Context: an optimization exercise on an open-source flow, tuned for small area and a short achievable clock period. The choices shown serve that exercise and are no tape-out recipe. At most, simulation tests tie the RTL to the original design; equivalence was not proved. Not every run is shown, and edits may drop behaviour that the tests do not exercise. Function not checked in runs 1 to 6: the RTL went through the layout flow alone.

[design/flow/design.v]
module fir_gen (input clk, input reset, input Load_x,
    input signed [7:0] x_in, input signed [7:0] c_in, output signed [7:0] y_out);
reg [7:0] c0, c1, c2;
reg [3:0] xo, xt, xn;
reg [15:0] a2r0;
reg [15:0] a2r1;
reg [15:0] a2r2;
reg [16:0] a1r0;
reg [16:0] a1r1;
reg [2:0] yq;
reg [7:0] yg;
reg [7:0] yp;
wire [8:0] xe = {x_in, 1'b0};
wire [3:0] bo, bt, bn;
genvar gi;
generate for (gi = 0; gi < 4; gi = gi + 1) begin : rec
  assign bo[gi] = xe[2*gi+1] ^ xe[2*gi];
  assign bt[gi] = (xe[2*gi+2] & ~xe[2*gi+1] & ~xe[2*gi]) | (~xe[2*gi+2] & xe[2*gi+1] & xe[2*gi]);
  assign bn[gi] = xe[2*gi+2];
end endgenerate
wire [3:0] xon = Load_x ? bo : xo;
wire [3:0] xtn = Load_x ? bt : xt;
wire [3:0] xnn = Load_x ? bn : xn;
wire p1;
wire p2;
wire p3;
wire p4;
wire p5;
wire p6;
wire p7;
wire p8;
wire p9;
wire p10;
wire p11;
wire p12;
wire p13;
wire p14;
wire p15;
wire p16;
wire p17;
wire p18;
wire p19;
wire p20;
wire p21;
wire p22;
wire p23;
wire p24;
wire p25;
wire p26;
wire p27;
wire p28;
wire p29;
wire p30;
wire p31;
wire p32;
wire p33;
wire p34;
wire p35;
wire p36;
wire s37;
wire c38;
wire s39;
wire c40;
wire s41;
wire c42;
wire s43;
wire c44;
wire s45;
wire c46;
wire s47;
wire c48;
wire s49;
wire c50;
wire s51;
wire c52;
wire s53;
wire c54;
wire s55;
wire c56;
wire s57;
wire c58;
wire s59;
wire c60;
wire s61;
wire c62;
wire s63;
wire c64;
wire s65;
wire c66;
wire s67;
wire c68;
wire s69;
wire c70;
wire s71;
wire c72;
wire s73;
wire c74;
wire p75;
wire p76;
wire p77;
wire p78;
wire p79;
wire p80;
wire p81;
wire p82;
wire p83;
wire p84;
wire p85;
wire p86;
wire p87;
wire p88;
wire p89;
wire p90;
wire p91;
wire p92;
wire p93;
wire p94;
wire p95;
wire p96;
wire p97;
wire p98;
wire p99;
wire p100;
wire p101;
wire p102;
wire p103;
wire p104;
wire p105;
wire p106;
wire p107;
wire p108;
wire p109;
wire p110;
wire s111;
wire c112;
wire s113;
wire c114;
wire s115;
wire c116;
wire s117;
wire c118;
wire s119;
wire c120;
wire s121;
wire c122;
wire s123;
wire c124;
wire s125;
wire c126;
wire s127;
wire c128;
wire s129;
wire c130;
wire s131;
wire c132;
wire s133;
wire c134;
wire s135;
wire c136;
wire s137;
wire c138;
wire s139;
wire c140;
wire s141;
wire c142;
wire s143;
wire c144;
wire s145;
wire c146;
wire s147;
wire c148;
wire s149;
wire c150;
wire s151;
wire c152;
wire s153;
wire c154;
wire s155;
wire c156;
wire s157;
wire c158;
wire s159;
wire c160;
wire s161;
wire c162;
wire s163;
wire c164;
wire s165;
wire c166;
wire s167;
wire c168;
wire s169;
wire c170;
wire s171;
wire c172;
wire s173;
wire c174;
wire s175;
wire c176;
wire s177;
wire c178;
wire s179;
wire c180;
wire s181;
wire c182;
wire s183;
wire c184;
wire s185;
wire c186;
wire s187;
wire c188;
wire s189;
wire c190;
wire s191;
wire c192;
wire s193;
wire c194;
wire s195;
wire c196;
wire p197;
wire p198;
wire p199;
wire p200;
wire p201;
wire p202;
wire p203;
wire p204;
wire p205;
wire p206;
wire p207;
wire p208;
wire p209;
wire p210;
wire p211;
wire p212;
wire p213;
wire p214;
wire p215;
wire p216;
wire p217;
wire p218;
wire p219;
wire p220;
wire p221;
wire p222;
wire p223;
wire p224;
wire p225;
wire p226;
wire p227;
wire p228;
wire p229;
wire p230;
wire p231;
wire p232;
wire s233;
wire c234;
wire s235;
wire c236;
wire s237;
wire c238;
wire s239;
wire c240;
wire s241;
wire c242;
wire s243;
wire c244;
wire s245;
wire c246;
wire s247;
wire c248;
wire s249;
wire c250;
wire s251;
wire c252;
wire s253;
wire c254;
wire s255;
wire c256;
wire s257;
wire c258;
wire s259;
wire c260;
wire s261;
wire c262;
wire s263;
wire c264;
wire s265;
wire c266;
wire s267;
wire c268;
wire s269;
wire c270;
wire s271;
wire c272;
wire s273;
wire c274;
wire s275;
wire c276;
wire s277;
wire c278;
wire s279;
wire c280;
wire s281;
wire c282;
wire s283;
wire c284;
wire s285;
wire c286;
wire s287;
wire c288;
wire s289;
wire c290;
wire s291;
wire c292;
wire s293;
wire c294;
wire s295;
wire c296;
wire s297;
wire c298;
wire s299;
wire c300;
wire s301;
wire c302;
wire s303;
wire c304;
wire s305;
wire c306;
wire s307;
wire c308;
wire s309;
wire c310;
wire s311;
wire c312;
wire s313;
wire c314;
wire s315;
wire c316;
wire s317;
wire c318;
wire s319;
wire c320;
wire s321;
wire c322;
wire s323;
wire c324;
wire s325;
wire c326;
wire s327;
wire c328;
wire s329;
wire c330;
wire s331;
wire c332;
wire s333;
wire c334;
wire s335;
wire c336;
wire g337;
wire o338;
wire g339;
wire g340;
wire o341;
wire g342;
wire g343;
wire o344;
wire g345;
wire g346;
wire o347;
wire g348;
wire g349;
wire o350;
wire g351;
wire g352;
wire o353;
wire g354;
wire g355;
wire o356;
wire g357;
wire g358;
wire o359;
wire g360;
wire g361;
wire o362;
wire g363;
wire g364;
wire o365;
wire g366;
wire g367;
wire o368;
wire g369;
wire g370;
wire o371;
wire g372;
wire g373;
wire o374;
wire g375;
wire s376;
wire c377;
wire s378;
wire c379;
wire s380;
wire c381;
wire s382;
wire c383;
wire s384;
wire c385;
wire s386;
wire c387;
wire s388;
wire c389;
wire n390;
wire g391;
wire o392;
wire g393;
wire g394;
wire o395;
wire g396;
wire g397;
wire o398;
wire g399;
wire g400;
wire o401;
wire g402;
wire g403;
wire o404;
wire g405;
wire g406;
wire o407;
wire g408;
wire g409;
wire o410;
wire g411;
wire g412;
wire o413;
wire g414;
wire g415;
wire o416;
wire g417;
wire g418;
wire o419;
wire g420;
wire g421;
wire o422;
wire g423;
wire g424;
wire o425;
wire g426;
wire x427;
wire x428;
wire x429;
wire x430;
wire x431;
wire x432;
wire x433;
wire n434;
wire o435;
wire x436;
wire o437;
wire x438;
wire o439;
wire x440;
wire o441;
wire x442;
wire o443;
wire x444;
wire o445;
wire x446;
wire o447;
wire x448;
wire g449;
wire o450;
wire g451;
wire g452;
wire o453;
wire g454;
wire o455;
wire g456;
wire g457;
wire o458;
wire g459;
wire g460;
wire o461;
wire g462;
wire g463;
wire o464;
wire g465;
wire g466;
wire o467;
wire g468;
wire g469;
wire o470;
wire g471;
wire g472;
wire o473;
wire g474;
wire g475;
wire o476;
wire g477;
wire g478;
wire o479;
wire g480;
wire x481;
wire g482;
wire o483;
wire x484;
wire g485;
wire o486;
wire x487;
wire g488;
wire o489;
wire x490;
wire g491;
wire o492;
wire x493;
wire g494;
wire o495;
wire x496;
wire g497;
wire o498;
wire x499;
wire g500;
wire o501;
wire x502;
assign p1 = (xo[0] & c2[0]) ^ xn[0];
assign p2 = ((xo[0] & c2[1]) | (xt[0] & c2[0])) ^ xn[0];
assign p3 = ((xo[0] & c2[2]) | (xt[0] & c2[1])) ^ xn[0];
assign p4 = ((xo[0] & c2[3]) | (xt[0] & c2[2])) ^ xn[0];
assign p5 = ((xo[0] & c2[4]) | (xt[0] & c2[3])) ^ xn[0];
assign p6 = ((xo[0] & c2[5]) | (xt[0] & c2[4])) ^ xn[0];
assign p7 = ((xo[0] & c2[6]) | (xt[0] & c2[5])) ^ xn[0];
assign p8 = ((xo[0] & c2[7]) | (xt[0] & c2[6])) ^ xn[0];
assign p9 = ~(((xo[0] & c2[7]) | (xt[0] & c2[7])) ^ xn[0]);
assign p10 = (xo[1] & c2[0]) ^ xn[1];
assign p11 = ((xo[1] & c2[1]) | (xt[1] & c2[0])) ^ xn[1];
assign p12 = ((xo[1] & c2[2]) | (xt[1] & c2[1])) ^ xn[1];
assign p13 = ((xo[1] & c2[3]) | (xt[1] & c2[2])) ^ xn[1];
assign p14 = ((xo[1] & c2[4]) | (xt[1] & c2[3])) ^ xn[1];
assign p15 = ((xo[1] & c2[5]) | (xt[1] & c2[4])) ^ xn[1];
assign p16 = ((xo[1] & c2[6]) | (xt[1] & c2[5])) ^ xn[1];
assign p17 = ((xo[1] & c2[7]) | (xt[1] & c2[6])) ^ xn[1];
assign p18 = ~(((xo[1] & c2[7]) | (xt[1] & c2[7])) ^ xn[1]);
assign p19 = (xo[2] & c2[0]) ^ xn[2];
assign p20 = ((xo[2] & c2[1]) | (xt[2] & c2[0])) ^ xn[2];
assign p21 = ((xo[2] & c2[2]) | (xt[2] & c2[1])) ^ xn[2];
assign p22 = ((xo[2] & c2[3]) | (xt[2] & c2[2])) ^ xn[2];
assign p23 = ((xo[2] & c2[4]) | (xt[2] & c2[3])) ^ xn[2];
assign p24 = ((xo[2] & c2[5]) | (xt[2] & c2[4])) ^ xn[2];
assign p25 = ((xo[2] & c2[6]) | (xt[2] & c2[5])) ^ xn[2];
assign p26 = ((xo[2] & c2[7]) | (xt[2] & c2[6])) ^ xn[2];
assign p27 = ~(((xo[2] & c2[7]) | (xt[2] & c2[7])) ^ xn[2]);
assign p28 = (xo[3] & c2[0]) ^ xn[3];
assign p29 = ((xo[3] & c2[1]) | (xt[3] & c2[0])) ^ xn[3];
assign p30 = ((xo[3] & c2[2]) | (xt[3] & c2[1])) ^ xn[3];
assign p31 = ((xo[3] & c2[3]) | (xt[3] & c2[2])) ^ xn[3];
assign p32 = ((xo[3] & c2[4]) | (xt[3] & c2[3])) ^ xn[3];
assign p33 = ((xo[3] & c2[5]) | (xt[3] & c2[4])) ^ xn[3];
assign p34 = ((xo[3] & c2[6]) | (xt[3] & c2[5])) ^ xn[3];
assign p35 = ((xo[3] & c2[7]) | (xt[3] & c2[6])) ^ xn[3];
assign p36 = ~(((xo[3] & c2[7]) | (xt[3] & c2[7])) ^ xn[3]);
fa_cell us37 (.a(xn[1]), .b(p3), .c(p10), .s(s37), .co(c38));
fa_cell us39 (.a(xn[2]), .b(p5), .c(p12), .s(s39), .co(c40));
fa_cell us41 (.a(p6), .b(p13), .c(p20), .s(s41), .co(c42));
fa_cell us43 (.a(xn[3]), .b(p7), .c(p14), .s(s43), .co(c44));
fa_cell us45 (.a(p8), .b(p15), .c(p22), .s(s45), .co(c46));
assign s47 = ~(p9 ^ p16);
assign c48 = p9 | p16;
fa_cell us49 (.a(p17), .b(p24), .c(p31), .s(s49), .co(c50));
fa_cell us51 (.a(p18), .b(p25), .c(p32), .s(s51), .co(c52));
fa_cell us53 (.a(p4), .b(p11), .c(c38), .s(s53), .co(c54));
fa_cell us55 (.a(p21), .b(p28), .c(c42), .s(s55), .co(c56));
fa_cell us57 (.a(p29), .b(c44), .c(s45), .s(s57), .co(c58));
fa_cell us59 (.a(p23), .b(p30), .c(s47), .s(s59), .co(c60));
fa_cell us61 (.a(p26), .b(p33), .c(c52), .s(s61), .co(c62));
fa_cell us63 (.a(xn[0]), .b(p1), .c(xnn[0]), .s(s63), .co(c64));
fa_cell us65 (.a(p19), .b(s39), .c(xnn[2]), .s(s65), .co(c66));
fa_cell us67 (.a(s43), .b(xnn[3]), .c(s55), .s(s67), .co(c68));
fa_cell us69 (.a(c46), .b(s59), .c(c58), .s(s69), .co(c70));
fa_cell us71 (.a(c48), .b(s49), .c(c60), .s(s71), .co(c72));
fa_cell us73 (.a(p27), .b(p34), .c(c62), .s(s73), .co(c74));
assign p75 = (xo[0] & c1[0]) ^ xn[0];
assign p76 = ((xo[0] & c1[1]) | (xt[0] & c1[0])) ^ xn[0];
assign p77 = ((xo[0] & c1[2]) | (xt[0] & c1[1])) ^ xn[0];
assign p78 = ((xo[0] & c1[3]) | (xt[0] & c1[2])) ^ xn[0];
assign p79 = ((xo[0] & c1[4]) | (xt[0] & c1[3])) ^ xn[0];
assign p80 = ((xo[0] & c1[5]) | (xt[0] & c1[4])) ^ xn[0];
assign p81 = ((xo[0] & c1[6]) | (xt[0] & c1[5])) ^ xn[0];
assign p82 = ((xo[0] & c1[7]) | (xt[0] & c1[6])) ^ xn[0];
assign p83 = ~(((xo[0] & c1[7]) | (xt[0] & c1[7])) ^ xn[0]);
assign p84 = (xo[1] & c1[0]) ^ xn[1];
assign p85 = ((xo[1] & c1[1]) | (xt[1] & c1[0])) ^ xn[1];
assign p86 = ((xo[1] & c1[2]) | (xt[1] & c1[1])) ^ xn[1];
assign p87 = ((xo[1] & c1[3]) | (xt[1] & c1[2])) ^ xn[1];
assign p88 = ((xo[1] & c1[4]) | (xt[1] & c1[3])) ^ xn[1];
assign p89 = ((xo[1] & c1[5]) | (xt[1] & c1[4])) ^ xn[1];
assign p90 = ((xo[1] & c1[6]) | (xt[1] & c1[5])) ^ xn[1];
assign p91 = ((xo[1] & c1[7]) | (xt[1] & c1[6])) ^ xn[1];
assign p92 = ~(((xo[1] & c1[7]) | (xt[1] & c1[7])) ^ xn[1]);
assign p93 = (xo[2] & c1[0]) ^ xn[2];
assign p94 = ((xo[2] & c1[1]) | (xt[2] & c1[0])) ^ xn[2];
assign p95 = ((xo[2] & c1[2]) | (xt[2] & c1[1])) ^ xn[2];
assign p96 = ((xo[2] & c1[3]) | (xt[2] & c1[2])) ^ xn[2];
assign p97 = ((xo[2] & c1[4]) | (xt[2] & c1[3])) ^ xn[2];
assign p98 = ((xo[2] & c1[5]) | (xt[2] & c1[4])) ^ xn[2];
assign p99 = ((xo[2] & c1[6]) | (xt[2] & c1[5])) ^ xn[2];
assign p100 = ((xo[2] & c1[7]) | (xt[2] & c1[6])) ^ xn[2];
assign p101 = ~(((xo[2] & c1[7]) | (xt[2] & c1[7])) ^ xn[2]);
assign p102 = (xo[3] & c1[0]) ^ xn[3];
assign p103 = ((xo[3] & c1[1]) | (xt[3] & c1[0])) ^ xn[3];
assign p104 = ((xo[3] & c1[2]) | (xt[3] & c1[1])) ^ xn[3];
assign p105 = ((xo[3] & c1[3]) | (xt[3] & c1[2])) ^ xn[3];
assign p106 = ((xo[3] & c1[4]) | (xt[3] & c1[3])) ^ xn[3];
assign p107 = ((xo[3] & c1[5]) | (xt[3] & c1[4])) ^ xn[3];
assign p108 = ((xo[3] & c1[6]) | (xt[3] & c1[5])) ^ xn[3];
assign p109 = ((xo[3] & c1[7]) | (xt[3] & c1[6])) ^ xn[3];
assign p110 = ~(((xo[3] & c1[7]) | (xt[3] & c1[7])) ^ xn[3]);
ha_cell us111 (.a(a2r0[7]), .b(a2r1[7]), .s(s111), .co(c112));
ha_cell us113 (.a(a2r0[2]), .b(a2r1[2]), .s(s113), .co(c114));
fa_cell us115 (.a(a2r0[4]), .b(a2r1[4]), .c(p79), .s(s115), .co(c116));
fa_cell us117 (.a(a2r0[5]), .b(a2r1[5]), .c(a2r2[5]), .s(s117), .co(c118));
ha_cell us119 (.a(p80), .b(p87), .s(s119), .co(c120));
fa_cell us121 (.a(a2r0[6]), .b(p81), .c(p88), .s(s121), .co(c122));
fa_cell us123 (.a(p95), .b(p102), .c(xnn[3]), .s(s123), .co(c124));
fa_cell us125 (.a(a2r2[7]), .b(s111), .c(p82), .s(s125), .co(c126));
fa_cell us127 (.a(p89), .b(p96), .c(p103), .s(s127), .co(c128));
fa_cell us129 (.a(a2r0[8]), .b(c112), .c(p83), .s(s129), .co(c130));
fa_cell us131 (.a(p90), .b(p97), .c(p104), .s(s131), .co(c132));
fa_cell us133 (.a(a2r0[9]), .b(a2r1[9]), .c(p91), .s(s133), .co(c134));
ha_cell us135 (.a(p98), .b(p105), .s(s135), .co(c136));
fa_cell us137 (.a(a2r0[10]), .b(a2r1[10]), .c(a2r2[10]), .s(s137), .co(c138));
fa_cell us139 (.a(p92), .b(p99), .c(p106), .s(s139), .co(c140));
ha_cell us141 (.a(a2r0[11]), .b(p100), .s(s141), .co(c142));
ha_cell us143 (.a(s113), .b(p77), .s(s143), .co(c144));
fa_cell us145 (.a(a2r0[3]), .b(c114), .c(p78), .s(s145), .co(c146));
fa_cell us147 (.a(p86), .b(p93), .c(s115), .s(s147), .co(c148));
fa_cell us149 (.a(s117), .b(p94), .c(s119), .s(s149), .co(c150));
fa_cell us151 (.a(c118), .b(c120), .c(s121), .s(s151), .co(c152));
fa_cell us153 (.a(c122), .b(s125), .c(s127), .s(s153), .co(c154));
fa_cell us155 (.a(c126), .b(c128), .c(s129), .s(s155), .co(c156));
fa_cell us157 (.a(s135), .b(c130), .c(c132), .s(s157), .co(c158));
fa_cell us159 (.a(s137), .b(c136), .c(c134), .s(s159), .co(c160));
fa_cell us161 (.a(c138), .b(p107), .c(s141), .s(s161), .co(c162));
fa_cell us163 (.a(a2r0[12]), .b(p101), .c(p108), .s(s163), .co(c164));
ha_cell us165 (.a(a2r0[13]), .b(a2r1[13]), .s(s165), .co(c166));
ha_cell us167 (.a(a2r0[0]), .b(p75), .s(s167), .co(c168));
fa_cell us169 (.a(a2r0[1]), .b(a2r1[1]), .c(p76), .s(s169), .co(c170));
fa_cell us171 (.a(p84), .b(s143), .c(xnn[1]), .s(s171), .co(c172));
fa_cell us173 (.a(p85), .b(c144), .c(s145), .s(s173), .co(c174));
fa_cell us175 (.a(c146), .b(xnn[2]), .c(s147), .s(s175), .co(c176));
fa_cell us177 (.a(c116), .b(s149), .c(c148), .s(s177), .co(c178));
fa_cell us179 (.a(c150), .b(s151), .c(s123), .s(s179), .co(c180));
fa_cell us181 (.a(c152), .b(s153), .c(c124), .s(s181), .co(c182));
fa_cell us183 (.a(s131), .b(c154), .c(s155), .s(s183), .co(c184));
fa_cell us185 (.a(s133), .b(c156), .c(s157), .s(s185), .co(c186));
fa_cell us187 (.a(s139), .b(c158), .c(s159), .s(s187), .co(c188));
fa_cell us189 (.a(c140), .b(s161), .c(c160), .s(s189), .co(c190));
fa_cell us191 (.a(c142), .b(s163), .c(c162), .s(s191), .co(c192));
fa_cell us193 (.a(s165), .b(p109), .c(c164), .s(s193), .co(c194));
fa_cell us195 (.a(a2r0[14]), .b(c166), .c(p110), .s(s195), .co(c196));
assign p197 = (xo[0] & c0[0]) ^ xn[0];
assign p198 = ((xo[0] & c0[1]) | (xt[0] & c0[0])) ^ xn[0];
assign p199 = ((xo[0] & c0[2]) | (xt[0] & c0[1])) ^ xn[0];
assign p200 = ((xo[0] & c0[3]) | (xt[0] & c0[2])) ^ xn[0];
assign p201 = ((xo[0] & c0[4]) | (xt[0] & c0[3])) ^ xn[0];
assign p202 = ((xo[0] & c0[5]) | (xt[0] & c0[4])) ^ xn[0];
assign p203 = ((xo[0] & c0[6]) | (xt[0] & c0[5])) ^ xn[0];
assign p204 = ((xo[0] & c0[7]) | (xt[0] & c0[6])) ^ xn[0];
assign p205 = ~(((xo[0] & c0[7]) | (xt[0] & c0[7])) ^ xn[0]);
assign p206 = (xo[1] & c0[0]) ^ xn[1];
assign p207 = ((xo[1] & c0[1]) | (xt[1] & c0[0])) ^ xn[1];
assign p208 = ((xo[1] & c0[2]) | (xt[1] & c0[1])) ^ xn[1];
assign p209 = ((xo[1] & c0[3]) | (xt[1] & c0[2])) ^ xn[1];
assign p210 = ((xo[1] & c0[4]) | (xt[1] & c0[3])) ^ xn[1];
assign p211 = ((xo[1] & c0[5]) | (xt[1] & c0[4])) ^ xn[1];
assign p212 = ((xo[1] & c0[6]) | (xt[1] & c0[5])) ^ xn[1];
assign p213 = ((xo[1] & c0[7]) | (xt[1] & c0[6])) ^ xn[1];
assign p214 = ~(((xo[1] & c0[7]) | (xt[1] & c0[7])) ^ xn[1]);
assign p215 = (xo[2] & c0[0]) ^ xn[2];
assign p216 = ((xo[2] & c0[1]) | (xt[2] & c0[0])) ^ xn[2];
assign p217 = ((xo[2] & c0[2]) | (xt[2] & c0[1])) ^ xn[2];
assign p218 = ((xo[2] & c0[3]) | (xt[2] & c0[2])) ^ xn[2];
assign p219 = ((xo[2] & c0[4]) | (xt[2] & c0[3])) ^ xn[2];
assign p220 = ((xo[2] & c0[5]) | (xt[2] & c0[4])) ^ xn[2];
assign p221 = ((xo[2] & c0[6]) | (xt[2] & c0[5])) ^ xn[2];
assign p222 = ((xo[2] & c0[7]) | (xt[2] & c0[6])) ^ xn[2];
assign p223 = ~(((xo[2] & c0[7]) | (xt[2] & c0[7])) ^ xn[2]);
assign p224 = (xo[3] & c0[0]) ^ xn[3];
assign p225 = ((xo[3] & c0[1]) | (xt[3] & c0[0])) ^ xn[3];
assign p226 = ((xo[3] & c0[2]) | (xt[3] & c0[1])) ^ xn[3];
assign p227 = ((xo[3] & c0[3]) | (xt[3] & c0[2])) ^ xn[3];
assign p228 = ((xo[3] & c0[4]) | (xt[3] & c0[3])) ^ xn[3];
assign p229 = ((xo[3] & c0[5]) | (xt[3] & c0[4])) ^ xn[3];
assign p230 = ((xo[3] & c0[6]) | (xt[3] & c0[5])) ^ xn[3];
assign p231 = ((xo[3] & c0[7]) | (xt[3] & c0[6])) ^ xn[3];
assign p232 = ~(((xo[3] & c0[7]) | (xt[3] & c0[7])) ^ xn[3]);
ha_cell us233 (.a(a1r0[4]), .b(a1r1[4]), .s(s233), .co(c234));
fa_cell us235 (.a(a1r0[5]), .b(a1r1[5]), .c(p202), .s(s235), .co(c236));
fa_cell us237 (.a(a1r0[6]), .b(a1r1[6]), .c(p203), .s(s237), .co(c238));
ha_cell us239 (.a(p210), .b(p217), .s(s239), .co(c240));
fa_cell us241 (.a(a1r0[7]), .b(a1r1[7]), .c(p204), .s(s241), .co(c242));
fa_cell us243 (.a(p211), .b(p218), .c(p225), .s(s243), .co(c244));
fa_cell us245 (.a(a1r0[8]), .b(a1r1[8]), .c(p205), .s(s245), .co(c246));
fa_cell us247 (.a(p212), .b(p219), .c(p226), .s(s247), .co(c248));
fa_cell us249 (.a(a1r0[9]), .b(a1r1[9]), .c(p213), .s(s249), .co(c250));
ha_cell us251 (.a(p220), .b(p227), .s(s251), .co(c252));
fa_cell us253 (.a(a1r0[10]), .b(a1r1[10]), .c(p214), .s(s253), .co(c254));
ha_cell us255 (.a(p221), .b(p228), .s(s255), .co(c256));
fa_cell us257 (.a(a1r0[11]), .b(a1r1[11]), .c(p222), .s(s257), .co(c258));
ha_cell us259 (.a(a1r0[12]), .b(a1r1[12]), .s(s259), .co(c260));
ha_cell us261 (.a(a1r0[2]), .b(a1r1[2]), .s(s261), .co(c262));
fa_cell us263 (.a(a1r0[3]), .b(a1r1[3]), .c(p200), .s(s263), .co(c264));
fa_cell us265 (.a(s233), .b(p201), .c(p208), .s(s265), .co(c266));
fa_cell us267 (.a(c234), .b(p209), .c(p216), .s(s267), .co(c268));
fa_cell us269 (.a(p224), .b(s239), .c(c236), .s(s269), .co(c270));
fa_cell us271 (.a(c240), .b(c238), .c(s241), .s(s271), .co(c272));
fa_cell us273 (.a(c242), .b(c244), .c(s245), .s(s273), .co(c274));
fa_cell us275 (.a(s251), .b(c246), .c(c248), .s(s275), .co(c276));
fa_cell us277 (.a(c252), .b(s255), .c(c250), .s(s277), .co(c278));
fa_cell us279 (.a(p229), .b(c256), .c(c254), .s(s279), .co(c280));
fa_cell us281 (.a(s259), .b(p223), .c(p230), .s(s281), .co(c282));
fa_cell us283 (.a(a1r0[13]), .b(a1r1[13]), .c(c260), .s(s283), .co(c284));
ha_cell us285 (.a(a1r0[14]), .b(a1r1[14]), .s(s285), .co(c286));
ha_cell us287 (.a(a1r0[0]), .b(a1r1[0]), .s(s287), .co(c288));
fa_cell us289 (.a(a1r0[1]), .b(a1r1[1]), .c(p198), .s(s289), .co(c290));
fa_cell us291 (.a(s261), .b(p199), .c(p206), .s(s291), .co(c292));
fa_cell us293 (.a(c262), .b(p207), .c(s263), .s(s293), .co(c294));
fa_cell us295 (.a(p215), .b(c264), .c(s265), .s(s295), .co(c296));
fa_cell us297 (.a(c266), .b(s235), .c(s267), .s(s297), .co(c298));
fa_cell us299 (.a(c268), .b(s237), .c(s269), .s(s299), .co(c300));
fa_cell us301 (.a(s243), .b(c270), .c(s271), .s(s301), .co(c302));
fa_cell us303 (.a(s247), .b(c272), .c(s273), .s(s303), .co(c304));
fa_cell us305 (.a(s249), .b(c274), .c(s275), .s(s305), .co(c306));
fa_cell us307 (.a(s253), .b(c276), .c(s277), .s(s307), .co(c308));
fa_cell us309 (.a(s257), .b(c278), .c(s279), .s(s309), .co(c310));
fa_cell us311 (.a(c258), .b(s281), .c(c280), .s(s311), .co(c312));
fa_cell us313 (.a(p231), .b(s283), .c(c282), .s(s313), .co(c314));
fa_cell us315 (.a(s285), .b(p232), .c(c284), .s(s315), .co(c316));
ha_cell us317 (.a(a1r0[15]), .b(c286), .s(s317), .co(c318));
ha_cell us319 (.a(p197), .b(s287), .s(s319), .co(c320));
ha_cell us321 (.a(c288), .b(s289), .s(s321), .co(c322));
ha_cell us323 (.a(c290), .b(s291), .s(s323), .co(c324));
ha_cell us325 (.a(c292), .b(s293), .s(s325), .co(c326));
ha_cell us327 (.a(c294), .b(s295), .s(s327), .co(c328));
ha_cell us329 (.a(c296), .b(s297), .s(s329), .co(c330));
ha_cell us331 (.a(c298), .b(s299), .s(s331), .co(c332));
ha_cell us333 (.a(c300), .b(s301), .s(s333), .co(c334));
ha_cell us335 (.a(c302), .b(s303), .s(s335), .co(c336));
assign g337 = s321 & c320;
assign o338 = c322 | g337;
assign g339 = s321 & s319;
assign g340 = s325 & c324;
assign o341 = c326 | g340;
assign g342 = s325 & s323;
assign g343 = s329 & c328;
assign o344 = c330 | g343;
assign g345 = s329 & s327;
assign g346 = s333 & c332;
assign o347 = c334 | g346;
assign g348 = s333 & s331;
assign g349 = s323 & o338;
assign o350 = c324 | g349;
assign g351 = s323 & g339;
assign g352 = g342 & o338;
assign o353 = o341 | g352;
assign g354 = g342 & g339;
assign g355 = s331 & o344;
assign o356 = c332 | g355;
assign g357 = s331 & g345;
assign g358 = g348 & o344;
assign o359 = o347 | g358;
assign g360 = g348 & g345;
assign g361 = s327 & o353;
assign o362 = c328 | g361;
assign g363 = s327 & g354;
assign g364 = g345 & o353;
assign o365 = o344 | g364;
assign g366 = g345 & g354;
assign g367 = g357 & o353;
assign o368 = o356 | g367;
assign g369 = g357 & g354;
assign g370 = g360 & o353;
assign o371 = o359 | g370;
assign g372 = g360 & g354;
assign g373 = s335 & o371;
assign o374 = c336 | g373;
assign g375 = s335 & g372;
ha_cell us376 (.a(c304), .b(s305), .s(s376), .co(c377));
ha_cell us378 (.a(c306), .b(s307), .s(s378), .co(c379));
ha_cell us380 (.a(c308), .b(s309), .s(s380), .co(c381));
ha_cell us382 (.a(c310), .b(s311), .s(s382), .co(c383));
ha_cell us384 (.a(c312), .b(s313), .s(s384), .co(c385));
ha_cell us386 (.a(c314), .b(s315), .s(s386), .co(c387));
ha_cell us388 (.a(c316), .b(s317), .s(s388), .co(c389));
assign n390 = ~c318;
assign g391 = s378 & c377;
assign o392 = c379 | g391;
assign g393 = s378 & s376;
assign g394 = s382 & c381;
assign o395 = c383 | g394;
assign g396 = s382 & s380;
assign g397 = s386 & c385;
assign o398 = c387 | g397;
assign g399 = s386 & s384;
assign g400 = n390 & c389;
assign o401 = c318 | g400;
assign g402 = n390 & s388;
assign g403 = s380 & o392;
assign o404 = c381 | g403;
assign g405 = s380 & g393;
assign g406 = g396 & o392;
assign o407 = o395 | g406;
assign g408 = g396 & g393;
assign g409 = s388 & o398;
assign o410 = c389 | g409;
assign g411 = s388 & g399;
assign g412 = g402 & o398;
assign o413 = o401 | g412;
assign g414 = g402 & g399;
assign g415 = s384 & o407;
assign o416 = c385 | g415;
assign g417 = s384 & g408;
assign g418 = g399 & o407;
assign o419 = o398 | g418;
assign g420 = g399 & g408;
assign g421 = g411 & o407;
assign o422 = o410 | g421;
assign g423 = g411 & g408;
assign g424 = g414 & o407;
assign o425 = o413 | g424;
assign g426 = g414 & g408;
assign x427 = s378 ^ c377;
assign x428 = s380 ^ o392;
assign x429 = s382 ^ o404;
assign x430 = s384 ^ o407;
assign x431 = s386 ^ o416;
assign x432 = s388 ^ o419;
assign x433 = n390 ^ o422;
assign n434 = ~s376;
assign o435 = c377 | s376;
assign x436 = s378 ^ o435;
assign o437 = o392 | g393;
assign x438 = s380 ^ o437;
assign o439 = o404 | g405;
assign x440 = s382 ^ o439;
assign o441 = o407 | g408;
assign x442 = s384 ^ o441;
assign o443 = o416 | g417;
assign x444 = s386 ^ o443;
assign o445 = o419 | g420;
assign x446 = s388 ^ o445;
assign o447 = o422 | g423;
assign x448 = n390 ^ o447;
assign g449 = s335 & c334;
assign o450 = c336 | g449;
assign g451 = s335 & s333;
assign g452 = yq[2] & yq[0];
assign o453 = yq[1] | g452;
assign g454 = yp[1] & yg[0];
assign o455 = yg[1] | g454;
assign g456 = yp[1] & yp[0];
assign g457 = yp[3] & yg[2];
assign o458 = yg[3] | g457;
assign g459 = yp[3] & yp[2];
assign g460 = yp[5] & yg[4];
assign o461 = yg[5] | g460;
assign g462 = yp[5] & yp[4];
assign g463 = yp[2] & o455;
assign o464 = yg[2] | g463;
assign g465 = yp[2] & g456;
assign g466 = g459 & o455;
assign o467 = o458 | g466;
assign g468 = g459 & g456;
assign g469 = yp[6] & o461;
assign o470 = yg[6] | g469;
assign g471 = yp[6] & g462;
assign g472 = yp[4] & o467;
assign o473 = yg[4] | g472;
assign g474 = yp[4] & g468;
assign g475 = g462 & o467;
assign o476 = o461 | g475;
assign g477 = g462 & g468;
assign g478 = g471 & o467;
assign o479 = o470 | g478;
assign g480 = g471 & g468;
assign x481 = yp[0] ^ o453;
assign g482 = yp[0] & o453;
assign o483 = yg[0] | g482;
assign x484 = yp[1] ^ o483;
assign g485 = g456 & o453;
assign o486 = o455 | g485;
assign x487 = yp[2] ^ o486;
assign g488 = g465 & o453;
assign o489 = o464 | g488;
assign x490 = yp[3] ^ o489;
assign g491 = g468 & o453;
assign o492 = o467 | g491;
assign x493 = yp[4] ^ o492;
assign g494 = g474 & o453;
assign o495 = o473 | g494;
assign x496 = yp[5] ^ o495;
assign g497 = g477 & o453;
assign o498 = o476 | g497;
assign x499 = yp[6] ^ o498;
assign g500 = g480 & o453;
assign o501 = o479 | g500;
assign x502 = yp[7] ^ o501;
always @(posedge clk or posedge reset)
  if (reset) begin
    xo <= 4'd0; xt <= 4'd0; xn <= 4'd0; c0 <= 8'd0; c1 <= 8'd0; c2 <= 8'd0;
    a2r0 <= 16'd22016; a2r1 <= 16'd0; a2r2 <= 16'd0; a1r0 <= 17'd43776; a1r1 <= 17'd0; yq <= 3'd0; yg <= 8'd0; yp <= 8'd0;
  end else begin
    xo <= xon; xt <= xtn; xn <= xnn;
    if (!Load_x) begin c2 <= c_in; c1 <= c2; c0 <= c1; end
    a2r0 <= {1'b0,p36,c74,s73,s61,c72,c70,s69,c68,s67,c66,s65,s53,s37,c64,s63};
    a2r1 <= {1'b0,1'b0,p35,1'b0,1'b0,c50,s71,1'b0,c56,1'b0,c40,c54,1'b0,xnn[1],p2,1'b0};
    a2r2 <= {1'b0,1'b0,1'b0,1'b0,1'b0,s51,1'b0,1'b0,s57,1'b0,s41,1'b0,1'b0,1'b0,1'b0,1'b0};
    a1r0 <= {1'b0,c196,c194,c192,c190,c188,c186,c184,c182,c180,c178,c176,c174,c172,c170,c168,xnn[0]};
    a1r1 <= {1'b0,1'b0,s195,s193,s191,s189,s187,s185,s183,s181,s179,s177,s175,s173,s171,s169,s167};
    yq <= {g451,o450,o368};
    yg <= {1'b0,c389,c387,c385,c383,c381,c379,c377};
    yp <= {n390,s388,s386,s384,s382,s380,s378,s376};
  end
assign y_out = {x502,x499,x496,x493,x490,x487,x484,x481};
endmodule
module fa_cell (input a, input b, input c, output s, output co);
assign {co, s} = a + b + c;
endmodule
module ha_cell (input a, input b, output s, output co);
assign {co, s} = a + b;
endmodule
[design/flow/flow/run.sh]
#!/bin/bash
# Own layout flow: the standard flow (standard.sh), with two changes after synthesis:
#  - the input and output port buffers are buf_1 cells (buffer_ports -buffer_cell)
#  - clock tree synthesis without dummy loads
# Each step's full output goes to its own log file in this folder.
set -euo pipefail
bash standard.sh synth > synth.log 2>&1
export BUFFER_PORTS_ARGS="-buffer_cell sky130_fd_sc_hd__buf_1"
export CTS_ARGS="-sink_clustering_enable -repair_clock_nets -dont_use_dummy_load"
bash standard.sh floorplan > floorplan.log 2>&1
bash standard.sh place > place.log 2>&1
bash standard.sh cts > cts.log 2>&1
bash standard.sh route > route.log 2>&1
bash standard.sh finish > finish.log 2>&1
test -f out/final.def
[design/flow/constraint.sdc]
create_clock -name core_clock -period 5.5 [get_ports {clk}]
set_input_delay 1.1000 -clock core_clock [delete_from_list [all_inputs] [get_ports {clk}]]
set_output_delay 1.1000 -clock core_clock [all_outputs]
set_load 0.01 [all_outputs]
[design/flow/config.mk]
export PLATFORM = sky130hd
export DESIGN_NAME = fir_gen
export DESIGN_NICKNAME = fir_gen
export VERILOG_FILES = /design/flow/design.v
export SDC_FILE = /design/flow/constraint.sdc
export NUM_CORES = 4
export LEC_CHECK = 0
export CAP_MARGIN = 20
export CORE_MARGIN = 2
export CORE_UTILIZATION = 50
export SETUP_SLACK_MARGIN = 2.5
export SLEW_MARGIN = 20
export SYNTH_HIERARCHICAL = 1
export SYNTH_MINIMUM_KEEP_SIZE = 0
[design/flow/standard.sh]
#!/bin/bash
# synth_recipe.tcl (not shown) runs the flow's synth.tcl, then flattens the netlist and writes it again
# the make line also repeats each setting of config.mk as NAME=value (left out here)
make -C /OpenROAD-flow-scripts/flow DESIGN_CONFIG=/design/flow/config.mk WORK_HOME=/design/flow/orfs CLKGATE_MAP_FILE= SYNTH_SCRIPT=/design/flow/synth_recipe.tcl "${@:-finish}"
==> run_1/final_ir_drop.png <==
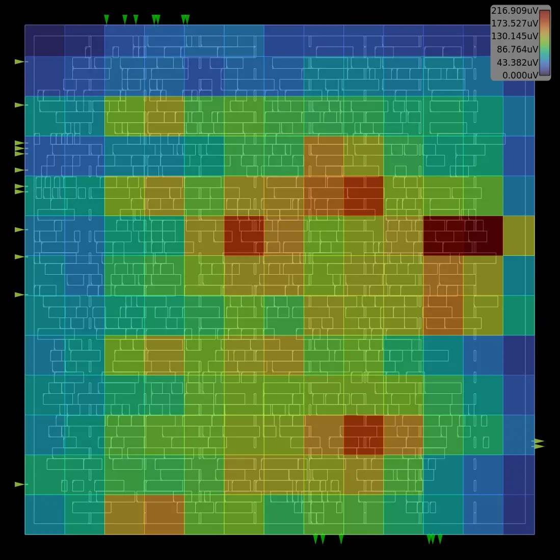

==> run_1/met3.png <==
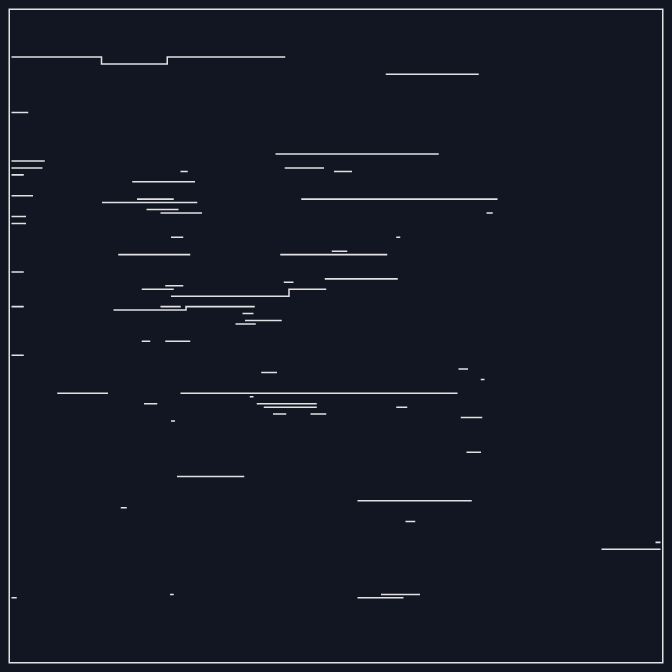
41 nets have wire on it. The layer holds 3.5% of the routed length. The longest straight run is 54.1 microns.
drt total wl: 16100 microns
grt met3 use: 2.34%

==> run_1/registers.png <==
Bar = 50 microns. Other sequential cells in the stronger gray, the rest of the logic in the fainter gray.
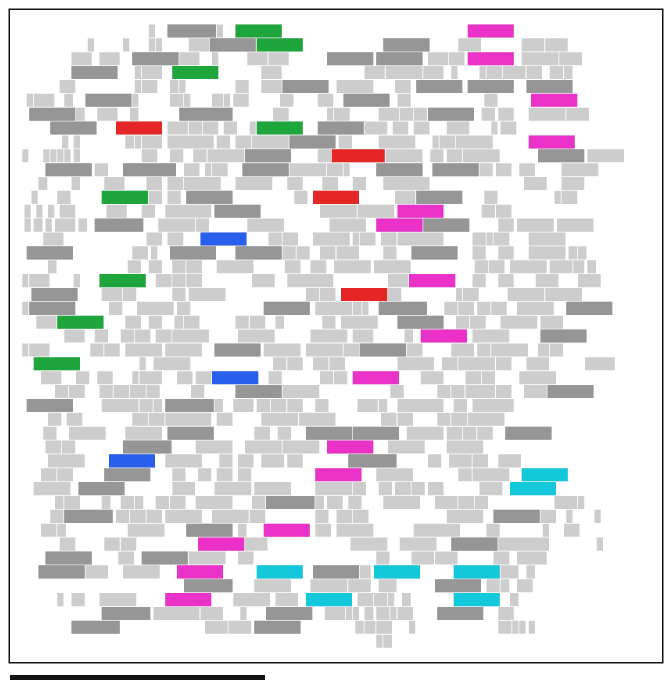
Red stands for xn, flops 4, where top middle. Magenta stands for a1r1, flops 15. Blue stands for a2r2, flops 3. Cyan stands for yg, flops 7. Green stands for c1, flops 8.
Another 72 sequential cells are not colored.

==> run_1/drive_strength.png <==
Bar = 50 microns.
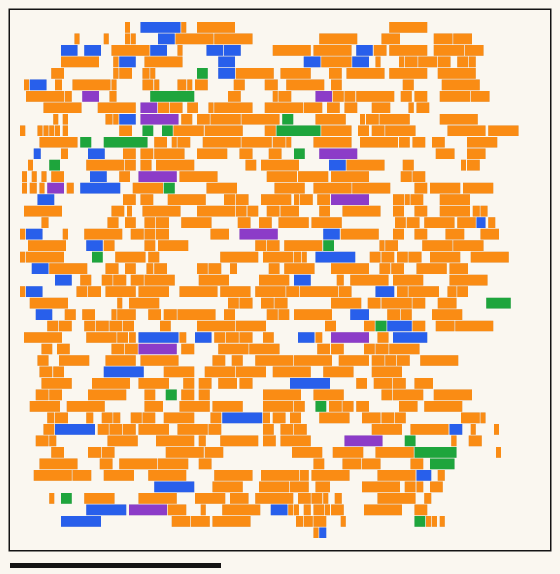
Purple stands for drive 6 and up, cells 13, share 2.1%, most used clkbuf_16. Orange stands for drive 1 or less, cells 524, share 86%, most used xnor2_1. Blue stands for drive 2, cells 49, share 8.1%, most used mux2_2. Green stands for drive 3 to 4, cells 22, share 3.6%, most used buf_4.

==> run_results.csv, run 1 <==
group,metric,value,unit
clock_tree,cts_buffers,9,
synth,synth_top_area_share,32.6,%
min_path,hp-class,"flop to flop",
timing,post-route-period-util,53.0,%
layout,final_common_cell,"xnor2_1",
synth,ys_top_cells_by_area,"dfrtp_1, fa_1, xnor2_1, a22oi_1, ha_1",
place,gp_congestion,0.812,
layout,n_fill_cell,1293,
floorplanning,nWellTaps,188,
detailed_routing,first_pass_iters,5,
timing,rsz0062_at_grt,"false",
outcome,status,"timing/DRC/antenna clean",
synth,synth-seq-area-share,35.7,%
layout,multi_input_area,4650,sq um
clock_tree,clkLatencyLatePin,0.35,ns
global_route,antenna_found_initial,0,
layout,final_cell_mix,"xnor2_1, dfrtp_1, fa_1",
worst_setup_path,cp_top_family,"compound AO/OA/AOI/OAI gates",
layout,largest_cell_class,"multi-input combinational cells",
clock_tree,root_buffer,"clkbuf_16",
place,place_ws,2.09,ns
detailed_routing,routedWlPerCell,20.2,microns
clock_tree,tritoncts,"done",
detailed_routing,drc,0,
timing,drv_slew,0,
layout,seq_cells,109,
worst_setup_path,path_max_fanout,5,
clock_tree,clkSlewWorstSetupHoldPaths,0.07,ns
worst_setup_path,crit_chain,"a21o_1 -> o2bb2ai_4 -> or4_1 -> o311ai_1 -> buf_2",
clock_tree,htreeDepth,3,
timing,holdWs,0.488,ns
layout,multi_input_area_share,57.0,%
worst_setup_path,startpoint_type,"flop",
timing,finalHoldViolCount,0,
floorplanning,ios,27,
layout,n_antenna_cell,0,
synth,synth_cells,624,
timing,maxSlewHeadroom,36.1,%
worst_setup_path,crit_path_max_incr_delay,0.42,ns
worst_setup_path,crit_type,"flop to output port",
synth,synth_top_area_cell,"dfrtp_1",
place,io_buffers,26,
floorplanning,die_y,128,microns
global_route,gr-total-overflow,0,
worst_setup_path,cp_data_arrival_time,1.82,ns
place,place_area,7800,sq um
detailed_routing,antenna_left,0,
clock_tree,hold_buffers,0,
detailed_routing,viasPerCell,5.82,
timing,period_minus_slack,2.92,ns
floorplanning,die_x,128,microns
layout,finalInstanceArea,8160,sq um
layout,clk_share,2.76,%
layout,inverters_excl_clock,8,
layout,area_growth,6.31,%
worst_setup_path,crit_required,4.40,ns
global_route,grt_max_degree,77,
synth,ys_types,33,
layout,nClkBuffers,9,
layout,final_layout_size_suffix_gt1_share,13.8,%
layout,signal_buffers,45,
synth,yosys_warnings,7,
layout,multi_input_cells,437,
detailed_routing,dr_total_vias,4631,
layout,fin_cells,796,
timing,finalWorstSetupSlack,2.58,ns
flow_run,cap_violations,0,
timing,setup_viol,0,
worst_setup_path,critPathBufInv,1,
floorplanning,rows,45,
global_route,track_usage,20.8,%
layout,buffer_area_share,3.16,%
global_route,grt_pass1_vias,5003,
synth,syn-mean-instance-area,12.3,sq um
timing,worst_pin_slew,0.958,ns
detailed_routing,initialDrtViolationCount,238,
synth,synth.cell_area,7670,sq um
worst_setup_path,crit_path_end_kind,"output port",
layout,final_net_count,751,
layout,final_core_util,54.1,%
place,placed_cells,782,
worst_setup_path,crit_slowest_cell,"or4_1",
floorplanning,initial_utilization,50.8,%
timing,worst_clock_skew,0.0173,ns
synth,synth_nets,765,
timing,tns,0,ns
clock_tree,cts_num_sinks,109,
floorplanning,dieArea,16400,sq um
place,dp_hpwl,10800,microns
floorplanning,core_area,15100,sq um
global_route,grt_pass1_wl,26400,microns
clock_tree,clockBufferDepth,2,
layout,regArea,2750,sq um
synth,ys_seq_elements,109,
timing,fmax,343,MHz
layout,seq_share,33.7,%
==> run 1: modules after synthesis (local to each module, per instance) <==
module | times used | cell area, sq um | flip-flops and latches | cells inside
ha_cell | 33 | 12.5 | 0 | 1
fa_cell | 87 | 20.0 | 0 | 1
fir_gen | 1 | 5520 | 109 | 504
==> run 1: cell families after synthesis <==
group           synth area share (%)
simple gates                    2.58
compound gates                  11.5
flops                           35.7
xor+xnor                        13.1
buf+inv                         4.45
fa+ha+maj                       28.4
mux                             4.26
==> run 1: synthesized netlist by cell type <==
library cell and n:
xnor2_1 104, dfrtp_1 100, fa_1 87, a22oi_1 84, clkbuf_1 42, ha_1 35, mux2_2 29, nand2_1 19
a21oi_1 15, nor2_1 15, o21ai_0 14, buf_2 13, xor2_1 11, dfstp_2 9, buf_4 8, inv_1 8
buf_1 5, nor3_1 5, a21o_1 4, a311oi_1 2, clkbuf_2 2, or4_1 2, a21oi_2 1, a2bb2oi_1 1
and2_1 1, nand2b_1 1, nand3_1 1, nor4_1 1, o211a_1 1, o22ai_1 1, o2bb2ai_2 1, o311ai_1 1
or2_2 1
==> run 1: flip-flops by register name (all words and copies together), names as in the netlist, 8 cells and up <==
signal  cells
a1r0       15
yp          8
c1          8
a2r0       15
c0          8
a1r1       15
c2          8
==> run 1: repair_timing <==
action / 4_1_cts / 5_1_grt
pin swaps: 2 / 5
endpoints found under the hold margin: 0 / 0
endpoints found under the setup margin: 13 / 6
setup buffers: 3 / 2
gates cloned: 0 / 0
resized for setup: 10 / 14
==> run 1: layer usage <==
metal	track usage, %	vias to the layer above	wire [microns]
li1	-	2065	-
met1	28.7	2440	7230
met2	34.6	107	8060
met3	2.34	19	558
met4	7.24	0	255
met5	0	-	0
==> run 1: final timing paths <==
check / from / endpoint / slack (ns) / cells past startpoint
max: yp[3]$_DFF_PP0_ / y_out[7] / 2.58 / 5
min: a2r0[0]$_DFF_PP0_ / a1r1[0]$_DFF_PP0_ / 0.49 / 1
max reg2reg: xt[2]$_DFFE_PP0P_ / yq[2]$_DFF_PP0_ / 2.59 / 8
min reg2reg: a2r0[0]$_DFF_PP0_ / a1r1[0]$_DFF_PP0_ / 0.49 / 1
max in group asynchronous: reset / xt[0]$_DFFE_PP0P_ / 3.16 / 3
min in group asynchronous: reset / a1r0[14]$_DFF_PP0_ / 0.86 / 2
==> run_1/gate_families.png <==
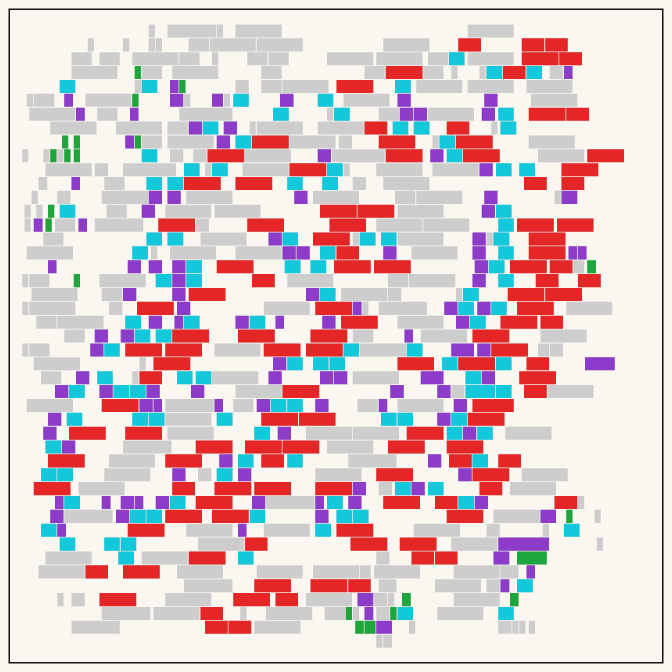

==> run 2: a larger rewrite; changed files in full <==
==> design/flow/design.v <==
module fir_gen (input clk, input reset, input Load_x,
    input signed [7:0] x_in, input signed [7:0] c_in, output signed [7:0] y_out);
reg [7:0] c0, c1, c2;
reg [3:0] xo, xt, xn;
reg [15:0] a2r0;
reg [15:0] a2r1;
reg [15:0] a2r2;
reg [16:0] a1r0;
reg [16:0] a1r1;
reg [16:0] a1r2;
reg [2:0] yq;
reg [7:0] yg;
reg [7:0] yp;
wire [8:0] xe = {x_in, 1'b0};
wire [3:0] bo, bt, bn;
genvar gi;
generate for (gi = 0; gi < 4; gi = gi + 1) begin : rec
  assign bo[gi] = xe[2*gi+1] ^ xe[2*gi];
  assign bt[gi] = (xe[2*gi+2] & ~xe[2*gi+1] & ~xe[2*gi]) | (~xe[2*gi+2] & xe[2*gi+1] & xe[2*gi]);
  assign bn[gi] = xe[2*gi+2];
end endgenerate
wire [3:0] xon = Load_x ? bo : xo;
wire [3:0] xtn = Load_x ? bt : xt;
wire [3:0] xnn = Load_x ? bn : xn;
wire p1;
wire p2;
wire p3;
wire p4;
wire p5;
wire p6;
wire p7;
wire p8;
wire p9;
wire p10;
wire p11;
wire p12;
wire p13;
wire p14;
wire p15;
wire p16;
wire p17;
wire p18;
wire p19;
wire p20;
wire p21;
wire p22;
wire p23;
wire p24;
wire p25;
wire p26;
wire p27;
wire p28;
wire p29;
wire p30;
wire p31;
wire p32;
wire p33;
wire p34;
wire p35;
wire p36;
wire s37;
wire c38;
wire s39;
wire c40;
wire s41;
wire c42;
wire s43;
wire c44;
wire s45;
wire c46;
wire s47;
wire c48;
wire s49;
wire c50;
wire s51;
wire c52;
wire s53;
wire c54;
wire s55;
wire c56;
wire s57;
wire c58;
wire s59;
wire c60;
wire s61;
wire c62;
wire s63;
wire c64;
wire s65;
wire c66;
wire s67;
wire c68;
wire s69;
wire c70;
wire s71;
wire c72;
wire s73;
wire c74;
wire p75;
wire p76;
wire p77;
wire p78;
wire p79;
wire p80;
wire p81;
wire p82;
wire p83;
wire p84;
wire p85;
wire p86;
wire p87;
wire p88;
wire p89;
wire p90;
wire p91;
wire p92;
wire p93;
wire p94;
wire p95;
wire p96;
wire p97;
wire p98;
wire p99;
wire p100;
wire p101;
wire p102;
wire p103;
wire p104;
wire p105;
wire p106;
wire p107;
wire p108;
wire p109;
wire p110;
wire s111;
wire c112;
wire s113;
wire c114;
wire s115;
wire c116;
wire s117;
wire c118;
wire s119;
wire c120;
wire s121;
wire c122;
wire s123;
wire c124;
wire s125;
wire c126;
wire s127;
wire c128;
wire s129;
wire c130;
wire s131;
wire c132;
wire s133;
wire c134;
wire s135;
wire c136;
wire s137;
wire c138;
wire s139;
wire c140;
wire s141;
wire c142;
wire s143;
wire c144;
wire s145;
wire c146;
wire s147;
wire c148;
wire s149;
wire c150;
wire s151;
wire c152;
wire s153;
wire c154;
wire s155;
wire c156;
wire s157;
wire c158;
wire s159;
wire c160;
wire s161;
wire c162;
wire s163;
wire c164;
wire s165;
wire c166;
wire s167;
wire c168;
wire s169;
wire c170;
wire s171;
wire c172;
wire s173;
wire c174;
wire s175;
wire c176;
wire s177;
wire c178;
wire s179;
wire c180;
wire s181;
wire c182;
wire s183;
wire c184;
wire s185;
wire c186;
wire s187;
wire c188;
wire s189;
wire c190;
wire s191;
wire c192;
wire p193;
wire p194;
wire p195;
wire p196;
wire p197;
wire p198;
wire p199;
wire p200;
wire p201;
wire p202;
wire p203;
wire p204;
wire p205;
wire p206;
wire p207;
wire p208;
wire p209;
wire p210;
wire p211;
wire p212;
wire p213;
wire p214;
wire p215;
wire p216;
wire p217;
wire p218;
wire p219;
wire p220;
wire p221;
wire p222;
wire p223;
wire p224;
wire p225;
wire p226;
wire p227;
wire p228;
wire s229;
wire c230;
wire s231;
wire c232;
wire s233;
wire c234;
wire s235;
wire c236;
wire s237;
wire c238;
wire s239;
wire c240;
wire s241;
wire c242;
wire s243;
wire c244;
wire s245;
wire c246;
wire s247;
wire c248;
wire s249;
wire c250;
wire s251;
wire c252;
wire s253;
wire c254;
wire s255;
wire c256;
wire s257;
wire c258;
wire s259;
wire c260;
wire s261;
wire c262;
wire s263;
wire c264;
wire s265;
wire c266;
wire s267;
wire c268;
wire s269;
wire c270;
wire s271;
wire c272;
wire s273;
wire c274;
wire s275;
wire c276;
wire s277;
wire c278;
wire s279;
wire c280;
wire s281;
wire c282;
wire s283;
wire c284;
wire s285;
wire c286;
wire s287;
wire c288;
wire s289;
wire c290;
wire s291;
wire c292;
wire s293;
wire c294;
wire s295;
wire c296;
wire s297;
wire c298;
wire s299;
wire c300;
wire s301;
wire c302;
wire s303;
wire c304;
wire s305;
wire c306;
wire s307;
wire c308;
wire s309;
wire c310;
wire s311;
wire c312;
wire s313;
wire c314;
wire s315;
wire c316;
wire s317;
wire c318;
wire g319;
wire o320;
wire g321;
wire g322;
wire o323;
wire g324;
wire g325;
wire o326;
wire g327;
wire g328;
wire o329;
wire g330;
wire g331;
wire o332;
wire g333;
wire g334;
wire o335;
wire g336;
wire g337;
wire o338;
wire g339;
wire g340;
wire o341;
wire g342;
wire g343;
wire o344;
wire g345;
wire g346;
wire o347;
wire g348;
wire g349;
wire o350;
wire g351;
wire g352;
wire o353;
wire g354;
wire g355;
wire o356;
wire g357;
wire s358;
wire c359;
wire s360;
wire c361;
wire s362;
wire c363;
wire s364;
wire c365;
wire s366;
wire c367;
wire s368;
wire c369;
wire s370;
wire c371;
wire g372;
wire o373;
wire g374;
wire g375;
wire o376;
wire g377;
wire g378;
wire o379;
wire g380;
wire g381;
wire o382;
wire g383;
wire g384;
wire o385;
wire g386;
wire g387;
wire o388;
wire g389;
wire g390;
wire o391;
wire g392;
wire g393;
wire o394;
wire g395;
wire g396;
wire o397;
wire g398;
wire g399;
wire o400;
wire g401;
wire g402;
wire o403;
wire g404;
wire x405;
wire x406;
wire x407;
wire x408;
wire x409;
wire x410;
wire n411;
wire n412;
wire o413;
wire x414;
wire o415;
wire x416;
wire o417;
wire x418;
wire o419;
wire x420;
wire o421;
wire x422;
wire o423;
wire x424;
wire o425;
wire n426;
wire g427;
wire o428;
wire g429;
wire g430;
wire o431;
wire g432;
wire o433;
wire g434;
wire g435;
wire o436;
wire g437;
wire g438;
wire o439;
wire g440;
wire g441;
wire o442;
wire g443;
wire g444;
wire o445;
wire g446;
wire g447;
wire o448;
wire g449;
wire g450;
wire o451;
wire g452;
wire g453;
wire o454;
wire g455;
wire g456;
wire o457;
wire g458;
wire x459;
wire g460;
wire o461;
wire x462;
wire g463;
wire o464;
wire x465;
wire g466;
wire o467;
wire x468;
wire g469;
wire o470;
wire x471;
wire g472;
wire o473;
wire x474;
wire g475;
wire o476;
wire x477;
wire g478;
wire o479;
wire x480;
assign p1 = (xo[0] & c2[0]) ^ xn[0];
assign p2 = ((xo[0] & c2[1]) | (xt[0] & c2[0])) ^ xn[0];
assign p3 = ((xo[0] & c2[2]) | (xt[0] & c2[1])) ^ xn[0];
assign p4 = ((xo[0] & c2[3]) | (xt[0] & c2[2])) ^ xn[0];
assign p5 = ((xo[0] & c2[4]) | (xt[0] & c2[3])) ^ xn[0];
assign p6 = ((xo[0] & c2[5]) | (xt[0] & c2[4])) ^ xn[0];
assign p7 = ((xo[0] & c2[6]) | (xt[0] & c2[5])) ^ xn[0];
assign p8 = ((xo[0] & c2[7]) | (xt[0] & c2[6])) ^ xn[0];
assign p9 = ~(((xo[0] & c2[7]) | (xt[0] & c2[7])) ^ xn[0]);
assign p10 = (xo[1] & c2[0]) ^ xn[1];
assign p11 = ((xo[1] & c2[1]) | (xt[1] & c2[0])) ^ xn[1];
assign p12 = ((xo[1] & c2[2]) | (xt[1] & c2[1])) ^ xn[1];
assign p13 = ((xo[1] & c2[3]) | (xt[1] & c2[2])) ^ xn[1];
assign p14 = ((xo[1] & c2[4]) | (xt[1] & c2[3])) ^ xn[1];
assign p15 = ((xo[1] & c2[5]) | (xt[1] & c2[4])) ^ xn[1];
assign p16 = ((xo[1] & c2[6]) | (xt[1] & c2[5])) ^ xn[1];
assign p17 = ((xo[1] & c2[7]) | (xt[1] & c2[6])) ^ xn[1];
assign p18 = ~(((xo[1] & c2[7]) | (xt[1] & c2[7])) ^ xn[1]);
assign p19 = (xo[2] & c2[0]) ^ xn[2];
assign p20 = ((xo[2] & c2[1]) | (xt[2] & c2[0])) ^ xn[2];
assign p21 = ((xo[2] & c2[2]) | (xt[2] & c2[1])) ^ xn[2];
assign p22 = ((xo[2] & c2[3]) | (xt[2] & c2[2])) ^ xn[2];
assign p23 = ((xo[2] & c2[4]) | (xt[2] & c2[3])) ^ xn[2];
assign p24 = ((xo[2] & c2[5]) | (xt[2] & c2[4])) ^ xn[2];
assign p25 = ((xo[2] & c2[6]) | (xt[2] & c2[5])) ^ xn[2];
assign p26 = ((xo[2] & c2[7]) | (xt[2] & c2[6])) ^ xn[2];
assign p27 = ~(((xo[2] & c2[7]) | (xt[2] & c2[7])) ^ xn[2]);
assign p28 = (xo[3] & c2[0]) ^ xn[3];
assign p29 = ((xo[3] & c2[1]) | (xt[3] & c2[0])) ^ xn[3];
assign p30 = ((xo[3] & c2[2]) | (xt[3] & c2[1])) ^ xn[3];
assign p31 = ((xo[3] & c2[3]) | (xt[3] & c2[2])) ^ xn[3];
assign p32 = ((xo[3] & c2[4]) | (xt[3] & c2[3])) ^ xn[3];
assign p33 = ((xo[3] & c2[5]) | (xt[3] & c2[4])) ^ xn[3];
assign p34 = ((xo[3] & c2[6]) | (xt[3] & c2[5])) ^ xn[3];
assign p35 = ((xo[3] & c2[7]) | (xt[3] & c2[6])) ^ xn[3];
assign p36 = ~(((xo[3] & c2[7]) | (xt[3] & c2[7])) ^ xn[3]);
fa_cell us37 (.a(xn[1]), .b(p3), .c(p10), .s(s37), .co(c38));
fa_cell us39 (.a(xn[2]), .b(p5), .c(p12), .s(s39), .co(c40));
fa_cell us41 (.a(p6), .b(p13), .c(p20), .s(s41), .co(c42));
fa_cell us43 (.a(xn[3]), .b(p7), .c(p14), .s(s43), .co(c44));
fa_cell us45 (.a(p8), .b(p15), .c(p22), .s(s45), .co(c46));
assign s47 = ~(p9 ^ p16);
assign c48 = p9 | p16;
fa_cell us49 (.a(p17), .b(p24), .c(p31), .s(s49), .co(c50));
fa_cell us51 (.a(p18), .b(p25), .c(p32), .s(s51), .co(c52));
fa_cell us53 (.a(p4), .b(p11), .c(c38), .s(s53), .co(c54));
fa_cell us55 (.a(p21), .b(p28), .c(c42), .s(s55), .co(c56));
fa_cell us57 (.a(p29), .b(c44), .c(s45), .s(s57), .co(c58));
fa_cell us59 (.a(p23), .b(p30), .c(s47), .s(s59), .co(c60));
fa_cell us61 (.a(p26), .b(p33), .c(c52), .s(s61), .co(c62));
fa_cell us63 (.a(xn[0]), .b(p1), .c(xnn[0]), .s(s63), .co(c64));
fa_cell us65 (.a(p19), .b(s39), .c(xnn[2]), .s(s65), .co(c66));
fa_cell us67 (.a(s43), .b(xnn[3]), .c(s55), .s(s67), .co(c68));
fa_cell us69 (.a(c46), .b(s59), .c(c58), .s(s69), .co(c70));
fa_cell us71 (.a(c48), .b(s49), .c(c60), .s(s71), .co(c72));
fa_cell us73 (.a(p27), .b(p34), .c(c62), .s(s73), .co(c74));
assign p75 = (xo[0] & c1[0]) ^ xn[0];
assign p76 = ((xo[0] & c1[1]) | (xt[0] & c1[0])) ^ xn[0];
assign p77 = ((xo[0] & c1[2]) | (xt[0] & c1[1])) ^ xn[0];
assign p78 = ((xo[0] & c1[3]) | (xt[0] & c1[2])) ^ xn[0];
assign p79 = ((xo[0] & c1[4]) | (xt[0] & c1[3])) ^ xn[0];
assign p80 = ((xo[0] & c1[5]) | (xt[0] & c1[4])) ^ xn[0];
assign p81 = ((xo[0] & c1[6]) | (xt[0] & c1[5])) ^ xn[0];
assign p82 = ((xo[0] & c1[7]) | (xt[0] & c1[6])) ^ xn[0];
assign p83 = ~(((xo[0] & c1[7]) | (xt[0] & c1[7])) ^ xn[0]);
assign p84 = (xo[1] & c1[0]) ^ xn[1];
assign p85 = ((xo[1] & c1[1]) | (xt[1] & c1[0])) ^ xn[1];
assign p86 = ((xo[1] & c1[2]) | (xt[1] & c1[1])) ^ xn[1];
assign p87 = ((xo[1] & c1[3]) | (xt[1] & c1[2])) ^ xn[1];
assign p88 = ((xo[1] & c1[4]) | (xt[1] & c1[3])) ^ xn[1];
assign p89 = ((xo[1] & c1[5]) | (xt[1] & c1[4])) ^ xn[1];
assign p90 = ((xo[1] & c1[6]) | (xt[1] & c1[5])) ^ xn[1];
assign p91 = ((xo[1] & c1[7]) | (xt[1] & c1[6])) ^ xn[1];
assign p92 = ~(((xo[1] & c1[7]) | (xt[1] & c1[7])) ^ xn[1]);
assign p93 = (xo[2] & c1[0]) ^ xn[2];
assign p94 = ((xo[2] & c1[1]) | (xt[2] & c1[0])) ^ xn[2];
assign p95 = ((xo[2] & c1[2]) | (xt[2] & c1[1])) ^ xn[2];
assign p96 = ((xo[2] & c1[3]) | (xt[2] & c1[2])) ^ xn[2];
assign p97 = ((xo[2] & c1[4]) | (xt[2] & c1[3])) ^ xn[2];
assign p98 = ((xo[2] & c1[5]) | (xt[2] & c1[4])) ^ xn[2];
assign p99 = ((xo[2] & c1[6]) | (xt[2] & c1[5])) ^ xn[2];
assign p100 = ((xo[2] & c1[7]) | (xt[2] & c1[6])) ^ xn[2];
assign p101 = ~(((xo[2] & c1[7]) | (xt[2] & c1[7])) ^ xn[2]);
assign p102 = (xo[3] & c1[0]) ^ xn[3];
assign p103 = ((xo[3] & c1[1]) | (xt[3] & c1[0])) ^ xn[3];
assign p104 = ((xo[3] & c1[2]) | (xt[3] & c1[1])) ^ xn[3];
assign p105 = ((xo[3] & c1[3]) | (xt[3] & c1[2])) ^ xn[3];
assign p106 = ((xo[3] & c1[4]) | (xt[3] & c1[3])) ^ xn[3];
assign p107 = ((xo[3] & c1[5]) | (xt[3] & c1[4])) ^ xn[3];
assign p108 = ((xo[3] & c1[6]) | (xt[3] & c1[5])) ^ xn[3];
assign p109 = ((xo[3] & c1[7]) | (xt[3] & c1[6])) ^ xn[3];
assign p110 = ~(((xo[3] & c1[7]) | (xt[3] & c1[7])) ^ xn[3]);
ha_cell us111 (.a(a2r0[7]), .b(a2r1[7]), .s(s111), .co(c112));
fa_cell us113 (.a(a2r0[1]), .b(a2r1[1]), .c(p76), .s(s113), .co(c114));
fa_cell us115 (.a(a2r0[2]), .b(a2r1[2]), .c(p77), .s(s115), .co(c116));
fa_cell us117 (.a(a2r0[3]), .b(p78), .c(p85), .s(s117), .co(c118));
fa_cell us119 (.a(a2r0[4]), .b(a2r1[4]), .c(p79), .s(s119), .co(c120));
fa_cell us121 (.a(a2r0[5]), .b(a2r1[5]), .c(a2r2[5]), .s(s121), .co(c122));
fa_cell us123 (.a(p80), .b(p87), .c(p94), .s(s123), .co(c124));
fa_cell us125 (.a(a2r0[6]), .b(p81), .c(p88), .s(s125), .co(c126));
fa_cell us127 (.a(a2r2[7]), .b(s111), .c(p82), .s(s127), .co(c128));
fa_cell us129 (.a(p89), .b(p96), .c(p103), .s(s129), .co(c130));
fa_cell us131 (.a(a2r0[8]), .b(c112), .c(p83), .s(s131), .co(c132));
fa_cell us133 (.a(p90), .b(p97), .c(p104), .s(s133), .co(c134));
fa_cell us135 (.a(a2r0[9]), .b(a2r1[9]), .c(p91), .s(s135), .co(c136));
fa_cell us137 (.a(a2r0[10]), .b(a2r1[10]), .c(a2r2[10]), .s(s137), .co(c138));
fa_cell us139 (.a(p92), .b(p99), .c(p106), .s(s139), .co(c140));
fa_cell us141 (.a(a2r0[11]), .b(p100), .c(p107), .s(s141), .co(c142));
fa_cell us143 (.a(a2r0[12]), .b(p101), .c(p108), .s(s143), .co(c144));
fa_cell us145 (.a(a2r0[13]), .b(a2r1[13]), .c(p109), .s(s145), .co(c146));
fa_cell us147 (.a(p84), .b(c114), .c(s115), .s(s147), .co(c148));
fa_cell us149 (.a(p86), .b(p93), .c(c118), .s(s149), .co(c150));
fa_cell us151 (.a(s121), .b(c120), .c(s123), .s(s151), .co(c152));
fa_cell us153 (.a(c122), .b(p95), .c(p102), .s(s153), .co(c154));
fa_cell us155 (.a(c126), .b(s127), .c(s129), .s(s155), .co(c156));
fa_cell us157 (.a(c128), .b(c130), .c(s131), .s(s157), .co(c158));
fa_cell us159 (.a(p98), .b(p105), .c(c132), .s(s159), .co(c160));
fa_cell us161 (.a(s137), .b(c136), .c(s139), .s(s161), .co(c162));
fa_cell us163 (.a(c138), .b(c140), .c(s141), .s(s163), .co(c164));
fa_cell us165 (.a(a2r0[14]), .b(p110), .c(c146), .s(s165), .co(c166));
fa_cell us167 (.a(a2r0[0]), .b(p75), .c(xnn[0]), .s(s167), .co(c168));
fa_cell us169 (.a(c116), .b(s117), .c(c148), .s(s169), .co(c170));
fa_cell us171 (.a(s119), .b(xnn[2]), .c(s149), .s(s171), .co(c172));
fa_cell us173 (.a(c124), .b(s153), .c(s125), .s(s173), .co(c174));
fa_cell us175 (.a(s133), .b(c156), .c(s157), .s(s175), .co(c176));
fa_cell us177 (.a(c134), .b(s135), .c(c158), .s(s177), .co(c178));
fa_cell us179 (.a(c142), .b(s143), .c(c164), .s(s179), .co(c180));
fa_cell us181 (.a(c150), .b(s151), .c(c172), .s(s181), .co(c182));
fa_cell us183 (.a(xnn[3]), .b(c152), .c(s173), .s(s183), .co(c184));
fa_cell us185 (.a(c154), .b(c174), .c(s155), .s(s185), .co(c186));
fa_cell us187 (.a(s159), .b(c176), .c(s177), .s(s187), .co(c188));
fa_cell us189 (.a(c160), .b(s161), .c(c178), .s(s189), .co(c190));
fa_cell us191 (.a(c144), .b(s145), .c(c180), .s(s191), .co(c192));
assign p193 = (xo[0] & c0[0]) ^ xn[0];
assign p194 = ((xo[0] & c0[1]) | (xt[0] & c0[0])) ^ xn[0];
assign p195 = ((xo[0] & c0[2]) | (xt[0] & c0[1])) ^ xn[0];
assign p196 = ((xo[0] & c0[3]) | (xt[0] & c0[2])) ^ xn[0];
assign p197 = ((xo[0] & c0[4]) | (xt[0] & c0[3])) ^ xn[0];
assign p198 = ((xo[0] & c0[5]) | (xt[0] & c0[4])) ^ xn[0];
assign p199 = ((xo[0] & c0[6]) | (xt[0] & c0[5])) ^ xn[0];
assign p200 = ((xo[0] & c0[7]) | (xt[0] & c0[6])) ^ xn[0];
assign p201 = ~(((xo[0] & c0[7]) | (xt[0] & c0[7])) ^ xn[0]);
assign p202 = (xo[1] & c0[0]) ^ xn[1];
assign p203 = ((xo[1] & c0[1]) | (xt[1] & c0[0])) ^ xn[1];
assign p204 = ((xo[1] & c0[2]) | (xt[1] & c0[1])) ^ xn[1];
assign p205 = ((xo[1] & c0[3]) | (xt[1] & c0[2])) ^ xn[1];
assign p206 = ((xo[1] & c0[4]) | (xt[1] & c0[3])) ^ xn[1];
assign p207 = ((xo[1] & c0[5]) | (xt[1] & c0[4])) ^ xn[1];
assign p208 = ((xo[1] & c0[6]) | (xt[1] & c0[5])) ^ xn[1];
assign p209 = ((xo[1] & c0[7]) | (xt[1] & c0[6])) ^ xn[1];
assign p210 = ~(((xo[1] & c0[7]) | (xt[1] & c0[7])) ^ xn[1]);
assign p211 = (xo[2] & c0[0]) ^ xn[2];
assign p212 = ((xo[2] & c0[1]) | (xt[2] & c0[0])) ^ xn[2];
assign p213 = ((xo[2] & c0[2]) | (xt[2] & c0[1])) ^ xn[2];
assign p214 = ((xo[2] & c0[3]) | (xt[2] & c0[2])) ^ xn[2];
assign p215 = ((xo[2] & c0[4]) | (xt[2] & c0[3])) ^ xn[2];
assign p216 = ((xo[2] & c0[5]) | (xt[2] & c0[4])) ^ xn[2];
assign p217 = ((xo[2] & c0[6]) | (xt[2] & c0[5])) ^ xn[2];
assign p218 = ((xo[2] & c0[7]) | (xt[2] & c0[6])) ^ xn[2];
assign p219 = ~(((xo[2] & c0[7]) | (xt[2] & c0[7])) ^ xn[2]);
assign p220 = (xo[3] & c0[0]) ^ xn[3];
assign p221 = ((xo[3] & c0[1]) | (xt[3] & c0[0])) ^ xn[3];
assign p222 = ((xo[3] & c0[2]) | (xt[3] & c0[1])) ^ xn[3];
assign p223 = ((xo[3] & c0[3]) | (xt[3] & c0[2])) ^ xn[3];
assign p224 = ((xo[3] & c0[4]) | (xt[3] & c0[3])) ^ xn[3];
assign p225 = ((xo[3] & c0[5]) | (xt[3] & c0[4])) ^ xn[3];
assign p226 = ((xo[3] & c0[6]) | (xt[3] & c0[5])) ^ xn[3];
assign p227 = ((xo[3] & c0[7]) | (xt[3] & c0[6])) ^ xn[3];
assign p228 = ~(((xo[3] & c0[7]) | (xt[3] & c0[7])) ^ xn[3]);
ha_cell us229 (.a(a1r0[4]), .b(a1r1[4]), .s(s229), .co(c230));
ha_cell us231 (.a(a1r0[5]), .b(p198), .s(s231), .co(c232));
fa_cell us233 (.a(a1r0[6]), .b(a1r1[6]), .c(p199), .s(s233), .co(c234));
ha_cell us235 (.a(p206), .b(p213), .s(s235), .co(c236));
fa_cell us237 (.a(a1r0[7]), .b(a1r1[7]), .c(p200), .s(s237), .co(c238));
fa_cell us239 (.a(p207), .b(p214), .c(p221), .s(s239), .co(c240));
fa_cell us241 (.a(a1r0[8]), .b(a1r1[8]), .c(p201), .s(s241), .co(c242));
fa_cell us243 (.a(p208), .b(p215), .c(p222), .s(s243), .co(c244));
fa_cell us245 (.a(a1r0[9]), .b(p209), .c(p216), .s(s245), .co(c246));
fa_cell us247 (.a(a1r0[10]), .b(a1r1[10]), .c(p210), .s(s247), .co(c248));
fa_cell us249 (.a(a1r0[11]), .b(a1r1[11]), .c(a1r2[11]), .s(s249), .co(c250));
ha_cell us251 (.a(a1r0[2]), .b(a1r1[2]), .s(s251), .co(c252));
ha_cell us253 (.a(a1r0[3]), .b(p196), .s(s253), .co(c254));
fa_cell us255 (.a(s229), .b(p197), .c(p204), .s(s255), .co(c256));
fa_cell us257 (.a(c230), .b(p205), .c(p212), .s(s257), .co(c258));
fa_cell us259 (.a(p220), .b(c232), .c(s235), .s(s259), .co(c260));
fa_cell us261 (.a(c236), .b(c234), .c(s237), .s(s261), .co(c262));
fa_cell us263 (.a(c238), .b(c240), .c(s241), .s(s263), .co(c264));
fa_cell us265 (.a(p223), .b(c242), .c(c244), .s(s265), .co(c266));
fa_cell us267 (.a(p217), .b(p224), .c(c246), .s(s267), .co(c268));
fa_cell us269 (.a(s249), .b(p218), .c(p225), .s(s269), .co(c270));
fa_cell us271 (.a(a1r0[12]), .b(c250), .c(p219), .s(s271), .co(c272));
ha_cell us273 (.a(a1r0[1]), .b(a1r1[1]), .s(s273), .co(c274));
fa_cell us275 (.a(s251), .b(p195), .c(p202), .s(s275), .co(c276));
fa_cell us277 (.a(c252), .b(p203), .c(s253), .s(s277), .co(c278));
fa_cell us279 (.a(p211), .b(c254), .c(s255), .s(s279), .co(c280));
fa_cell us281 (.a(s231), .b(c256), .c(s257), .s(s281), .co(c282));
fa_cell us283 (.a(c258), .b(s233), .c(s259), .s(s283), .co(c284));
fa_cell us285 (.a(s239), .b(c260), .c(s261), .s(s285), .co(c286));
fa_cell us287 (.a(s243), .b(c262), .c(s263), .s(s287), .co(c288));
fa_cell us289 (.a(s245), .b(c264), .c(s265), .s(s289), .co(c290));
fa_cell us291 (.a(s247), .b(c266), .c(s267), .s(s291), .co(c292));
fa_cell us293 (.a(c248), .b(s269), .c(c268), .s(s293), .co(c294));
fa_cell us295 (.a(p226), .b(c270), .c(s271), .s(s295), .co(c296));
fa_cell us297 (.a(a1r0[13]), .b(p227), .c(c272), .s(s297), .co(c298));
fa_cell us299 (.a(a1r0[14]), .b(a1r1[14]), .c(p228), .s(s299), .co(c300));
ha_cell us301 (.a(a1r0[0]), .b(p193), .s(s301), .co(c302));
ha_cell us303 (.a(p194), .b(s273), .s(s303), .co(c304));
ha_cell us305 (.a(c274), .b(s275), .s(s305), .co(c306));
ha_cell us307 (.a(c276), .b(s277), .s(s307), .co(c308));
ha_cell us309 (.a(c278), .b(s279), .s(s309), .co(c310));
ha_cell us311 (.a(c280), .b(s281), .s(s311), .co(c312));
ha_cell us313 (.a(c282), .b(s283), .s(s313), .co(c314));
ha_cell us315 (.a(c284), .b(s285), .s(s315), .co(c316));
ha_cell us317 (.a(c286), .b(s287), .s(s317), .co(c318));
assign g319 = s303 & c302;
assign o320 = c304 | g319;
assign g321 = s303 & s301;
assign g322 = s307 & c306;
assign o323 = c308 | g322;
assign g324 = s307 & s305;
assign g325 = s311 & c310;
assign o326 = c312 | g325;
assign g327 = s311 & s309;
assign g328 = s315 & c314;
assign o329 = c316 | g328;
assign g330 = s315 & s313;
assign g331 = s305 & o320;
assign o332 = c306 | g331;
assign g333 = s305 & g321;
assign g334 = g324 & o320;
assign o335 = o323 | g334;
assign g336 = g324 & g321;
assign g337 = s313 & o326;
assign o338 = c314 | g337;
assign g339 = s313 & g327;
assign g340 = g330 & o326;
assign o341 = o329 | g340;
assign g342 = g330 & g327;
assign g343 = s309 & o335;
assign o344 = c310 | g343;
assign g345 = s309 & g336;
assign g346 = g327 & o335;
assign o347 = o326 | g346;
assign g348 = g327 & g336;
assign g349 = g339 & o335;
assign o350 = o338 | g349;
assign g351 = g339 & g336;
assign g352 = g342 & o335;
assign o353 = o341 | g352;
assign g354 = g342 & g336;
assign g355 = s317 & o353;
assign o356 = c318 | g355;
assign g357 = s317 & g354;
ha_cell us358 (.a(c288), .b(s289), .s(s358), .co(c359));
ha_cell us360 (.a(c290), .b(s291), .s(s360), .co(c361));
ha_cell us362 (.a(c292), .b(s293), .s(s362), .co(c363));
ha_cell us364 (.a(c294), .b(s295), .s(s364), .co(c365));
ha_cell us366 (.a(c296), .b(s297), .s(s366), .co(c367));
ha_cell us368 (.a(c298), .b(s299), .s(s368), .co(c369));
ha_cell us370 (.a(a1r0[15]), .b(c300), .s(s370), .co(c371));
assign g372 = s360 & c359;
assign o373 = c361 | g372;
assign g374 = s360 & s358;
assign g375 = s364 & c363;
assign o376 = c365 | g375;
assign g377 = s364 & s362;
assign g378 = s368 & c367;
assign o379 = c369 | g378;
assign g380 = s368 & s366;
assign g381 = s362 & o373;
assign o382 = c363 | g381;
assign g383 = s362 & g374;
assign g384 = g377 & o373;
assign o385 = o376 | g384;
assign g386 = g377 & g374;
assign g387 = s370 & o379;
assign o388 = c371 | g387;
assign g389 = s370 & g380;
assign g390 = s370 & o379;
assign o391 = c371 | g390;
assign g392 = s370 & g380;
assign g393 = s366 & o385;
assign o394 = c367 | g393;
assign g395 = s366 & g386;
assign g396 = g380 & o385;
assign o397 = o379 | g396;
assign g398 = g380 & g386;
assign g399 = g389 & o385;
assign o400 = o388 | g399;
assign g401 = g389 & g386;
assign g402 = g392 & o385;
assign o403 = o391 | g402;
assign g404 = g392 & g386;
assign x405 = s360 ^ c359;
assign x406 = s362 ^ o373;
assign x407 = s364 ^ o382;
assign x408 = s366 ^ o385;
assign x409 = s368 ^ o394;
assign x410 = s370 ^ o397;
assign n411 = ~o400;
assign n412 = ~s358;
assign o413 = c359 | s358;
assign x414 = s360 ^ o413;
assign o415 = o373 | g374;
assign x416 = s362 ^ o415;
assign o417 = o382 | g383;
assign x418 = s364 ^ o417;
assign o419 = o385 | g386;
assign x420 = s366 ^ o419;
assign o421 = o394 | g395;
assign x422 = s368 ^ o421;
assign o423 = o397 | g398;
assign x424 = s370 ^ o423;
assign o425 = o400 | g401;
assign n426 = ~o425;
assign g427 = s317 & c316;
assign o428 = c318 | g427;
assign g429 = s317 & s315;
assign g430 = yq[2] & yq[0];
assign o431 = yq[1] | g430;
assign g432 = yp[1] & yg[0];
assign o433 = yg[1] | g432;
assign g434 = yp[1] & yp[0];
assign g435 = yp[3] & yg[2];
assign o436 = yg[3] | g435;
assign g437 = yp[3] & yp[2];
assign g438 = yp[5] & yg[4];
assign o439 = yg[5] | g438;
assign g440 = yp[5] & yp[4];
assign g441 = yp[2] & o433;
assign o442 = yg[2] | g441;
assign g443 = yp[2] & g434;
assign g444 = g437 & o433;
assign o445 = o436 | g444;
assign g446 = g437 & g434;
assign g447 = yp[6] & o439;
assign o448 = yg[6] | g447;
assign g449 = yp[6] & g440;
assign g450 = yp[4] & o445;
assign o451 = yg[4] | g450;
assign g452 = yp[4] & g446;
assign g453 = g440 & o445;
assign o454 = o439 | g453;
assign g455 = g440 & g446;
assign g456 = g449 & o445;
assign o457 = o448 | g456;
assign g458 = g449 & g446;
assign x459 = yp[0] ^ o431;
assign g460 = yp[0] & o431;
assign o461 = yg[0] | g460;
assign x462 = yp[1] ^ o461;
assign g463 = g434 & o431;
assign o464 = o433 | g463;
assign x465 = yp[2] ^ o464;
assign g466 = g443 & o431;
assign o467 = o442 | g466;
assign x468 = yp[3] ^ o467;
assign g469 = g446 & o431;
assign o470 = o445 | g469;
assign x471 = yp[4] ^ o470;
assign g472 = g452 & o431;
assign o473 = o451 | g472;
assign x474 = yp[5] ^ o473;
assign g475 = g455 & o431;
assign o476 = o454 | g475;
assign x477 = yp[6] ^ o476;
assign g478 = g458 & o431;
assign o479 = o457 | g478;
assign x480 = yp[7] ^ o479;
always @(posedge clk or posedge reset)
  if (reset) begin
    xo <= 4'd0; xt <= 4'd0; xn <= 4'd0; c0 <= 8'd0; c1 <= 8'd0; c2 <= 8'd0;
    a2r0 <= 16'd22016; a2r1 <= 16'd0; a2r2 <= 16'd0; a1r0 <= 17'd43776; a1r1 <= 17'd0; a1r2 <= 17'd0; yq <= 3'd0; yg <= 8'd0; yp <= 8'd0;
  end else begin
    xo <= xon; xt <= xtn; xn <= xnn;
    if (!Load_x) begin c2 <= c_in; c1 <= c2; c0 <= c1; end
    a2r0 <= {1'b0,p36,c74,s73,s61,c72,c70,s69,c68,s67,c66,s65,s53,s37,c64,s63};
    a2r1 <= {1'b0,1'b0,p35,1'b0,1'b0,c50,s71,1'b0,c56,1'b0,c40,c54,1'b0,xnn[1],p2,1'b0};
    a2r2 <= {1'b0,1'b0,1'b0,1'b0,1'b0,s51,1'b0,1'b0,s57,1'b0,s41,1'b0,1'b0,1'b0,1'b0,1'b0};
    a1r0 <= {1'b0,c166,c192,s191,s179,c190,c188,s187,c186,c184,c182,s181,c170,s169,xnn[1],s113,s167};
    a1r1 <= {1'b0,1'b0,s165,1'b0,1'b0,c162,s189,1'b0,s175,s185,s183,1'b0,s171,1'b0,s147,c168,1'b0};
    a1r2 <= {1'b0,1'b0,1'b0,1'b0,1'b0,s163,1'b0,1'b0,1'b0,1'b0,1'b0,1'b0,1'b0,1'b0,1'b0,1'b0,1'b0};
    yq <= {g429,o428,o350};
    yg <= {1'b0,c371,c369,c367,c365,c363,c361,c359};
    yp <= {1'b1,s370,s368,s366,s364,s362,s360,s358};
  end
assign y_out = {x480,x477,x474,x471,x468,x465,x462,x459};
endmodule
module fa_cell (input a, input b, input c, output s, output co);
assign {co, s} = a + b + c;
endmodule
module ha_cell (input a, input b, output s, output co);
assign {co, s} = a + b;
endmodule
==> run_2/gate_families.png <==
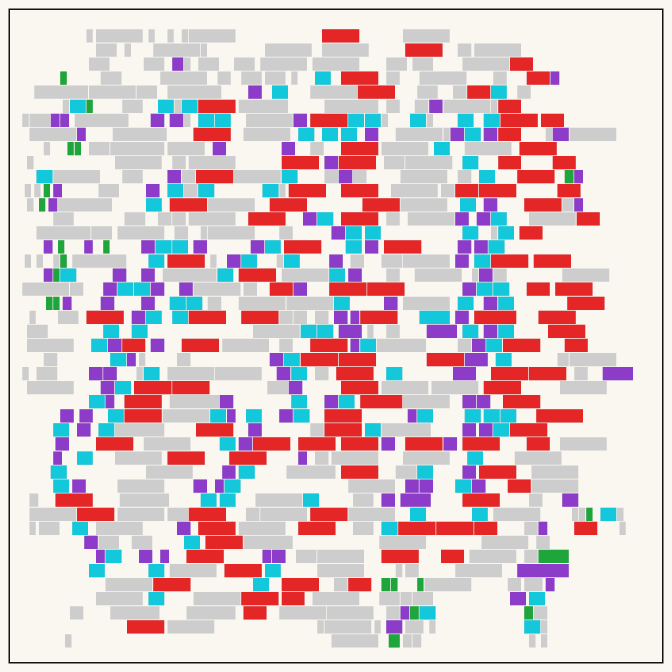
Purple stands for inverting AOI/OAI gates, cells 120, most used a22oi_1, where spread over the die. Red stands for adder and majority cells, cells 113, most used fa_1. Cyan stands for XOR/XNOR gates, cells 115, most used xnor2_1. Green stands for NOR gates, cells 21, most used nor2_1, where spread over the die.

==> run_2/met3.png <==
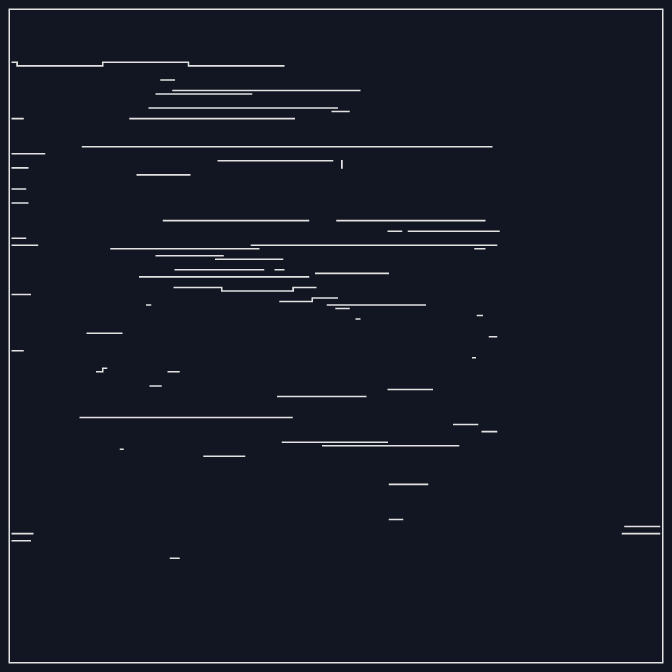
The layer holds 5.1% of the routed length. The wires run mostly horizontal.

==> run 2 against run 1 <==
Still clean on timing, DRC and antenna. Clock-buffer cell count is the same. Via count grew 0.54%. Core utilization grew 2.7 points. Global-route usage shrank 0.080 points. Wire length shrank 0.30%. Clock skew grew 0.0014 ns. Highest routed layer unchanged.
==> run_results.csv, run 2 <==
group,metric,value,unit
floorplanning,ios,27,
min_path,hold_end,"xt[3]$_DFFE_PP0P_",
synth,ys_seq_elements,104,
timing,setup_viol,0,
synth,ys_top_cells_by_area,"dfrtp_1, fa_1, xnor2_1, a22oi_1, mux2_2",
clock_tree,htreeDepth,3,
outcome,status,"timing/DRC/antenna clean",
clock_tree,clkSlewWorstSetupHoldPaths,0.06,ns
synth,synth-seq-area-share,35.1,%
synth,synth-simple-area-share,2.65,%
detailed_routing,routedWlPerCell,19.8,microns
synth,yosys_warnings,7,
layout,reg.largest.list,"a1r0 (15), a2r0 (15), a1r1 (9)",
synth,synth_common_cells,"xnor2_1, dfrtp_1, fa_1, a22oi_1, clkbuf_1",
synth,synthArstFlopShare,100,%
timing,worst_clock_skew,0.0187,ns
global_route,gr-total-overflow,0,
floorplanning,initial_utilization,51.3,%
place,gp_congestion,0.810,
floorplanning,die_y,126,microns
floorplanning,dieArea,15900,sq um
worst_setup_path,timing.rr.start,"xo[0]$_DFFE_PP0P_",
min_path,worst_hold_path.num_cells,2,
worst_setup_path,path_max_fanout,5,
min_path,hp-class,"flop to flop",
synth,synth_top_area_cell,"dfrtp_1",
worst_setup_path,critPathBufInv,1,
timing,drv_slew,0,
synth,synth_fa_ha_area_share,27.8,%
global_route,grt_pass1_wl,26000,microns
global_route,antenna_found_initial,0,
layout,final_common_cell,"xnor2_1",
clock_tree,tritoncts,"done",
synth,synth_compound_area_share,11.8,%
global_route,grt_pass1_vias,5108,
floorplanning,die_x,126,microns
detailed_routing,antenna_left,0,
flow_run,cap_violations,0,
place,io_buffers,26,
global_route,grt_max_degree,79,
worst_setup_path,crit_end,"y_out[7]",
place,dp_hpwl,10400,microns
detailed_routing,first_pass_iters,4,
worst_setup_path,worstSetupPathDepth,5,
timing,finalHoldViolCount,0,
layout,final_net_count,760,
worst_setup_path,cp_top_family,"simple AND/OR/NAND/NOR gates",
clock_tree,root_buffer,"clkbuf_16",
worst_setup_path,crit_slowest_cell,"or4_4",
synth,synth_flop_cell,"dfrtp_1",
synth,synth.most_common_cell,"xnor2_1",
timing,fmax,335,MHz
clock_tree,cts_num_sinks,104,
detailed_routing,viasPerCell,5.75,
worst_setup_path,crit_path_end_kind,"output port",
layout,area_growth,10.7,%
worst_setup_path,crit_type,"flop to output port",
synth,synthXorXnorAreaFrac,13.5,%
synth,synth_top_area_share,31.9,%
timing,tns,0,ns
global_route,track_usage,20.7,%
worst_setup_path,r2r-end,"yq[1]$_DFF_PP0_",
worst_setup_path,reg2reg_depth,8,
worst_setup_path,startpoint,"yq[0]$_DFF_PP0_",
floorplanning,rows,44,
synth,synthMuxAreaShare,4.38,%
timing,holdWs,0.534,ns
synth,synth_nets,744,
synth,syn-mean-instance-area,12.2,sq um
synth,synth_top_family_by_area,"adder cells",
worst_setup_path,cp_data_arrival_time,1.88,ns
synth,synth.cell_area,7450,sq um
layout,final_cell_mix,"xnor2_1, fa_1, dfrtp_1",
detailed_routing,wl,16100,microns
synth,synth_edf_count,0,
layout,n_fill_cell,1254,
detailed_routing,initialDrtViolationCount,227,
clock_tree,cts_buffers,9,
min_path,min-delay-start,"xt[3]$_DFFE_PP0P_",
timing,worst_pin_slew,0.965,ns
[run 2: changes by cell type after synthesis]
cell and change:
ha_1 -10, clkbuf_1 -1, inv_1 -1, dfrtp_1 -5, buf_1 +3, fa_1 +1, conb_1 +1
[run 2: worst register-to-register path: cells and delay by family, from the launching register on]
kind | cells | cell delay (ns)
fa+ha+maj | 4 | 1.76
flops | 1 | 0.51
compound gates | 2 | 0.31
buf+inv | 1 | 0.16
xor+xnor | 1 | 0.09
[run 2: per-stage QoR]
stage,area [sq um],std cells,util [%],setup WS [ns]
after floorplan,7460,612,-,2.51
after CTS,7900,777,54.3,2.50
after global placement,7540,760,51.9,2.09
after global routing,8250,810,56.8,2.46
final,8250,810,56.8,2.52
after detailed placement,7540,760,51.9,2.01
[run 2: modules after synthesis (local to each module, per instance)]
| module | times used | cell area, sq um | flip-flops and latches | cells inside |
|---|---|---|---|---|
| fir_gen | 1 | 5400 | 104 | 501 |
| fa_cell | 88 | 20.0 | 0 | 1 |
| ha_cell | 23 | 12.5 | 0 | 1 |
[run 2: layout make-up]
cell class / instances / area [sq um] / area share [%]
inverters: 7 / 30.0 / 0.364
multi-input cells: 429 / 4590 / 55.7
well taps: 184 / 230 / 2.79
flip-flops and latches: 104 / 2650 / 32.2
repair buffers: 77 / 519 / 6.29
clock buffers: 9 / 225 / 2.73
[run 2: kinds of logic (layout without fill, tap and decap cells)]
family                     after synthesis  after routing
DFF                                    104            104
AOI/OAI and AO/OA                      125            125
buffers and inverters                   79             93
adders and majority gates              113            113
xor gates and xnor gates               115            115
muxes                                   29             29
and+or+nand+nor                         46             46
other                                    1              1
[run 2: routing by layer]
layer / part of all wire, % / global-route usage [%] / vias to the layer above
met3: 5.0 / 2.21 / 21
met4: 2.0 / 8.40 / 0
met5: 0 / 0 / -
met1: 42 / 27.6 / 2444
met2: 51 / 35.0 / 108
li1: - / - / 2083
[run 2: repair_timing]
| action | 4_1_cts | 5_1_grt |
|---|---|---|
| hold buffers | 0 | 0 |
| buffers inserted | 8 | 33 |
| endpoints found under the setup margin | 32 | 11 |
| hold endpoints to repair | 0 | 0 |
| resized for setup | 24 | 21 |
| pin swaps | 3 | 6 |
==> run_2/final_ir_drop.png <==
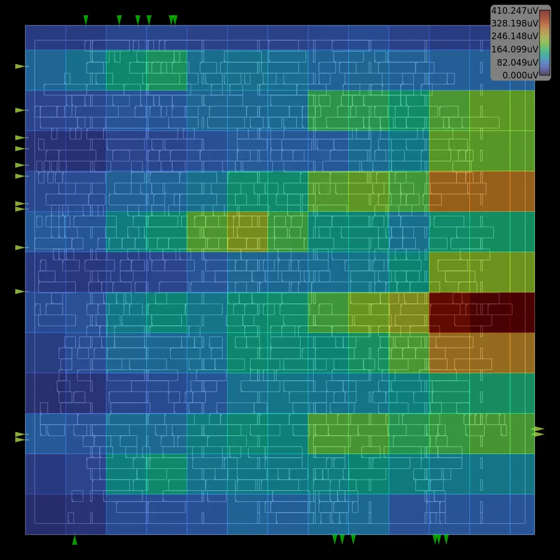

--- run 3 (diff from run 2) ---
--- a/design/flow/config.mk
+++ b/design/flow/config.mk
@@ -12,3 +12,4 @@
 export SLEW_MARGIN = 20
 export SYNTH_HIERARCHICAL = 1
 export SYNTH_MINIMUM_KEEP_SIZE = 0
+export TNS_END_PERCENT = 30
==> run_3/final_ir_drop.png <==
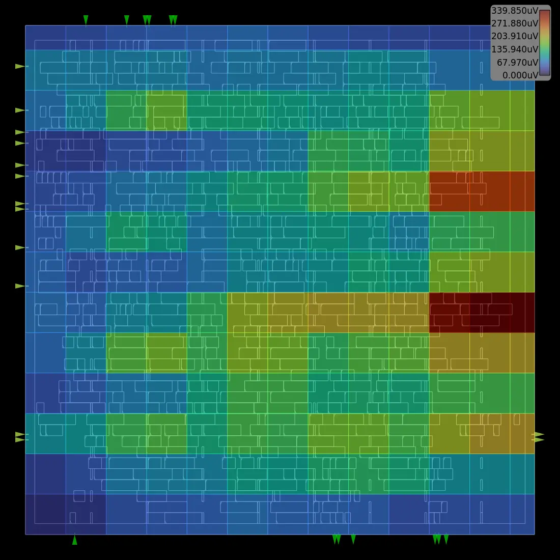

==> run 3 against run 2 <==
Clock-buffer cell count unchanged. Die area did not move. Synthesized cell count is the same. Area after synthesis unchanged. Largest cell class unchanged. Flip-flop and latch count unchanged. Still clean.
==> run_results.csv, run 3 <==
group,metric,value,unit
flow_run,cap_violations,0,
detailed_routing,antenna_left,0,
clock_tree,htreeDepth,3,
place,place_area,7540,sq um
timing,worst_pin_slew,0.693,ns
place,gp_congestion,0.806,
global_route,track_usage,21.8,%
worst_setup_path,path_max_fanout,8,
place,io_buffers,26,
layout,finalInstanceArea,8180,sq um
timing,finalHoldViolCount,0,
synth,synth.most_common_cell,"xnor2_1",
synth,synth_top_area_share,31.9,%
timing,fmax,332,MHz
floorplanning,initial_utilization,51.3,%
layout,fin_cells,798,
place,placed_cells,760,
place,dp_hpwl,10500,microns
layout,final_common_cell,"xnor2_1",
synth,syn-mean-instance-area,12.2,sq um
min_path,hold_end,"xt[3]$_DFFE_PP0P_",
synth,synth_common_cells,"xnor2_1, dfrtp_1, fa_1, a22oi_1, clkbuf_1",
synth,synth_flop_cell,"dfrtp_1",
synth,synth-seq-area-share,35.1,%
worst_setup_path,timing.rr.start,"xo[0]$_DFFE_PP0P_",
detailed_routing,wl,16400,microns
floorplanning,dieArea,15900,sq um
worst_setup_path,cp_data_arrival_time,3.25,ns
timing,tns,0,ns
clock_tree,cts_buffers,9,
worst_setup_path,crit_type,"flop to flop",
global_route,grtUsageMet1,29.7,%
layout,n_fill_cell,1232,
synth,synth_edf_count,0,
clock_tree,clkSlewWorstSetupHoldPaths,0.08,ns
timing,drv_slew,0,
clock_tree,cts_num_sinks,104,
layout,final_cell_mix,"xnor2_1, dfrtp_1, fa_1",
clock_tree,tritoncts,"done",
layout,final_net_count,748,
detailed_routing,viasPerCell,5.82,
clock_tree,root_buffer,"clkbuf_16",
global_route,grt_max_degree,79,
timing,setup_viol,0,
synth,ys_top_cells_by_area,"dfrtp_1, fa_1, xnor2_1, a22oi_1, mux2_2",
global_route,gr-total-overflow,0,
global_route,antenna_found_initial,0,
place,place_ws,1.98,ns
clock_tree,hold_buffers,0,
synth,synthArstFlopShare,100,%
synth,synth_nets,744,
min_path,hp-class,"flop to flop",
timing,holdWs,0.564,ns
synth,ys_seq_elements,104,
synth,yosys_warnings,7,
synth,synth.cell_area,7450,sq um
worst_setup_path,r2r-end,"yq[2]$_DFF_PP0_",
outcome,status,"timing/DRC/antenna clean",
worst_setup_path,reg2reg_depth,8,
global_route,grt_pass1_wl,26900,microns
min_path,worst_hold_path.num_cells,2,
detailed_routing,initialDrtViolationCount,284,
global_route,grt_pass1_vias,5064,
==> run_3/met3.png <==
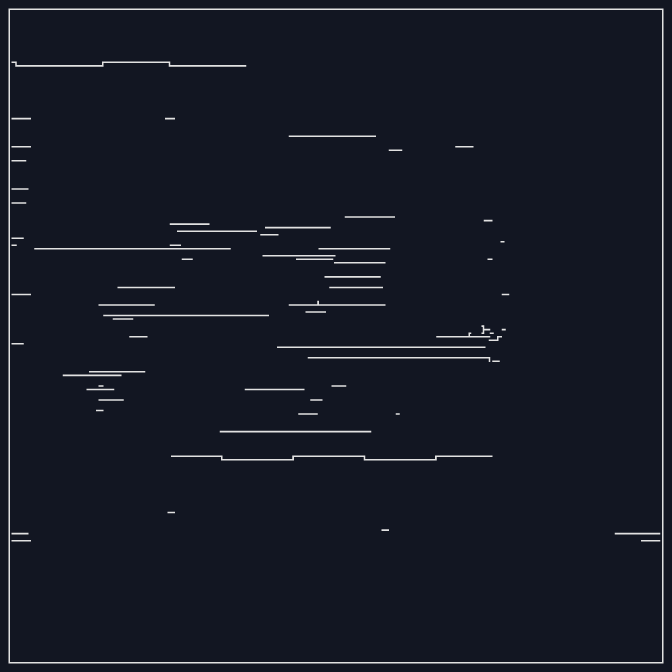
DR vias: 4647
grt met3 use: 2.68%

-- run 3: worst max path at each step --
stage                       from                 end  cells past startpoint
6_report       xo[0]$_DFFE_PP0P_     yq[2]$_DFF_PP0_                      8
5_1_grt        xo[0]$_DFFE_PP0P_     yq[2]$_DFF_PP0_                      8
4_1_cts          yp[3]$_DFF_PP0_            y_out[7]                      5
3_5_place_dp   xn[1]$_DFFE_PP0P_  a1r0[13]$_DFF_PP1_                      6
3_3_place_gp   xn[1]$_DFFE_PP0P_  a1r0[13]$_DFF_PP1_                      6
2_1_floorplan  xo[1]$_DFFE_PP0P_     yq[2]$_DFF_PP0_                      9
-- run 3: area by class of cell --
| type | instances | area, sq um | area share, % |
|---|---|---|---|
| inverter | 7 | 30.0 | 0.367 |
| clock buffer | 9 | 225 | 2.75 |
| multi-input combinational | 429 | 4590 | 56.1 |
| sequential | 104 | 2650 | 32.4 |
| timing repair buffer | 65 | 453 | 5.54 |
| tap | 184 | 230 | 2.81 |
-- run 3: what timing repair did --
item / 4_1_cts / 5_1_grt
buffers inserted: 9 / 19
pin swaps: 0 / 6
gates resized for setup: 26 / 21
endpoints found under the setup margin: 32 / 10
-- run 3: per-layer routing --
metal	routed length [microns]	vias to the layer above
met4	335	0
li1	-	2060
met2	8240	110
met3	594	26
met1	7230	2451
met5	0	-
-- run 3: Yosys stat by module (local to each module, per instance) --
module / cells inside / times used / cell area (sq um) / flip-flops and latches
ha_cell: 1 / 23 / 12.5 / 0
fir_gen: 501 / 1 / 5400 / 104
fa_cell: 1 / 88 / 20.0 / 0
-- run 3: kinds of logic (layout without fill, tap and decap cells) --
group                      after synthesis  in the layout  synth area share [%]
muxes                                   29             29                  4.38
other                                    1              1                0.0503
adders and majority gates              113            113                  27.8
AOI/OAI and AO/OA                      125            125                  11.8
xor gates and xnor gates               115            115                  13.5
buffers and inverters                   79             81                  4.64
DFF                                    104            104                  35.1
and+or+nand+nor                         46             46                  2.65
-- run 3: critical path: stages (launching register included) --
cell,delay [ns]
dfrtp_4,0.53
buf_8,0.16
a22oi_2,0.24
xnor2_2,0.16
fa_2,0.47
fa_2,0.54
fa_1,0.41
ha_1,0.27
and2_1,0.13
==> run_3/gate_families.png <==
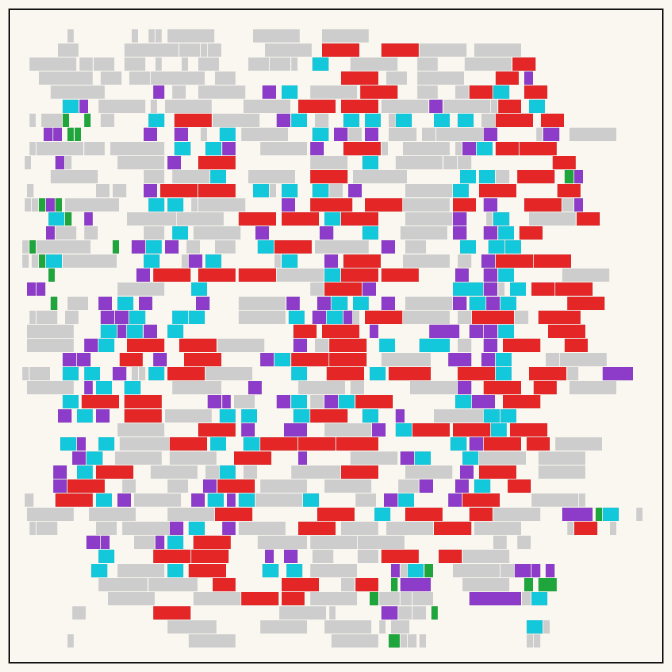

==> run 4: a larger rewrite; changed files in full <==
removed: design/flow/flow/run.sh
removed: design/flow/standard.sh
==> design/flow/design.v <==
module fir_gen (input clk, input reset, input Load_x,
    input signed [7:0] x_in, input signed [7:0] c_in, output signed [7:0] y_out);
reg [7:0] c0, c1, c2;
reg [3:0] xo, xt, xn;
reg [15:0] a2r0;
reg [15:0] a2r1;
reg [16:0] a1r0;
reg [16:0] a1r1;
reg [7:0] yh;
wire [8:0] xe = {x_in, 1'b0};
wire [3:0] bo, bt, bn;
genvar gi;
generate for (gi = 0; gi < 4; gi = gi + 1) begin : rec
  assign bo[gi] = xe[2*gi+1] ^ xe[2*gi];
  assign bt[gi] = (xe[2*gi+2] & ~xe[2*gi+1] & ~xe[2*gi]) | (~xe[2*gi+2] & xe[2*gi+1] & xe[2*gi]);
  assign bn[gi] = xe[2*gi+2];
end endgenerate
wire [3:0] xon = Load_x ? bo : xo;
wire [3:0] xtn = Load_x ? bt : xt;
wire [3:0] xnn = Load_x ? bn : xn;
wire p1;
wire p2;
wire p3;
wire p4;
wire p5;
wire p6;
wire p7;
wire p8;
wire p9;
wire p10;
wire p11;
wire p12;
wire p13;
wire p14;
wire p15;
wire p16;
wire p17;
wire p18;
wire p19;
wire p20;
wire p21;
wire p22;
wire p23;
wire p24;
wire p25;
wire p26;
wire p27;
wire p28;
wire p29;
wire p30;
wire p31;
wire p32;
wire p33;
wire p34;
wire p35;
wire p36;
wire s37;
wire c38;
wire s39;
wire c40;
wire s41;
wire c42;
wire s43;
wire c44;
wire s45;
wire c46;
wire s47;
wire c48;
wire s49;
wire c50;
wire s51;
wire c52;
wire s53;
wire c54;
wire s55;
wire c56;
wire s57;
wire c58;
wire s59;
wire c60;
wire s61;
wire c62;
wire s63;
wire c64;
wire s65;
wire c66;
wire s67;
wire c68;
wire s69;
wire c70;
wire s71;
wire c72;
wire s73;
wire c74;
wire s75;
wire c76;
wire s77;
wire c78;
wire s79;
wire c80;
wire s81;
wire c82;
wire s83;
wire c84;
wire p85;
wire p86;
wire p87;
wire p88;
wire p89;
wire p90;
wire p91;
wire p92;
wire p93;
wire p94;
wire p95;
wire p96;
wire p97;
wire p98;
wire p99;
wire p100;
wire p101;
wire p102;
wire p103;
wire p104;
wire p105;
wire p106;
wire p107;
wire p108;
wire p109;
wire p110;
wire p111;
wire p112;
wire p113;
wire p114;
wire p115;
wire p116;
wire p117;
wire p118;
wire p119;
wire p120;
wire s121;
wire c122;
wire s123;
wire c124;
wire s125;
wire c126;
wire s127;
wire c128;
wire s129;
wire c130;
wire s131;
wire c132;
wire s133;
wire c134;
wire s135;
wire c136;
wire s137;
wire c138;
wire s139;
wire c140;
wire s141;
wire c142;
wire s143;
wire c144;
wire s145;
wire c146;
wire s147;
wire c148;
wire s149;
wire c150;
wire s151;
wire c152;
wire s153;
wire c154;
wire s155;
wire c156;
wire s157;
wire c158;
wire s159;
wire c160;
wire s161;
wire c162;
wire s163;
wire c164;
wire s165;
wire c166;
wire s167;
wire c168;
wire s169;
wire c170;
wire s171;
wire c172;
wire s173;
wire c174;
wire s175;
wire c176;
wire s177;
wire c178;
wire s179;
wire c180;
wire s181;
wire c182;
wire s183;
wire c184;
wire s185;
wire c186;
wire s187;
wire c188;
wire s189;
wire c190;
wire s191;
wire c192;
wire s193;
wire c194;
wire s195;
wire c196;
wire s197;
wire c198;
wire s199;
wire c200;
wire s201;
wire c202;
wire s203;
wire c204;
wire s205;
wire c206;
wire s207;
wire c208;
wire s209;
wire c210;
wire s211;
wire c212;
wire s213;
wire c214;
wire s215;
wire c216;
wire s217;
wire c218;
wire s219;
wire c220;
wire p221;
wire p222;
wire p223;
wire p224;
wire p225;
wire p226;
wire p227;
wire p228;
wire p229;
wire p230;
wire p231;
wire p232;
wire p233;
wire p234;
wire p235;
wire p236;
wire p237;
wire p238;
wire p239;
wire p240;
wire p241;
wire p242;
wire p243;
wire p244;
wire p245;
wire p246;
wire p247;
wire p248;
wire p249;
wire p250;
wire p251;
wire p252;
wire p253;
wire p254;
wire p255;
wire p256;
wire s257;
wire c258;
wire s259;
wire c260;
wire s261;
wire c262;
wire s263;
wire c264;
wire s265;
wire c266;
wire s267;
wire c268;
wire s269;
wire c270;
wire s271;
wire c272;
wire s273;
wire c274;
wire s275;
wire c276;
wire s277;
wire c278;
wire s279;
wire c280;
wire s281;
wire c282;
wire s283;
wire c284;
wire s285;
wire c286;
wire s287;
wire c288;
wire s289;
wire c290;
wire s291;
wire c292;
wire s293;
wire c294;
wire s295;
wire c296;
wire s297;
wire c298;
wire s299;
wire c300;
wire s301;
wire c302;
wire s303;
wire c304;
wire s305;
wire c306;
wire s307;
wire c308;
wire s309;
wire c310;
wire s311;
wire c312;
wire s313;
wire c314;
wire s315;
wire c316;
wire s317;
wire c318;
wire s319;
wire c320;
wire s321;
wire c322;
wire s323;
wire c324;
wire s325;
wire c326;
wire s327;
wire c328;
wire s329;
wire c330;
wire s331;
wire c332;
wire s333;
wire c334;
wire s335;
wire c336;
wire s337;
wire c338;
wire s339;
wire c340;
wire s341;
wire c342;
wire s343;
wire c344;
wire s345;
wire c346;
wire s347;
wire c348;
wire s349;
wire c350;
wire s351;
wire c352;
wire s353;
wire c354;
wire s355;
wire c356;
wire s357;
wire c358;
wire s359;
wire c360;
wire g361;
wire o362;
wire g363;
wire g364;
wire o365;
wire g366;
wire g367;
wire o368;
wire g369;
wire g370;
wire o371;
wire g372;
wire g373;
wire o374;
wire g375;
wire g376;
wire o377;
wire g378;
wire g379;
wire o380;
wire g381;
wire g382;
wire o383;
wire g384;
wire g385;
wire o386;
wire g387;
wire g388;
wire o389;
wire g390;
wire g391;
wire o392;
wire g393;
wire g394;
wire o395;
wire g396;
wire g397;
wire o398;
wire g399;
wire s400;
wire c401;
wire s402;
wire c403;
wire s404;
wire c405;
wire s406;
wire c407;
wire s408;
wire c409;
wire s410;
wire c411;
wire s412;
wire c413;
wire n414;
wire g415;
wire o416;
wire g417;
wire g418;
wire o419;
wire g420;
wire g421;
wire o422;
wire g423;
wire g424;
wire o425;
wire g426;
wire g427;
wire o428;
wire g429;
wire g430;
wire o431;
wire g432;
wire g433;
wire o434;
wire g435;
wire g436;
wire o437;
wire g438;
wire g439;
wire o440;
wire g441;
wire g442;
wire o443;
wire g444;
wire g445;
wire o446;
wire g447;
wire g448;
wire o449;
wire g450;
wire x451;
wire x452;
wire x453;
wire x454;
wire x455;
wire x456;
wire x457;
wire n458;
wire o459;
wire x460;
wire o461;
wire x462;
wire o463;
wire x464;
wire o465;
wire x466;
wire o467;
wire x468;
wire o469;
wire x470;
wire o471;
wire x472;
wire y473;
wire y474;
wire y475;
wire y476;
wire y477;
wire y478;
wire y479;
wire y480;
assign p1 = (xo[0] & c2[0]) ^ xn[0];
assign p2 = ((xo[0] & c2[1]) | (xt[0] & c2[0])) ^ xn[0];
assign p3 = ((xo[0] & c2[2]) | (xt[0] & c2[1])) ^ xn[0];
assign p4 = ((xo[0] & c2[3]) | (xt[0] & c2[2])) ^ xn[0];
assign p5 = ((xo[0] & c2[4]) | (xt[0] & c2[3])) ^ xn[0];
assign p6 = ((xo[0] & c2[5]) | (xt[0] & c2[4])) ^ xn[0];
assign p7 = ((xo[0] & c2[6]) | (xt[0] & c2[5])) ^ xn[0];
assign p8 = ((xo[0] & c2[7]) | (xt[0] & c2[6])) ^ xn[0];
assign p9 = ~(((xo[0] & c2[7]) | (xt[0] & c2[7])) ^ xn[0]);
assign p10 = (xo[1] & c2[0]) ^ xn[1];
assign p11 = ((xo[1] & c2[1]) | (xt[1] & c2[0])) ^ xn[1];
assign p12 = ((xo[1] & c2[2]) | (xt[1] & c2[1])) ^ xn[1];
assign p13 = ((xo[1] & c2[3]) | (xt[1] & c2[2])) ^ xn[1];
assign p14 = ((xo[1] & c2[4]) | (xt[1] & c2[3])) ^ xn[1];
assign p15 = ((xo[1] & c2[5]) | (xt[1] & c2[4])) ^ xn[1];
assign p16 = ((xo[1] & c2[6]) | (xt[1] & c2[5])) ^ xn[1];
assign p17 = ((xo[1] & c2[7]) | (xt[1] & c2[6])) ^ xn[1];
assign p18 = ~(((xo[1] & c2[7]) | (xt[1] & c2[7])) ^ xn[1]);
assign p19 = (xo[2] & c2[0]) ^ xn[2];
assign p20 = ((xo[2] & c2[1]) | (xt[2] & c2[0])) ^ xn[2];
assign p21 = ((xo[2] & c2[2]) | (xt[2] & c2[1])) ^ xn[2];
assign p22 = ((xo[2] & c2[3]) | (xt[2] & c2[2])) ^ xn[2];
assign p23 = ((xo[2] & c2[4]) | (xt[2] & c2[3])) ^ xn[2];
assign p24 = ((xo[2] & c2[5]) | (xt[2] & c2[4])) ^ xn[2];
assign p25 = ((xo[2] & c2[6]) | (xt[2] & c2[5])) ^ xn[2];
assign p26 = ((xo[2] & c2[7]) | (xt[2] & c2[6])) ^ xn[2];
assign p27 = ~(((xo[2] & c2[7]) | (xt[2] & c2[7])) ^ xn[2]);
assign p28 = (xo[3] & c2[0]) ^ xn[3];
assign p29 = ((xo[3] & c2[1]) | (xt[3] & c2[0])) ^ xn[3];
assign p30 = ((xo[3] & c2[2]) | (xt[3] & c2[1])) ^ xn[3];
assign p31 = ((xo[3] & c2[3]) | (xt[3] & c2[2])) ^ xn[3];
assign p32 = ((xo[3] & c2[4]) | (xt[3] & c2[3])) ^ xn[3];
assign p33 = ((xo[3] & c2[5]) | (xt[3] & c2[4])) ^ xn[3];
assign p34 = ((xo[3] & c2[6]) | (xt[3] & c2[5])) ^ xn[3];
assign p35 = ((xo[3] & c2[7]) | (xt[3] & c2[6])) ^ xn[3];
assign p36 = ~(((xo[3] & c2[7]) | (xt[3] & c2[7])) ^ xn[3]);
ha_cell us37 (.a(xn[2]), .b(p5), .s(s37), .co(c38));
fa_cell us39 (.a(xn[3]), .b(p7), .c(p14), .s(s39), .co(c40));
ha_cell us41 (.a(p8), .b(p15), .s(s41), .co(c42));
assign s43 = ~(p9 ^ p16);
assign c44 = p9 | p16;
ha_cell us45 (.a(xn[1]), .b(p3), .s(s45), .co(c46));
ha_cell us47 (.a(p12), .b(p19), .s(s47), .co(c48));
fa_cell us49 (.a(p6), .b(p13), .c(p20), .s(s49), .co(c50));
fa_cell us51 (.a(p21), .b(p28), .c(s39), .s(s51), .co(c52));
fa_cell us53 (.a(p22), .b(p29), .c(s41), .s(s53), .co(c54));
fa_cell us55 (.a(p23), .b(p30), .c(c42), .s(s55), .co(c56));
fa_cell us57 (.a(p17), .b(p24), .c(p31), .s(s57), .co(c58));
ha_cell us59 (.a(p18), .b(p25), .s(s59), .co(c60));
ha_cell us61 (.a(xn[0]), .b(p1), .s(s61), .co(c62));
ha_cell us63 (.a(p10), .b(s45), .s(s63), .co(c64));
fa_cell us65 (.a(p4), .b(p11), .c(c46), .s(s65), .co(c66));
fa_cell us67 (.a(s37), .b(s47), .c(xnn[2]), .s(s67), .co(c68));
fa_cell us69 (.a(c38), .b(c48), .c(s49), .s(s69), .co(c70));
fa_cell us71 (.a(c50), .b(xnn[3]), .c(s51), .s(s71), .co(c72));
fa_cell us73 (.a(c40), .b(s53), .c(c52), .s(s73), .co(c74));
fa_cell us75 (.a(s43), .b(s55), .c(c54), .s(s75), .co(c76));
fa_cell us77 (.a(c44), .b(s57), .c(c56), .s(s77), .co(c78));
fa_cell us79 (.a(p32), .b(s59), .c(c58), .s(s79), .co(c80));
fa_cell us81 (.a(p26), .b(p33), .c(c60), .s(s81), .co(c82));
ha_cell us83 (.a(p27), .b(p34), .s(s83), .co(c84));
assign p85 = (xo[0] & c1[0]) ^ xn[0];
assign p86 = ((xo[0] & c1[1]) | (xt[0] & c1[0])) ^ xn[0];
assign p87 = ((xo[0] & c1[2]) | (xt[0] & c1[1])) ^ xn[0];
assign p88 = ((xo[0] & c1[3]) | (xt[0] & c1[2])) ^ xn[0];
assign p89 = ((xo[0] & c1[4]) | (xt[0] & c1[3])) ^ xn[0];
assign p90 = ((xo[0] & c1[5]) | (xt[0] & c1[4])) ^ xn[0];
assign p91 = ((xo[0] & c1[6]) | (xt[0] & c1[5])) ^ xn[0];
assign p92 = ((xo[0] & c1[7]) | (xt[0] & c1[6])) ^ xn[0];
assign p93 = ~(((xo[0] & c1[7]) | (xt[0] & c1[7])) ^ xn[0]);
assign p94 = (xo[1] & c1[0]) ^ xn[1];
assign p95 = ((xo[1] & c1[1]) | (xt[1] & c1[0])) ^ xn[1];
assign p96 = ((xo[1] & c1[2]) | (xt[1] & c1[1])) ^ xn[1];
assign p97 = ((xo[1] & c1[3]) | (xt[1] & c1[2])) ^ xn[1];
assign p98 = ((xo[1] & c1[4]) | (xt[1] & c1[3])) ^ xn[1];
assign p99 = ((xo[1] & c1[5]) | (xt[1] & c1[4])) ^ xn[1];
assign p100 = ((xo[1] & c1[6]) | (xt[1] & c1[5])) ^ xn[1];
assign p101 = ((xo[1] & c1[7]) | (xt[1] & c1[6])) ^ xn[1];
assign p102 = ~(((xo[1] & c1[7]) | (xt[1] & c1[7])) ^ xn[1]);
assign p103 = (xo[2] & c1[0]) ^ xn[2];
assign p104 = ((xo[2] & c1[1]) | (xt[2] & c1[0])) ^ xn[2];
assign p105 = ((xo[2] & c1[2]) | (xt[2] & c1[1])) ^ xn[2];
assign p106 = ((xo[2] & c1[3]) | (xt[2] & c1[2])) ^ xn[2];
assign p107 = ((xo[2] & c1[4]) | (xt[2] & c1[3])) ^ xn[2];
assign p108 = ((xo[2] & c1[5]) | (xt[2] & c1[4])) ^ xn[2];
assign p109 = ((xo[2] & c1[6]) | (xt[2] & c1[5])) ^ xn[2];
assign p110 = ((xo[2] & c1[7]) | (xt[2] & c1[6])) ^ xn[2];
assign p111 = ~(((xo[2] & c1[7]) | (xt[2] & c1[7])) ^ xn[2]);
assign p112 = (xo[3] & c1[0]) ^ xn[3];
assign p113 = ((xo[3] & c1[1]) | (xt[3] & c1[0])) ^ xn[3];
assign p114 = ((xo[3] & c1[2]) | (xt[3] & c1[1])) ^ xn[3];
assign p115 = ((xo[3] & c1[3]) | (xt[3] & c1[2])) ^ xn[3];
assign p116 = ((xo[3] & c1[4]) | (xt[3] & c1[3])) ^ xn[3];
assign p117 = ((xo[3] & c1[5]) | (xt[3] & c1[4])) ^ xn[3];
assign p118 = ((xo[3] & c1[6]) | (xt[3] & c1[5])) ^ xn[3];
assign p119 = ((xo[3] & c1[7]) | (xt[3] & c1[6])) ^ xn[3];
assign p120 = ~(((xo[3] & c1[7]) | (xt[3] & c1[7])) ^ xn[3]);
ha_cell us121 (.a(a2r0[6]), .b(a2r1[6]), .s(s121), .co(c122));
ha_cell us123 (.a(a2r0[7]), .b(a2r1[7]), .s(s123), .co(c124));
ha_cell us125 (.a(a2r0[8]), .b(a2r1[8]), .s(s125), .co(c126));
ha_cell us127 (.a(a2r0[2]), .b(a2r1[2]), .s(s127), .co(c128));
ha_cell us129 (.a(a2r0[3]), .b(a2r1[3]), .s(s129), .co(c130));
fa_cell us131 (.a(a2r0[4]), .b(a2r1[4]), .c(p89), .s(s131), .co(c132));
ha_cell us133 (.a(p96), .b(p103), .s(s133), .co(c134));
fa_cell us135 (.a(a2r0[5]), .b(a2r1[5]), .c(p90), .s(s135), .co(c136));
ha_cell us137 (.a(p97), .b(p104), .s(s137), .co(c138));
fa_cell us139 (.a(s121), .b(p91), .c(p98), .s(s139), .co(c140));
fa_cell us141 (.a(p105), .b(p112), .c(xnn[3]), .s(s141), .co(c142));
fa_cell us143 (.a(c122), .b(s123), .c(p92), .s(s143), .co(c144));
fa_cell us145 (.a(p99), .b(p106), .c(p113), .s(s145), .co(c146));
fa_cell us147 (.a(c124), .b(s125), .c(p93), .s(s147), .co(c148));
fa_cell us149 (.a(p100), .b(p107), .c(p114), .s(s149), .co(c150));
fa_cell us151 (.a(a2r0[9]), .b(a2r1[9]), .c(c126), .s(s151), .co(c152));
fa_cell us153 (.a(p101), .b(p108), .c(p115), .s(s153), .co(c154));
fa_cell us155 (.a(a2r0[10]), .b(a2r1[10]), .c(p102), .s(s155), .co(c156));
ha_cell us157 (.a(p109), .b(p116), .s(s157), .co(c158));
fa_cell us159 (.a(a2r0[11]), .b(a2r1[11]), .c(p110), .s(s159), .co(c160));
ha_cell us161 (.a(a2r0[12]), .b(a2r1[12]), .s(s161), .co(c162));
ha_cell us163 (.a(a2r0[0]), .b(a2r1[0]), .s(s163), .co(c164));
ha_cell us165 (.a(a2r0[1]), .b(a2r1[1]), .s(s165), .co(c166));
fa_cell us167 (.a(s127), .b(p87), .c(p94), .s(s167), .co(c168));
fa_cell us169 (.a(c128), .b(s129), .c(p88), .s(s169), .co(c170));
fa_cell us171 (.a(c130), .b(s133), .c(s131), .s(s171), .co(c172));
fa_cell us173 (.a(c134), .b(s137), .c(c132), .s(s173), .co(c174));
fa_cell us175 (.a(c138), .b(c136), .c(s139), .s(s175), .co(c176));
fa_cell us177 (.a(c140), .b(s143), .c(s145), .s(s177), .co(c178));
fa_cell us179 (.a(c144), .b(c146), .c(s147), .s(s179), .co(c180));
fa_cell us181 (.a(s151), .b(c148), .c(c150), .s(s181), .co(c182));
fa_cell us183 (.a(c152), .b(s157), .c(c154), .s(s183), .co(c184));
fa_cell us185 (.a(p117), .b(c158), .c(c156), .s(s185), .co(c186));
fa_cell us187 (.a(s161), .b(p111), .c(p118), .s(s187), .co(c188));
fa_cell us189 (.a(a2r0[13]), .b(a2r1[13]), .c(c162), .s(s189), .co(c190));
ha_cell us191 (.a(s163), .b(p85), .s(s191), .co(c192));
fa_cell us193 (.a(c164), .b(s165), .c(p86), .s(s193), .co(c194));
fa_cell us195 (.a(c166), .b(s167), .c(xnn[1]), .s(s195), .co(c196));
fa_cell us197 (.a(p95), .b(c168), .c(s169), .s(s197), .co(c198));
fa_cell us199 (.a(c170), .b(xnn[2]), .c(s171), .s(s199), .co(c200));
fa_cell us201 (.a(s135), .b(c172), .c(s173), .s(s201), .co(c202));
fa_cell us203 (.a(c174), .b(s175), .c(s141), .s(s203), .co(c204));
fa_cell us205 (.a(c176), .b(s177), .c(c142), .s(s205), .co(c206));
fa_cell us207 (.a(s149), .b(c178), .c(s179), .s(s207), .co(c208));
fa_cell us209 (.a(s153), .b(c180), .c(s181), .s(s209), .co(c210));
fa_cell us211 (.a(s155), .b(c182), .c(s183), .s(s211), .co(c212));
fa_cell us213 (.a(s159), .b(c184), .c(s185), .s(s213), .co(c214));
fa_cell us215 (.a(c160), .b(s187), .c(c186), .s(s215), .co(c216));
fa_cell us217 (.a(p119), .b(s189), .c(c188), .s(s217), .co(c218));
fa_cell us219 (.a(a2r0[14]), .b(p120), .c(c190), .s(s219), .co(c220));
assign p221 = (xo[0] & c0[0]) ^ xn[0];
assign p222 = ((xo[0] & c0[1]) | (xt[0] & c0[0])) ^ xn[0];
assign p223 = ((xo[0] & c0[2]) | (xt[0] & c0[1])) ^ xn[0];
assign p224 = ((xo[0] & c0[3]) | (xt[0] & c0[2])) ^ xn[0];
assign p225 = ((xo[0] & c0[4]) | (xt[0] & c0[3])) ^ xn[0];
assign p226 = ((xo[0] & c0[5]) | (xt[0] & c0[4])) ^ xn[0];
assign p227 = ((xo[0] & c0[6]) | (xt[0] & c0[5])) ^ xn[0];
assign p228 = ((xo[0] & c0[7]) | (xt[0] & c0[6])) ^ xn[0];
assign p229 = ~(((xo[0] & c0[7]) | (xt[0] & c0[7])) ^ xn[0]);
assign p230 = (xo[1] & c0[0]) ^ xn[1];
assign p231 = ((xo[1] & c0[1]) | (xt[1] & c0[0])) ^ xn[1];
assign p232 = ((xo[1] & c0[2]) | (xt[1] & c0[1])) ^ xn[1];
assign p233 = ((xo[1] & c0[3]) | (xt[1] & c0[2])) ^ xn[1];
assign p234 = ((xo[1] & c0[4]) | (xt[1] & c0[3])) ^ xn[1];
assign p235 = ((xo[1] & c0[5]) | (xt[1] & c0[4])) ^ xn[1];
assign p236 = ((xo[1] & c0[6]) | (xt[1] & c0[5])) ^ xn[1];
assign p237 = ((xo[1] & c0[7]) | (xt[1] & c0[6])) ^ xn[1];
assign p238 = ~(((xo[1] & c0[7]) | (xt[1] & c0[7])) ^ xn[1]);
assign p239 = (xo[2] & c0[0]) ^ xn[2];
assign p240 = ((xo[2] & c0[1]) | (xt[2] & c0[0])) ^ xn[2];
assign p241 = ((xo[2] & c0[2]) | (xt[2] & c0[1])) ^ xn[2];
assign p242 = ((xo[2] & c0[3]) | (xt[2] & c0[2])) ^ xn[2];
assign p243 = ((xo[2] & c0[4]) | (xt[2] & c0[3])) ^ xn[2];
assign p244 = ((xo[2] & c0[5]) | (xt[2] & c0[4])) ^ xn[2];
assign p245 = ((xo[2] & c0[6]) | (xt[2] & c0[5])) ^ xn[2];
assign p246 = ((xo[2] & c0[7]) | (xt[2] & c0[6])) ^ xn[2];
assign p247 = ~(((xo[2] & c0[7]) | (xt[2] & c0[7])) ^ xn[2]);
assign p248 = (xo[3] & c0[0]) ^ xn[3];
assign p249 = ((xo[3] & c0[1]) | (xt[3] & c0[0])) ^ xn[3];
assign p250 = ((xo[3] & c0[2]) | (xt[3] & c0[1])) ^ xn[3];
assign p251 = ((xo[3] & c0[3]) | (xt[3] & c0[2])) ^ xn[3];
assign p252 = ((xo[3] & c0[4]) | (xt[3] & c0[3])) ^ xn[3];
assign p253 = ((xo[3] & c0[5]) | (xt[3] & c0[4])) ^ xn[3];
assign p254 = ((xo[3] & c0[6]) | (xt[3] & c0[5])) ^ xn[3];
assign p255 = ((xo[3] & c0[7]) | (xt[3] & c0[6])) ^ xn[3];
assign p256 = ~(((xo[3] & c0[7]) | (xt[3] & c0[7])) ^ xn[3]);
ha_cell us257 (.a(a1r0[4]), .b(a1r1[4]), .s(s257), .co(c258));
fa_cell us259 (.a(a1r0[5]), .b(a1r1[5]), .c(p226), .s(s259), .co(c260));
fa_cell us261 (.a(a1r0[6]), .b(a1r1[6]), .c(p227), .s(s261), .co(c262));
ha_cell us263 (.a(p234), .b(p241), .s(s263), .co(c264));
fa_cell us265 (.a(a1r0[7]), .b(a1r1[7]), .c(p228), .s(s265), .co(c266));
fa_cell us267 (.a(p235), .b(p242), .c(p249), .s(s267), .co(c268));
fa_cell us269 (.a(a1r0[8]), .b(a1r1[8]), .c(p229), .s(s269), .co(c270));
fa_cell us271 (.a(p236), .b(p243), .c(p250), .s(s271), .co(c272));
fa_cell us273 (.a(a1r0[9]), .b(a1r1[9]), .c(p237), .s(s273), .co(c274));
ha_cell us275 (.a(p244), .b(p251), .s(s275), .co(c276));
fa_cell us277 (.a(a1r0[10]), .b(a1r1[10]), .c(p238), .s(s277), .co(c278));
ha_cell us279 (.a(p245), .b(p252), .s(s279), .co(c280));
fa_cell us281 (.a(a1r0[11]), .b(a1r1[11]), .c(p246), .s(s281), .co(c282));
ha_cell us283 (.a(a1r0[12]), .b(a1r1[12]), .s(s283), .co(c284));
ha_cell us285 (.a(a1r0[2]), .b(a1r1[2]), .s(s285), .co(c286));
fa_cell us287 (.a(a1r0[3]), .b(a1r1[3]), .c(p224), .s(s287), .co(c288));
fa_cell us289 (.a(s257), .b(p225), .c(p232), .s(s289), .co(c290));
fa_cell us291 (.a(c258), .b(p233), .c(p240), .s(s291), .co(c292));
fa_cell us293 (.a(p248), .b(s263), .c(c260), .s(s293), .co(c294));
fa_cell us295 (.a(c264), .b(c262), .c(s265), .s(s295), .co(c296));
fa_cell us297 (.a(c266), .b(c268), .c(s269), .s(s297), .co(c298));
fa_cell us299 (.a(s275), .b(c270), .c(c272), .s(s299), .co(c300));
fa_cell us301 (.a(c276), .b(s279), .c(c274), .s(s301), .co(c302));
fa_cell us303 (.a(p253), .b(c280), .c(c278), .s(s303), .co(c304));
fa_cell us305 (.a(s283), .b(p247), .c(p254), .s(s305), .co(c306));
fa_cell us307 (.a(a1r0[13]), .b(a1r1[13]), .c(c284), .s(s307), .co(c308));
ha_cell us309 (.a(a1r0[14]), .b(a1r1[14]), .s(s309), .co(c310));
ha_cell us311 (.a(a1r0[0]), .b(a1r1[0]), .s(s311), .co(c312));
fa_cell us313 (.a(a1r0[1]), .b(a1r1[1]), .c(p222), .s(s313), .co(c314));
fa_cell us315 (.a(s285), .b(p223), .c(p230), .s(s315), .co(c316));
fa_cell us317 (.a(c286), .b(p231), .c(s287), .s(s317), .co(c318));
fa_cell us319 (.a(p239), .b(c288), .c(s289), .s(s319), .co(c320));
fa_cell us321 (.a(c290), .b(s259), .c(s291), .s(s321), .co(c322));
fa_cell us323 (.a(c292), .b(s261), .c(s293), .s(s323), .co(c324));
fa_cell us325 (.a(s267), .b(c294), .c(s295), .s(s325), .co(c326));
fa_cell us327 (.a(s271), .b(c296), .c(s297), .s(s327), .co(c328));
fa_cell us329 (.a(s273), .b(c298), .c(s299), .s(s329), .co(c330));
fa_cell us331 (.a(s277), .b(c300), .c(s301), .s(s331), .co(c332));
fa_cell us333 (.a(s281), .b(c302), .c(s303), .s(s333), .co(c334));
fa_cell us335 (.a(c282), .b(s305), .c(c304), .s(s335), .co(c336));
fa_cell us337 (.a(p255), .b(s307), .c(c306), .s(s337), .co(c338));
fa_cell us339 (.a(s309), .b(p256), .c(c308), .s(s339), .co(c340));
ha_cell us341 (.a(a1r0[15]), .b(c310), .s(s341), .co(c342));
ha_cell us343 (.a(p221), .b(s311), .s(s343), .co(c344));
ha_cell us345 (.a(c312), .b(s313), .s(s345), .co(c346));
ha_cell us347 (.a(c314), .b(s315), .s(s347), .co(c348));
ha_cell us349 (.a(c316), .b(s317), .s(s349), .co(c350));
ha_cell us351 (.a(c318), .b(s319), .s(s351), .co(c352));
ha_cell us353 (.a(c320), .b(s321), .s(s353), .co(c354));
ha_cell us355 (.a(c322), .b(s323), .s(s355), .co(c356));
ha_cell us357 (.a(c324), .b(s325), .s(s357), .co(c358));
ha_cell us359 (.a(c326), .b(s327), .s(s359), .co(c360));
assign g361 = s345 & c344;
assign o362 = c346 | g361;
assign g363 = s345 & s343;
assign g364 = s349 & c348;
assign o365 = c350 | g364;
assign g366 = s349 & s347;
assign g367 = s353 & c352;
assign o368 = c354 | g367;
assign g369 = s353 & s351;
assign g370 = s357 & c356;
assign o371 = c358 | g370;
assign g372 = s357 & s355;
assign g373 = s347 & o362;
assign o374 = c348 | g373;
assign g375 = s347 & g363;
assign g376 = g366 & o362;
assign o377 = o365 | g376;
assign g378 = g366 & g363;
assign g379 = s355 & o368;
assign o380 = c356 | g379;
assign g381 = s355 & g369;
assign g382 = g372 & o368;
assign o383 = o371 | g382;
assign g384 = g372 & g369;
assign g385 = s351 & o377;
assign o386 = c352 | g385;
assign g387 = s351 & g378;
assign g388 = g369 & o377;
assign o389 = o368 | g388;
assign g390 = g369 & g378;
assign g391 = g381 & o377;
assign o392 = o380 | g391;
assign g393 = g381 & g378;
assign g394 = g384 & o377;
assign o395 = o383 | g394;
assign g396 = g384 & g378;
assign g397 = s359 & o395;
assign o398 = c360 | g397;
assign g399 = s359 & g396;
ha_cell us400 (.a(c328), .b(s329), .s(s400), .co(c401));
ha_cell us402 (.a(c330), .b(s331), .s(s402), .co(c403));
ha_cell us404 (.a(c332), .b(s333), .s(s404), .co(c405));
ha_cell us406 (.a(c334), .b(s335), .s(s406), .co(c407));
ha_cell us408 (.a(c336), .b(s337), .s(s408), .co(c409));
ha_cell us410 (.a(c338), .b(s339), .s(s410), .co(c411));
ha_cell us412 (.a(c340), .b(s341), .s(s412), .co(c413));
assign n414 = ~c342;
assign g415 = s402 & c401;
assign o416 = c403 | g415;
assign g417 = s402 & s400;
assign g418 = s406 & c405;
assign o419 = c407 | g418;
assign g420 = s406 & s404;
assign g421 = s410 & c409;
assign o422 = c411 | g421;
assign g423 = s410 & s408;
assign g424 = n414 & c413;
assign o425 = c342 | g424;
assign g426 = n414 & s412;
assign g427 = s404 & o416;
assign o428 = c405 | g427;
assign g429 = s404 & g417;
assign g430 = g420 & o416;
assign o431 = o419 | g430;
assign g432 = g420 & g417;
assign g433 = s412 & o422;
assign o434 = c413 | g433;
assign g435 = s412 & g423;
assign g436 = g426 & o422;
assign o437 = o425 | g436;
assign g438 = g426 & g423;
assign g439 = s408 & o431;
assign o440 = c409 | g439;
assign g441 = s408 & g432;
assign g442 = g423 & o431;
assign o443 = o422 | g442;
assign g444 = g423 & g432;
assign g445 = g435 & o431;
assign o446 = o434 | g445;
assign g447 = g435 & g432;
assign g448 = g438 & o431;
assign o449 = o437 | g448;
assign g450 = g438 & g432;
assign x451 = s402 ^ c401;
assign x452 = s404 ^ o416;
assign x453 = s406 ^ o428;
assign x454 = s408 ^ o431;
assign x455 = s410 ^ o440;
assign x456 = s412 ^ o443;
assign x457 = n414 ^ o446;
assign n458 = ~s400;
assign o459 = c401 | s400;
assign x460 = s402 ^ o459;
assign o461 = o416 | g417;
assign x462 = s404 ^ o461;
assign o463 = o428 | g429;
assign x464 = s406 ^ o463;
assign o465 = o431 | g432;
assign x466 = s408 ^ o465;
assign o467 = o440 | g441;
assign x468 = s410 ^ o467;
assign o469 = o443 | g444;
assign x470 = s412 ^ o469;
assign o471 = o446 | g447;
assign x472 = n414 ^ o471;
assign y473 = o398 ? n458 : s400;
assign y474 = o398 ? x460 : x451;
assign y475 = o398 ? x462 : x452;
assign y476 = o398 ? x464 : x453;
assign y477 = o398 ? x466 : x454;
assign y478 = o398 ? x468 : x455;
assign y479 = o398 ? x470 : x456;
assign y480 = o398 ? x472 : x457;
always @(posedge clk or posedge reset)
  if (reset) begin
    xo <= 4'd0; xt <= 4'd0; xn <= 4'd0; c0 <= 8'd0; c1 <= 8'd0; c2 <= 8'd0;
    a2r0 <= 16'd22016; a2r1 <= 16'd0; a1r0 <= 17'd43776; a1r1 <= 17'd0; yh <= 8'd0;
  end else begin
    xo <= xon; xt <= xtn; xn <= xnn;
    if (!Load_x) begin c2 <= c_in; c1 <= c2; c0 <= c1; end
    a2r0 <= {1'b0,p36,p35,c82,c80,c78,c76,c74,c72,c70,c68,c66,c64,xnn[1],p2,xnn[0]};
    a2r1 <= {1'b0,1'b0,c84,s83,s81,s79,s77,s75,s73,s71,s69,s67,s65,s63,c62,s61};
    a1r0 <= {1'b0,c220,c218,c216,c214,c212,c210,c208,c206,c204,c202,c200,c198,c196,c194,c192,xnn[0]};
    a1r1 <= {1'b0,1'b0,s219,s217,s215,s213,s211,s209,s207,s205,s203,s201,s199,s197,s195,s193,s191};
    yh <= {y480,y479,y478,y477,y476,y475,y474,y473};
  end
assign y_out = {yh[7],yh[6],yh[5],yh[4],yh[3],yh[2],yh[1],yh[0]};
endmodule
module fa_cell (input a, input b, input c, output s, output co);
assign {co, s} = a + b + c;
endmodule
module ha_cell (input a, input b, output s, output co);
assign {co, s} = a + b;
endmodule
==> design/flow/run.sh <==
#!/bin/bash
# synth_recipe.tcl (not shown) runs the flow's synth.tcl, then flattens the netlist and writes it again
# the make line also repeats each setting of config.mk as NAME=value (left out here)
make -C /OpenROAD-flow-scripts/flow DESIGN_CONFIG=/design/flow/config.mk WORK_HOME=/design/flow/orfs CLKGATE_MAP_FILE= SYNTH_SCRIPT=/design/flow/synth_recipe.tcl finish
==> design/flow/config.mk <==
export PLATFORM = sky130hd
export DESIGN_NAME = fir_gen
export DESIGN_NICKNAME = fir_gen
export VERILOG_FILES = /design/flow/design.v
export SDC_FILE = /design/flow/constraint.sdc
export NUM_CORES = 4
export LEC_CHECK = 0
export CAP_MARGIN = 20
export CORE_MARGIN = 2
export CORE_UTILIZATION = 40
export SETUP_SLACK_MARGIN = 2.5
export SLEW_MARGIN = 20
export SYNTH_HIERARCHICAL = 1
export SYNTH_MINIMUM_KEEP_SIZE = 0
==> run_4/gate_families.png <==
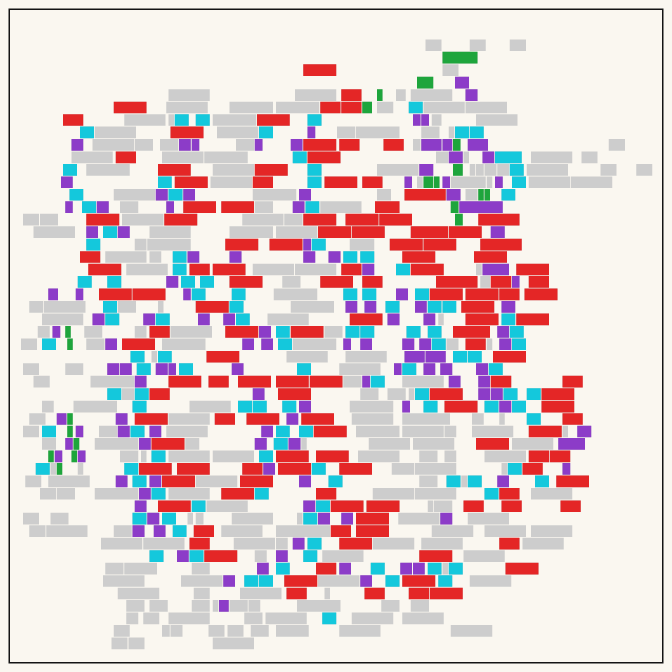
multi-input combinational area share: 57.5%
final cell count without fillers: 866
most common cell after layout, fill and taps aside: xnor2_1

==> run_4/drive_strength.png <==
Bar = 50 microns.
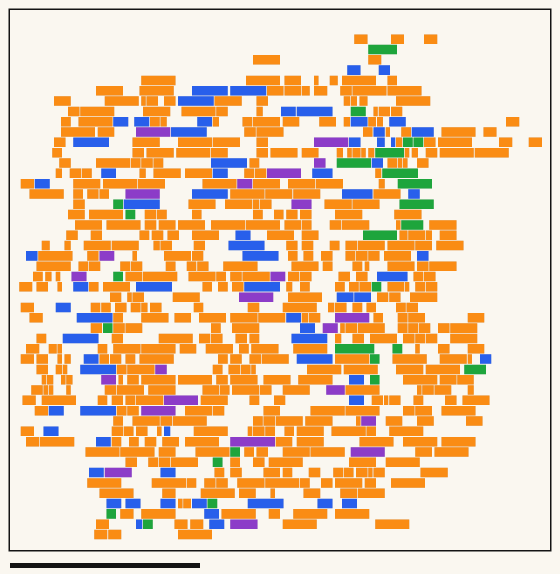
final worst slack: 1.82 ns
Non-Clock Buffer Count: 49
design area: 8650 sq um
P&R area growth vs syn: 13.1%

==> run 4 against run 3 <==
Non-clock buffer count decreased by 16. Global-route usage shrank 2.9 points. Worst hold slack improved by 0.047 ns. Cell area grew 5.7%. First-iteration DRC count shrank 3.5%. Clock-buffer cell count grew 2. Final cell count grew 8.5%. Core utilization shrank 10 points.
==> run_results.csv, run 4 <==
group,metric,value,unit
outcome,status,"timing/DRC/antenna clean",
worst_setup_path,crit_end,"yh[1]$_DFF_PP0_",
timing,tns,0,ns
place,dp_hpwl,12300,microns
worst_setup_path,r2r-end,"yh[1]$_DFF_PP0_",
detailed_routing,routedWlPerCell,20.3,microns
global_route,grt_pass1_vias,5395,
timing,worst_pin_slew,0.602,ns
synth,synth-seq-area-share,33.2,%
clock_tree,cts_buffers,9,
clock_tree,htreeDepth,3,
clock_tree,hold_buffers,0,
timing,finalHoldViolCount,0,
floorplanning,die_x,142,microns
synth,synth_flop_cell,"dfrtp_1",
worst_setup_path,path_max_fanout,6,
timing,maxSlewHeadroom,59.9,%
synth,synth.cell_area,7650,sq um
global_route,antenna_found_initial,0,
clock_tree,clockBufferDepth,2,
place,io_buffers,26,
place,place_ws,1.48,ns
worst_setup_path,cp_data_arrival_time,3.96,ns
synth,synth_top_area_cell,"dfrtp_1",
detailed_routing,viasPerCell,5.59,
worst_setup_path,startpoint,"xt[0]$_DFFE_PP0P_",
global_route,gr-total-overflow,0,
layout,final_layout_size_suffix_gt1_share,18.7,%
timing,period_minus_slack,3.68,ns
floorplanning,core_area,18800,sq um
worst_setup_path,reg2reg_depth,12,
worst_setup_path,timing.rr.start,"xt[0]$_DFFE_PP0P_",
global_route,grt_pass1_wl,29500,microns
synth,ys_seq_elements,101,
detailed_routing,drc,0,
floorplanning,rows,50,
layout,multi_input_area,4980,sq um
synth,yosys_warnings,7,
worst_setup_path,ff2ff_setup_slack,1.82,ns
place,gp_congestion,0.845,
synth,synth_cells,629,
clock_tree,cts_num_sinks,101,
min_path,min-delay-start,"a2r1[0]$_DFF_PP0_",
clock_tree,clkLatencyLatePin,0.36,ns
layout,final_cell_mix,"xnor2_1, fa_1, a22oi_1",
layout,final_net_count,779,
synth,syn-mean-instance-area,12.2,sq um
worst_setup_path,startpoint_type,"flop",
floorplanning,die_y,142,microns
synth,ys_types,39,
clock_tree,tritoncts,"done",
layout,final_core_util,46.1,%
timing,rsz0062_at_grt,"true",
place,place_area,8140,sq um
min_path,worst_hold_path.num_cells,2,
timing,fmax,272,MHz
synth,ys_top_cells_by_area,"dfrtp_1, fa_1, xnor2_1, a22oi_1, ha_1",
detailed_routing,dr_total_vias,4845,
layout,n_fill_cell,1688,
detailed_routing,initialDrtViolationCount,274,
detailed_routing,first_pass_iters,5,
synth,synth.most_common_cell,"xnor2_1",
synth,synth_nets,781,
synth,synth_edf_count,0,
floorplanning,initial_utilization,40.8,%
global_route,track_usage,18.9,%
clock_tree,clkSlewWorstSetupHoldPaths,0.07,ns
flow_run,cap_violations,0,
timing,post-route-period-util,66.9,%
timing,worst_clock_skew,0.0104,ns
layout,regArea,2560,sq um
worst_setup_path,crit_path_end_kind,"flop",
worst_setup_path,crit_required,5.78,ns
min_path,hp-class,"flop to flop",
timing,setup_viol,0,
place,placed_cells,841,
global_route,grt_max_degree,102,
floorplanning,dieArea,20300,sq um
synth,synth_top_area_share,30.1,%
timing,holdWs,0.611,ns
worst_setup_path,crit_type,"flop to flop",
detailed_routing,antenna_left,0,
detailed_routing,wl,17600,microns
layout,n_antenna_cell,0,
layout,reg.largest.list,"a1r0 (15), a1r1 (15), a2r1 (14)",
synth,synthArstFlopShare,100,%
floorplanning,ios,27,
timing,drv_slew,0,
clock_tree,root_buffer,"clkbuf_16",
synth,synth_common_cells,"xnor2_1, dfrtp_1, fa_1, a22oi_1, ha_1",
[run 4: worst min path at each step]
stage,end,slack [ns]
after CTS,a1r1[0]$_DFF_PP0_,0.61
after floorplan,a2r1[0]$_DFF_PP0_,0.53
final,a1r0[1]$_DFF_PP0_,0.61
after global routing,a1r1[0]$_DFF_PP0_,0.64
after global placement,a1r1[0]$_DFF_PP0_,0.58
after detailed placement,a1r1[0]$_DFF_PP0_,0.59
[run 4: cells by family (layout without fill, tap and decap cells)]
logic type               Yosys count  in the layout  synth area share (%)
AO/OA/AOI/OAI                    128            128                  11.8
XOR/XNOR                         118            118                  13.5
adder cells (fa/ha/maj)          133            133                  30.3
buffers and inverters             70             73                  3.66
flip-flops                       101            101                  33.2
multiplexers                      29             29                  4.25
AND/OR/NAND/NOR                   50             50                  3.38
[run 4: critical path, stage by stage, from the launching register on]
cell and delay, ns:
dfrtp_1 0.41, buf_12 0.15, a22oi_2 0.13, xnor2_1 0.16
fa_1 0.48, fa_1 0.52, fa_1 0.46, ha_4 0.30
nand4_1 0.24, nor2_2 0.28, a221oi_4 0.12, o21bai_1 0.19
xor2_1 0.15
[run 4: layer usage]
| metal | share of wire, % | global-route usage, % | routed length, microns | vias to the layer above |
|---|---|---|---|---|
| li1 | - | - | - | 2145 |
| met2 | 51 | 32.2 | 8910 | 113 |
| met1 | 44 | 25.2 | 7730 | 2561 |
| met5 | 0 | 0 | 0 | - |
| met3 | 3.5 | 3.13 | 621 | 26 |
| met4 | 1.8 | 5.32 | 325 | 0 |
[run 4: area by class of cell]
class,count,area share [%]
well taps,234,3.38
clock buffers,11,2.81
clock inverters,5,0.477
repair buffers,49,5.87
multi-input cells,458,57.5
flip-flops and latches,101,29.5
inverters,8,0.390
[run 4: Yosys stat by module (local to each module, per instance)]
| module | area (sq um) | copies in the design | flip-flops and latches | cells inside |
|---|---|---|---|---|
| fir_gen | 5350 | 1 | 101 | 497 |
| fa_cell | 20.0 | 87 | 0 | 1 |
| ha_cell | 12.5 | 45 | 0 | 1 |
[run 4: what timing repair did]
item                                   4_1_cts  5_1_grt
endpoints found under the hold margin        0        0
setup endpoints to repair                    8        9
pin swaps                                    9        5
resized for setup                           23       19
gates cloned                                 1        0
buffers inserted                             7        1
==> run_4/final_ir_drop.png <==
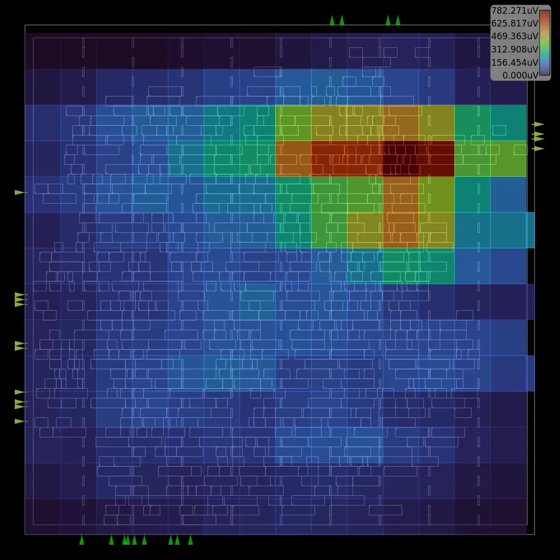

## Run 5: files that changed since run 4, shown whole
removed: design/flow/run.sh
==> design/flow/design.v <==
module fir_gen (input clk, input reset, input Load_x,
    input signed [7:0] x_in, input signed [7:0] c_in, output signed [7:0] y_out);
reg [7:0] c0, c1, c2;
reg [3:0] xo, xt, xn;
reg [15:0] a2r0;
reg [15:0] a2r1;
reg [15:0] a2r2;
reg [16:0] a1r0;
reg [16:0] a1r1;
reg [2:0] yq;
reg [7:0] yg;
reg [7:0] yp;
wire [8:0] xe = {x_in, 1'b0};
wire [3:0] bo, bt, bn;
genvar gi;
generate for (gi = 0; gi < 4; gi = gi + 1) begin : rec
  assign bo[gi] = xe[2*gi+1] ^ xe[2*gi];
  assign bt[gi] = (xe[2*gi+2] & ~xe[2*gi+1] & ~xe[2*gi]) | (~xe[2*gi+2] & xe[2*gi+1] & xe[2*gi]);
  assign bn[gi] = xe[2*gi+2];
end endgenerate
wire [3:0] xon = Load_x ? bo : xo;
wire [3:0] xtn = Load_x ? bt : xt;
wire [3:0] xnn = Load_x ? bn : xn;
wire p1;
wire p2;
wire p3;
wire p4;
wire p5;
wire p6;
wire p7;
wire p8;
wire p9;
wire p10;
wire p11;
wire p12;
wire p13;
wire p14;
wire p15;
wire p16;
wire p17;
wire p18;
wire p19;
wire p20;
wire p21;
wire p22;
wire p23;
wire p24;
wire p25;
wire p26;
wire p27;
wire p28;
wire p29;
wire p30;
wire p31;
wire p32;
wire p33;
wire p34;
wire p35;
wire p36;
wire s37;
wire c38;
wire s39;
wire c40;
wire s41;
wire c42;
wire s43;
wire c44;
wire s45;
wire c46;
wire s47;
wire c48;
wire s49;
wire c50;
wire s51;
wire c52;
wire s53;
wire c54;
wire s55;
wire c56;
wire s57;
wire c58;
wire s59;
wire c60;
wire s61;
wire c62;
wire s63;
wire c64;
wire s65;
wire c66;
wire s67;
wire c68;
wire s69;
wire c70;
wire s71;
wire c72;
wire s73;
wire c74;
wire s75;
wire c76;
wire s77;
wire c78;
wire p79;
wire p80;
wire p81;
wire p82;
wire p83;
wire p84;
wire p85;
wire p86;
wire p87;
wire p88;
wire p89;
wire p90;
wire p91;
wire p92;
wire p93;
wire p94;
wire p95;
wire p96;
wire p97;
wire p98;
wire p99;
wire p100;
wire p101;
wire p102;
wire p103;
wire p104;
wire p105;
wire p106;
wire p107;
wire p108;
wire p109;
wire p110;
wire p111;
wire p112;
wire p113;
wire p114;
wire s115;
wire c116;
wire s117;
wire c118;
wire s119;
wire c120;
wire s121;
wire c122;
wire s123;
wire c124;
wire s125;
wire c126;
wire s127;
wire c128;
wire s129;
wire c130;
wire s131;
wire c132;
wire s133;
wire c134;
wire s135;
wire c136;
wire s137;
wire c138;
wire s139;
wire c140;
wire s141;
wire c142;
wire s143;
wire c144;
wire s145;
wire c146;
wire s147;
wire c148;
wire s149;
wire c150;
wire s151;
wire c152;
wire s153;
wire c154;
wire s155;
wire c156;
wire s157;
wire c158;
wire s159;
wire c160;
wire s161;
wire c162;
wire s163;
wire c164;
wire s165;
wire c166;
wire s167;
wire c168;
wire s169;
wire c170;
wire s171;
wire c172;
wire s173;
wire c174;
wire s175;
wire c176;
wire s177;
wire c178;
wire s179;
wire c180;
wire s181;
wire c182;
wire s183;
wire c184;
wire s185;
wire c186;
wire s187;
wire c188;
wire s189;
wire c190;
wire s191;
wire c192;
wire s193;
wire c194;
wire s195;
wire c196;
wire s197;
wire c198;
wire p199;
wire p200;
wire p201;
wire p202;
wire p203;
wire p204;
wire p205;
wire p206;
wire p207;
wire p208;
wire p209;
wire p210;
wire p211;
wire p212;
wire p213;
wire p214;
wire p215;
wire p216;
wire p217;
wire p218;
wire p219;
wire p220;
wire p221;
wire p222;
wire p223;
wire p224;
wire p225;
wire p226;
wire p227;
wire p228;
wire p229;
wire p230;
wire p231;
wire p232;
wire p233;
wire p234;
wire s235;
wire s236;
wire c237;
wire s238;
wire c239;
wire s240;
wire c241;
wire s242;
wire c243;
wire s244;
wire c245;
wire s246;
wire c247;
wire s248;
wire c249;
wire s250;
wire c251;
wire s252;
wire c253;
wire s254;
wire c255;
wire s256;
wire c257;
wire s258;
wire c259;
wire s260;
wire c261;
wire s262;
wire c263;
wire s264;
wire c265;
wire s266;
wire c267;
wire s268;
wire c269;
wire s270;
wire c271;
wire s272;
wire c273;
wire s274;
wire c275;
wire s276;
wire c277;
wire s278;
wire c279;
wire s280;
wire c281;
wire s282;
wire c283;
wire s284;
wire c285;
wire s286;
wire c287;
wire s288;
wire c289;
wire s290;
wire c291;
wire s292;
wire c293;
wire s294;
wire c295;
wire s296;
wire c297;
wire s298;
wire c299;
wire s300;
wire c301;
wire s302;
wire c303;
wire s304;
wire c305;
wire s306;
wire c307;
wire s308;
wire c309;
wire s310;
wire c311;
wire s312;
wire c313;
wire s314;
wire c315;
wire s316;
wire c317;
wire s318;
wire c319;
wire s320;
wire c321;
wire s322;
wire c323;
wire s324;
wire c325;
wire s326;
wire c327;
wire s328;
wire c329;
wire s330;
wire c331;
wire s332;
wire c333;
wire s334;
wire c335;
wire s336;
wire c337;
wire s338;
wire c339;
wire g340;
wire o341;
wire g342;
wire g343;
wire o344;
wire g345;
wire g346;
wire o347;
wire g348;
wire g349;
wire o350;
wire g351;
wire g352;
wire o353;
wire g354;
wire g355;
wire o356;
wire g357;
wire g358;
wire o359;
wire g360;
wire g361;
wire o362;
wire g363;
wire g364;
wire o365;
wire g366;
wire g367;
wire o368;
wire g369;
wire g370;
wire o371;
wire g372;
wire g373;
wire o374;
wire g375;
wire g376;
wire o377;
wire g378;
wire s379;
wire c380;
wire s381;
wire c382;
wire s383;
wire c384;
wire s385;
wire c386;
wire s387;
wire c388;
wire s389;
wire c390;
wire s391;
wire c392;
wire n393;
wire g394;
wire o395;
wire g396;
wire g397;
wire o398;
wire g399;
wire g400;
wire o401;
wire g402;
wire g403;
wire o404;
wire g405;
wire g406;
wire o407;
wire g408;
wire g409;
wire o410;
wire g411;
wire g412;
wire o413;
wire g414;
wire g415;
wire o416;
wire g417;
wire g418;
wire o419;
wire g420;
wire g421;
wire o422;
wire g423;
wire g424;
wire o425;
wire g426;
wire g427;
wire o428;
wire g429;
wire x430;
wire x431;
wire x432;
wire x433;
wire x434;
wire x435;
wire x436;
wire n437;
wire o438;
wire x439;
wire o440;
wire x441;
wire o442;
wire x443;
wire o444;
wire x445;
wire o446;
wire x447;
wire o448;
wire x449;
wire o450;
wire x451;
wire g452;
wire o453;
wire g454;
wire g455;
wire o456;
wire g457;
wire o458;
wire g459;
wire g460;
wire o461;
wire g462;
wire g463;
wire o464;
wire g465;
wire g466;
wire o467;
wire g468;
wire g469;
wire o470;
wire g471;
wire g472;
wire o473;
wire g474;
wire g475;
wire o476;
wire g477;
wire g478;
wire o479;
wire g480;
wire g481;
wire o482;
wire g483;
wire x484;
wire g485;
wire o486;
wire x487;
wire g488;
wire o489;
wire x490;
wire g491;
wire o492;
wire x493;
wire g494;
wire o495;
wire x496;
wire g497;
wire o498;
wire x499;
wire g500;
wire o501;
wire x502;
wire g503;
wire o504;
wire x505;
assign p1 = (xo[0] & c2[0]) ^ xn[0];
assign p2 = ((xo[0] & c2[1]) | (xt[0] & c2[0])) ^ xn[0];
assign p3 = ((xo[0] & c2[2]) | (xt[0] & c2[1])) ^ xn[0];
assign p4 = ((xo[0] & c2[3]) | (xt[0] & c2[2])) ^ xn[0];
assign p5 = ((xo[0] & c2[4]) | (xt[0] & c2[3])) ^ xn[0];
assign p6 = ((xo[0] & c2[5]) | (xt[0] & c2[4])) ^ xn[0];
assign p7 = ((xo[0] & c2[6]) | (xt[0] & c2[5])) ^ xn[0];
assign p8 = ((xo[0] & c2[7]) | (xt[0] & c2[6])) ^ xn[0];
assign p9 = ~(((xo[0] & c2[7]) | (xt[0] & c2[7])) ^ xn[0]);
assign p10 = (xo[1] & c2[0]) ^ xn[1];
assign p11 = ((xo[1] & c2[1]) | (xt[1] & c2[0])) ^ xn[1];
assign p12 = ((xo[1] & c2[2]) | (xt[1] & c2[1])) ^ xn[1];
assign p13 = ((xo[1] & c2[3]) | (xt[1] & c2[2])) ^ xn[1];
assign p14 = ((xo[1] & c2[4]) | (xt[1] & c2[3])) ^ xn[1];
assign p15 = ((xo[1] & c2[5]) | (xt[1] & c2[4])) ^ xn[1];
assign p16 = ((xo[1] & c2[6]) | (xt[1] & c2[5])) ^ xn[1];
assign p17 = ((xo[1] & c2[7]) | (xt[1] & c2[6])) ^ xn[1];
assign p18 = ~(((xo[1] & c2[7]) | (xt[1] & c2[7])) ^ xn[1]);
assign p19 = (xo[2] & c2[0]) ^ xn[2];
assign p20 = ((xo[2] & c2[1]) | (xt[2] & c2[0])) ^ xn[2];
assign p21 = ((xo[2] & c2[2]) | (xt[2] & c2[1])) ^ xn[2];
assign p22 = ((xo[2] & c2[3]) | (xt[2] & c2[2])) ^ xn[2];
assign p23 = ((xo[2] & c2[4]) | (xt[2] & c2[3])) ^ xn[2];
assign p24 = ((xo[2] & c2[5]) | (xt[2] & c2[4])) ^ xn[2];
assign p25 = ((xo[2] & c2[6]) | (xt[2] & c2[5])) ^ xn[2];
assign p26 = ((xo[2] & c2[7]) | (xt[2] & c2[6])) ^ xn[2];
assign p27 = ~(((xo[2] & c2[7]) | (xt[2] & c2[7])) ^ xn[2]);
assign p28 = (xo[3] & c2[0]) ^ xn[3];
assign p29 = ((xo[3] & c2[1]) | (xt[3] & c2[0])) ^ xn[3];
assign p30 = ((xo[3] & c2[2]) | (xt[3] & c2[1])) ^ xn[3];
assign p31 = ((xo[3] & c2[3]) | (xt[3] & c2[2])) ^ xn[3];
assign p32 = ((xo[3] & c2[4]) | (xt[3] & c2[3])) ^ xn[3];
assign p33 = ((xo[3] & c2[5]) | (xt[3] & c2[4])) ^ xn[3];
assign p34 = ((xo[3] & c2[6]) | (xt[3] & c2[5])) ^ xn[3];
assign p35 = ((xo[3] & c2[7]) | (xt[3] & c2[6])) ^ xn[3];
assign p36 = ~(((xo[3] & c2[7]) | (xt[3] & c2[7])) ^ xn[3]);
fa_cell us37 (.a(xn[1]), .b(p3), .c(p10), .s(s37), .co(c38));
fa_cell us39 (.a(xn[2]), .b(p5), .c(p12), .s(s39), .co(c40));
fa_cell us41 (.a(p6), .b(p13), .c(p20), .s(s41), .co(c42));
fa_cell us43 (.a(xn[3]), .b(p7), .c(p14), .s(s43), .co(c44));
fa_cell us45 (.a(p8), .b(p15), .c(p22), .s(s45), .co(c46));
fa_cell us47 (.a(p9), .b(p16), .c(p23), .s(s47), .co(c48));
fa_cell us49 (.a(p17), .b(p24), .c(p31), .s(s49), .co(c50));
fa_cell us51 (.a(p18), .b(p25), .c(p32), .s(s51), .co(c52));
fa_cell us53 (.a(p4), .b(p11), .c(c38), .s(s53), .co(c54));
fa_cell us55 (.a(p21), .b(p28), .c(c42), .s(s55), .co(c56));
fa_cell us57 (.a(p29), .b(c44), .c(s45), .s(s57), .co(c58));
fa_cell us59 (.a(p30), .b(c46), .c(s47), .s(s59), .co(c60));
fa_cell us61 (.a(p26), .b(p33), .c(c52), .s(s61), .co(c62));
fa_cell us63 (.a(xn[0]), .b(p1), .c(xnn[0]), .s(s63), .co(c64));
fa_cell us65 (.a(p19), .b(s39), .c(xnn[2]), .s(s65), .co(c66));
fa_cell us67 (.a(s43), .b(xnn[3]), .c(s55), .s(s67), .co(c68));
fa_cell us69 (.a(c48), .b(s49), .c(c60), .s(s69), .co(c70));
fa_cell us71 (.a(p27), .b(p34), .c(c62), .s(s71), .co(c72));
fa_cell us73 (.a(c40), .b(s41), .c(c66), .s(s73), .co(c74));
fa_cell us75 (.a(c56), .b(s57), .c(c68), .s(s75), .co(c76));
fa_cell us77 (.a(c50), .b(s51), .c(c70), .s(s77), .co(c78));
assign p79 = (xo[0] & c1[0]) ^ xn[0];
assign p80 = ((xo[0] & c1[1]) | (xt[0] & c1[0])) ^ xn[0];
assign p81 = ((xo[0] & c1[2]) | (xt[0] & c1[1])) ^ xn[0];
assign p82 = ((xo[0] & c1[3]) | (xt[0] & c1[2])) ^ xn[0];
assign p83 = ((xo[0] & c1[4]) | (xt[0] & c1[3])) ^ xn[0];
assign p84 = ((xo[0] & c1[5]) | (xt[0] & c1[4])) ^ xn[0];
assign p85 = ((xo[0] & c1[6]) | (xt[0] & c1[5])) ^ xn[0];
assign p86 = ((xo[0] & c1[7]) | (xt[0] & c1[6])) ^ xn[0];
assign p87 = ~(((xo[0] & c1[7]) | (xt[0] & c1[7])) ^ xn[0]);
assign p88 = (xo[1] & c1[0]) ^ xn[1];
assign p89 = ((xo[1] & c1[1]) | (xt[1] & c1[0])) ^ xn[1];
assign p90 = ((xo[1] & c1[2]) | (xt[1] & c1[1])) ^ xn[1];
assign p91 = ((xo[1] & c1[3]) | (xt[1] & c1[2])) ^ xn[1];
assign p92 = ((xo[1] & c1[4]) | (xt[1] & c1[3])) ^ xn[1];
assign p93 = ((xo[1] & c1[5]) | (xt[1] & c1[4])) ^ xn[1];
assign p94 = ((xo[1] & c1[6]) | (xt[1] & c1[5])) ^ xn[1];
assign p95 = ((xo[1] & c1[7]) | (xt[1] & c1[6])) ^ xn[1];
assign p96 = ~(((xo[1] & c1[7]) | (xt[1] & c1[7])) ^ xn[1]);
assign p97 = (xo[2] & c1[0]) ^ xn[2];
assign p98 = ((xo[2] & c1[1]) | (xt[2] & c1[0])) ^ xn[2];
assign p99 = ((xo[2] & c1[2]) | (xt[2] & c1[1])) ^ xn[2];
assign p100 = ((xo[2] & c1[3]) | (xt[2] & c1[2])) ^ xn[2];
assign p101 = ((xo[2] & c1[4]) | (xt[2] & c1[3])) ^ xn[2];
assign p102 = ((xo[2] & c1[5]) | (xt[2] & c1[4])) ^ xn[2];
assign p103 = ((xo[2] & c1[6]) | (xt[2] & c1[5])) ^ xn[2];
assign p104 = ((xo[2] & c1[7]) | (xt[2] & c1[6])) ^ xn[2];
assign p105 = ~(((xo[2] & c1[7]) | (xt[2] & c1[7])) ^ xn[2]);
assign p106 = (xo[3] & c1[0]) ^ xn[3];
assign p107 = ((xo[3] & c1[1]) | (xt[3] & c1[0])) ^ xn[3];
assign p108 = ((xo[3] & c1[2]) | (xt[3] & c1[1])) ^ xn[3];
assign p109 = ((xo[3] & c1[3]) | (xt[3] & c1[2])) ^ xn[3];
assign p110 = ((xo[3] & c1[4]) | (xt[3] & c1[3])) ^ xn[3];
assign p111 = ((xo[3] & c1[5]) | (xt[3] & c1[4])) ^ xn[3];
assign p112 = ((xo[3] & c1[6]) | (xt[3] & c1[5])) ^ xn[3];
assign p113 = ((xo[3] & c1[7]) | (xt[3] & c1[6])) ^ xn[3];
assign p114 = ~(((xo[3] & c1[7]) | (xt[3] & c1[7])) ^ xn[3]);
ha_cell us115 (.a(a2r0[6]), .b(a2r1[6]), .s(s115), .co(c116));
ha_cell us117 (.a(a2r0[8]), .b(a2r1[8]), .s(s117), .co(c118));
ha_cell us119 (.a(a2r0[2]), .b(a2r1[2]), .s(s119), .co(c120));
fa_cell us121 (.a(a2r0[4]), .b(a2r1[4]), .c(p83), .s(s121), .co(c122));
ha_cell us123 (.a(a2r0[5]), .b(p84), .s(s123), .co(c124));
fa_cell us125 (.a(s115), .b(p85), .c(p92), .s(s125), .co(c126));
ha_cell us127 (.a(p99), .b(p106), .s(s127), .co(c128));
fa_cell us129 (.a(a2r0[7]), .b(c116), .c(p86), .s(s129), .co(c130));
fa_cell us131 (.a(p93), .b(p100), .c(p107), .s(s131), .co(c132));
fa_cell us133 (.a(a2r2[8]), .b(s117), .c(p87), .s(s133), .co(c134));
fa_cell us135 (.a(p94), .b(p101), .c(p108), .s(s135), .co(c136));
fa_cell us137 (.a(a2r0[9]), .b(c118), .c(p95), .s(s137), .co(c138));
ha_cell us139 (.a(p102), .b(p109), .s(s139), .co(c140));
fa_cell us141 (.a(a2r0[10]), .b(p96), .c(p103), .s(s141), .co(c142));
ha_cell us143 (.a(a2r0[11]), .b(a2r1[11]), .s(s143), .co(c144));
ha_cell us145 (.a(s119), .b(p81), .s(s145), .co(c146));
fa_cell us147 (.a(a2r0[3]), .b(c120), .c(p82), .s(s147), .co(c148));
fa_cell us149 (.a(p90), .b(p97), .c(s121), .s(s149), .co(c150));
fa_cell us151 (.a(p91), .b(p98), .c(s123), .s(s151), .co(c152));
fa_cell us153 (.a(c124), .b(s127), .c(s125), .s(s153), .co(c154));
fa_cell us155 (.a(c128), .b(c126), .c(s129), .s(s155), .co(c156));
fa_cell us157 (.a(c130), .b(c132), .c(s133), .s(s157), .co(c158));
fa_cell us159 (.a(s139), .b(c134), .c(c136), .s(s159), .co(c160));
fa_cell us161 (.a(p110), .b(c140), .c(c138), .s(s161), .co(c162));
fa_cell us163 (.a(s143), .b(p104), .c(p111), .s(s163), .co(c164));
fa_cell us165 (.a(a2r0[12]), .b(c144), .c(p105), .s(s165), .co(c166));
ha_cell us167 (.a(a2r0[13]), .b(a2r1[13]), .s(s167), .co(c168));
ha_cell us169 (.a(a2r0[0]), .b(p79), .s(s169), .co(c170));
fa_cell us171 (.a(a2r0[1]), .b(a2r1[1]), .c(p80), .s(s171), .co(c172));
fa_cell us173 (.a(p88), .b(s145), .c(xnn[1]), .s(s173), .co(c174));
fa_cell us175 (.a(p89), .b(c146), .c(s147), .s(s175), .co(c176));
fa_cell us177 (.a(c148), .b(xnn[2]), .c(s149), .s(s177), .co(c178));
fa_cell us179 (.a(c122), .b(s151), .c(c150), .s(s179), .co(c180));
fa_cell us181 (.a(xnn[3]), .b(c152), .c(s153), .s(s181), .co(c182));
fa_cell us183 (.a(s131), .b(c154), .c(s155), .s(s183), .co(c184));
fa_cell us185 (.a(s135), .b(c156), .c(s157), .s(s185), .co(c186));
fa_cell us187 (.a(s137), .b(c158), .c(s159), .s(s187), .co(c188));
fa_cell us189 (.a(s141), .b(c160), .c(s161), .s(s189), .co(c190));
fa_cell us191 (.a(c142), .b(s163), .c(c162), .s(s191), .co(c192));
fa_cell us193 (.a(p112), .b(c164), .c(s165), .s(s193), .co(c194));
fa_cell us195 (.a(s167), .b(p113), .c(c166), .s(s195), .co(c196));
fa_cell us197 (.a(a2r0[14]), .b(c168), .c(p114), .s(s197), .co(c198));
assign p199 = (xo[0] & c0[0]) ^ xn[0];
assign p200 = ((xo[0] & c0[1]) | (xt[0] & c0[0])) ^ xn[0];
assign p201 = ((xo[0] & c0[2]) | (xt[0] & c0[1])) ^ xn[0];
assign p202 = ((xo[0] & c0[3]) | (xt[0] & c0[2])) ^ xn[0];
assign p203 = ((xo[0] & c0[4]) | (xt[0] & c0[3])) ^ xn[0];
assign p204 = ((xo[0] & c0[5]) | (xt[0] & c0[4])) ^ xn[0];
assign p205 = ((xo[0] & c0[6]) | (xt[0] & c0[5])) ^ xn[0];
assign p206 = ((xo[0] & c0[7]) | (xt[0] & c0[6])) ^ xn[0];
assign p207 = ~(((xo[0] & c0[7]) | (xt[0] & c0[7])) ^ xn[0]);
assign p208 = (xo[1] & c0[0]) ^ xn[1];
assign p209 = ((xo[1] & c0[1]) | (xt[1] & c0[0])) ^ xn[1];
assign p210 = ((xo[1] & c0[2]) | (xt[1] & c0[1])) ^ xn[1];
assign p211 = ((xo[1] & c0[3]) | (xt[1] & c0[2])) ^ xn[1];
assign p212 = ((xo[1] & c0[4]) | (xt[1] & c0[3])) ^ xn[1];
assign p213 = ((xo[1] & c0[5]) | (xt[1] & c0[4])) ^ xn[1];
assign p214 = ((xo[1] & c0[6]) | (xt[1] & c0[5])) ^ xn[1];
assign p215 = ((xo[1] & c0[7]) | (xt[1] & c0[6])) ^ xn[1];
assign p216 = ~(((xo[1] & c0[7]) | (xt[1] & c0[7])) ^ xn[1]);
assign p217 = (xo[2] & c0[0]) ^ xn[2];
assign p218 = ((xo[2] & c0[1]) | (xt[2] & c0[0])) ^ xn[2];
assign p219 = ((xo[2] & c0[2]) | (xt[2] & c0[1])) ^ xn[2];
assign p220 = ((xo[2] & c0[3]) | (xt[2] & c0[2])) ^ xn[2];
assign p221 = ((xo[2] & c0[4]) | (xt[2] & c0[3])) ^ xn[2];
assign p222 = ((xo[2] & c0[5]) | (xt[2] & c0[4])) ^ xn[2];
assign p223 = ((xo[2] & c0[6]) | (xt[2] & c0[5])) ^ xn[2];
assign p224 = ((xo[2] & c0[7]) | (xt[2] & c0[6])) ^ xn[2];
assign p225 = ~(((xo[2] & c0[7]) | (xt[2] & c0[7])) ^ xn[2]);
assign p226 = (xo[3] & c0[0]) ^ xn[3];
assign p227 = ((xo[3] & c0[1]) | (xt[3] & c0[0])) ^ xn[3];
assign p228 = ((xo[3] & c0[2]) | (xt[3] & c0[1])) ^ xn[3];
assign p229 = ((xo[3] & c0[3]) | (xt[3] & c0[2])) ^ xn[3];
assign p230 = ((xo[3] & c0[4]) | (xt[3] & c0[3])) ^ xn[3];
assign p231 = ((xo[3] & c0[5]) | (xt[3] & c0[4])) ^ xn[3];
assign p232 = ((xo[3] & c0[6]) | (xt[3] & c0[5])) ^ xn[3];
assign p233 = ((xo[3] & c0[7]) | (xt[3] & c0[6])) ^ xn[3];
assign p234 = ~(((xo[3] & c0[7]) | (xt[3] & c0[7])) ^ xn[3]);
assign s235 = ~a1r0[8];
ha_cell us236 (.a(a1r0[4]), .b(a1r1[4]), .s(s236), .co(c237));
fa_cell us238 (.a(a1r0[5]), .b(a1r1[5]), .c(p204), .s(s238), .co(c239));
fa_cell us240 (.a(a1r0[6]), .b(a1r1[6]), .c(p205), .s(s240), .co(c241));
ha_cell us242 (.a(p212), .b(p219), .s(s242), .co(c243));
fa_cell us244 (.a(a1r0[7]), .b(a1r1[7]), .c(p206), .s(s244), .co(c245));
fa_cell us246 (.a(p213), .b(p220), .c(p227), .s(s246), .co(c247));
fa_cell us248 (.a(a1r1[8]), .b(s235), .c(p207), .s(s248), .co(c249));
fa_cell us250 (.a(p214), .b(p221), .c(p228), .s(s250), .co(c251));
fa_cell us252 (.a(a1r0[9]), .b(a1r1[9]), .c(a1r0[8]), .s(s252), .co(c253));
fa_cell us254 (.a(p215), .b(p222), .c(p229), .s(s254), .co(c255));
fa_cell us256 (.a(a1r0[10]), .b(a1r1[10]), .c(p216), .s(s256), .co(c257));
ha_cell us258 (.a(p223), .b(p230), .s(s258), .co(c259));
fa_cell us260 (.a(a1r0[11]), .b(a1r1[11]), .c(p224), .s(s260), .co(c261));
ha_cell us262 (.a(a1r0[12]), .b(a1r1[12]), .s(s262), .co(c263));
ha_cell us264 (.a(a1r0[2]), .b(a1r1[2]), .s(s264), .co(c265));
fa_cell us266 (.a(a1r0[3]), .b(a1r1[3]), .c(p202), .s(s266), .co(c267));
fa_cell us268 (.a(s236), .b(p203), .c(p210), .s(s268), .co(c269));
fa_cell us270 (.a(c237), .b(p211), .c(p218), .s(s270), .co(c271));
fa_cell us272 (.a(p226), .b(s242), .c(c239), .s(s272), .co(c273));
fa_cell us274 (.a(c243), .b(c241), .c(s244), .s(s274), .co(c275));
fa_cell us276 (.a(c245), .b(c247), .c(s248), .s(s276), .co(c277));
fa_cell us278 (.a(s252), .b(c249), .c(c251), .s(s278), .co(c279));
fa_cell us280 (.a(c253), .b(s258), .c(c255), .s(s280), .co(c281));
fa_cell us282 (.a(p231), .b(c259), .c(c257), .s(s282), .co(c283));
fa_cell us284 (.a(s262), .b(p225), .c(p232), .s(s284), .co(c285));
fa_cell us286 (.a(a1r0[13]), .b(a1r1[13]), .c(c263), .s(s286), .co(c287));
ha_cell us288 (.a(a1r0[14]), .b(a1r1[14]), .s(s288), .co(c289));
ha_cell us290 (.a(a1r0[0]), .b(a1r1[0]), .s(s290), .co(c291));
fa_cell us292 (.a(a1r0[1]), .b(a1r1[1]), .c(p200), .s(s292), .co(c293));
fa_cell us294 (.a(s264), .b(p201), .c(p208), .s(s294), .co(c295));
fa_cell us296 (.a(c265), .b(p209), .c(s266), .s(s296), .co(c297));
fa_cell us298 (.a(p217), .b(c267), .c(s268), .s(s298), .co(c299));
fa_cell us300 (.a(c269), .b(s238), .c(s270), .s(s300), .co(c301));
fa_cell us302 (.a(c271), .b(s240), .c(s272), .s(s302), .co(c303));
fa_cell us304 (.a(s246), .b(c273), .c(s274), .s(s304), .co(c305));
fa_cell us306 (.a(s250), .b(c275), .c(s276), .s(s306), .co(c307));
fa_cell us308 (.a(s254), .b(c277), .c(s278), .s(s308), .co(c309));
fa_cell us310 (.a(s256), .b(c279), .c(s280), .s(s310), .co(c311));
fa_cell us312 (.a(s260), .b(c281), .c(s282), .s(s312), .co(c313));
fa_cell us314 (.a(c261), .b(s284), .c(c283), .s(s314), .co(c315));
fa_cell us316 (.a(p233), .b(s286), .c(c285), .s(s316), .co(c317));
fa_cell us318 (.a(s288), .b(p234), .c(c287), .s(s318), .co(c319));
ha_cell us320 (.a(a1r0[15]), .b(c289), .s(s320), .co(c321));
ha_cell us322 (.a(p199), .b(s290), .s(s322), .co(c323));
ha_cell us324 (.a(c291), .b(s292), .s(s324), .co(c325));
ha_cell us326 (.a(c293), .b(s294), .s(s326), .co(c327));
ha_cell us328 (.a(c295), .b(s296), .s(s328), .co(c329));
ha_cell us330 (.a(c297), .b(s298), .s(s330), .co(c331));
ha_cell us332 (.a(c299), .b(s300), .s(s332), .co(c333));
ha_cell us334 (.a(c301), .b(s302), .s(s334), .co(c335));
ha_cell us336 (.a(c303), .b(s304), .s(s336), .co(c337));
ha_cell us338 (.a(c305), .b(s306), .s(s338), .co(c339));
assign g340 = s324 & c323;
assign o341 = c325 | g340;
assign g342 = s324 & s322;
assign g343 = s328 & c327;
assign o344 = c329 | g343;
assign g345 = s328 & s326;
assign g346 = s332 & c331;
assign o347 = c333 | g346;
assign g348 = s332 & s330;
assign g349 = s336 & c335;
assign o350 = c337 | g349;
assign g351 = s336 & s334;
assign g352 = s326 & o341;
assign o353 = c327 | g352;
assign g354 = s326 & g342;
assign g355 = g345 & o341;
assign o356 = o344 | g355;
assign g357 = g345 & g342;
assign g358 = s334 & o347;
assign o359 = c335 | g358;
assign g360 = s334 & g348;
assign g361 = g351 & o347;
assign o362 = o350 | g361;
assign g363 = g351 & g348;
assign g364 = s330 & o356;
assign o365 = c331 | g364;
assign g366 = s330 & g357;
assign g367 = g348 & o356;
assign o368 = o347 | g367;
assign g369 = g348 & g357;
assign g370 = g360 & o356;
assign o371 = o359 | g370;
assign g372 = g360 & g357;
assign g373 = g363 & o356;
assign o374 = o362 | g373;
assign g375 = g363 & g357;
assign g376 = s338 & o374;
assign o377 = c339 | g376;
assign g378 = s338 & g375;
ha_cell us379 (.a(c307), .b(s308), .s(s379), .co(c380));
ha_cell us381 (.a(c309), .b(s310), .s(s381), .co(c382));
ha_cell us383 (.a(c311), .b(s312), .s(s383), .co(c384));
ha_cell us385 (.a(c313), .b(s314), .s(s385), .co(c386));
ha_cell us387 (.a(c315), .b(s316), .s(s387), .co(c388));
ha_cell us389 (.a(c317), .b(s318), .s(s389), .co(c390));
ha_cell us391 (.a(c319), .b(s320), .s(s391), .co(c392));
assign n393 = ~c321;
assign g394 = s381 & c380;
assign o395 = c382 | g394;
assign g396 = s381 & s379;
assign g397 = s385 & c384;
assign o398 = c386 | g397;
assign g399 = s385 & s383;
assign g400 = s389 & c388;
assign o401 = c390 | g400;
assign g402 = s389 & s387;
assign g403 = n393 & c392;
assign o404 = c321 | g403;
assign g405 = n393 & s391;
assign g406 = s383 & o395;
assign o407 = c384 | g406;
assign g408 = s383 & g396;
assign g409 = g399 & o395;
assign o410 = o398 | g409;
assign g411 = g399 & g396;
assign g412 = s391 & o401;
assign o413 = c392 | g412;
assign g414 = s391 & g402;
assign g415 = g405 & o401;
assign o416 = o404 | g415;
assign g417 = g405 & g402;
assign g418 = s387 & o410;
assign o419 = c388 | g418;
assign g420 = s387 & g411;
assign g421 = g402 & o410;
assign o422 = o401 | g421;
assign g423 = g402 & g411;
assign g424 = g414 & o410;
assign o425 = o413 | g424;
assign g426 = g414 & g411;
assign g427 = g417 & o410;
assign o428 = o416 | g427;
assign g429 = g417 & g411;
assign x430 = s381 ^ c380;
assign x431 = s383 ^ o395;
assign x432 = s385 ^ o407;
assign x433 = s387 ^ o410;
assign x434 = s389 ^ o419;
assign x435 = s391 ^ o422;
assign x436 = n393 ^ o425;
assign n437 = ~s379;
assign o438 = c380 | s379;
assign x439 = s381 ^ o438;
assign o440 = o395 | g396;
assign x441 = s383 ^ o440;
assign o442 = o407 | g408;
assign x443 = s385 ^ o442;
assign o444 = o410 | g411;
assign x445 = s387 ^ o444;
assign o446 = o419 | g420;
assign x447 = s389 ^ o446;
assign o448 = o422 | g423;
assign x449 = s391 ^ o448;
assign o450 = o425 | g426;
assign x451 = n393 ^ o450;
assign g452 = s338 & c337;
assign o453 = c339 | g452;
assign g454 = s338 & s336;
assign g455 = yq[2] & yq[0];
assign o456 = yq[1] | g455;
assign g457 = yp[1] & yg[0];
assign o458 = yg[1] | g457;
assign g459 = yp[1] & yp[0];
assign g460 = yp[3] & yg[2];
assign o461 = yg[3] | g460;
assign g462 = yp[3] & yp[2];
assign g463 = yp[5] & yg[4];
assign o464 = yg[5] | g463;
assign g465 = yp[5] & yp[4];
assign g466 = yp[2] & o458;
assign o467 = yg[2] | g466;
assign g468 = yp[2] & g459;
assign g469 = g462 & o458;
assign o470 = o461 | g469;
assign g471 = g462 & g459;
assign g472 = yp[6] & o464;
assign o473 = yg[6] | g472;
assign g474 = yp[6] & g465;
assign g475 = yp[4] & o470;
assign o476 = yg[4] | g475;
assign g477 = yp[4] & g471;
assign g478 = g465 & o470;
assign o479 = o464 | g478;
assign g480 = g465 & g471;
assign g481 = g474 & o470;
assign o482 = o473 | g481;
assign g483 = g474 & g471;
assign x484 = yp[0] ^ o456;
assign g485 = yp[0] & o456;
assign o486 = yg[0] | g485;
assign x487 = yp[1] ^ o486;
assign g488 = g459 & o456;
assign o489 = o458 | g488;
assign x490 = yp[2] ^ o489;
assign g491 = g468 & o456;
assign o492 = o467 | g491;
assign x493 = yp[3] ^ o492;
assign g494 = g471 & o456;
assign o495 = o470 | g494;
assign x496 = yp[4] ^ o495;
assign g497 = g477 & o456;
assign o498 = o476 | g497;
assign x499 = yp[5] ^ o498;
assign g500 = g480 & o456;
assign o501 = o479 | g500;
assign x502 = yp[6] ^ o501;
assign g503 = g483 & o456;
assign o504 = o482 | g503;
assign x505 = yp[7] ^ o504;
always @(posedge clk or posedge reset)
  if (reset) begin
    xo <= 4'd0; xt <= 4'd0; xn <= 4'd0; c0 <= 8'd0; c1 <= 8'd0; c2 <= 8'd0;
    a2r0 <= 16'd21760; a2r1 <= 16'd0; a2r2 <= 16'd0; a1r0 <= 17'd43520; a1r1 <= 17'd0; yq <= 3'd0; yg <= 8'd0; yp <= 8'd0;
  end else begin
    xo <= xon; xt <= xtn; xn <= xnn;
    if (!Load_x) begin c2 <= c_in; c1 <= c2; c0 <= c1; end
    a2r0 <= {1'b0,p36,p35,s71,c78,s77,s69,c76,s75,c74,s73,c54,s53,s37,p2,s63};
    a2r1 <= {1'b0,1'b0,c72,1'b0,s61,1'b0,1'b0,c58,1'b0,s67,1'b0,s65,1'b0,xnn[1],c64,1'b0};
    a2r2 <= {1'b0,1'b0,1'b0,1'b0,1'b0,1'b0,1'b0,s59,1'b0,1'b0,1'b0,1'b0,1'b0,1'b0,1'b0,1'b0};
    a1r0 <= {1'b0,c198,c196,c194,c192,c190,c188,c186,c184,c182,c180,c178,c176,c174,c172,c170,xnn[0]};
    a1r1 <= {1'b0,1'b0,s197,s195,s193,s191,s189,s187,s185,s183,s181,s179,s177,s175,s173,s171,s169};
    yq <= {g454,o453,o371};
    yg <= {1'b0,c392,c390,c388,c386,c384,c382,c380};
    yp <= {n393,s391,s389,s387,s385,s383,s381,s379};
  end
assign y_out = {x505,x502,x499,x496,x493,x490,x487,x484};
endmodule
module fa_cell (input a, input b, input c, output s, output co);
assign {co, s} = a + b + c;
endmodule
module ha_cell (input a, input b, output s, output co);
assign {co, s} = a + b;
endmodule
==> design/flow/flow/run.sh <==
#!/bin/bash
# Own layout flow: the standard flow (standard.sh), with two changes after synthesis:
#  - the input and output port buffers are buf_1 cells (buffer_ports -buffer_cell)
#  - clock tree synthesis without dummy loads
# Each step's full output goes to its own log file in this folder.
set -euo pipefail
bash standard.sh synth > synth.log 2>&1
export BUFFER_PORTS_ARGS="-buffer_cell sky130_fd_sc_hd__buf_1"
export CTS_ARGS="-sink_clustering_enable -repair_clock_nets -dont_use_dummy_load"
bash standard.sh floorplan > floorplan.log 2>&1
bash standard.sh place > place.log 2>&1
bash standard.sh cts > cts.log 2>&1
bash standard.sh route > route.log 2>&1
bash standard.sh finish > finish.log 2>&1
test -f out/final.def
==> design/flow/standard.sh <==
#!/bin/bash
# synth_recipe.tcl (not shown) runs the flow's synth.tcl, then flattens the netlist and writes it again
# the make line also repeats each setting of config.mk as NAME=value (left out here)
make -C /OpenROAD-flow-scripts/flow DESIGN_CONFIG=/design/flow/config.mk WORK_HOME=/design/flow/orfs CLKGATE_MAP_FILE= SYNTH_SCRIPT=/design/flow/synth_recipe.tcl "${@:-finish}"
==> design/flow/config.mk <==
export PLATFORM = sky130hd
export DESIGN_NAME = fir_gen
export DESIGN_NICKNAME = fir_gen
export VERILOG_FILES = /design/flow/design.v
export SDC_FILE = /design/flow/constraint.sdc
export NUM_CORES = 4
export LEC_CHECK = 0
export CAP_MARGIN = 20
export CORE_MARGIN = 2
export CORE_UTILIZATION = 50
export SETUP_SLACK_MARGIN = 2.5
export SLEW_MARGIN = 20
export SYNTH_HIERARCHICAL = 1
export SYNTH_MINIMUM_KEEP_SIZE = 0
==> run_5/final_ir_drop.png <==
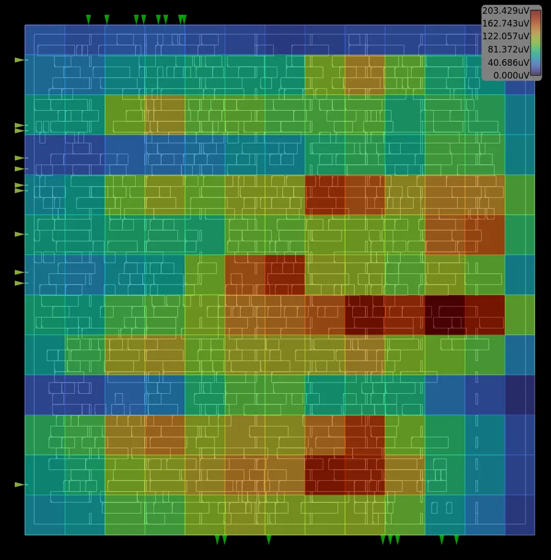

==> run 5 against run 4 <==
First-iteration DRC count down 5.8%. Cell area down 5.6%. Critical path type is now flop to output port.
==> run_results.csv, run 5 <==
group,metric,value,unit
place,gp_congestion,0.847,
worst_setup_path,path_max_fanout,5,
synth,synth_flop_cell,"dfrtp_1",
detailed_routing,drc,0,
timing,drv_slew,0,
outcome,status,"timing/DRC/antenna clean",
timing,period_minus_slack,2.95,ns
detailed_routing,met1_length,7220,microns
global_route,grt_pass1_wl,26900,microns
global_route,track_usage,21.7,%
detailed_routing,routedWlPerCell,21.2,microns
global_route,grt_pass1_vias,5045,
worst_setup_path,crit_path_end_kind,"output port",
clock_tree,clockBufferDepth,2,
synth,synth_edf_count,0,
floorplanning,ios,27,
place,dp_hpwl,11100,microns
layout,final_cell_mix,"xnor2_1, dfrtp_1, fa_1",
timing,holdWs,0.493,ns
floorplanning,core_area,15000,sq um
timing,tns,0,ns
timing,worst_clock_skew,0.0215,ns
clock_tree,htreeDepth,3,
detailed_routing,wl_met2,8540,microns
worst_setup_path,crit_type,"flop to output port",
synth,synth-seq-area-share,35.0,%
timing,rsz0062_at_grt,"true",
layout,area_growth,7.31,%
place,io_buffers,26,
synth,ys_types,36,
worst_setup_path,ff2ff_setup_slack,2.59,ns
global_route,gr-total-overflow,0,
worst_setup_path,startpoint_type,"flop",
synth,yosys_warnings,7,
synth,synth.most_common_cell,"xnor2_1",
clock_tree,root_buffer,"clkbuf_16",
layout,final_layout_size_suffix_gt1_share,15.6,%
layout,final_net_count,748,
floorplanning,initial_utilization,50.7,%
flow_run,cap_violations,0,
clock_tree,clkSlewWorstSetupHoldPaths,0.07,ns
detailed_routing,initialDrtViolationCount,258,
synth,ys_seq_elements,106,
layout,final_common_cell,"xnor2_1",
global_route,antenna_found_initial,0,
floorplanning,dieArea,16200,sq um
synth,synth_common_cells,"xnor2_1, dfrtp_1, fa_1, a22oi_1, clkbuf_1",
place,place_ws,2.09,ns
clock_tree,cts_num_sinks,106,
detailed_routing,antenna_left,0,
min_path,hp-class,"flop to flop",
layout,final_core_util,54.4,%
layout,regArea,2690,sq um
synth,synth_cells,617,
clock_tree,hold_buffers,0,
clock_tree,cts_buffers,9,
synth,ys_top_cells_by_area,"dfrtp_1, fa_1, xnor2_1, a22oi_1, ha_1",
synth,synth.cell_area,7610,sq um
global_route,grt_max_degree,57,
timing,fmax,339,MHz
detailed_routing,top_layer_used,"met5",
layout,n_antenna_cell,0,
worst_setup_path,cp_data_arrival_time,1.85,ns
synth,synth_top_area_share,32.2,%
detailed_routing,dr_total_vias,4733,
detailed_routing,wl,16800,microns
floorplanning,die_y,127,microns
detailed_routing,viasPerCell,5.98,
synth,synth_nets,759,
clock_tree,clkLatencyLatePin,0.36,ns
worst_setup_path,crit_required,4.40,ns
synth,synth_top_area_cell,"dfrtp_1",
timing,finalWorstSetupSlack,2.55,ns
synth,synthArstFlopShare,100,%
timing,finalHoldViolCount,0,
detailed_routing,met3WireLength,738,microns
layout,multi_input_area,4690,sq um
timing,maxSlewHeadroom,51.3,%
detailed_routing,first_pass_iters,5,
synth,syn-mean-instance-area,12.3,sq um
layout,reg.largest.list,"a1r0 (15), a1r1 (15), a2r0 (15)",
floorplanning,rows,45,
timing,worst_pin_slew,0.731,ns
floorplanning,die_x,127,microns
timing,post-route-period-util,53.6,%
clock_tree,tritoncts,"done",
timing,setup_viol,0,
layout,n_fill_cell,1260,
==> run_5/drive_strength.png <==
Bar = 50 microns.
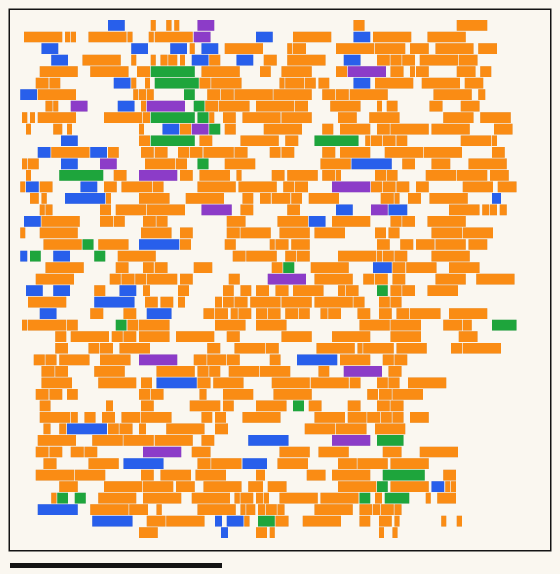
Blue stands for drive 2, cells 51, share 8.4%, most used mux2_2. Orange stands for drive 1 or less, cells 510, share 84%, most used xnor2_1. Green stands for drive 3 to 4, cells 27, share 4.5%, most used buf_4. Purple stands for drive 6 and up, cells 16, share 2.6%, most used clkbuf_16.
design area: 8170 sq um
Non-Clock Buffer Count: 48

run 5: changes by cell type after synthesis, sizes merged, moves of 3 or more:
cell   before  now
a21oi      16   12
o21ai      18   14
a21o        0    4
dfrtp      92   98
xor2       16   10
ha         46   35
xnor2     102  105
buf        20   27
run 5: final cells by class:
cell class / count / area share, %
inverters: 7 / 0.367
clock buffers: 9 / 2.76
multi-input cells: 434 / 57.4
repair buffers: 48 / 3.69
well taps: 188 / 2.88
flip-flops and latches: 106 / 32.9
run 5: what timing repair did:
| action | in CTS | in global routing |
|---|---|---|
| gates resized for setup | 17 | 16 |
| setup endpoints to repair | 18 | 6 |
| buffers inserted | 3 | 9 |
| pin swaps | 2 | 4 |
run 5: worst paths after layout:
| check | start | end | depth (start not counted) |
|---|---|---|---|
| max | yp[3]$_DFF_PP0_ | y_out[7] | 6 |
| min | a2r0[0]$_DFF_PP0_ | a1r1[0]$_DFF_PP0_ | 1 |
| max reg2reg | xt[0]$_DFFE_PP0P_ | a2r0[10]$_DFF_PP1_ | 7 |
| min reg2reg | a2r0[0]$_DFF_PP0_ | a1r1[0]$_DFF_PP0_ | 1 |
| max in group asynchronous | reset | xn[1]$_DFF_PP0_ | 4 |
| min in group asynchronous | reset | a1r1[14]$_DFF_PP0_ | 3 |
run 5: per-stage QoR:
stage,instances,instance area [sq um]
finish,792,8170
global route,792,8170
CTS,783,8010
detailed placement,771,7720
global placement,771,7720
floorplan,617,7620
run 5: per-layer routing:
metal	up-vias	global-route usage [%]
met3	20	2.51
met5	-	1.86
met4	2	7.63
li1	2064	-
met1	2520	29.8
met2	127	36.0
run 5: cells by family after synthesis:
group                      count (synthesis)  synth area share, %
AOI/OAI and AO/OA                        123                 11.5
and+or+nand+nor                           44                 2.73
DFF                                      106                 35.0
muxes                                     29                 4.29
buffers and inverters                     77                 4.44
xor gates and xnor gates                 115                 13.2
adders and majority gates                123                 28.9
run 5: per-module statistics from Yosys (local to each module, per instance):
module,cells inside,cell area [sq um],flip-flops and latches
fir_gen,495,5430,106
fa_cell,1,20.0,0
ha_cell,1,12.5,0
run 5: worst max-delay path, cell delays in order (launching register included):
cell and delay [ns]:
dfrtp_1 0.39, buf_4 0.15, nand3_4 0.10, nor3_4 0.07
or4_4 0.52, o311ai_2 0.10, buf_2 0.18
==> run_5/gate_families.png <==
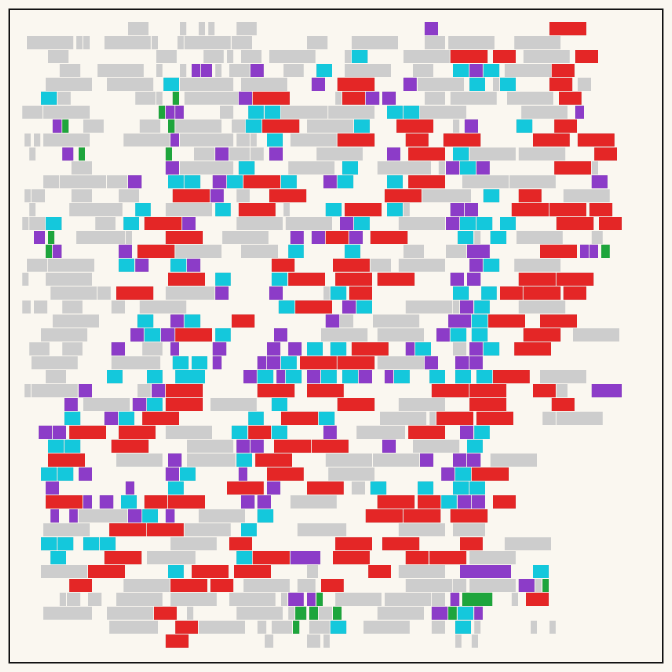

--- run 6 (changed files replaced; the others as in run 5) ---
==> design/flow/design.v <==
module fir_gen (input clk, input reset, input Load_x,
    input signed [7:0] x_in, input signed [7:0] c_in, output signed [7:0] y_out);
reg [7:0] c0, c1, c2;
reg [3:0] xo, xt, xn;
reg [15:0] a2r0;
reg [15:0] a2r1;
reg [15:0] a2r2;
reg [16:0] a1r0;
reg [16:0] a1r1;
reg [16:0] a1r2;
reg [2:0] yq;
reg [7:0] yg;
reg [7:0] yp;
wire [8:0] xe = {x_in, 1'b0};
wire [3:0] bo, bt, bn;
genvar gi;
generate for (gi = 0; gi < 4; gi = gi + 1) begin : rec
  assign bo[gi] = xe[2*gi+1] ^ xe[2*gi];
  assign bt[gi] = (xe[2*gi+2] & ~xe[2*gi+1] & ~xe[2*gi]) | (~xe[2*gi+2] & xe[2*gi+1] & xe[2*gi]);
  assign bn[gi] = xe[2*gi+2];
end endgenerate
wire [3:0] xon = Load_x ? bo : xo;
wire [3:0] xtn = Load_x ? bt : xt;
wire [3:0] xnn = Load_x ? bn : xn;
wire p1;
wire p2;
wire p3;
wire p4;
wire p5;
wire p6;
wire p7;
wire p8;
wire p9;
wire p10;
wire p11;
wire p12;
wire p13;
wire p14;
wire p15;
wire p16;
wire p17;
wire p18;
wire p19;
wire p20;
wire p21;
wire p22;
wire p23;
wire p24;
wire p25;
wire p26;
wire p27;
wire p28;
wire p29;
wire p30;
wire p31;
wire p32;
wire p33;
wire p34;
wire p35;
wire p36;
wire s37;
wire c38;
wire s39;
wire c40;
wire s41;
wire c42;
wire s43;
wire c44;
wire s45;
wire c46;
wire s47;
wire c48;
wire s49;
wire c50;
wire s51;
wire c52;
wire s53;
wire c54;
wire s55;
wire c56;
wire s57;
wire c58;
wire s59;
wire c60;
wire s61;
wire c62;
wire s63;
wire c64;
wire s65;
wire c66;
wire s67;
wire c68;
wire s69;
wire c70;
wire s71;
wire c72;
wire s73;
wire c74;
wire s75;
wire c76;
wire s77;
wire c78;
wire p79;
wire p80;
wire p81;
wire p82;
wire p83;
wire p84;
wire p85;
wire p86;
wire p87;
wire p88;
wire p89;
wire p90;
wire p91;
wire p92;
wire p93;
wire p94;
wire p95;
wire p96;
wire p97;
wire p98;
wire p99;
wire p100;
wire p101;
wire p102;
wire p103;
wire p104;
wire p105;
wire p106;
wire p107;
wire p108;
wire p109;
wire p110;
wire p111;
wire p112;
wire p113;
wire p114;
wire s115;
wire c116;
wire s117;
wire c118;
wire s119;
wire c120;
wire s121;
wire c122;
wire s123;
wire c124;
wire s125;
wire c126;
wire s127;
wire c128;
wire s129;
wire c130;
wire s131;
wire c132;
wire s133;
wire c134;
wire s135;
wire c136;
wire s137;
wire c138;
wire s139;
wire c140;
wire s141;
wire c142;
wire s143;
wire c144;
wire s145;
wire c146;
wire s147;
wire c148;
wire s149;
wire c150;
wire s151;
wire c152;
wire s153;
wire c154;
wire s155;
wire c156;
wire s157;
wire c158;
wire s159;
wire c160;
wire s161;
wire c162;
wire s163;
wire c164;
wire s165;
wire c166;
wire s167;
wire c168;
wire s169;
wire c170;
wire s171;
wire c172;
wire s173;
wire c174;
wire s175;
wire c176;
wire s177;
wire c178;
wire s179;
wire c180;
wire s181;
wire c182;
wire s183;
wire c184;
wire s185;
wire c186;
wire s187;
wire c188;
wire s189;
wire c190;
wire s191;
wire c192;
wire p193;
wire p194;
wire p195;
wire p196;
wire p197;
wire p198;
wire p199;
wire p200;
wire p201;
wire p202;
wire p203;
wire p204;
wire p205;
wire p206;
wire p207;
wire p208;
wire p209;
wire p210;
wire p211;
wire p212;
wire p213;
wire p214;
wire p215;
wire p216;
wire p217;
wire p218;
wire p219;
wire p220;
wire p221;
wire p222;
wire p223;
wire p224;
wire p225;
wire p226;
wire p227;
wire p228;
wire s229;
wire c230;
wire s231;
wire s232;
wire c233;
wire s234;
wire c235;
wire s236;
wire c237;
wire s238;
wire c239;
wire s240;
wire c241;
wire s242;
wire c243;
wire s244;
wire c245;
wire s246;
wire c247;
wire s248;
wire c249;
wire s250;
wire c251;
wire s252;
wire c253;
wire s254;
wire c255;
wire s256;
wire c257;
wire s258;
wire c259;
wire s260;
wire c261;
wire s262;
wire c263;
wire s264;
wire c265;
wire s266;
wire c267;
wire s268;
wire c269;
wire s270;
wire c271;
wire s272;
wire c273;
wire s274;
wire c275;
wire s276;
wire c277;
wire s278;
wire c279;
wire s280;
wire c281;
wire s282;
wire c283;
wire s284;
wire c285;
wire s286;
wire c287;
wire s288;
wire c289;
wire s290;
wire c291;
wire s292;
wire c293;
wire s294;
wire c295;
wire s296;
wire c297;
wire s298;
wire c299;
wire s300;
wire c301;
wire s302;
wire c303;
wire s304;
wire c305;
wire s306;
wire c307;
wire s308;
wire c309;
wire s310;
wire c311;
wire s312;
wire c313;
wire s314;
wire c315;
wire s316;
wire c317;
wire s318;
wire c319;
wire s320;
wire c321;
wire s322;
wire c323;
wire s324;
wire c325;
wire s326;
wire c327;
wire s328;
wire c329;
wire s330;
wire c331;
wire s332;
wire c333;
wire s334;
wire c335;
wire g336;
wire o337;
wire g338;
wire g339;
wire o340;
wire g341;
wire g342;
wire o343;
wire g344;
wire g345;
wire o346;
wire g347;
wire g348;
wire o349;
wire g350;
wire g351;
wire o352;
wire g353;
wire g354;
wire o355;
wire g356;
wire g357;
wire o358;
wire g359;
wire g360;
wire o361;
wire g362;
wire g363;
wire o364;
wire g365;
wire g366;
wire o367;
wire g368;
wire g369;
wire o370;
wire g371;
wire g372;
wire o373;
wire g374;
wire s375;
wire c376;
wire s377;
wire c378;
wire s379;
wire c380;
wire s381;
wire c382;
wire s383;
wire c384;
wire s385;
wire c386;
wire s387;
wire c388;
wire n389;
wire g390;
wire o391;
wire g392;
wire g393;
wire o394;
wire g395;
wire g396;
wire o397;
wire g398;
wire g399;
wire o400;
wire g401;
wire g402;
wire o403;
wire g404;
wire g405;
wire o406;
wire g407;
wire g408;
wire o409;
wire g410;
wire g411;
wire o412;
wire g413;
wire g414;
wire o415;
wire g416;
wire g417;
wire o418;
wire g419;
wire g420;
wire o421;
wire g422;
wire g423;
wire o424;
wire g425;
wire x426;
wire x427;
wire x428;
wire x429;
wire x430;
wire x431;
wire x432;
wire n433;
wire o434;
wire x435;
wire o436;
wire x437;
wire o438;
wire x439;
wire o440;
wire x441;
wire o442;
wire x443;
wire o444;
wire x445;
wire o446;
wire x447;
wire g448;
wire o449;
wire g450;
wire g451;
wire o452;
wire g453;
wire o454;
wire g455;
wire g456;
wire o457;
wire g458;
wire g459;
wire o460;
wire g461;
wire g462;
wire o463;
wire g464;
wire g465;
wire o466;
wire g467;
wire g468;
wire o469;
wire g470;
wire g471;
wire o472;
wire g473;
wire g474;
wire o475;
wire g476;
wire g477;
wire o478;
wire g479;
wire x480;
wire g481;
wire o482;
wire x483;
wire g484;
wire o485;
wire x486;
wire g487;
wire o488;
wire x489;
wire g490;
wire o491;
wire x492;
wire g493;
wire o494;
wire x495;
wire g496;
wire o497;
wire x498;
wire g499;
wire o500;
wire x501;
assign p1 = (xo[0] & c2[0]) ^ xn[0];
assign p2 = ((xo[0] & c2[1]) | (xt[0] & c2[0])) ^ xn[0];
assign p3 = ((xo[0] & c2[2]) | (xt[0] & c2[1])) ^ xn[0];
assign p4 = ((xo[0] & c2[3]) | (xt[0] & c2[2])) ^ xn[0];
assign p5 = ((xo[0] & c2[4]) | (xt[0] & c2[3])) ^ xn[0];
assign p6 = ((xo[0] & c2[5]) | (xt[0] & c2[4])) ^ xn[0];
assign p7 = ((xo[0] & c2[6]) | (xt[0] & c2[5])) ^ xn[0];
assign p8 = ((xo[0] & c2[7]) | (xt[0] & c2[6])) ^ xn[0];
assign p9 = ~(((xo[0] & c2[7]) | (xt[0] & c2[7])) ^ xn[0]);
assign p10 = (xo[1] & c2[0]) ^ xn[1];
assign p11 = ((xo[1] & c2[1]) | (xt[1] & c2[0])) ^ xn[1];
assign p12 = ((xo[1] & c2[2]) | (xt[1] & c2[1])) ^ xn[1];
assign p13 = ((xo[1] & c2[3]) | (xt[1] & c2[2])) ^ xn[1];
assign p14 = ((xo[1] & c2[4]) | (xt[1] & c2[3])) ^ xn[1];
assign p15 = ((xo[1] & c2[5]) | (xt[1] & c2[4])) ^ xn[1];
assign p16 = ((xo[1] & c2[6]) | (xt[1] & c2[5])) ^ xn[1];
assign p17 = ((xo[1] & c2[7]) | (xt[1] & c2[6])) ^ xn[1];
assign p18 = ~(((xo[1] & c2[7]) | (xt[1] & c2[7])) ^ xn[1]);
assign p19 = (xo[2] & c2[0]) ^ xn[2];
assign p20 = ((xo[2] & c2[1]) | (xt[2] & c2[0])) ^ xn[2];
assign p21 = ((xo[2] & c2[2]) | (xt[2] & c2[1])) ^ xn[2];
assign p22 = ((xo[2] & c2[3]) | (xt[2] & c2[2])) ^ xn[2];
assign p23 = ((xo[2] & c2[4]) | (xt[2] & c2[3])) ^ xn[2];
assign p24 = ((xo[2] & c2[5]) | (xt[2] & c2[4])) ^ xn[2];
assign p25 = ((xo[2] & c2[6]) | (xt[2] & c2[5])) ^ xn[2];
assign p26 = ((xo[2] & c2[7]) | (xt[2] & c2[6])) ^ xn[2];
assign p27 = ~(((xo[2] & c2[7]) | (xt[2] & c2[7])) ^ xn[2]);
assign p28 = (xo[3] & c2[0]) ^ xn[3];
assign p29 = ((xo[3] & c2[1]) | (xt[3] & c2[0])) ^ xn[3];
assign p30 = ((xo[3] & c2[2]) | (xt[3] & c2[1])) ^ xn[3];
assign p31 = ((xo[3] & c2[3]) | (xt[3] & c2[2])) ^ xn[3];
assign p32 = ((xo[3] & c2[4]) | (xt[3] & c2[3])) ^ xn[3];
assign p33 = ((xo[3] & c2[5]) | (xt[3] & c2[4])) ^ xn[3];
assign p34 = ((xo[3] & c2[6]) | (xt[3] & c2[5])) ^ xn[3];
assign p35 = ((xo[3] & c2[7]) | (xt[3] & c2[6])) ^ xn[3];
assign p36 = ~(((xo[3] & c2[7]) | (xt[3] & c2[7])) ^ xn[3]);
fa_cell us37 (.a(xn[1]), .b(p3), .c(p10), .s(s37), .co(c38));
fa_cell us39 (.a(xn[2]), .b(p5), .c(p12), .s(s39), .co(c40));
fa_cell us41 (.a(p6), .b(p13), .c(p20), .s(s41), .co(c42));
fa_cell us43 (.a(xn[3]), .b(p7), .c(p14), .s(s43), .co(c44));
fa_cell us45 (.a(p8), .b(p15), .c(p22), .s(s45), .co(c46));
fa_cell us47 (.a(p9), .b(p16), .c(p23), .s(s47), .co(c48));
fa_cell us49 (.a(p17), .b(p24), .c(p31), .s(s49), .co(c50));
fa_cell us51 (.a(p18), .b(p25), .c(p32), .s(s51), .co(c52));
fa_cell us53 (.a(p4), .b(p11), .c(c38), .s(s53), .co(c54));
fa_cell us55 (.a(p21), .b(p28), .c(c42), .s(s55), .co(c56));
fa_cell us57 (.a(p29), .b(c44), .c(s45), .s(s57), .co(c58));
fa_cell us59 (.a(p30), .b(c46), .c(s47), .s(s59), .co(c60));
fa_cell us61 (.a(p26), .b(p33), .c(c52), .s(s61), .co(c62));
fa_cell us63 (.a(xn[0]), .b(p1), .c(xnn[0]), .s(s63), .co(c64));
fa_cell us65 (.a(p19), .b(s39), .c(xnn[2]), .s(s65), .co(c66));
fa_cell us67 (.a(s43), .b(xnn[3]), .c(s55), .s(s67), .co(c68));
fa_cell us69 (.a(c48), .b(s49), .c(c60), .s(s69), .co(c70));
fa_cell us71 (.a(p27), .b(p34), .c(c62), .s(s71), .co(c72));
fa_cell us73 (.a(c40), .b(s41), .c(c66), .s(s73), .co(c74));
fa_cell us75 (.a(c56), .b(s57), .c(c68), .s(s75), .co(c76));
fa_cell us77 (.a(c50), .b(s51), .c(c70), .s(s77), .co(c78));
assign p79 = (xo[0] & c1[0]) ^ xn[0];
assign p80 = ((xo[0] & c1[1]) | (xt[0] & c1[0])) ^ xn[0];
assign p81 = ((xo[0] & c1[2]) | (xt[0] & c1[1])) ^ xn[0];
assign p82 = ((xo[0] & c1[3]) | (xt[0] & c1[2])) ^ xn[0];
assign p83 = ((xo[0] & c1[4]) | (xt[0] & c1[3])) ^ xn[0];
assign p84 = ((xo[0] & c1[5]) | (xt[0] & c1[4])) ^ xn[0];
assign p85 = ((xo[0] & c1[6]) | (xt[0] & c1[5])) ^ xn[0];
assign p86 = ((xo[0] & c1[7]) | (xt[0] & c1[6])) ^ xn[0];
assign p87 = ~(((xo[0] & c1[7]) | (xt[0] & c1[7])) ^ xn[0]);
assign p88 = (xo[1] & c1[0]) ^ xn[1];
assign p89 = ((xo[1] & c1[1]) | (xt[1] & c1[0])) ^ xn[1];
assign p90 = ((xo[1] & c1[2]) | (xt[1] & c1[1])) ^ xn[1];
assign p91 = ((xo[1] & c1[3]) | (xt[1] & c1[2])) ^ xn[1];
assign p92 = ((xo[1] & c1[4]) | (xt[1] & c1[3])) ^ xn[1];
assign p93 = ((xo[1] & c1[5]) | (xt[1] & c1[4])) ^ xn[1];
assign p94 = ((xo[1] & c1[6]) | (xt[1] & c1[5])) ^ xn[1];
assign p95 = ((xo[1] & c1[7]) | (xt[1] & c1[6])) ^ xn[1];
assign p96 = ~(((xo[1] & c1[7]) | (xt[1] & c1[7])) ^ xn[1]);
assign p97 = (xo[2] & c1[0]) ^ xn[2];
assign p98 = ((xo[2] & c1[1]) | (xt[2] & c1[0])) ^ xn[2];
assign p99 = ((xo[2] & c1[2]) | (xt[2] & c1[1])) ^ xn[2];
assign p100 = ((xo[2] & c1[3]) | (xt[2] & c1[2])) ^ xn[2];
assign p101 = ((xo[2] & c1[4]) | (xt[2] & c1[3])) ^ xn[2];
assign p102 = ((xo[2] & c1[5]) | (xt[2] & c1[4])) ^ xn[2];
assign p103 = ((xo[2] & c1[6]) | (xt[2] & c1[5])) ^ xn[2];
assign p104 = ((xo[2] & c1[7]) | (xt[2] & c1[6])) ^ xn[2];
assign p105 = ~(((xo[2] & c1[7]) | (xt[2] & c1[7])) ^ xn[2]);
assign p106 = (xo[3] & c1[0]) ^ xn[3];
assign p107 = ((xo[3] & c1[1]) | (xt[3] & c1[0])) ^ xn[3];
assign p108 = ((xo[3] & c1[2]) | (xt[3] & c1[1])) ^ xn[3];
assign p109 = ((xo[3] & c1[3]) | (xt[3] & c1[2])) ^ xn[3];
assign p110 = ((xo[3] & c1[4]) | (xt[3] & c1[3])) ^ xn[3];
assign p111 = ((xo[3] & c1[5]) | (xt[3] & c1[4])) ^ xn[3];
assign p112 = ((xo[3] & c1[6]) | (xt[3] & c1[5])) ^ xn[3];
assign p113 = ((xo[3] & c1[7]) | (xt[3] & c1[6])) ^ xn[3];
assign p114 = ~(((xo[3] & c1[7]) | (xt[3] & c1[7])) ^ xn[3]);
ha_cell us115 (.a(a2r0[6]), .b(a2r1[6]), .s(s115), .co(c116));
ha_cell us117 (.a(a2r0[8]), .b(a2r1[8]), .s(s117), .co(c118));
fa_cell us119 (.a(a2r0[1]), .b(a2r1[1]), .c(p80), .s(s119), .co(c120));
fa_cell us121 (.a(a2r0[2]), .b(a2r1[2]), .c(p81), .s(s121), .co(c122));
fa_cell us123 (.a(a2r0[3]), .b(p82), .c(p89), .s(s123), .co(c124));
fa_cell us125 (.a(a2r0[4]), .b(a2r1[4]), .c(p83), .s(s125), .co(c126));
fa_cell us127 (.a(a2r0[5]), .b(p84), .c(p91), .s(s127), .co(c128));
fa_cell us129 (.a(s115), .b(p85), .c(p92), .s(s129), .co(c130));
fa_cell us131 (.a(a2r0[7]), .b(c116), .c(p86), .s(s131), .co(c132));
fa_cell us133 (.a(p93), .b(p100), .c(p107), .s(s133), .co(c134));
fa_cell us135 (.a(a2r2[8]), .b(s117), .c(p87), .s(s135), .co(c136));
fa_cell us137 (.a(p94), .b(p101), .c(p108), .s(s137), .co(c138));
fa_cell us139 (.a(a2r0[9]), .b(c118), .c(p95), .s(s139), .co(c140));
fa_cell us141 (.a(a2r0[10]), .b(p96), .c(p103), .s(s141), .co(c142));
fa_cell us143 (.a(a2r0[11]), .b(a2r1[11]), .c(p104), .s(s143), .co(c144));
fa_cell us145 (.a(a2r0[12]), .b(p105), .c(p112), .s(s145), .co(c146));
fa_cell us147 (.a(a2r0[13]), .b(a2r1[13]), .c(p113), .s(s147), .co(c148));
fa_cell us149 (.a(p88), .b(c120), .c(s121), .s(s149), .co(c150));
fa_cell us151 (.a(p90), .b(p97), .c(c124), .s(s151), .co(c152));
fa_cell us153 (.a(p98), .b(c126), .c(s127), .s(s153), .co(c154));
fa_cell us155 (.a(p99), .b(p106), .c(c128), .s(s155), .co(c156));
fa_cell us157 (.a(c130), .b(s131), .c(s133), .s(s157), .co(c158));
fa_cell us159 (.a(c132), .b(c134), .c(s135), .s(s159), .co(c160));
fa_cell us161 (.a(p102), .b(p109), .c(c136), .s(s161), .co(c162));
fa_cell us163 (.a(p110), .b(c140), .c(s141), .s(s163), .co(c164));
fa_cell us165 (.a(p111), .b(c142), .c(s143), .s(s165), .co(c166));
fa_cell us167 (.a(a2r0[14]), .b(p114), .c(c148), .s(s167), .co(c168));
fa_cell us169 (.a(a2r0[0]), .b(p79), .c(xnn[0]), .s(s169), .co(c170));
fa_cell us171 (.a(c122), .b(s123), .c(c150), .s(s171), .co(c172));
fa_cell us173 (.a(s125), .b(xnn[2]), .c(s151), .s(s173), .co(c174));
fa_cell us175 (.a(s129), .b(xnn[3]), .c(c154), .s(s175), .co(c176));
fa_cell us177 (.a(s137), .b(c158), .c(s159), .s(s177), .co(c178));
fa_cell us179 (.a(c138), .b(s139), .c(c160), .s(s179), .co(c180));
fa_cell us181 (.a(c144), .b(s145), .c(c166), .s(s181), .co(c182));
fa_cell us183 (.a(c152), .b(s153), .c(c174), .s(s183), .co(c184));
fa_cell us185 (.a(c156), .b(s157), .c(c176), .s(s185), .co(c186));
fa_cell us187 (.a(s161), .b(c178), .c(s179), .s(s187), .co(c188));
fa_cell us189 (.a(c162), .b(s163), .c(c180), .s(s189), .co(c190));
fa_cell us191 (.a(c146), .b(s147), .c(c182), .s(s191), .co(c192));
assign p193 = (xo[0] & c0[0]) ^ xn[0];
assign p194 = ((xo[0] & c0[1]) | (xt[0] & c0[0])) ^ xn[0];
assign p195 = ((xo[0] & c0[2]) | (xt[0] & c0[1])) ^ xn[0];
assign p196 = ((xo[0] & c0[3]) | (xt[0] & c0[2])) ^ xn[0];
assign p197 = ((xo[0] & c0[4]) | (xt[0] & c0[3])) ^ xn[0];
assign p198 = ((xo[0] & c0[5]) | (xt[0] & c0[4])) ^ xn[0];
assign p199 = ((xo[0] & c0[6]) | (xt[0] & c0[5])) ^ xn[0];
assign p200 = ((xo[0] & c0[7]) | (xt[0] & c0[6])) ^ xn[0];
assign p201 = ~(((xo[0] & c0[7]) | (xt[0] & c0[7])) ^ xn[0]);
assign p202 = (xo[1] & c0[0]) ^ xn[1];
assign p203 = ((xo[1] & c0[1]) | (xt[1] & c0[0])) ^ xn[1];
assign p204 = ((xo[1] & c0[2]) | (xt[1] & c0[1])) ^ xn[1];
assign p205 = ((xo[1] & c0[3]) | (xt[1] & c0[2])) ^ xn[1];
assign p206 = ((xo[1] & c0[4]) | (xt[1] & c0[3])) ^ xn[1];
assign p207 = ((xo[1] & c0[5]) | (xt[1] & c0[4])) ^ xn[1];
assign p208 = ((xo[1] & c0[6]) | (xt[1] & c0[5])) ^ xn[1];
assign p209 = ((xo[1] & c0[7]) | (xt[1] & c0[6])) ^ xn[1];
assign p210 = ~(((xo[1] & c0[7]) | (xt[1] & c0[7])) ^ xn[1]);
assign p211 = (xo[2] & c0[0]) ^ xn[2];
assign p212 = ((xo[2] & c0[1]) | (xt[2] & c0[0])) ^ xn[2];
assign p213 = ((xo[2] & c0[2]) | (xt[2] & c0[1])) ^ xn[2];
assign p214 = ((xo[2] & c0[3]) | (xt[2] & c0[2])) ^ xn[2];
assign p215 = ((xo[2] & c0[4]) | (xt[2] & c0[3])) ^ xn[2];
assign p216 = ((xo[2] & c0[5]) | (xt[2] & c0[4])) ^ xn[2];
assign p217 = ((xo[2] & c0[6]) | (xt[2] & c0[5])) ^ xn[2];
assign p218 = ((xo[2] & c0[7]) | (xt[2] & c0[6])) ^ xn[2];
assign p219 = ~(((xo[2] & c0[7]) | (xt[2] & c0[7])) ^ xn[2]);
assign p220 = (xo[3] & c0[0]) ^ xn[3];
assign p221 = ((xo[3] & c0[1]) | (xt[3] & c0[0])) ^ xn[3];
assign p222 = ((xo[3] & c0[2]) | (xt[3] & c0[1])) ^ xn[3];
assign p223 = ((xo[3] & c0[3]) | (xt[3] & c0[2])) ^ xn[3];
assign p224 = ((xo[3] & c0[4]) | (xt[3] & c0[3])) ^ xn[3];
assign p225 = ((xo[3] & c0[5]) | (xt[3] & c0[4])) ^ xn[3];
assign p226 = ((xo[3] & c0[6]) | (xt[3] & c0[5])) ^ xn[3];
assign p227 = ((xo[3] & c0[7]) | (xt[3] & c0[6])) ^ xn[3];
assign p228 = ~(((xo[3] & c0[7]) | (xt[3] & c0[7])) ^ xn[3]);
ha_cell us229 (.a(a1r0[6]), .b(a1r1[6]), .s(s229), .co(c230));
assign s231 = ~a1r0[8];
ha_cell us232 (.a(a1r0[4]), .b(a1r1[4]), .s(s232), .co(c233));
ha_cell us234 (.a(a1r0[5]), .b(p198), .s(s234), .co(c235));
fa_cell us236 (.a(a1r2[6]), .b(s229), .c(p199), .s(s236), .co(c237));
ha_cell us238 (.a(p206), .b(p213), .s(s238), .co(c239));
fa_cell us240 (.a(a1r0[7]), .b(c230), .c(p200), .s(s240), .co(c241));
fa_cell us242 (.a(p207), .b(p214), .c(p221), .s(s242), .co(c243));
fa_cell us244 (.a(a1r1[8]), .b(s231), .c(p201), .s(s244), .co(c245));
fa_cell us246 (.a(p208), .b(p215), .c(p222), .s(s246), .co(c247));
fa_cell us248 (.a(a1r0[9]), .b(a1r0[8]), .c(p209), .s(s248), .co(c249));
ha_cell us250 (.a(p216), .b(p223), .s(s250), .co(c251));
fa_cell us252 (.a(a1r0[10]), .b(a1r1[10]), .c(p210), .s(s252), .co(c253));
ha_cell us254 (.a(p217), .b(p224), .s(s254), .co(c255));
fa_cell us256 (.a(a1r0[11]), .b(a1r1[11]), .c(a1r2[11]), .s(s256), .co(c257));
ha_cell us258 (.a(p218), .b(p225), .s(s258), .co(c259));
ha_cell us260 (.a(a1r0[12]), .b(p219), .s(s260), .co(c261));
ha_cell us262 (.a(a1r0[2]), .b(a1r1[2]), .s(s262), .co(c263));
ha_cell us264 (.a(a1r0[3]), .b(p196), .s(s264), .co(c265));
fa_cell us266 (.a(s232), .b(p197), .c(p204), .s(s266), .co(c267));
fa_cell us268 (.a(c233), .b(p205), .c(p212), .s(s268), .co(c269));
fa_cell us270 (.a(p220), .b(c235), .c(s238), .s(s270), .co(c271));
fa_cell us272 (.a(c239), .b(c237), .c(s240), .s(s272), .co(c273));
fa_cell us274 (.a(c241), .b(c243), .c(s244), .s(s274), .co(c275));
fa_cell us276 (.a(s250), .b(c245), .c(c247), .s(s276), .co(c277));
fa_cell us278 (.a(c251), .b(s254), .c(c249), .s(s278), .co(c279));
fa_cell us280 (.a(s256), .b(c255), .c(s258), .s(s280), .co(c281));
fa_cell us282 (.a(c257), .b(p226), .c(c259), .s(s282), .co(c283));
ha_cell us284 (.a(a1r0[13]), .b(p227), .s(s284), .co(c285));
ha_cell us286 (.a(a1r0[14]), .b(a1r1[14]), .s(s286), .co(c287));
ha_cell us288 (.a(a1r0[1]), .b(a1r1[1]), .s(s288), .co(c289));
fa_cell us290 (.a(s262), .b(p195), .c(p202), .s(s290), .co(c291));
fa_cell us292 (.a(c263), .b(p203), .c(s264), .s(s292), .co(c293));
fa_cell us294 (.a(p211), .b(c265), .c(s266), .s(s294), .co(c295));
fa_cell us296 (.a(s234), .b(c267), .c(s268), .s(s296), .co(c297));
fa_cell us298 (.a(c269), .b(s236), .c(s270), .s(s298), .co(c299));
fa_cell us300 (.a(s242), .b(c271), .c(s272), .s(s300), .co(c301));
fa_cell us302 (.a(s246), .b(c273), .c(s274), .s(s302), .co(c303));
fa_cell us304 (.a(s248), .b(c275), .c(s276), .s(s304), .co(c305));
fa_cell us306 (.a(s252), .b(c277), .c(s278), .s(s306), .co(c307));
fa_cell us308 (.a(c253), .b(s280), .c(c279), .s(s308), .co(c309));
fa_cell us310 (.a(s260), .b(s282), .c(c281), .s(s310), .co(c311));
fa_cell us312 (.a(c261), .b(s284), .c(c283), .s(s312), .co(c313));
fa_cell us314 (.a(s286), .b(p228), .c(c285), .s(s314), .co(c315));
ha_cell us316 (.a(a1r0[15]), .b(c287), .s(s316), .co(c317));
ha_cell us318 (.a(a1r0[0]), .b(p193), .s(s318), .co(c319));
ha_cell us320 (.a(p194), .b(s288), .s(s320), .co(c321));
ha_cell us322 (.a(c289), .b(s290), .s(s322), .co(c323));
ha_cell us324 (.a(c291), .b(s292), .s(s324), .co(c325));
ha_cell us326 (.a(c293), .b(s294), .s(s326), .co(c327));
ha_cell us328 (.a(c295), .b(s296), .s(s328), .co(c329));
ha_cell us330 (.a(c297), .b(s298), .s(s330), .co(c331));
ha_cell us332 (.a(c299), .b(s300), .s(s332), .co(c333));
ha_cell us334 (.a(c301), .b(s302), .s(s334), .co(c335));
assign g336 = s320 & c319;
assign o337 = c321 | g336;
assign g338 = s320 & s318;
assign g339 = s324 & c323;
assign o340 = c325 | g339;
assign g341 = s324 & s322;
assign g342 = s328 & c327;
assign o343 = c329 | g342;
assign g344 = s328 & s326;
assign g345 = s332 & c331;
assign o346 = c333 | g345;
assign g347 = s332 & s330;
assign g348 = s322 & o337;
assign o349 = c323 | g348;
assign g350 = s322 & g338;
assign g351 = g341 & o337;
assign o352 = o340 | g351;
assign g353 = g341 & g338;
assign g354 = s330 & o343;
assign o355 = c331 | g354;
assign g356 = s330 & g344;
assign g357 = g347 & o343;
assign o358 = o346 | g357;
assign g359 = g347 & g344;
assign g360 = s326 & o352;
assign o361 = c327 | g360;
assign g362 = s326 & g353;
assign g363 = g344 & o352;
assign o364 = o343 | g363;
assign g365 = g344 & g353;
assign g366 = g356 & o352;
assign o367 = o355 | g366;
assign g368 = g356 & g353;
assign g369 = g359 & o352;
assign o370 = o358 | g369;
assign g371 = g359 & g353;
assign g372 = s334 & o370;
assign o373 = c335 | g372;
assign g374 = s334 & g371;
ha_cell us375 (.a(c303), .b(s304), .s(s375), .co(c376));
ha_cell us377 (.a(c305), .b(s306), .s(s377), .co(c378));
ha_cell us379 (.a(c307), .b(s308), .s(s379), .co(c380));
ha_cell us381 (.a(c309), .b(s310), .s(s381), .co(c382));
ha_cell us383 (.a(c311), .b(s312), .s(s383), .co(c384));
ha_cell us385 (.a(c313), .b(s314), .s(s385), .co(c386));
ha_cell us387 (.a(c315), .b(s316), .s(s387), .co(c388));
assign n389 = ~c317;
assign g390 = s377 & c376;
assign o391 = c378 | g390;
assign g392 = s377 & s375;
assign g393 = s381 & c380;
assign o394 = c382 | g393;
assign g395 = s381 & s379;
assign g396 = s385 & c384;
assign o397 = c386 | g396;
assign g398 = s385 & s383;
assign g399 = n389 & c388;
assign o400 = c317 | g399;
assign g401 = n389 & s387;
assign g402 = s379 & o391;
assign o403 = c380 | g402;
assign g404 = s379 & g392;
assign g405 = g395 & o391;
assign o406 = o394 | g405;
assign g407 = g395 & g392;
assign g408 = s387 & o397;
assign o409 = c388 | g408;
assign g410 = s387 & g398;
assign g411 = g401 & o397;
assign o412 = o400 | g411;
assign g413 = g401 & g398;
assign g414 = s383 & o406;
assign o415 = c384 | g414;
assign g416 = s383 & g407;
assign g417 = g398 & o406;
assign o418 = o397 | g417;
assign g419 = g398 & g407;
assign g420 = g410 & o406;
assign o421 = o409 | g420;
assign g422 = g410 & g407;
assign g423 = g413 & o406;
assign o424 = o412 | g423;
assign g425 = g413 & g407;
assign x426 = s377 ^ c376;
assign x427 = s379 ^ o391;
assign x428 = s381 ^ o403;
assign x429 = s383 ^ o406;
assign x430 = s385 ^ o415;
assign x431 = s387 ^ o418;
assign x432 = n389 ^ o421;
assign n433 = ~s375;
assign o434 = c376 | s375;
assign x435 = s377 ^ o434;
assign o436 = o391 | g392;
assign x437 = s379 ^ o436;
assign o438 = o403 | g404;
assign x439 = s381 ^ o438;
assign o440 = o406 | g407;
assign x441 = s383 ^ o440;
assign o442 = o415 | g416;
assign x443 = s385 ^ o442;
assign o444 = o418 | g419;
assign x445 = s387 ^ o444;
assign o446 = o421 | g422;
assign x447 = n389 ^ o446;
assign g448 = s334 & c333;
assign o449 = c335 | g448;
assign g450 = s334 & s332;
assign g451 = yq[2] & yq[0];
assign o452 = yq[1] | g451;
assign g453 = yp[1] & yg[0];
assign o454 = yg[1] | g453;
assign g455 = yp[1] & yp[0];
assign g456 = yp[3] & yg[2];
assign o457 = yg[3] | g456;
assign g458 = yp[3] & yp[2];
assign g459 = yp[5] & yg[4];
assign o460 = yg[5] | g459;
assign g461 = yp[5] & yp[4];
assign g462 = yp[2] & o454;
assign o463 = yg[2] | g462;
assign g464 = yp[2] & g455;
assign g465 = g458 & o454;
assign o466 = o457 | g465;
assign g467 = g458 & g455;
assign g468 = yp[6] & o460;
assign o469 = yg[6] | g468;
assign g470 = yp[6] & g461;
assign g471 = yp[4] & o466;
assign o472 = yg[4] | g471;
assign g473 = yp[4] & g467;
assign g474 = g461 & o466;
assign o475 = o460 | g474;
assign g476 = g461 & g467;
assign g477 = g470 & o466;
assign o478 = o469 | g477;
assign g479 = g470 & g467;
assign x480 = yp[0] ^ o452;
assign g481 = yp[0] & o452;
assign o482 = yg[0] | g481;
assign x483 = yp[1] ^ o482;
assign g484 = g455 & o452;
assign o485 = o454 | g484;
assign x486 = yp[2] ^ o485;
assign g487 = g464 & o452;
assign o488 = o463 | g487;
assign x489 = yp[3] ^ o488;
assign g490 = g467 & o452;
assign o491 = o466 | g490;
assign x492 = yp[4] ^ o491;
assign g493 = g473 & o452;
assign o494 = o472 | g493;
assign x495 = yp[5] ^ o494;
assign g496 = g476 & o452;
assign o497 = o475 | g496;
assign x498 = yp[6] ^ o497;
assign g499 = g479 & o452;
assign o500 = o478 | g499;
assign x501 = yp[7] ^ o500;
always @(posedge clk or posedge reset)
  if (reset) begin
    xo <= 4'd0; xt <= 4'd0; xn <= 4'd0; c0 <= 8'd0; c1 <= 8'd0; c2 <= 8'd0;
    a2r0 <= 16'd21760; a2r1 <= 16'd0; a2r2 <= 16'd0; a1r0 <= 17'd43520; a1r1 <= 17'd0; a1r2 <= 17'd0; yq <= 3'd0; yg <= 8'd0; yp <= 8'd0;
  end else begin
    xo <= xon; xt <= xtn; xn <= xnn;
    if (!Load_x) begin c2 <= c_in; c1 <= c2; c0 <= c1; end
    a2r0 <= {1'b0,p36,p35,s71,c78,s77,s69,c76,s75,c74,s73,c54,s53,s37,p2,s63};
    a2r1 <= {1'b0,1'b0,c72,1'b0,s61,1'b0,1'b0,c58,1'b0,s67,1'b0,s65,1'b0,xnn[1],c64,1'b0};
    a2r2 <= {1'b0,1'b0,1'b0,1'b0,1'b0,1'b0,1'b0,s59,1'b0,1'b0,1'b0,1'b0,1'b0,1'b0,1'b0,1'b0};
    a1r0 <= {1'b0,c168,c192,s191,s181,c190,c188,s187,c186,s185,c184,s183,c172,s171,xnn[1],s119,s169};
    a1r1 <= {1'b0,1'b0,s167,1'b0,1'b0,c164,s189,1'b0,s177,1'b0,s155,1'b0,s173,1'b0,s149,c170,1'b0};
    a1r2 <= {1'b0,1'b0,1'b0,1'b0,1'b0,s165,1'b0,1'b0,1'b0,1'b0,s175,1'b0,1'b0,1'b0,1'b0,1'b0,1'b0};
    yq <= {g450,o449,o367};
    yg <= {1'b0,c388,c386,c384,c382,c380,c378,c376};
    yp <= {n389,s387,s385,s383,s381,s379,s377,s375};
  end
assign y_out = {x501,x498,x495,x492,x489,x486,x483,x480};
endmodule
module fa_cell (input a, input b, input c, output s, output co);
assign {co, s} = a + b + c;
endmodule
module ha_cell (input a, input b, output s, output co);
assign {co, s} = a + b;
endmodule
==> run_6/gate_families.png <==
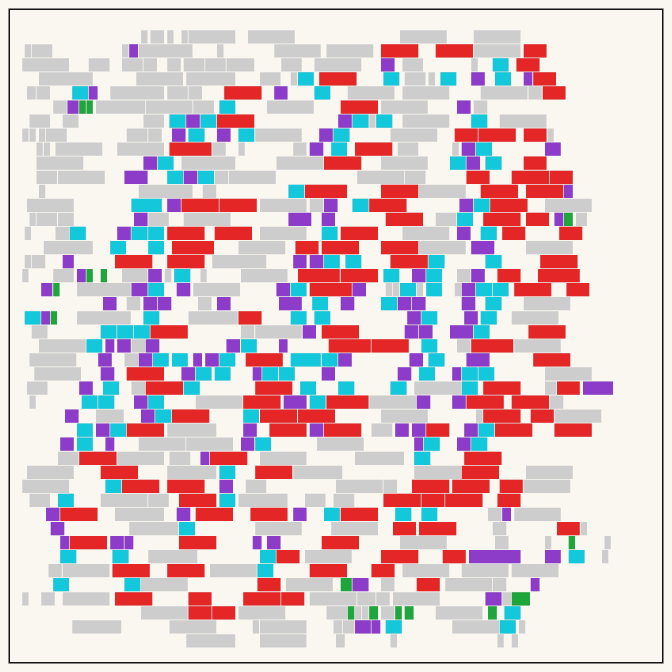
Purple stands for inverting AOI/OAI gates, cells 116, most used a22oi_1. Red stands for adder and majority cells, cells 121, most used fa_1. Cyan stands for XOR/XNOR gates, cells 115, most used xnor2_1. Green stands for NOR gates, cells 15, most used nor2_1, where spread over the die.

==> run 6 against run 5 <==
Still clean. Critical endpoint is now a1r0[5]$_DFF_PP0_. Critical path depth grew 1. Die area shrank 1.9%. First-iteration DRC count is 5.8% lower. Worst setup slack got worse by 0.019 ns. Clock-buffer cell count is the same. Core utilization rose by 1.2 points. Flip-flop and latch count decreased by 5. Non-clock buffer count up 7. Via count shrank 3.5%.
==> run_results.csv, run 6 <==
group,metric,value,unit
timing,period_minus_slack,2.96,ns
place,place_area,7570,sq um
timing,fmax,337,MHz
flow_run,cap_violations,0,
detailed_routing,antenna_left,0,
worst_setup_path,crit_path_end_kind,"flop",
worst_setup_path,crit_chain,"buf_4 -> a22oi_1 -> xnor2_1 -> fa_1 -> fa_1 -> fa_1 -> fa_1",
min_path,hp-class,"flop to flop",
clock_tree,root_buffer,"clkbuf_16",
global_route,gr-total-overflow,0,
layout,final_cell_mix,"xnor2_1, fa_1, dfrtp_1",
layout,final_layout_size_suffix_gt1_share,20.1,%
synth,synth_top_area_cell,"dfrtp_1",
detailed_routing,top_layer_used,"met4",
synth,syn-mean-instance-area,12.3,sq um
worst_setup_path,r2r-end,"a1r0[5]$_DFF_PP0_",
synth,ys_top_cells_by_area,"dfrtp_1, fa_1, xnor2_1, a22oi_1, ha_1",
synth,ys_seq_elements,101,
detailed_routing,dr_total_vias,4567,
worst_setup_path,reg2reg_depth,7,
timing,setup_viol,0,
timing,worst_pin_slew,0.637,ns
synth,synthArstFlopShare,100,%
layout,n_antenna_cell,0,
place,gp_congestion,0.826,
synth,synth.cell_area,7470,sq um
place,placed_cells,758,
worst_setup_path,ff2ff_setup_slack,2.54,ns
floorplanning,rows,44,
detailed_routing,routedWlPerCell,20.7,microns
global_route,track_usage,21.1,%
worst_setup_path,path_max_fanout,8,
worst_setup_path,cp_data_arrival_time,3.18,ns
outcome,status,"timing/DRC/antenna clean",
detailed_routing,met3WireLength,701,microns
timing,drv_slew,0,
layout,final_net_count,743,
synth,synth_cells,606,
worst_setup_path,crit_path_max_incr_delay,0.57,ns
clock_tree,clkLatencyLatePin,0.36,ns
detailed_routing,met1_length,7100,microns
clock_tree,htreeDepth,3,
detailed_routing,drc,0,
timing,rsz0062_at_grt,"true",
floorplanning,die_x,126,microns
synth,synth_edf_count,0,
timing,worst_clock_skew,0.0181,ns
timing,maxSlewHeadroom,57.5,%
worst_setup_path,crit_slowest_cell,"dfrtp_4",
worst_setup_path,crit_required,5.72,ns
place,io_buffers,26,
clock_tree,tritoncts,"done",
timing,tns,0,ns
worst_setup_path,startpoint,"xo[0]$_DFFE_PP0P_",
clock_tree,clkSlewWorstSetupHoldPaths,0.07,ns
timing,finalHoldViolCount,0,
worst_setup_path,timing.rr.start,"xo[0]$_DFFE_PP0P_",
layout,fin_cells,785,
synth,ys_types,35,
synth,synth-seq-area-share,34.0,%
worst_setup_path,crit_type,"flop to flop",
floorplanning,initial_utilization,51.2,%
layout,area_growth,8.56,%
detailed_routing,wl,16300,microns
global_route,grt_max_degree,51,
place,dp_hpwl,11000,microns
clock_tree,clockBufferDepth,2,
timing,post-route-period-util,53.9,%
detailed_routing,first_pass_iters,5,
layout,reg.largest.list,"a1r0 (15), a2r0 (15)",
layout,final_common_cell,"xnor2_1",
synth,synth_top_area_share,31.2,%
detailed_routing,initialDrtViolationCount,243,
detailed_routing,wl_met2,8020,microns
synth,yosys_warnings,7,
worst_setup_path,startpoint_type,"flop",
clock_tree,cts_buffers,9,
detailed_routing,viasPerCell,5.82,
synth,synth.most_common_cell,"xnor2_1",
synth,synth_flop_cell,"dfrtp_1",
global_route,grt_pass1_vias,4883,
global_route,grt_pass1_wl,26200,microns
clock_tree,cts_num_sinks,101,
worst_setup_path,crit_top_cell,"fa_1",
synth,synth_common_cells,"xnor2_1, dfrtp_1, fa_1, a22oi_1, clkbuf_1",
worst_setup_path,crit_end,"a1r0[5]$_DFF_PP0_",
global_route,antenna_found_initial,0,
floorplanning,core_area,14600,sq um
synth,synth_nets,746,
floorplanning,ios,27,
floorplanning,die_y,126,microns
floorplanning,dieArea,15900,sq um
==> run_6/drive_strength.png <==
Bar = 50 microns.
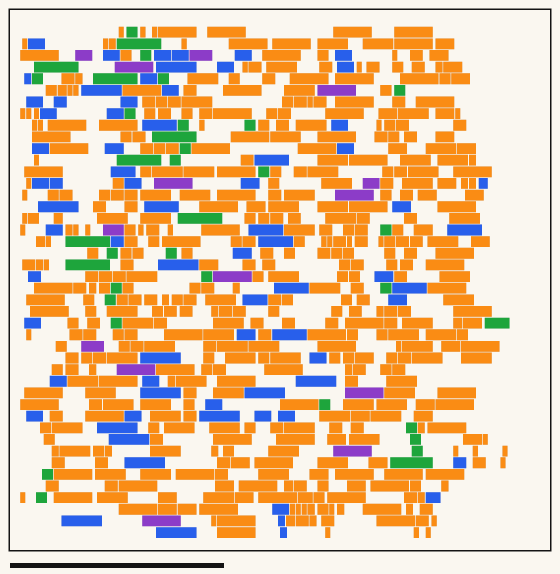
Purple stands for drive 6 and up, cells 14, share 2.3%, most used clkbuf_16. Orange stands for drive 1 or less, cells 480, share 80%, most used xnor2_1. Green stands for drive 3 to 4, cells 35, share 5.8%, most used buf_4. Blue stands for drive 2, cells 72, share 12%, most used mux2_2.
Non-Clock Buffer Count: 55
design area: 8110 sq um

-- run 6: kinds of logic after synthesis --
logic type	after synthesis	synth area share [%]
AOI/OAI and AO/OA	121	11.6
adders and majority gates	121	29.1
xor gates and xnor gates	115	13.5
DFF	101	34.0
buffers and inverters	75	4.46
and+or+nand+nor	43	2.90
muxes	30	4.52
-- run 6: metal layers --
| layer | vias to the layer above | GRT usage (%) |
|---|---|---|
| li1 | 2052 | - |
| met3 | 30 | 2.42 |
| met4 | 0 | 8.73 |
| met5 | - | 0 |
| met1 | 2371 | 28.5 |
| met2 | 114 | 35.1 |
-- run 6: cell type report --
class,count,area (sq um)
clock buffer,9,225
fill,1181,6480
inverter,6,26.3
multi-input combinational,430,4700
sequential,101,2570
tap,184,230
timing repair buffer,55,348
-- run 6: how the worst min path moves through the flow --
stage | cells after the start | from | slack [ns] | end
3_5_place_dp | 1 | a2r1[1]$_DFF_PP0_ | 0.55 | a1r0[1]$_DFF_PP0_
4_1_cts | 1 | a2r1[1]$_DFF_PP0_ | 0.56 | a1r0[1]$_DFF_PP0_
2_1_floorplan | 1 | a2r1[1]$_DFF_PP0_ | 0.51 | a1r0[1]$_DFF_PP0_
5_1_grt | 1 | a2r0[1]$_DFF_PP0_ | 0.60 | a1r0[1]$_DFF_PP0_
3_3_place_gp | 1 | a2r1[1]$_DFF_PP0_ | 0.55 | a1r0[1]$_DFF_PP0_
6_report | 1 | a2r0[1]$_DFF_PP0_ | 0.56 | a1r0[1]$_DFF_PP0_
-- run 6: metrics by stage --
step | utilization (%) | setup slack, ns | hold slack [ns]
after floorplan | - | 2.52 | 0.512
after global placement | 51.9 | 2.10 | 0.545
after detailed placement | 51.9 | 2.01 | 0.550
after CTS | 54.2 | 2.50 | 0.564
after global routing | 55.6 | 2.45 | 0.596
final | 55.6 | 2.54 | 0.561
-- run 6: timing repair --
| action | CTS | global route |
|---|---|---|
| buffers inserted | 6 | 12 |
| resized for setup | 23 | 33 |
| pin swaps | 3 | 8 |
| endpoints found under the setup margin | 28 | 15 |
| hold buffers | 0 | 0 |
-- run 6: critical path, delay by kind of cell, from the launching register on --
kind | cells | cell delay, ns
flops | 1 | 0.57
fa+ha+maj | 4 | 1.73
buf+inv | 1 | 0.21
compound gates | 1 | 0.19
xor+xnor | 1 | 0.11
==> run_6/met3.png <==
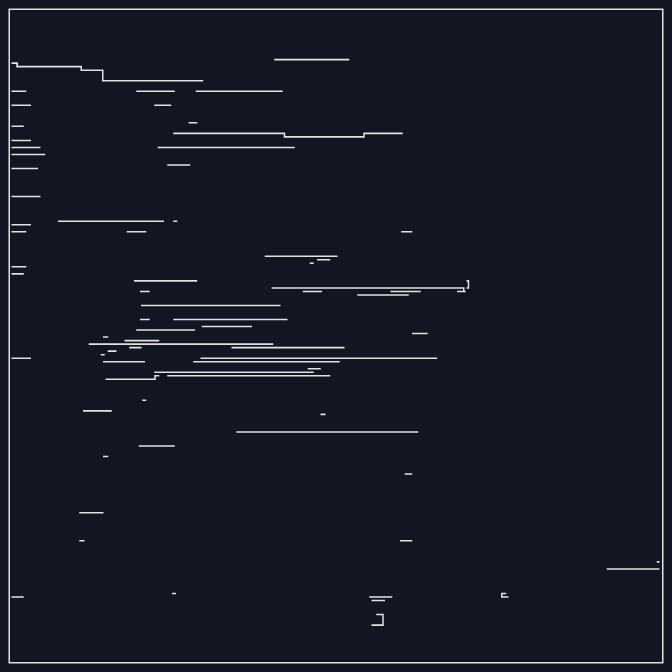

## Run 7: large edit since run 6, in outline
design/flow/design.v: 931 -> 1052 lines; modules unchanged: 2
  fir_gen: edited, 925 -> 1046 lines
==> design/flow/run.sh (new file) <==
#!/bin/bash
# synth_recipe.tcl (not shown) runs the flow's synth.tcl, then flattens the netlist and writes it again
# the make line also repeats each setting of config.mk as NAME=value (left out here)
make -C /OpenROAD-flow-scripts/flow DESIGN_CONFIG=/design/flow/config.mk WORK_HOME=/design/flow/orfs CLKGATE_MAP_FILE= SYNTH_SCRIPT=/design/flow/synth_recipe.tcl finish
--- a/design/flow/config.mk
+++ b/design/flow/config.mk
@@ -8,5 +8,5 @@
 export CAP_MARGIN = 20
 export CORE_MARGIN = 2
-export CORE_UTILIZATION = 50
+export CORE_UTILIZATION = 40
 export SETUP_SLACK_MARGIN = 2.5
 export SLEW_MARGIN = 20
removed: design/flow/flow/run.sh
removed: design/flow/standard.sh
==> run_7/met3.png <==
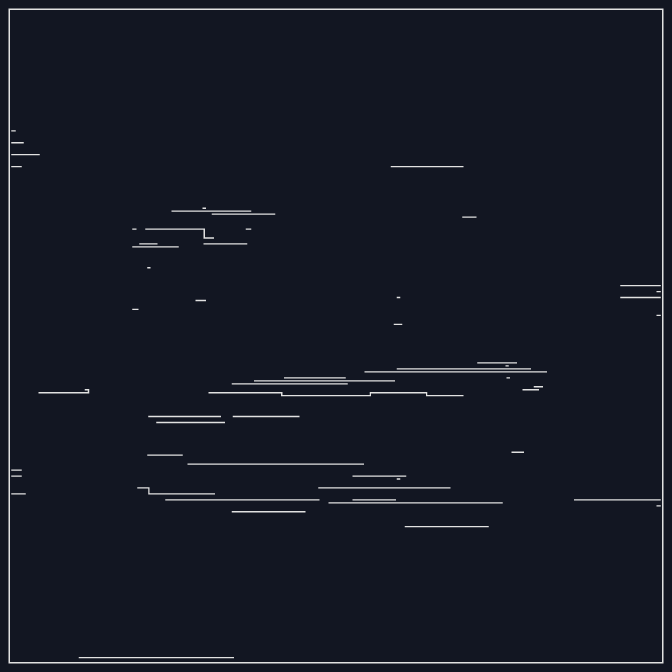
DR vias: 4785
drt total wl: 18000 microns

==> run 7 against run 6 <==
Still clean. Final cell count increased by 21%. Worst setup slack got worse by 0.43 ns. Synthesized cell count increased by 1.2%. Sequential share of layout area decreased by 3.3 points. First-iteration DRC count decreased by 23%. Via count increased by 4.8%. Non-clock buffer count increased by 16. Critical path type unchanged. Critical endpoint is now a0k$_DFF_PP0_.
==> run_results.csv, run 7 <==
group,metric,value,unit
layout,final_net_count,897,
min_path,hp-class,"flop to flop",
worst_setup_path,crit_type,"flop to flop",
clock_tree,htreeDepth,3,
clock_tree,clkLatencyLatePin,0.36,ns
timing,maxSlewHeadroom,40.1,%
detailed_routing,first_pass_iters,4,
global_route,antenna_found_initial,0,
layout,final_core_util,47.4,%
timing,rsz0062_at_grt,"true",
timing,drv_slew,0,
clock_tree,root_buffer,"clkbuf_16",
outcome,status,"timing/DRC/antenna clean",
detailed_routing,antenna_left,0,
synth,synth_cells,613,
clock_tree,clkSlewWorstSetupHoldPaths,0.08,ns
clock_tree,tritoncts,"done",
flow_run,cap_violations,0,
floorplanning,ios,27,
synth,synth_flop_cell,"dfrtp_1",
timing,finalHoldViolCount,0,
timing,post-route-period-util,61.7,%
floorplanning,die_x,149,microns
synth,ys_top_cells_by_area,"fa_1, dfrtp_1, and2_1, ha_1, dfstp_2",
layout,reg.largest.list,"a1c (16), a1s (16), a2s (15)",
layout,final_common_cell,"and2_1",
detailed_routing,routedWlPerCell,18.9,microns
synth,synth-seq-area-share,32.9,%
timing,holdWs,0.366,ns
layout,n_antenna_cell,0,
global_route,gr-total-overflow,0,
synth,yosys_warnings,7,
floorplanning,dieArea,22200,sq um
worst_setup_path,cp_data_arrival_time,3.66,ns
layout,final_cell_mix,"and2_1, fa_1, dfrtp_1",
global_route,grt_pass1_wl,30400,microns
floorplanning,initial_utilization,40.4,%
worst_setup_path,crit_path_max_incr_delay,0.57,ns
floorplanning,core_area,20800,sq um
synth,synth_top_area_cell,"fa_1",
worst_setup_path,crit_slowest_cell,"fa_1",
detailed_routing,viasPerCell,5.03,
worst_setup_path,critPathBufInv,3,
timing,period_minus_slack,3.39,ns
floorplanning,die_y,149,microns
synth,syn-mean-instance-area,13.7,sq um
clock_tree,hold_buffers,0,
worst_setup_path,crit_required,5.76,ns
worst_setup_path,startpoint_type,"flop",
worst_setup_path,cp_top_family,"adder cells",
clock_tree,cts_buffers,9,
synth,synth_common_cells,"fa_1, and2_1, dfrtp_1, ha_1, nand2_1",
place,io_buffers,26,
synth,ys_seq_elements,110,
synth,synth.cell_area,8410,sq um
timing,tns,0,ns
place,gp_congestion,0.807,
floorplanning,rows,53,
synth,synth.most_common_cell,"fa_1",
timing,worst_clock_skew,0.0118,ns
synth,synthArstFlopShare,100,%
timing,setup_viol,0,
clock_tree,clockBufferDepth,2,
layout,final_layout_size_suffix_gt1_share,30.0,%
global_route,track_usage,18.0,%
layout,area_growth,17.4,%
synth,ys_types,30,
detailed_routing,initialDrtViolationCount,186,
global_route,grt_pass1_vias,5748,
clock_tree,cts_num_sinks,110,
worst_setup_path,path_max_fanout,6,
worst_setup_path,crit_path_end_kind,"flop",
place,dp_hpwl,11600,microns
global_route,grt_max_degree,65,
worst_setup_path,crit_chain,"buf_4 -> buf_6 -> and2_1 -> ha_1 -> inv_1 -> fa_2 -> fa_2 -> fa_1 -> ha_1 -> o21a_1 -> a21o_1",
synth,synth_nets,838,
timing,fmax,295,MHz
synth,synth_edf_count,0,
detailed_routing,drc,0,
synth,synth_top_area_share,38.3,%
timing,worst_pin_slew,0.899,ns
==> run_7/final_ir_drop.png <==
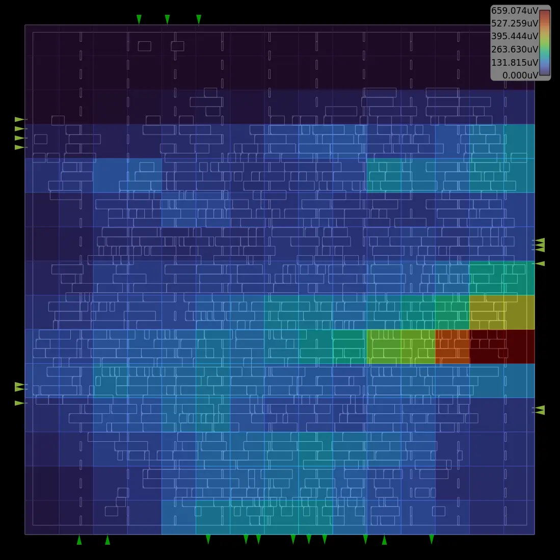

## run 7: cell count changes after synthesis, sizes merged, moves of 7 or more
cell    before  now
inv          6   14
ha          33   45
and2         1  150
fa          88  161
buf         33    3
a22oi       84    0
o21ai       14    3
nor2         9    1
nand2       15   44
clkbuf      36   20
xor2        13    2
xnor2      102    3
a21oi       10    3
## run 7: path summary, 6_finish.rpt
check / start / to / slack [ns] / cells past startpoint
max: x[1]$_DFFE_PP0P_ / a0k$_DFF_PP0_ / 2.11 / 11
min: a2s[0]$_DFF_PP0_ / a1c[0]$_DFF_PP0_ / 0.37 / 0
max reg2reg: x[1]$_DFFE_PP0P_ / a0k$_DFF_PP0_ / 2.11 / 11
min reg2reg: a2s[0]$_DFF_PP0_ / a1c[0]$_DFF_PP0_ / 0.37 / 0
max in group asynchronous: reset / x[7]$_DFFE_PP0P_ / 3.02 / 4
min in group asynchronous: reset / a0s[7]$_DFF_PP0_ / 1.33 / 3
## run 7: layout make-up
| class | instances | area [sq um] |
|---|---|---|
| clock buffer | 10 | 239 |
| clock inverter | 6 | 62.6 |
| fill | 1816 | 10900 |
| inverter | 14 | 56.3 |
| multi-input combinational | 466 | 5730 |
| sequential | 110 | 2810 |
| tap | 275 | 344 |
| timing repair buffer | 71 | 638 |
## run 7: metal layers
metal	up-vias	part of all wire (%)	global-route usage [%]
met4	0	2.0	5.24
met1	2619	43	23.8
li1	2054	-	-
met3	25	3.9	3.03
met2	87	51	30.6
met5	-	0	0
## run 7: through the flow
stage / setup WS, ns / std cells / area, sq um
floorplan: 2.18 / 613 / 8440
global placement: 1.79 / 893 / 8950
detailed placement: 1.62 / 893 / 8950
CTS: 2.10 / 944 / 9680
global route: 2.00 / 952 / 9880
finish: 2.11 / 952 / 9880
## run 7: kinds of logic after synthesis
logic type               synth area share [%]
AO/OA/AOI/OAI                            1.80
XOR/XNOR                                0.521
adder cells (fa/ha/maj)                  45.0
buffers and inverters                    1.70
flip-flops                               32.9
multiplexers                             4.40
AND/OR/NAND/NOR                          13.6
## run 7: repair_timing
action | 4_1_cts | 5_1_grt
setup endpoints to repair | 43 | 27
resized for setup | 97 | 41
buffers inserted | 35 | 8
pin swaps | 28 | 34
==> run_7/registers.png <==
Bar = 50 microns. Other sequential cells in the stronger gray, the rest of the logic in the fainter gray.
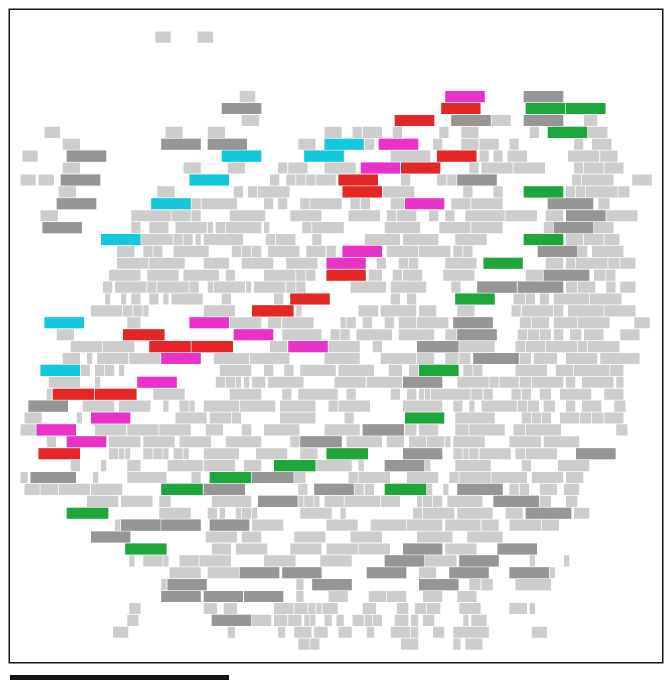

--- run 8 (diff from run 7) ---
--- a/design/flow/config.mk
+++ b/design/flow/config.mk
@@ -8,7 +8,7 @@
 export CAP_MARGIN = 20
 export CORE_MARGIN = 2
 export CORE_UTILIZATION = 40
-export SETUP_SLACK_MARGIN = 2.5
+export SETUP_SLACK_MARGIN = 1.5
 export SLEW_MARGIN = 20
 export SYNTH_HIERARCHICAL = 1
 export SYNTH_MINIMUM_KEEP_SIZE = 0
==> run_8/registers.png <==
Bar = 50 microns. Other sequential cells in the stronger gray, the rest of the logic in the fainter gray.
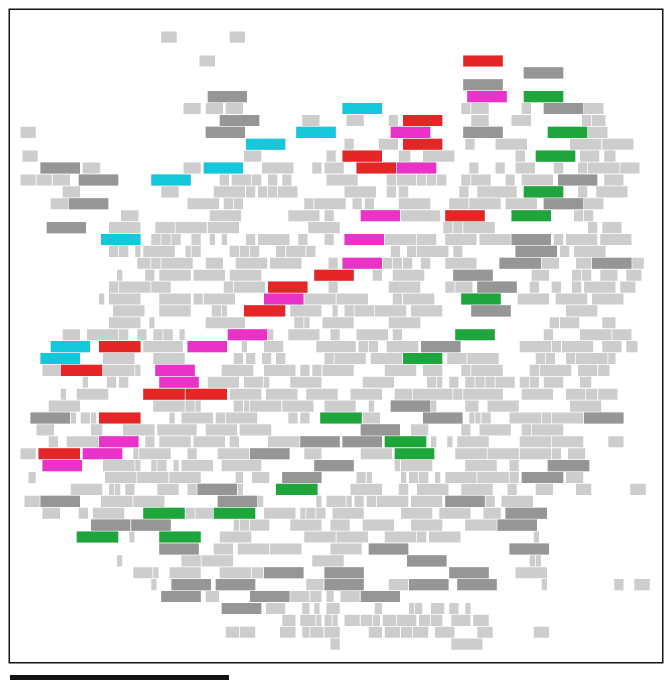
Cyan stands for c1, flops 8. Green stands for a1s, flops 16. Magenta stands for a2c, flops 14. Red stands for a2s, flops 15.
Another 57 sequential cells are not colored.

==> run_8/met3.png <==
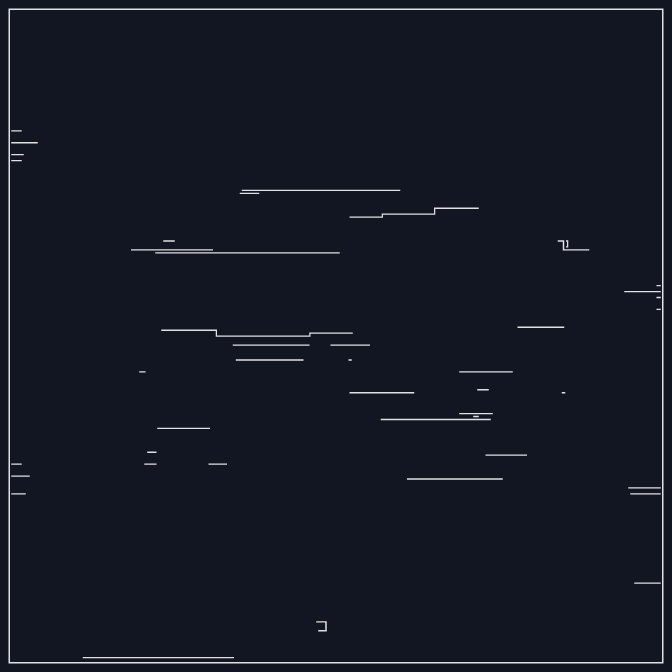
31 nets have wire on it. The wires run mostly horizontal. The layer carries 447 microns of wire. The layer holds 2.7% of the routed length. The longest straight run is 41.9 microns.
grt met3 use: 2.75%
DR vias: 4533
drt total wl: 16600 microns

==> run 8 against run 7 <==
Still clean on timing, DRC and antenna. Area after synthesis is the same. Flip-flop and latch count is the same. Worst setup slack lost 0.38 ns. Clock skew shrank 0.0027 ns. Global-route usage shrank 1.4 points. Register-to-register slack lost 0.29 ns. First-iteration DRC count shrank 22%. Via count shrank 5.3%. Highest routed layer unchanged.
==> run_results.csv, run 8 <==
group,metric,value,unit
outcome,status,"timing/DRC/antenna clean",
worst_setup_path,crit_slowest_cell,"clkdlybuf4s50_1",
timing,period_minus_slack,3.77,ns
timing,tns,0,ns
worst_setup_path,critPathBufInv,3,
global_route,gr-total-overflow,0,
global_route,grt_pass1_wl,28300,microns
layout,n_fill_cell,1906,
timing,post-route-period-util,68.6,%
worst_setup_path,crit_chain,"inv_1 -> fa_1 -> inv_1 -> fa_1 -> a211oi_2 -> o21bai_1 -> a21oi_1 -> xnor2_1 -> clkdlybuf4s50_1",
min_path,worst_hold_path.num_cells,0,
worst_setup_path,crit_type,"flop to output port",
min_path,hp-class,"flop to flop",
min_path,hold_end,"a1c[0]$_DFF_PP0_",
worst_setup_path,crit_path_end_kind,"output port",
place,gp_congestion,0.796,
layout,final_common_cell,"fa_1",
min_path,min-delay-start,"a2s[0]$_DFF_PP0_",
detailed_routing,viasPerCell,4.98,
worst_setup_path,path_max_fanout,3,
worst_setup_path,cp_data_arrival_time,2.67,ns
clock_tree,clkLatencyLatePin,0.35,ns
global_route,track_usage,16.5,%
synth,ys_top_cells_by_area,"fa_1, dfrtp_1, and2_1, ha_1, dfstp_2",
synth,synth_edf_count,0,
timing,rsz0062_at_grt,"false",
synth,synth_top_area_cell,"fa_1",
detailed_routing,antenna_left,0,
global_route,grt_max_degree,75,
layout,multi_input_area,5500,sq um
timing,worst_clock_skew,0.00909,ns
timing,drv_slew,0,
worst_setup_path,cp_top_family,"buffers and inverters",
synth,ys_seq_elements,110,
synth,synth_cells,613,
floorplanning,die_x,149,microns
detailed_routing,routedWlPerCell,18.2,microns
place,io_buffers,26,
worst_setup_path,crit_end,"y_out[6]",
clock_tree,clkSlewWorstSetupHoldPaths,0.08,ns
synth,synth_nets,838,
layout,final_core_util,44.4,%
detailed_routing,drc,0,
timing,fmax,265,MHz
floorplanning,core_area,20800,sq um
floorplanning,die_y,149,microns
synth,synthArstFlopShare,100,%
worst_setup_path,crit_required,4.40,ns
clock_tree,hold_buffers,0,
synth,synth.most_common_cell,"fa_1",
floorplanning,rows,53,
synth,synth_top_area_share,38.3,%
detailed_routing,initialDrtViolationCount,145,
layout,final_layout_size_suffix_gt1_share,11.7,%
layout,n_antenna_cell,0,
synth,synth_flop_cell,"dfrtp_1",
worst_setup_path,timing.rr.start,"x[6]$_DFFE_PP0P_",
layout,area_growth,9.95,%
synth,syn-mean-instance-area,13.7,sq um
layout,reg.largest.list,"a1c (16), a1s (16), a2s (15)",
global_route,grt_pass1_vias,5379,
clock_tree,htreeDepth,3,
layout,final_net_count,855,
worst_setup_path,r2r-end,"a0k$_DFF_PP0_",
worst_setup_path,startpoint,"a0k$_DFF_PP0_",
floorplanning,dieArea,22200,sq um
flow_run,cap_violations,0,
timing,setup_viol,0,
clock_tree,clockBufferDepth,2,
timing,worst_pin_slew,0.938,ns
floorplanning,initial_utilization,40.4,%
global_route,antenna_found_initial,0,
clock_tree,tritoncts,"done",
layout,regArea,2780,sq um
timing,finalHoldViolCount,0,
worst_setup_path,ff2ff_setup_slack,1.82,ns
synth,yosys_warnings,7,
synth,synth-seq-area-share,32.9,%
place,placed_cells,894,
worst_setup_path,startpoint_type,"flop",
worst_setup_path,crit_path_max_incr_delay,0.55,ns
worst_setup_path,reg2reg_depth,8,
detailed_routing,first_pass_iters,4,
timing,maxSlewHeadroom,37.5,%
synth,ys_types,30,
layout,fin_cells,910,
place,dp_hpwl,11800,microns
synth,synth.cell_area,8410,sq um
worst_setup_path,worstSetupPathDepth,9,
clock_tree,cts_num_sinks,110,
synth,synth_common_cells,"fa_1, and2_1, dfrtp_1, ha_1, nand2_1",
floorplanning,ios,27,
clock_tree,cts_buffers,9,
layout,final_cell_mix,"fa_1, and2_1, dfrtp_1",
clock_tree,root_buffer,"clkbuf_16",
## run 8: cell counts after synthesis
No cell type changed its count.
## run 8: metrics by stage
stage | cell area [sq um] | hold slack (ns) | worst slack (ns)
global placement | 8940 | 0.341 | 1.71
CTS | 9240 | 0.364 | 1.54
floorplan | 8410 | 0.331 | 1.52
finish | 9250 | 0.361 | 1.73
detailed placement | 8940 | 0.346 | 1.54
global route | 9250 | 0.373 | 1.54
## run 8: cells by family (layout without fill, tap and decap cells)
family	after synthesis	in the layout	synth area share, %
AOI/OAI and AO/OA	21	21	1.80
buffers and inverters	37	59	1.70
muxes	33	33	4.40
adders and majority gates	206	206	45.0
xor gates and xnor gates	5	5	0.521
DFF	110	110	32.9
and+or+nand+nor	201	201	13.6
## run 8: layer usage
layer / routed length, microns / GRT usage, %
met1: 7450 / 22.9
met2: 8490 / 27.8
met3: 446 / 2.75
met4: 172 / 3.62
met5: 0 / 0
## run 8: per-module statistics from Yosys (local to each module, per instance)
| module | area, sq um | flops+latches | copies in the design |
|---|---|---|---|
| fir_gen | 4860 | 110 | 1 |
| fa_cell | 20.0 | 0 | 159 |
| ha_cell | 12.5 | 0 | 29 |
## run 8: layout make-up
| cell class | instances | area share, % |
|---|---|---|
| Tap cell | 275 | 3.72 |
| Sequential cell | 110 | 30.0 |
| Clock inverter | 6 | 0.568 |
| Multi-Input combinational cell | 466 | 59.5 |
| Clock buffer | 10 | 2.58 |
| Inverter | 14 | 0.595 |
| Timing Repair Buffer | 29 | 3.00 |
## run 8: what timing repair did
action,in CTS,in global routing
endpoints found under the setup margin,0,2
buffers inserted,0,0
resized for setup,0,6
==> run_8/final_ir_drop.png <==
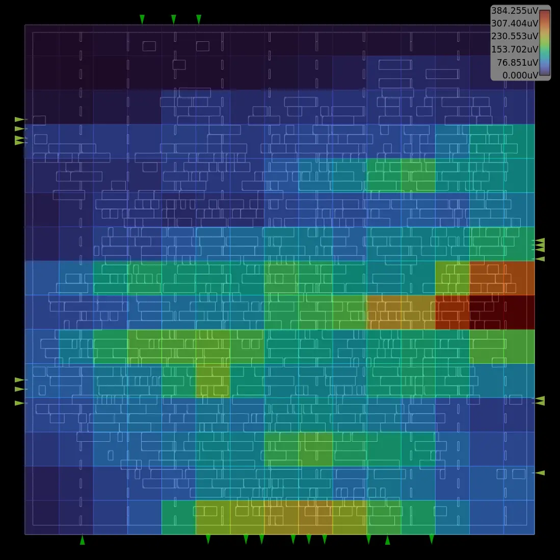

--- run 9 (diff from run 8) ---
--- a/design/flow/config.mk
+++ b/design/flow/config.mk
@@ -8,7 +8,6 @@
 export CAP_MARGIN = 20
 export CORE_MARGIN = 2
 export CORE_UTILIZATION = 40
-export SETUP_SLACK_MARGIN = 1.5
 export SLEW_MARGIN = 20
 export SYNTH_HIERARCHICAL = 1
 export SYNTH_MINIMUM_KEEP_SIZE = 0
==> run_9/final_ir_drop.png <==
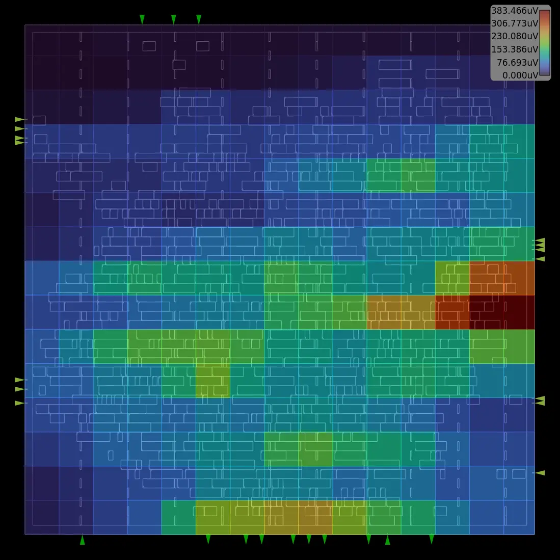

==> run_9/gate_families.png <==
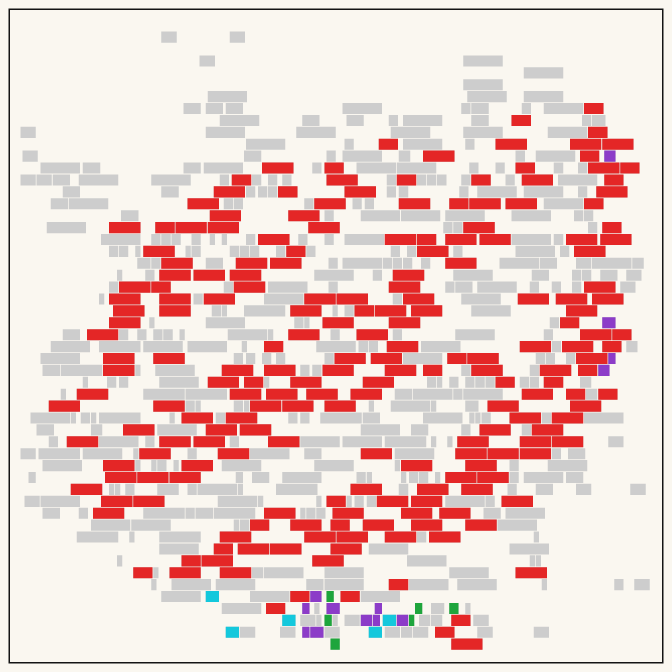
Cyan stands for XOR/XNOR gates, cells 5, most used xnor2_1, where bottom middle. Purple stands for inverting AOI/OAI gates, cells 13. Red stands for adder and majority cells, cells 206, most used fa_1. Green stands for NOR gates, cells 6, most used nor3_1, where bottom middle.

==> run 9 against run 8 <==
Still clean. Flip-flop and latch count is the same. First-iteration DRC count grew 6.9%. Wire length grew 0.42%. Via count grew 0.33%. Synthesized cell count is the same. Clock-buffer cell count is the same. Final cell count is the same. Area after synthesis is the same. Register-to-register slack lost 0.26 ns. Worst hold slack is essentially flat. Critical endpoint is now a0k$_DFF_PP0_. Highest routed layer unchanged.
==> run_results.csv, run 9 <==
group,metric,value,unit
timing,finalHoldViolCount,0,
clock_tree,hold_buffers,0,
min_path,min-delay-start,"a2s[0]$_DFF_PP0_",
detailed_routing,initialDrtViolationCount,155,
synth,ys_top_cells_by_area,"fa_1, dfrtp_1, and2_1, ha_1, dfstp_2",
floorplanning,initial_utilization,40.4,%
worst_setup_path,crit_required,5.75,ns
synth,synth_top_family_by_area,"adder cells",
place,placed_cells,894,
synth,synth_fa_ha_area_share,45.0,%
layout,final_common_cell,"fa_1",
global_route,track_usage,16.5,%
clock_tree,cts_resized,0,
worst_setup_path,path_max_fanout,25,
layout,final_layout_size_suffix_gt1_share,10.7,%
worst_setup_path,cp_data_arrival_time,4.19,ns
place,io_buffers,26,
worst_setup_path,timing.rr.start,"x[2]$_DFFE_PP0P_",
timing,drv_slew,0,
worst_setup_path,crit_path_end_kind,"flop",
detailed_routing,first_pass_iters,4,
synth,synth_compound_area_share,1.80,%
clock_tree,cts_num_sinks,110,
synth,synth_top_area_cell,"fa_1",
min_path,hold_end,"a1c[0]$_DFF_PP0_",
detailed_routing,wl,16600,microns
outcome,status,"timing/DRC/antenna clean",
place,gp_congestion,0.796,
floorplanning,core_area,20800,sq um
synth,synth_flop_cell,"dfrtp_1",
clock_tree,postCtsSetupBuffers,0,
synth,synth_cells,613,
timing,period_minus_slack,3.94,ns
layout,final_cell_mix,"fa_1, and2_1, dfrtp_1",
worst_setup_path,r2r-end,"a0k$_DFF_PP0_",
worst_setup_path,crit_type,"flop to flop",
min_path,worst_hold_path.num_cells,0,
worst_setup_path,crit_slowest_cell,"dfrtp_1",
clock_tree,cts_buffers,9,
synth,synthMuxAreaShare,4.40,%
layout,n_antenna_cell,0,
timing,post-route-period-util,71.6,%
layout,final_net_count,855,
layout,area_growth,9.82,%
place,place_area,8940,sq um
synth,synth_nets,838,
detailed_routing,viasPerCell,5.00,
synth,synth.most_common_cell,"fa_1",
timing,holdWs,0.361,ns
global_route,grt_max_degree,75,
floorplanning,rows,53,
timing,fmax,254,MHz
synth,syn-mean-instance-area,13.7,sq um
floorplanning,die_x,149,microns
global_route,grt_pass1_wl,28300,microns
floorplanning,ios,27,
worst_setup_path,crit_chain,"and2_1 -> fa_1 -> fa_1 -> fa_1 -> fa_1 -> ha_1 -> a211oi_1 -> o21ai_0 -> a21o_1",
synth,synth_common_cells,"fa_1, and2_1, dfrtp_1, ha_1, nand2_1",
## run 9: cell counts after synthesis
No cell type changed its count.
## run 9: kinds of logic (layout without fill, tap and decap cells)
family,after synthesis,after routing
fa+ha+maj,206,206
simple gates,201,201
flops,110,110
buf+inv,37,59
mux,33,33
compound gates,21,21
xor+xnor,5,5
## run 9: worst max path at each step
stage | start | endpoint | slack, ns | cells after the start
after floorplan | reset | a0c[0]$_DFF_PP0_ | 1.52 | 1
after global placement | x[2]$_DFFE_PP0P_ | a0k$_DFF_PP0_ | 1.71 | 9
after detailed placement | x[2]$_DFFE_PP0P_ | a0k$_DFF_PP0_ | 1.54 | 9
after CTS | x[2]$_DFFE_PP0P_ | a0k$_DFF_PP0_ | 1.54 | 9
after global routing | x[2]$_DFFE_PP0P_ | a0k$_DFF_PP0_ | 1.33 | 9
final | x[2]$_DFFE_PP0P_ | a0k$_DFF_PP0_ | 1.56 | 9
## run 9: critical path, delay by kind of cell, from the launching register on
kind	cells	cell delay [ns]
and+or+nand+nor	1	0.25
AOI/OAI and AO/OA	3	0.51
adders and majority gates	5	2.16
DFF	1	0.92
## run 9: final cells by class
type	count	area, sq um
fillers	1910	11600
clock inverters	6	52.6
flip-flops and latches	110	2770
repair buffers	29	278
clock buffers	10	239
multi-input cells	466	5500
inverters	14	55.1
well taps	275	344
## run 9: routing by layer
| metal | share of wire (%) | GRT usage, % | wire length (microns) | vias up |
|---|---|---|---|---|
| li1 | - | - | - | 1974 |
| met2 | 51 | 27.8 | 8530 | 82 |
| met5 | 0 | 0 | 0 | - |
| met4 | 1.0 | 3.62 | 172 | 0 |
| met3 | 3.1 | 2.75 | 517 | 13 |
| met1 | 45 | 22.9 | 7410 | 2479 |
## run 9: modules after synthesis (local to each module, per instance)
module / area, sq um / cells inside / flip-flops and latches / times used
fa_cell: 20.0 / 1 / 0 / 159
fir_gen: 4860 / 425 / 110 / 1
ha_cell: 12.5 / 1 / 0 / 29
==> run_9/registers.png <==
Bar = 50 microns. Other sequential cells in the stronger gray, the rest of the logic in the fainter gray.
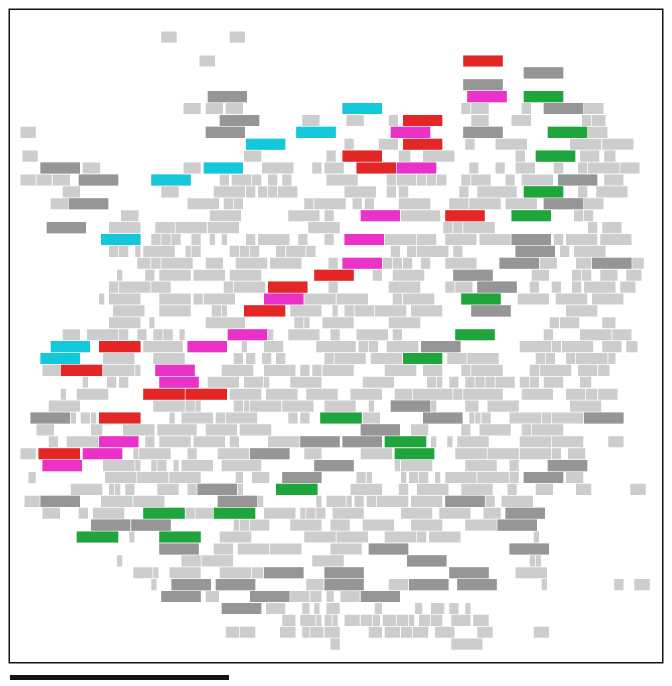

==> run 10: too many edits to list; what changed since run 9 <==
design/flow/design.v: 1052 -> 1709 lines; modules unchanged: 2
  fir_gen: edited, 1046 -> 1703 lines
==> run_10/registers.png <==
Bar = 50 microns. Other sequential cells in the stronger gray, the rest of the logic in the fainter gray.
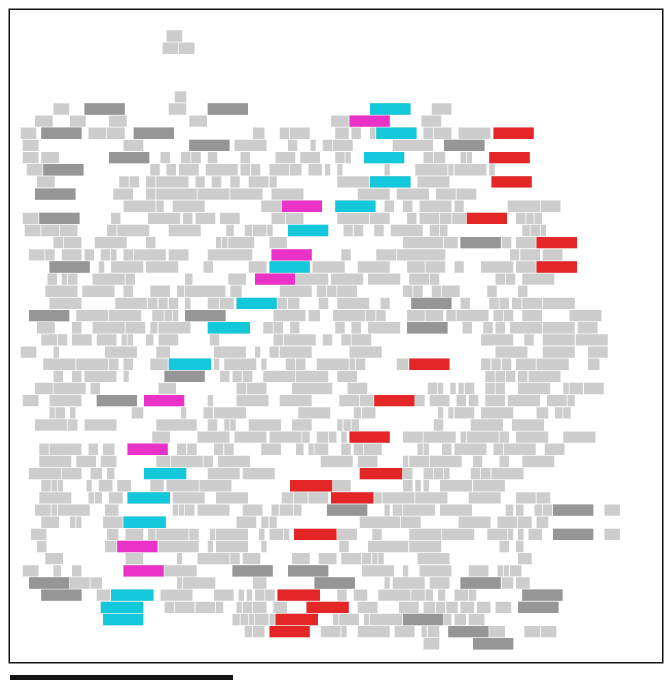
Magenta stands for c1, flops 8. Red stands for a1, flops 17. Cyan stands for a2, flops 16.
register area: 1840 sq um
sequential fraction of total cell area: 20.7%

==> run 10 against run 9 <==
Flip-flop and latch count down 37. Via count up 12%. Die area down 4.1%. Core utilization up 1.2 points. Clock-buffer cell count unchanged. Clock skew down 0.0029 ns. Synthesized cell count up 12%. Wire length up 2.5%. Global-route usage up 0.71 points. Critical path type unchanged. Largest cell class unchanged.
==> run_results.csv, run 10 <==
group,metric,value,unit
outcome,status,"timing/DRC/antenna clean",
floorplanning,core_area,19600,sq um
layout,n_antenna_cell,0,
min_path,worst_hold_path.num_cells,1,
floorplanning,rows,51,
timing,finalHoldViolCount,0,
floorplanning,ios,27,
synth,synth_flop_cell,"dfrtp_1",
worst_setup_path,timing.rr.start,"x[1]$_DFFE_PP0P_",
min_path,hold_end,"a1[0]$_DFF_PP0_",
synth,synth_common_cells,"and2_1, fa_1, ha_1, dfrtp_1, nand2_1",
detailed_routing,viasPerCell,5.22,
worst_setup_path,path_max_fanout,16,
clock_tree,cts_buffers,9,
detailed_routing,wl,17000,microns
worst_setup_path,crit_type,"flop to flop",
timing,post-route-period-util,87.2,%
layout,final_layout_size_suffix_gt1_share,9.10,%
detailed_routing,top_layer_used,"met4",
timing,period_minus_slack,4.80,ns
global_route,grt_pass1_wl,29100,microns
layout,final_cell_mix,"and2_1, fa_1, ha_1",
timing,drv_slew,0,
global_route,use_met2,29.9,%
place,io_buffers,26,
clock_tree,cts_num_sinks,73,
worst_setup_path,crit_required,5.79,ns
place,gp_congestion,0.840,
timing,fmax,208,MHz
synth,ys_top_cells_by_area,"fa_1, dfrtp_1, ha_1, and2_1, dfstp_2",
worst_setup_path,crit_end,"a1[15]$_DFF_PP1_",
layout,area_growth,10.8,%
synth,synth_cells,685,
synth,synth_top_area_cell,"fa_1",
==> run_10/gate_families.png <==
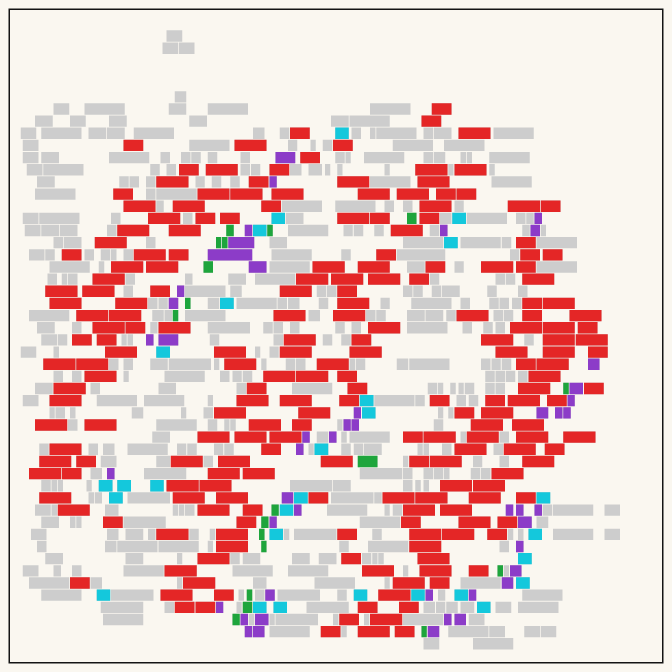
most common cell after layout, fill and taps aside: and2_1
multi-input combinational area share: 67.7%
final cell count without fillers: 979

==> run 10: changes by cell type after synthesis, moves of 11 or more <==
| cell | change |
|---|---|
| dfrtp_1 | -37 |
| ha_1 | +30 |
| fa_1 | -24 |
| a21oi_1 | +14 |
| mux2_1 | +14 |
| mux2_2 | -14 |
| xor2_1 | +12 |
| xnor2_1 | +11 |
==> run 10: modules after synthesis, one instance, submodules excluded <==
| module | cells | flops+latches | area, sq um | times used |
|---|---|---|---|---|
| fir_gen | 527 | 73 | 5100 | 1 |
| fa_cell | 1 | 0 | 20.0 | 130 |
| ha_cell | 1 | 0 | 12.5 | 28 |
==> run 10: cell type report <==
class | instances | area [sq um]
clock inverter | 6 | 58.8
fill | 1820 | 10700
timing repair buffer | 36 | 335
tap | 265 | 332
multi-input combinational | 567 | 6040
inverter | 22 | 83.8
sequential | 73 | 1840
clock buffer | 10 | 229
==> run 10: cell families after synthesis <==
kind of cell	share of synthesized area, %
AOI/OAI and AO/OA	5.51
xor gates and xnor gates	3.04
adders and majority gates	45.7
buffers and inverters	2.10
DFF	22.9
muxes	4.47
and+or+nand+nor	16.3
==> run 10: metrics by stage <==
stage	cell area [sq um]	util, %	hold slack [ns]	worst slack, ns
2_1_floorplan	8060	-	0.456	1.27
3_3_place_gp	8640	44.1	0.494	0.897
3_5_place_dp	8640	44.1	0.488	0.743
4_1_cts	8920	45.6	0.510	0.732
5_1_grt	8920	45.6	0.514	0.444
6_report	8920	45.6	0.502	0.702
==> run 10: critical path: cells and delay by family, from the launching register on <==
kind / cells / cell delay, ns
adder cells (fa/ha/maj): 5 / 2.29
AND/OR/NAND/NOR: 4 / 0.89
flip-flops: 1 / 0.70
AO/OA/AOI/OAI: 3 / 0.87

-- what the ideal ports hide --
No port has a modelled driver above. Below, the same layouts with a new extraction and two added sets of constraints.
Step 1 assumes that a clkbuf_16 drives the clock port and a buf_2 every other input.
Step 2, shift: input delay + t, output delay - t, t = (earliest + latest rising clock arrival at the registers) / 2. This alone moves slack from input paths to output paths.
a / b / c = no drivers / after step 1 / after step 2; a / b = the first two.
run | t, ns | setup slack, ns | worst setup path after step 2
run 1 | 0.383 | 2.583 / 2.544 / 2.594 | register to register
run 2 | 0.388 | 2.515 / 2.475 / 2.483 | input to register
run 3 | 0.394 | 2.491 / 2.454 / 2.491 | register to register
run 4 | 0.394 | 1.819 / 1.819 / 1.819 | register to register
run 5 | 0.393 | 2.554 / 2.507 / 2.431 | input to register
run 6 | 0.396 | 2.535 / 2.522 / 2.342 | input to register
run 7 | 0.397 | 2.108 / 2.108 / 2.108 | register to register
run 8 | 0.389 | 1.728 / 1.686 / 1.824 | register to register
run 9 | 0.392 | 1.563 / 1.563 / 1.563 | register to register
run 10 | 0.389 | 0.702 / 0.702 / 0.702 | register to register
After both steps every run listed still meets setup and hold. For run 6, which loses most, drivers alone change the setup slack by -0.013 ns; drivers and shift together by -0.193 ns.
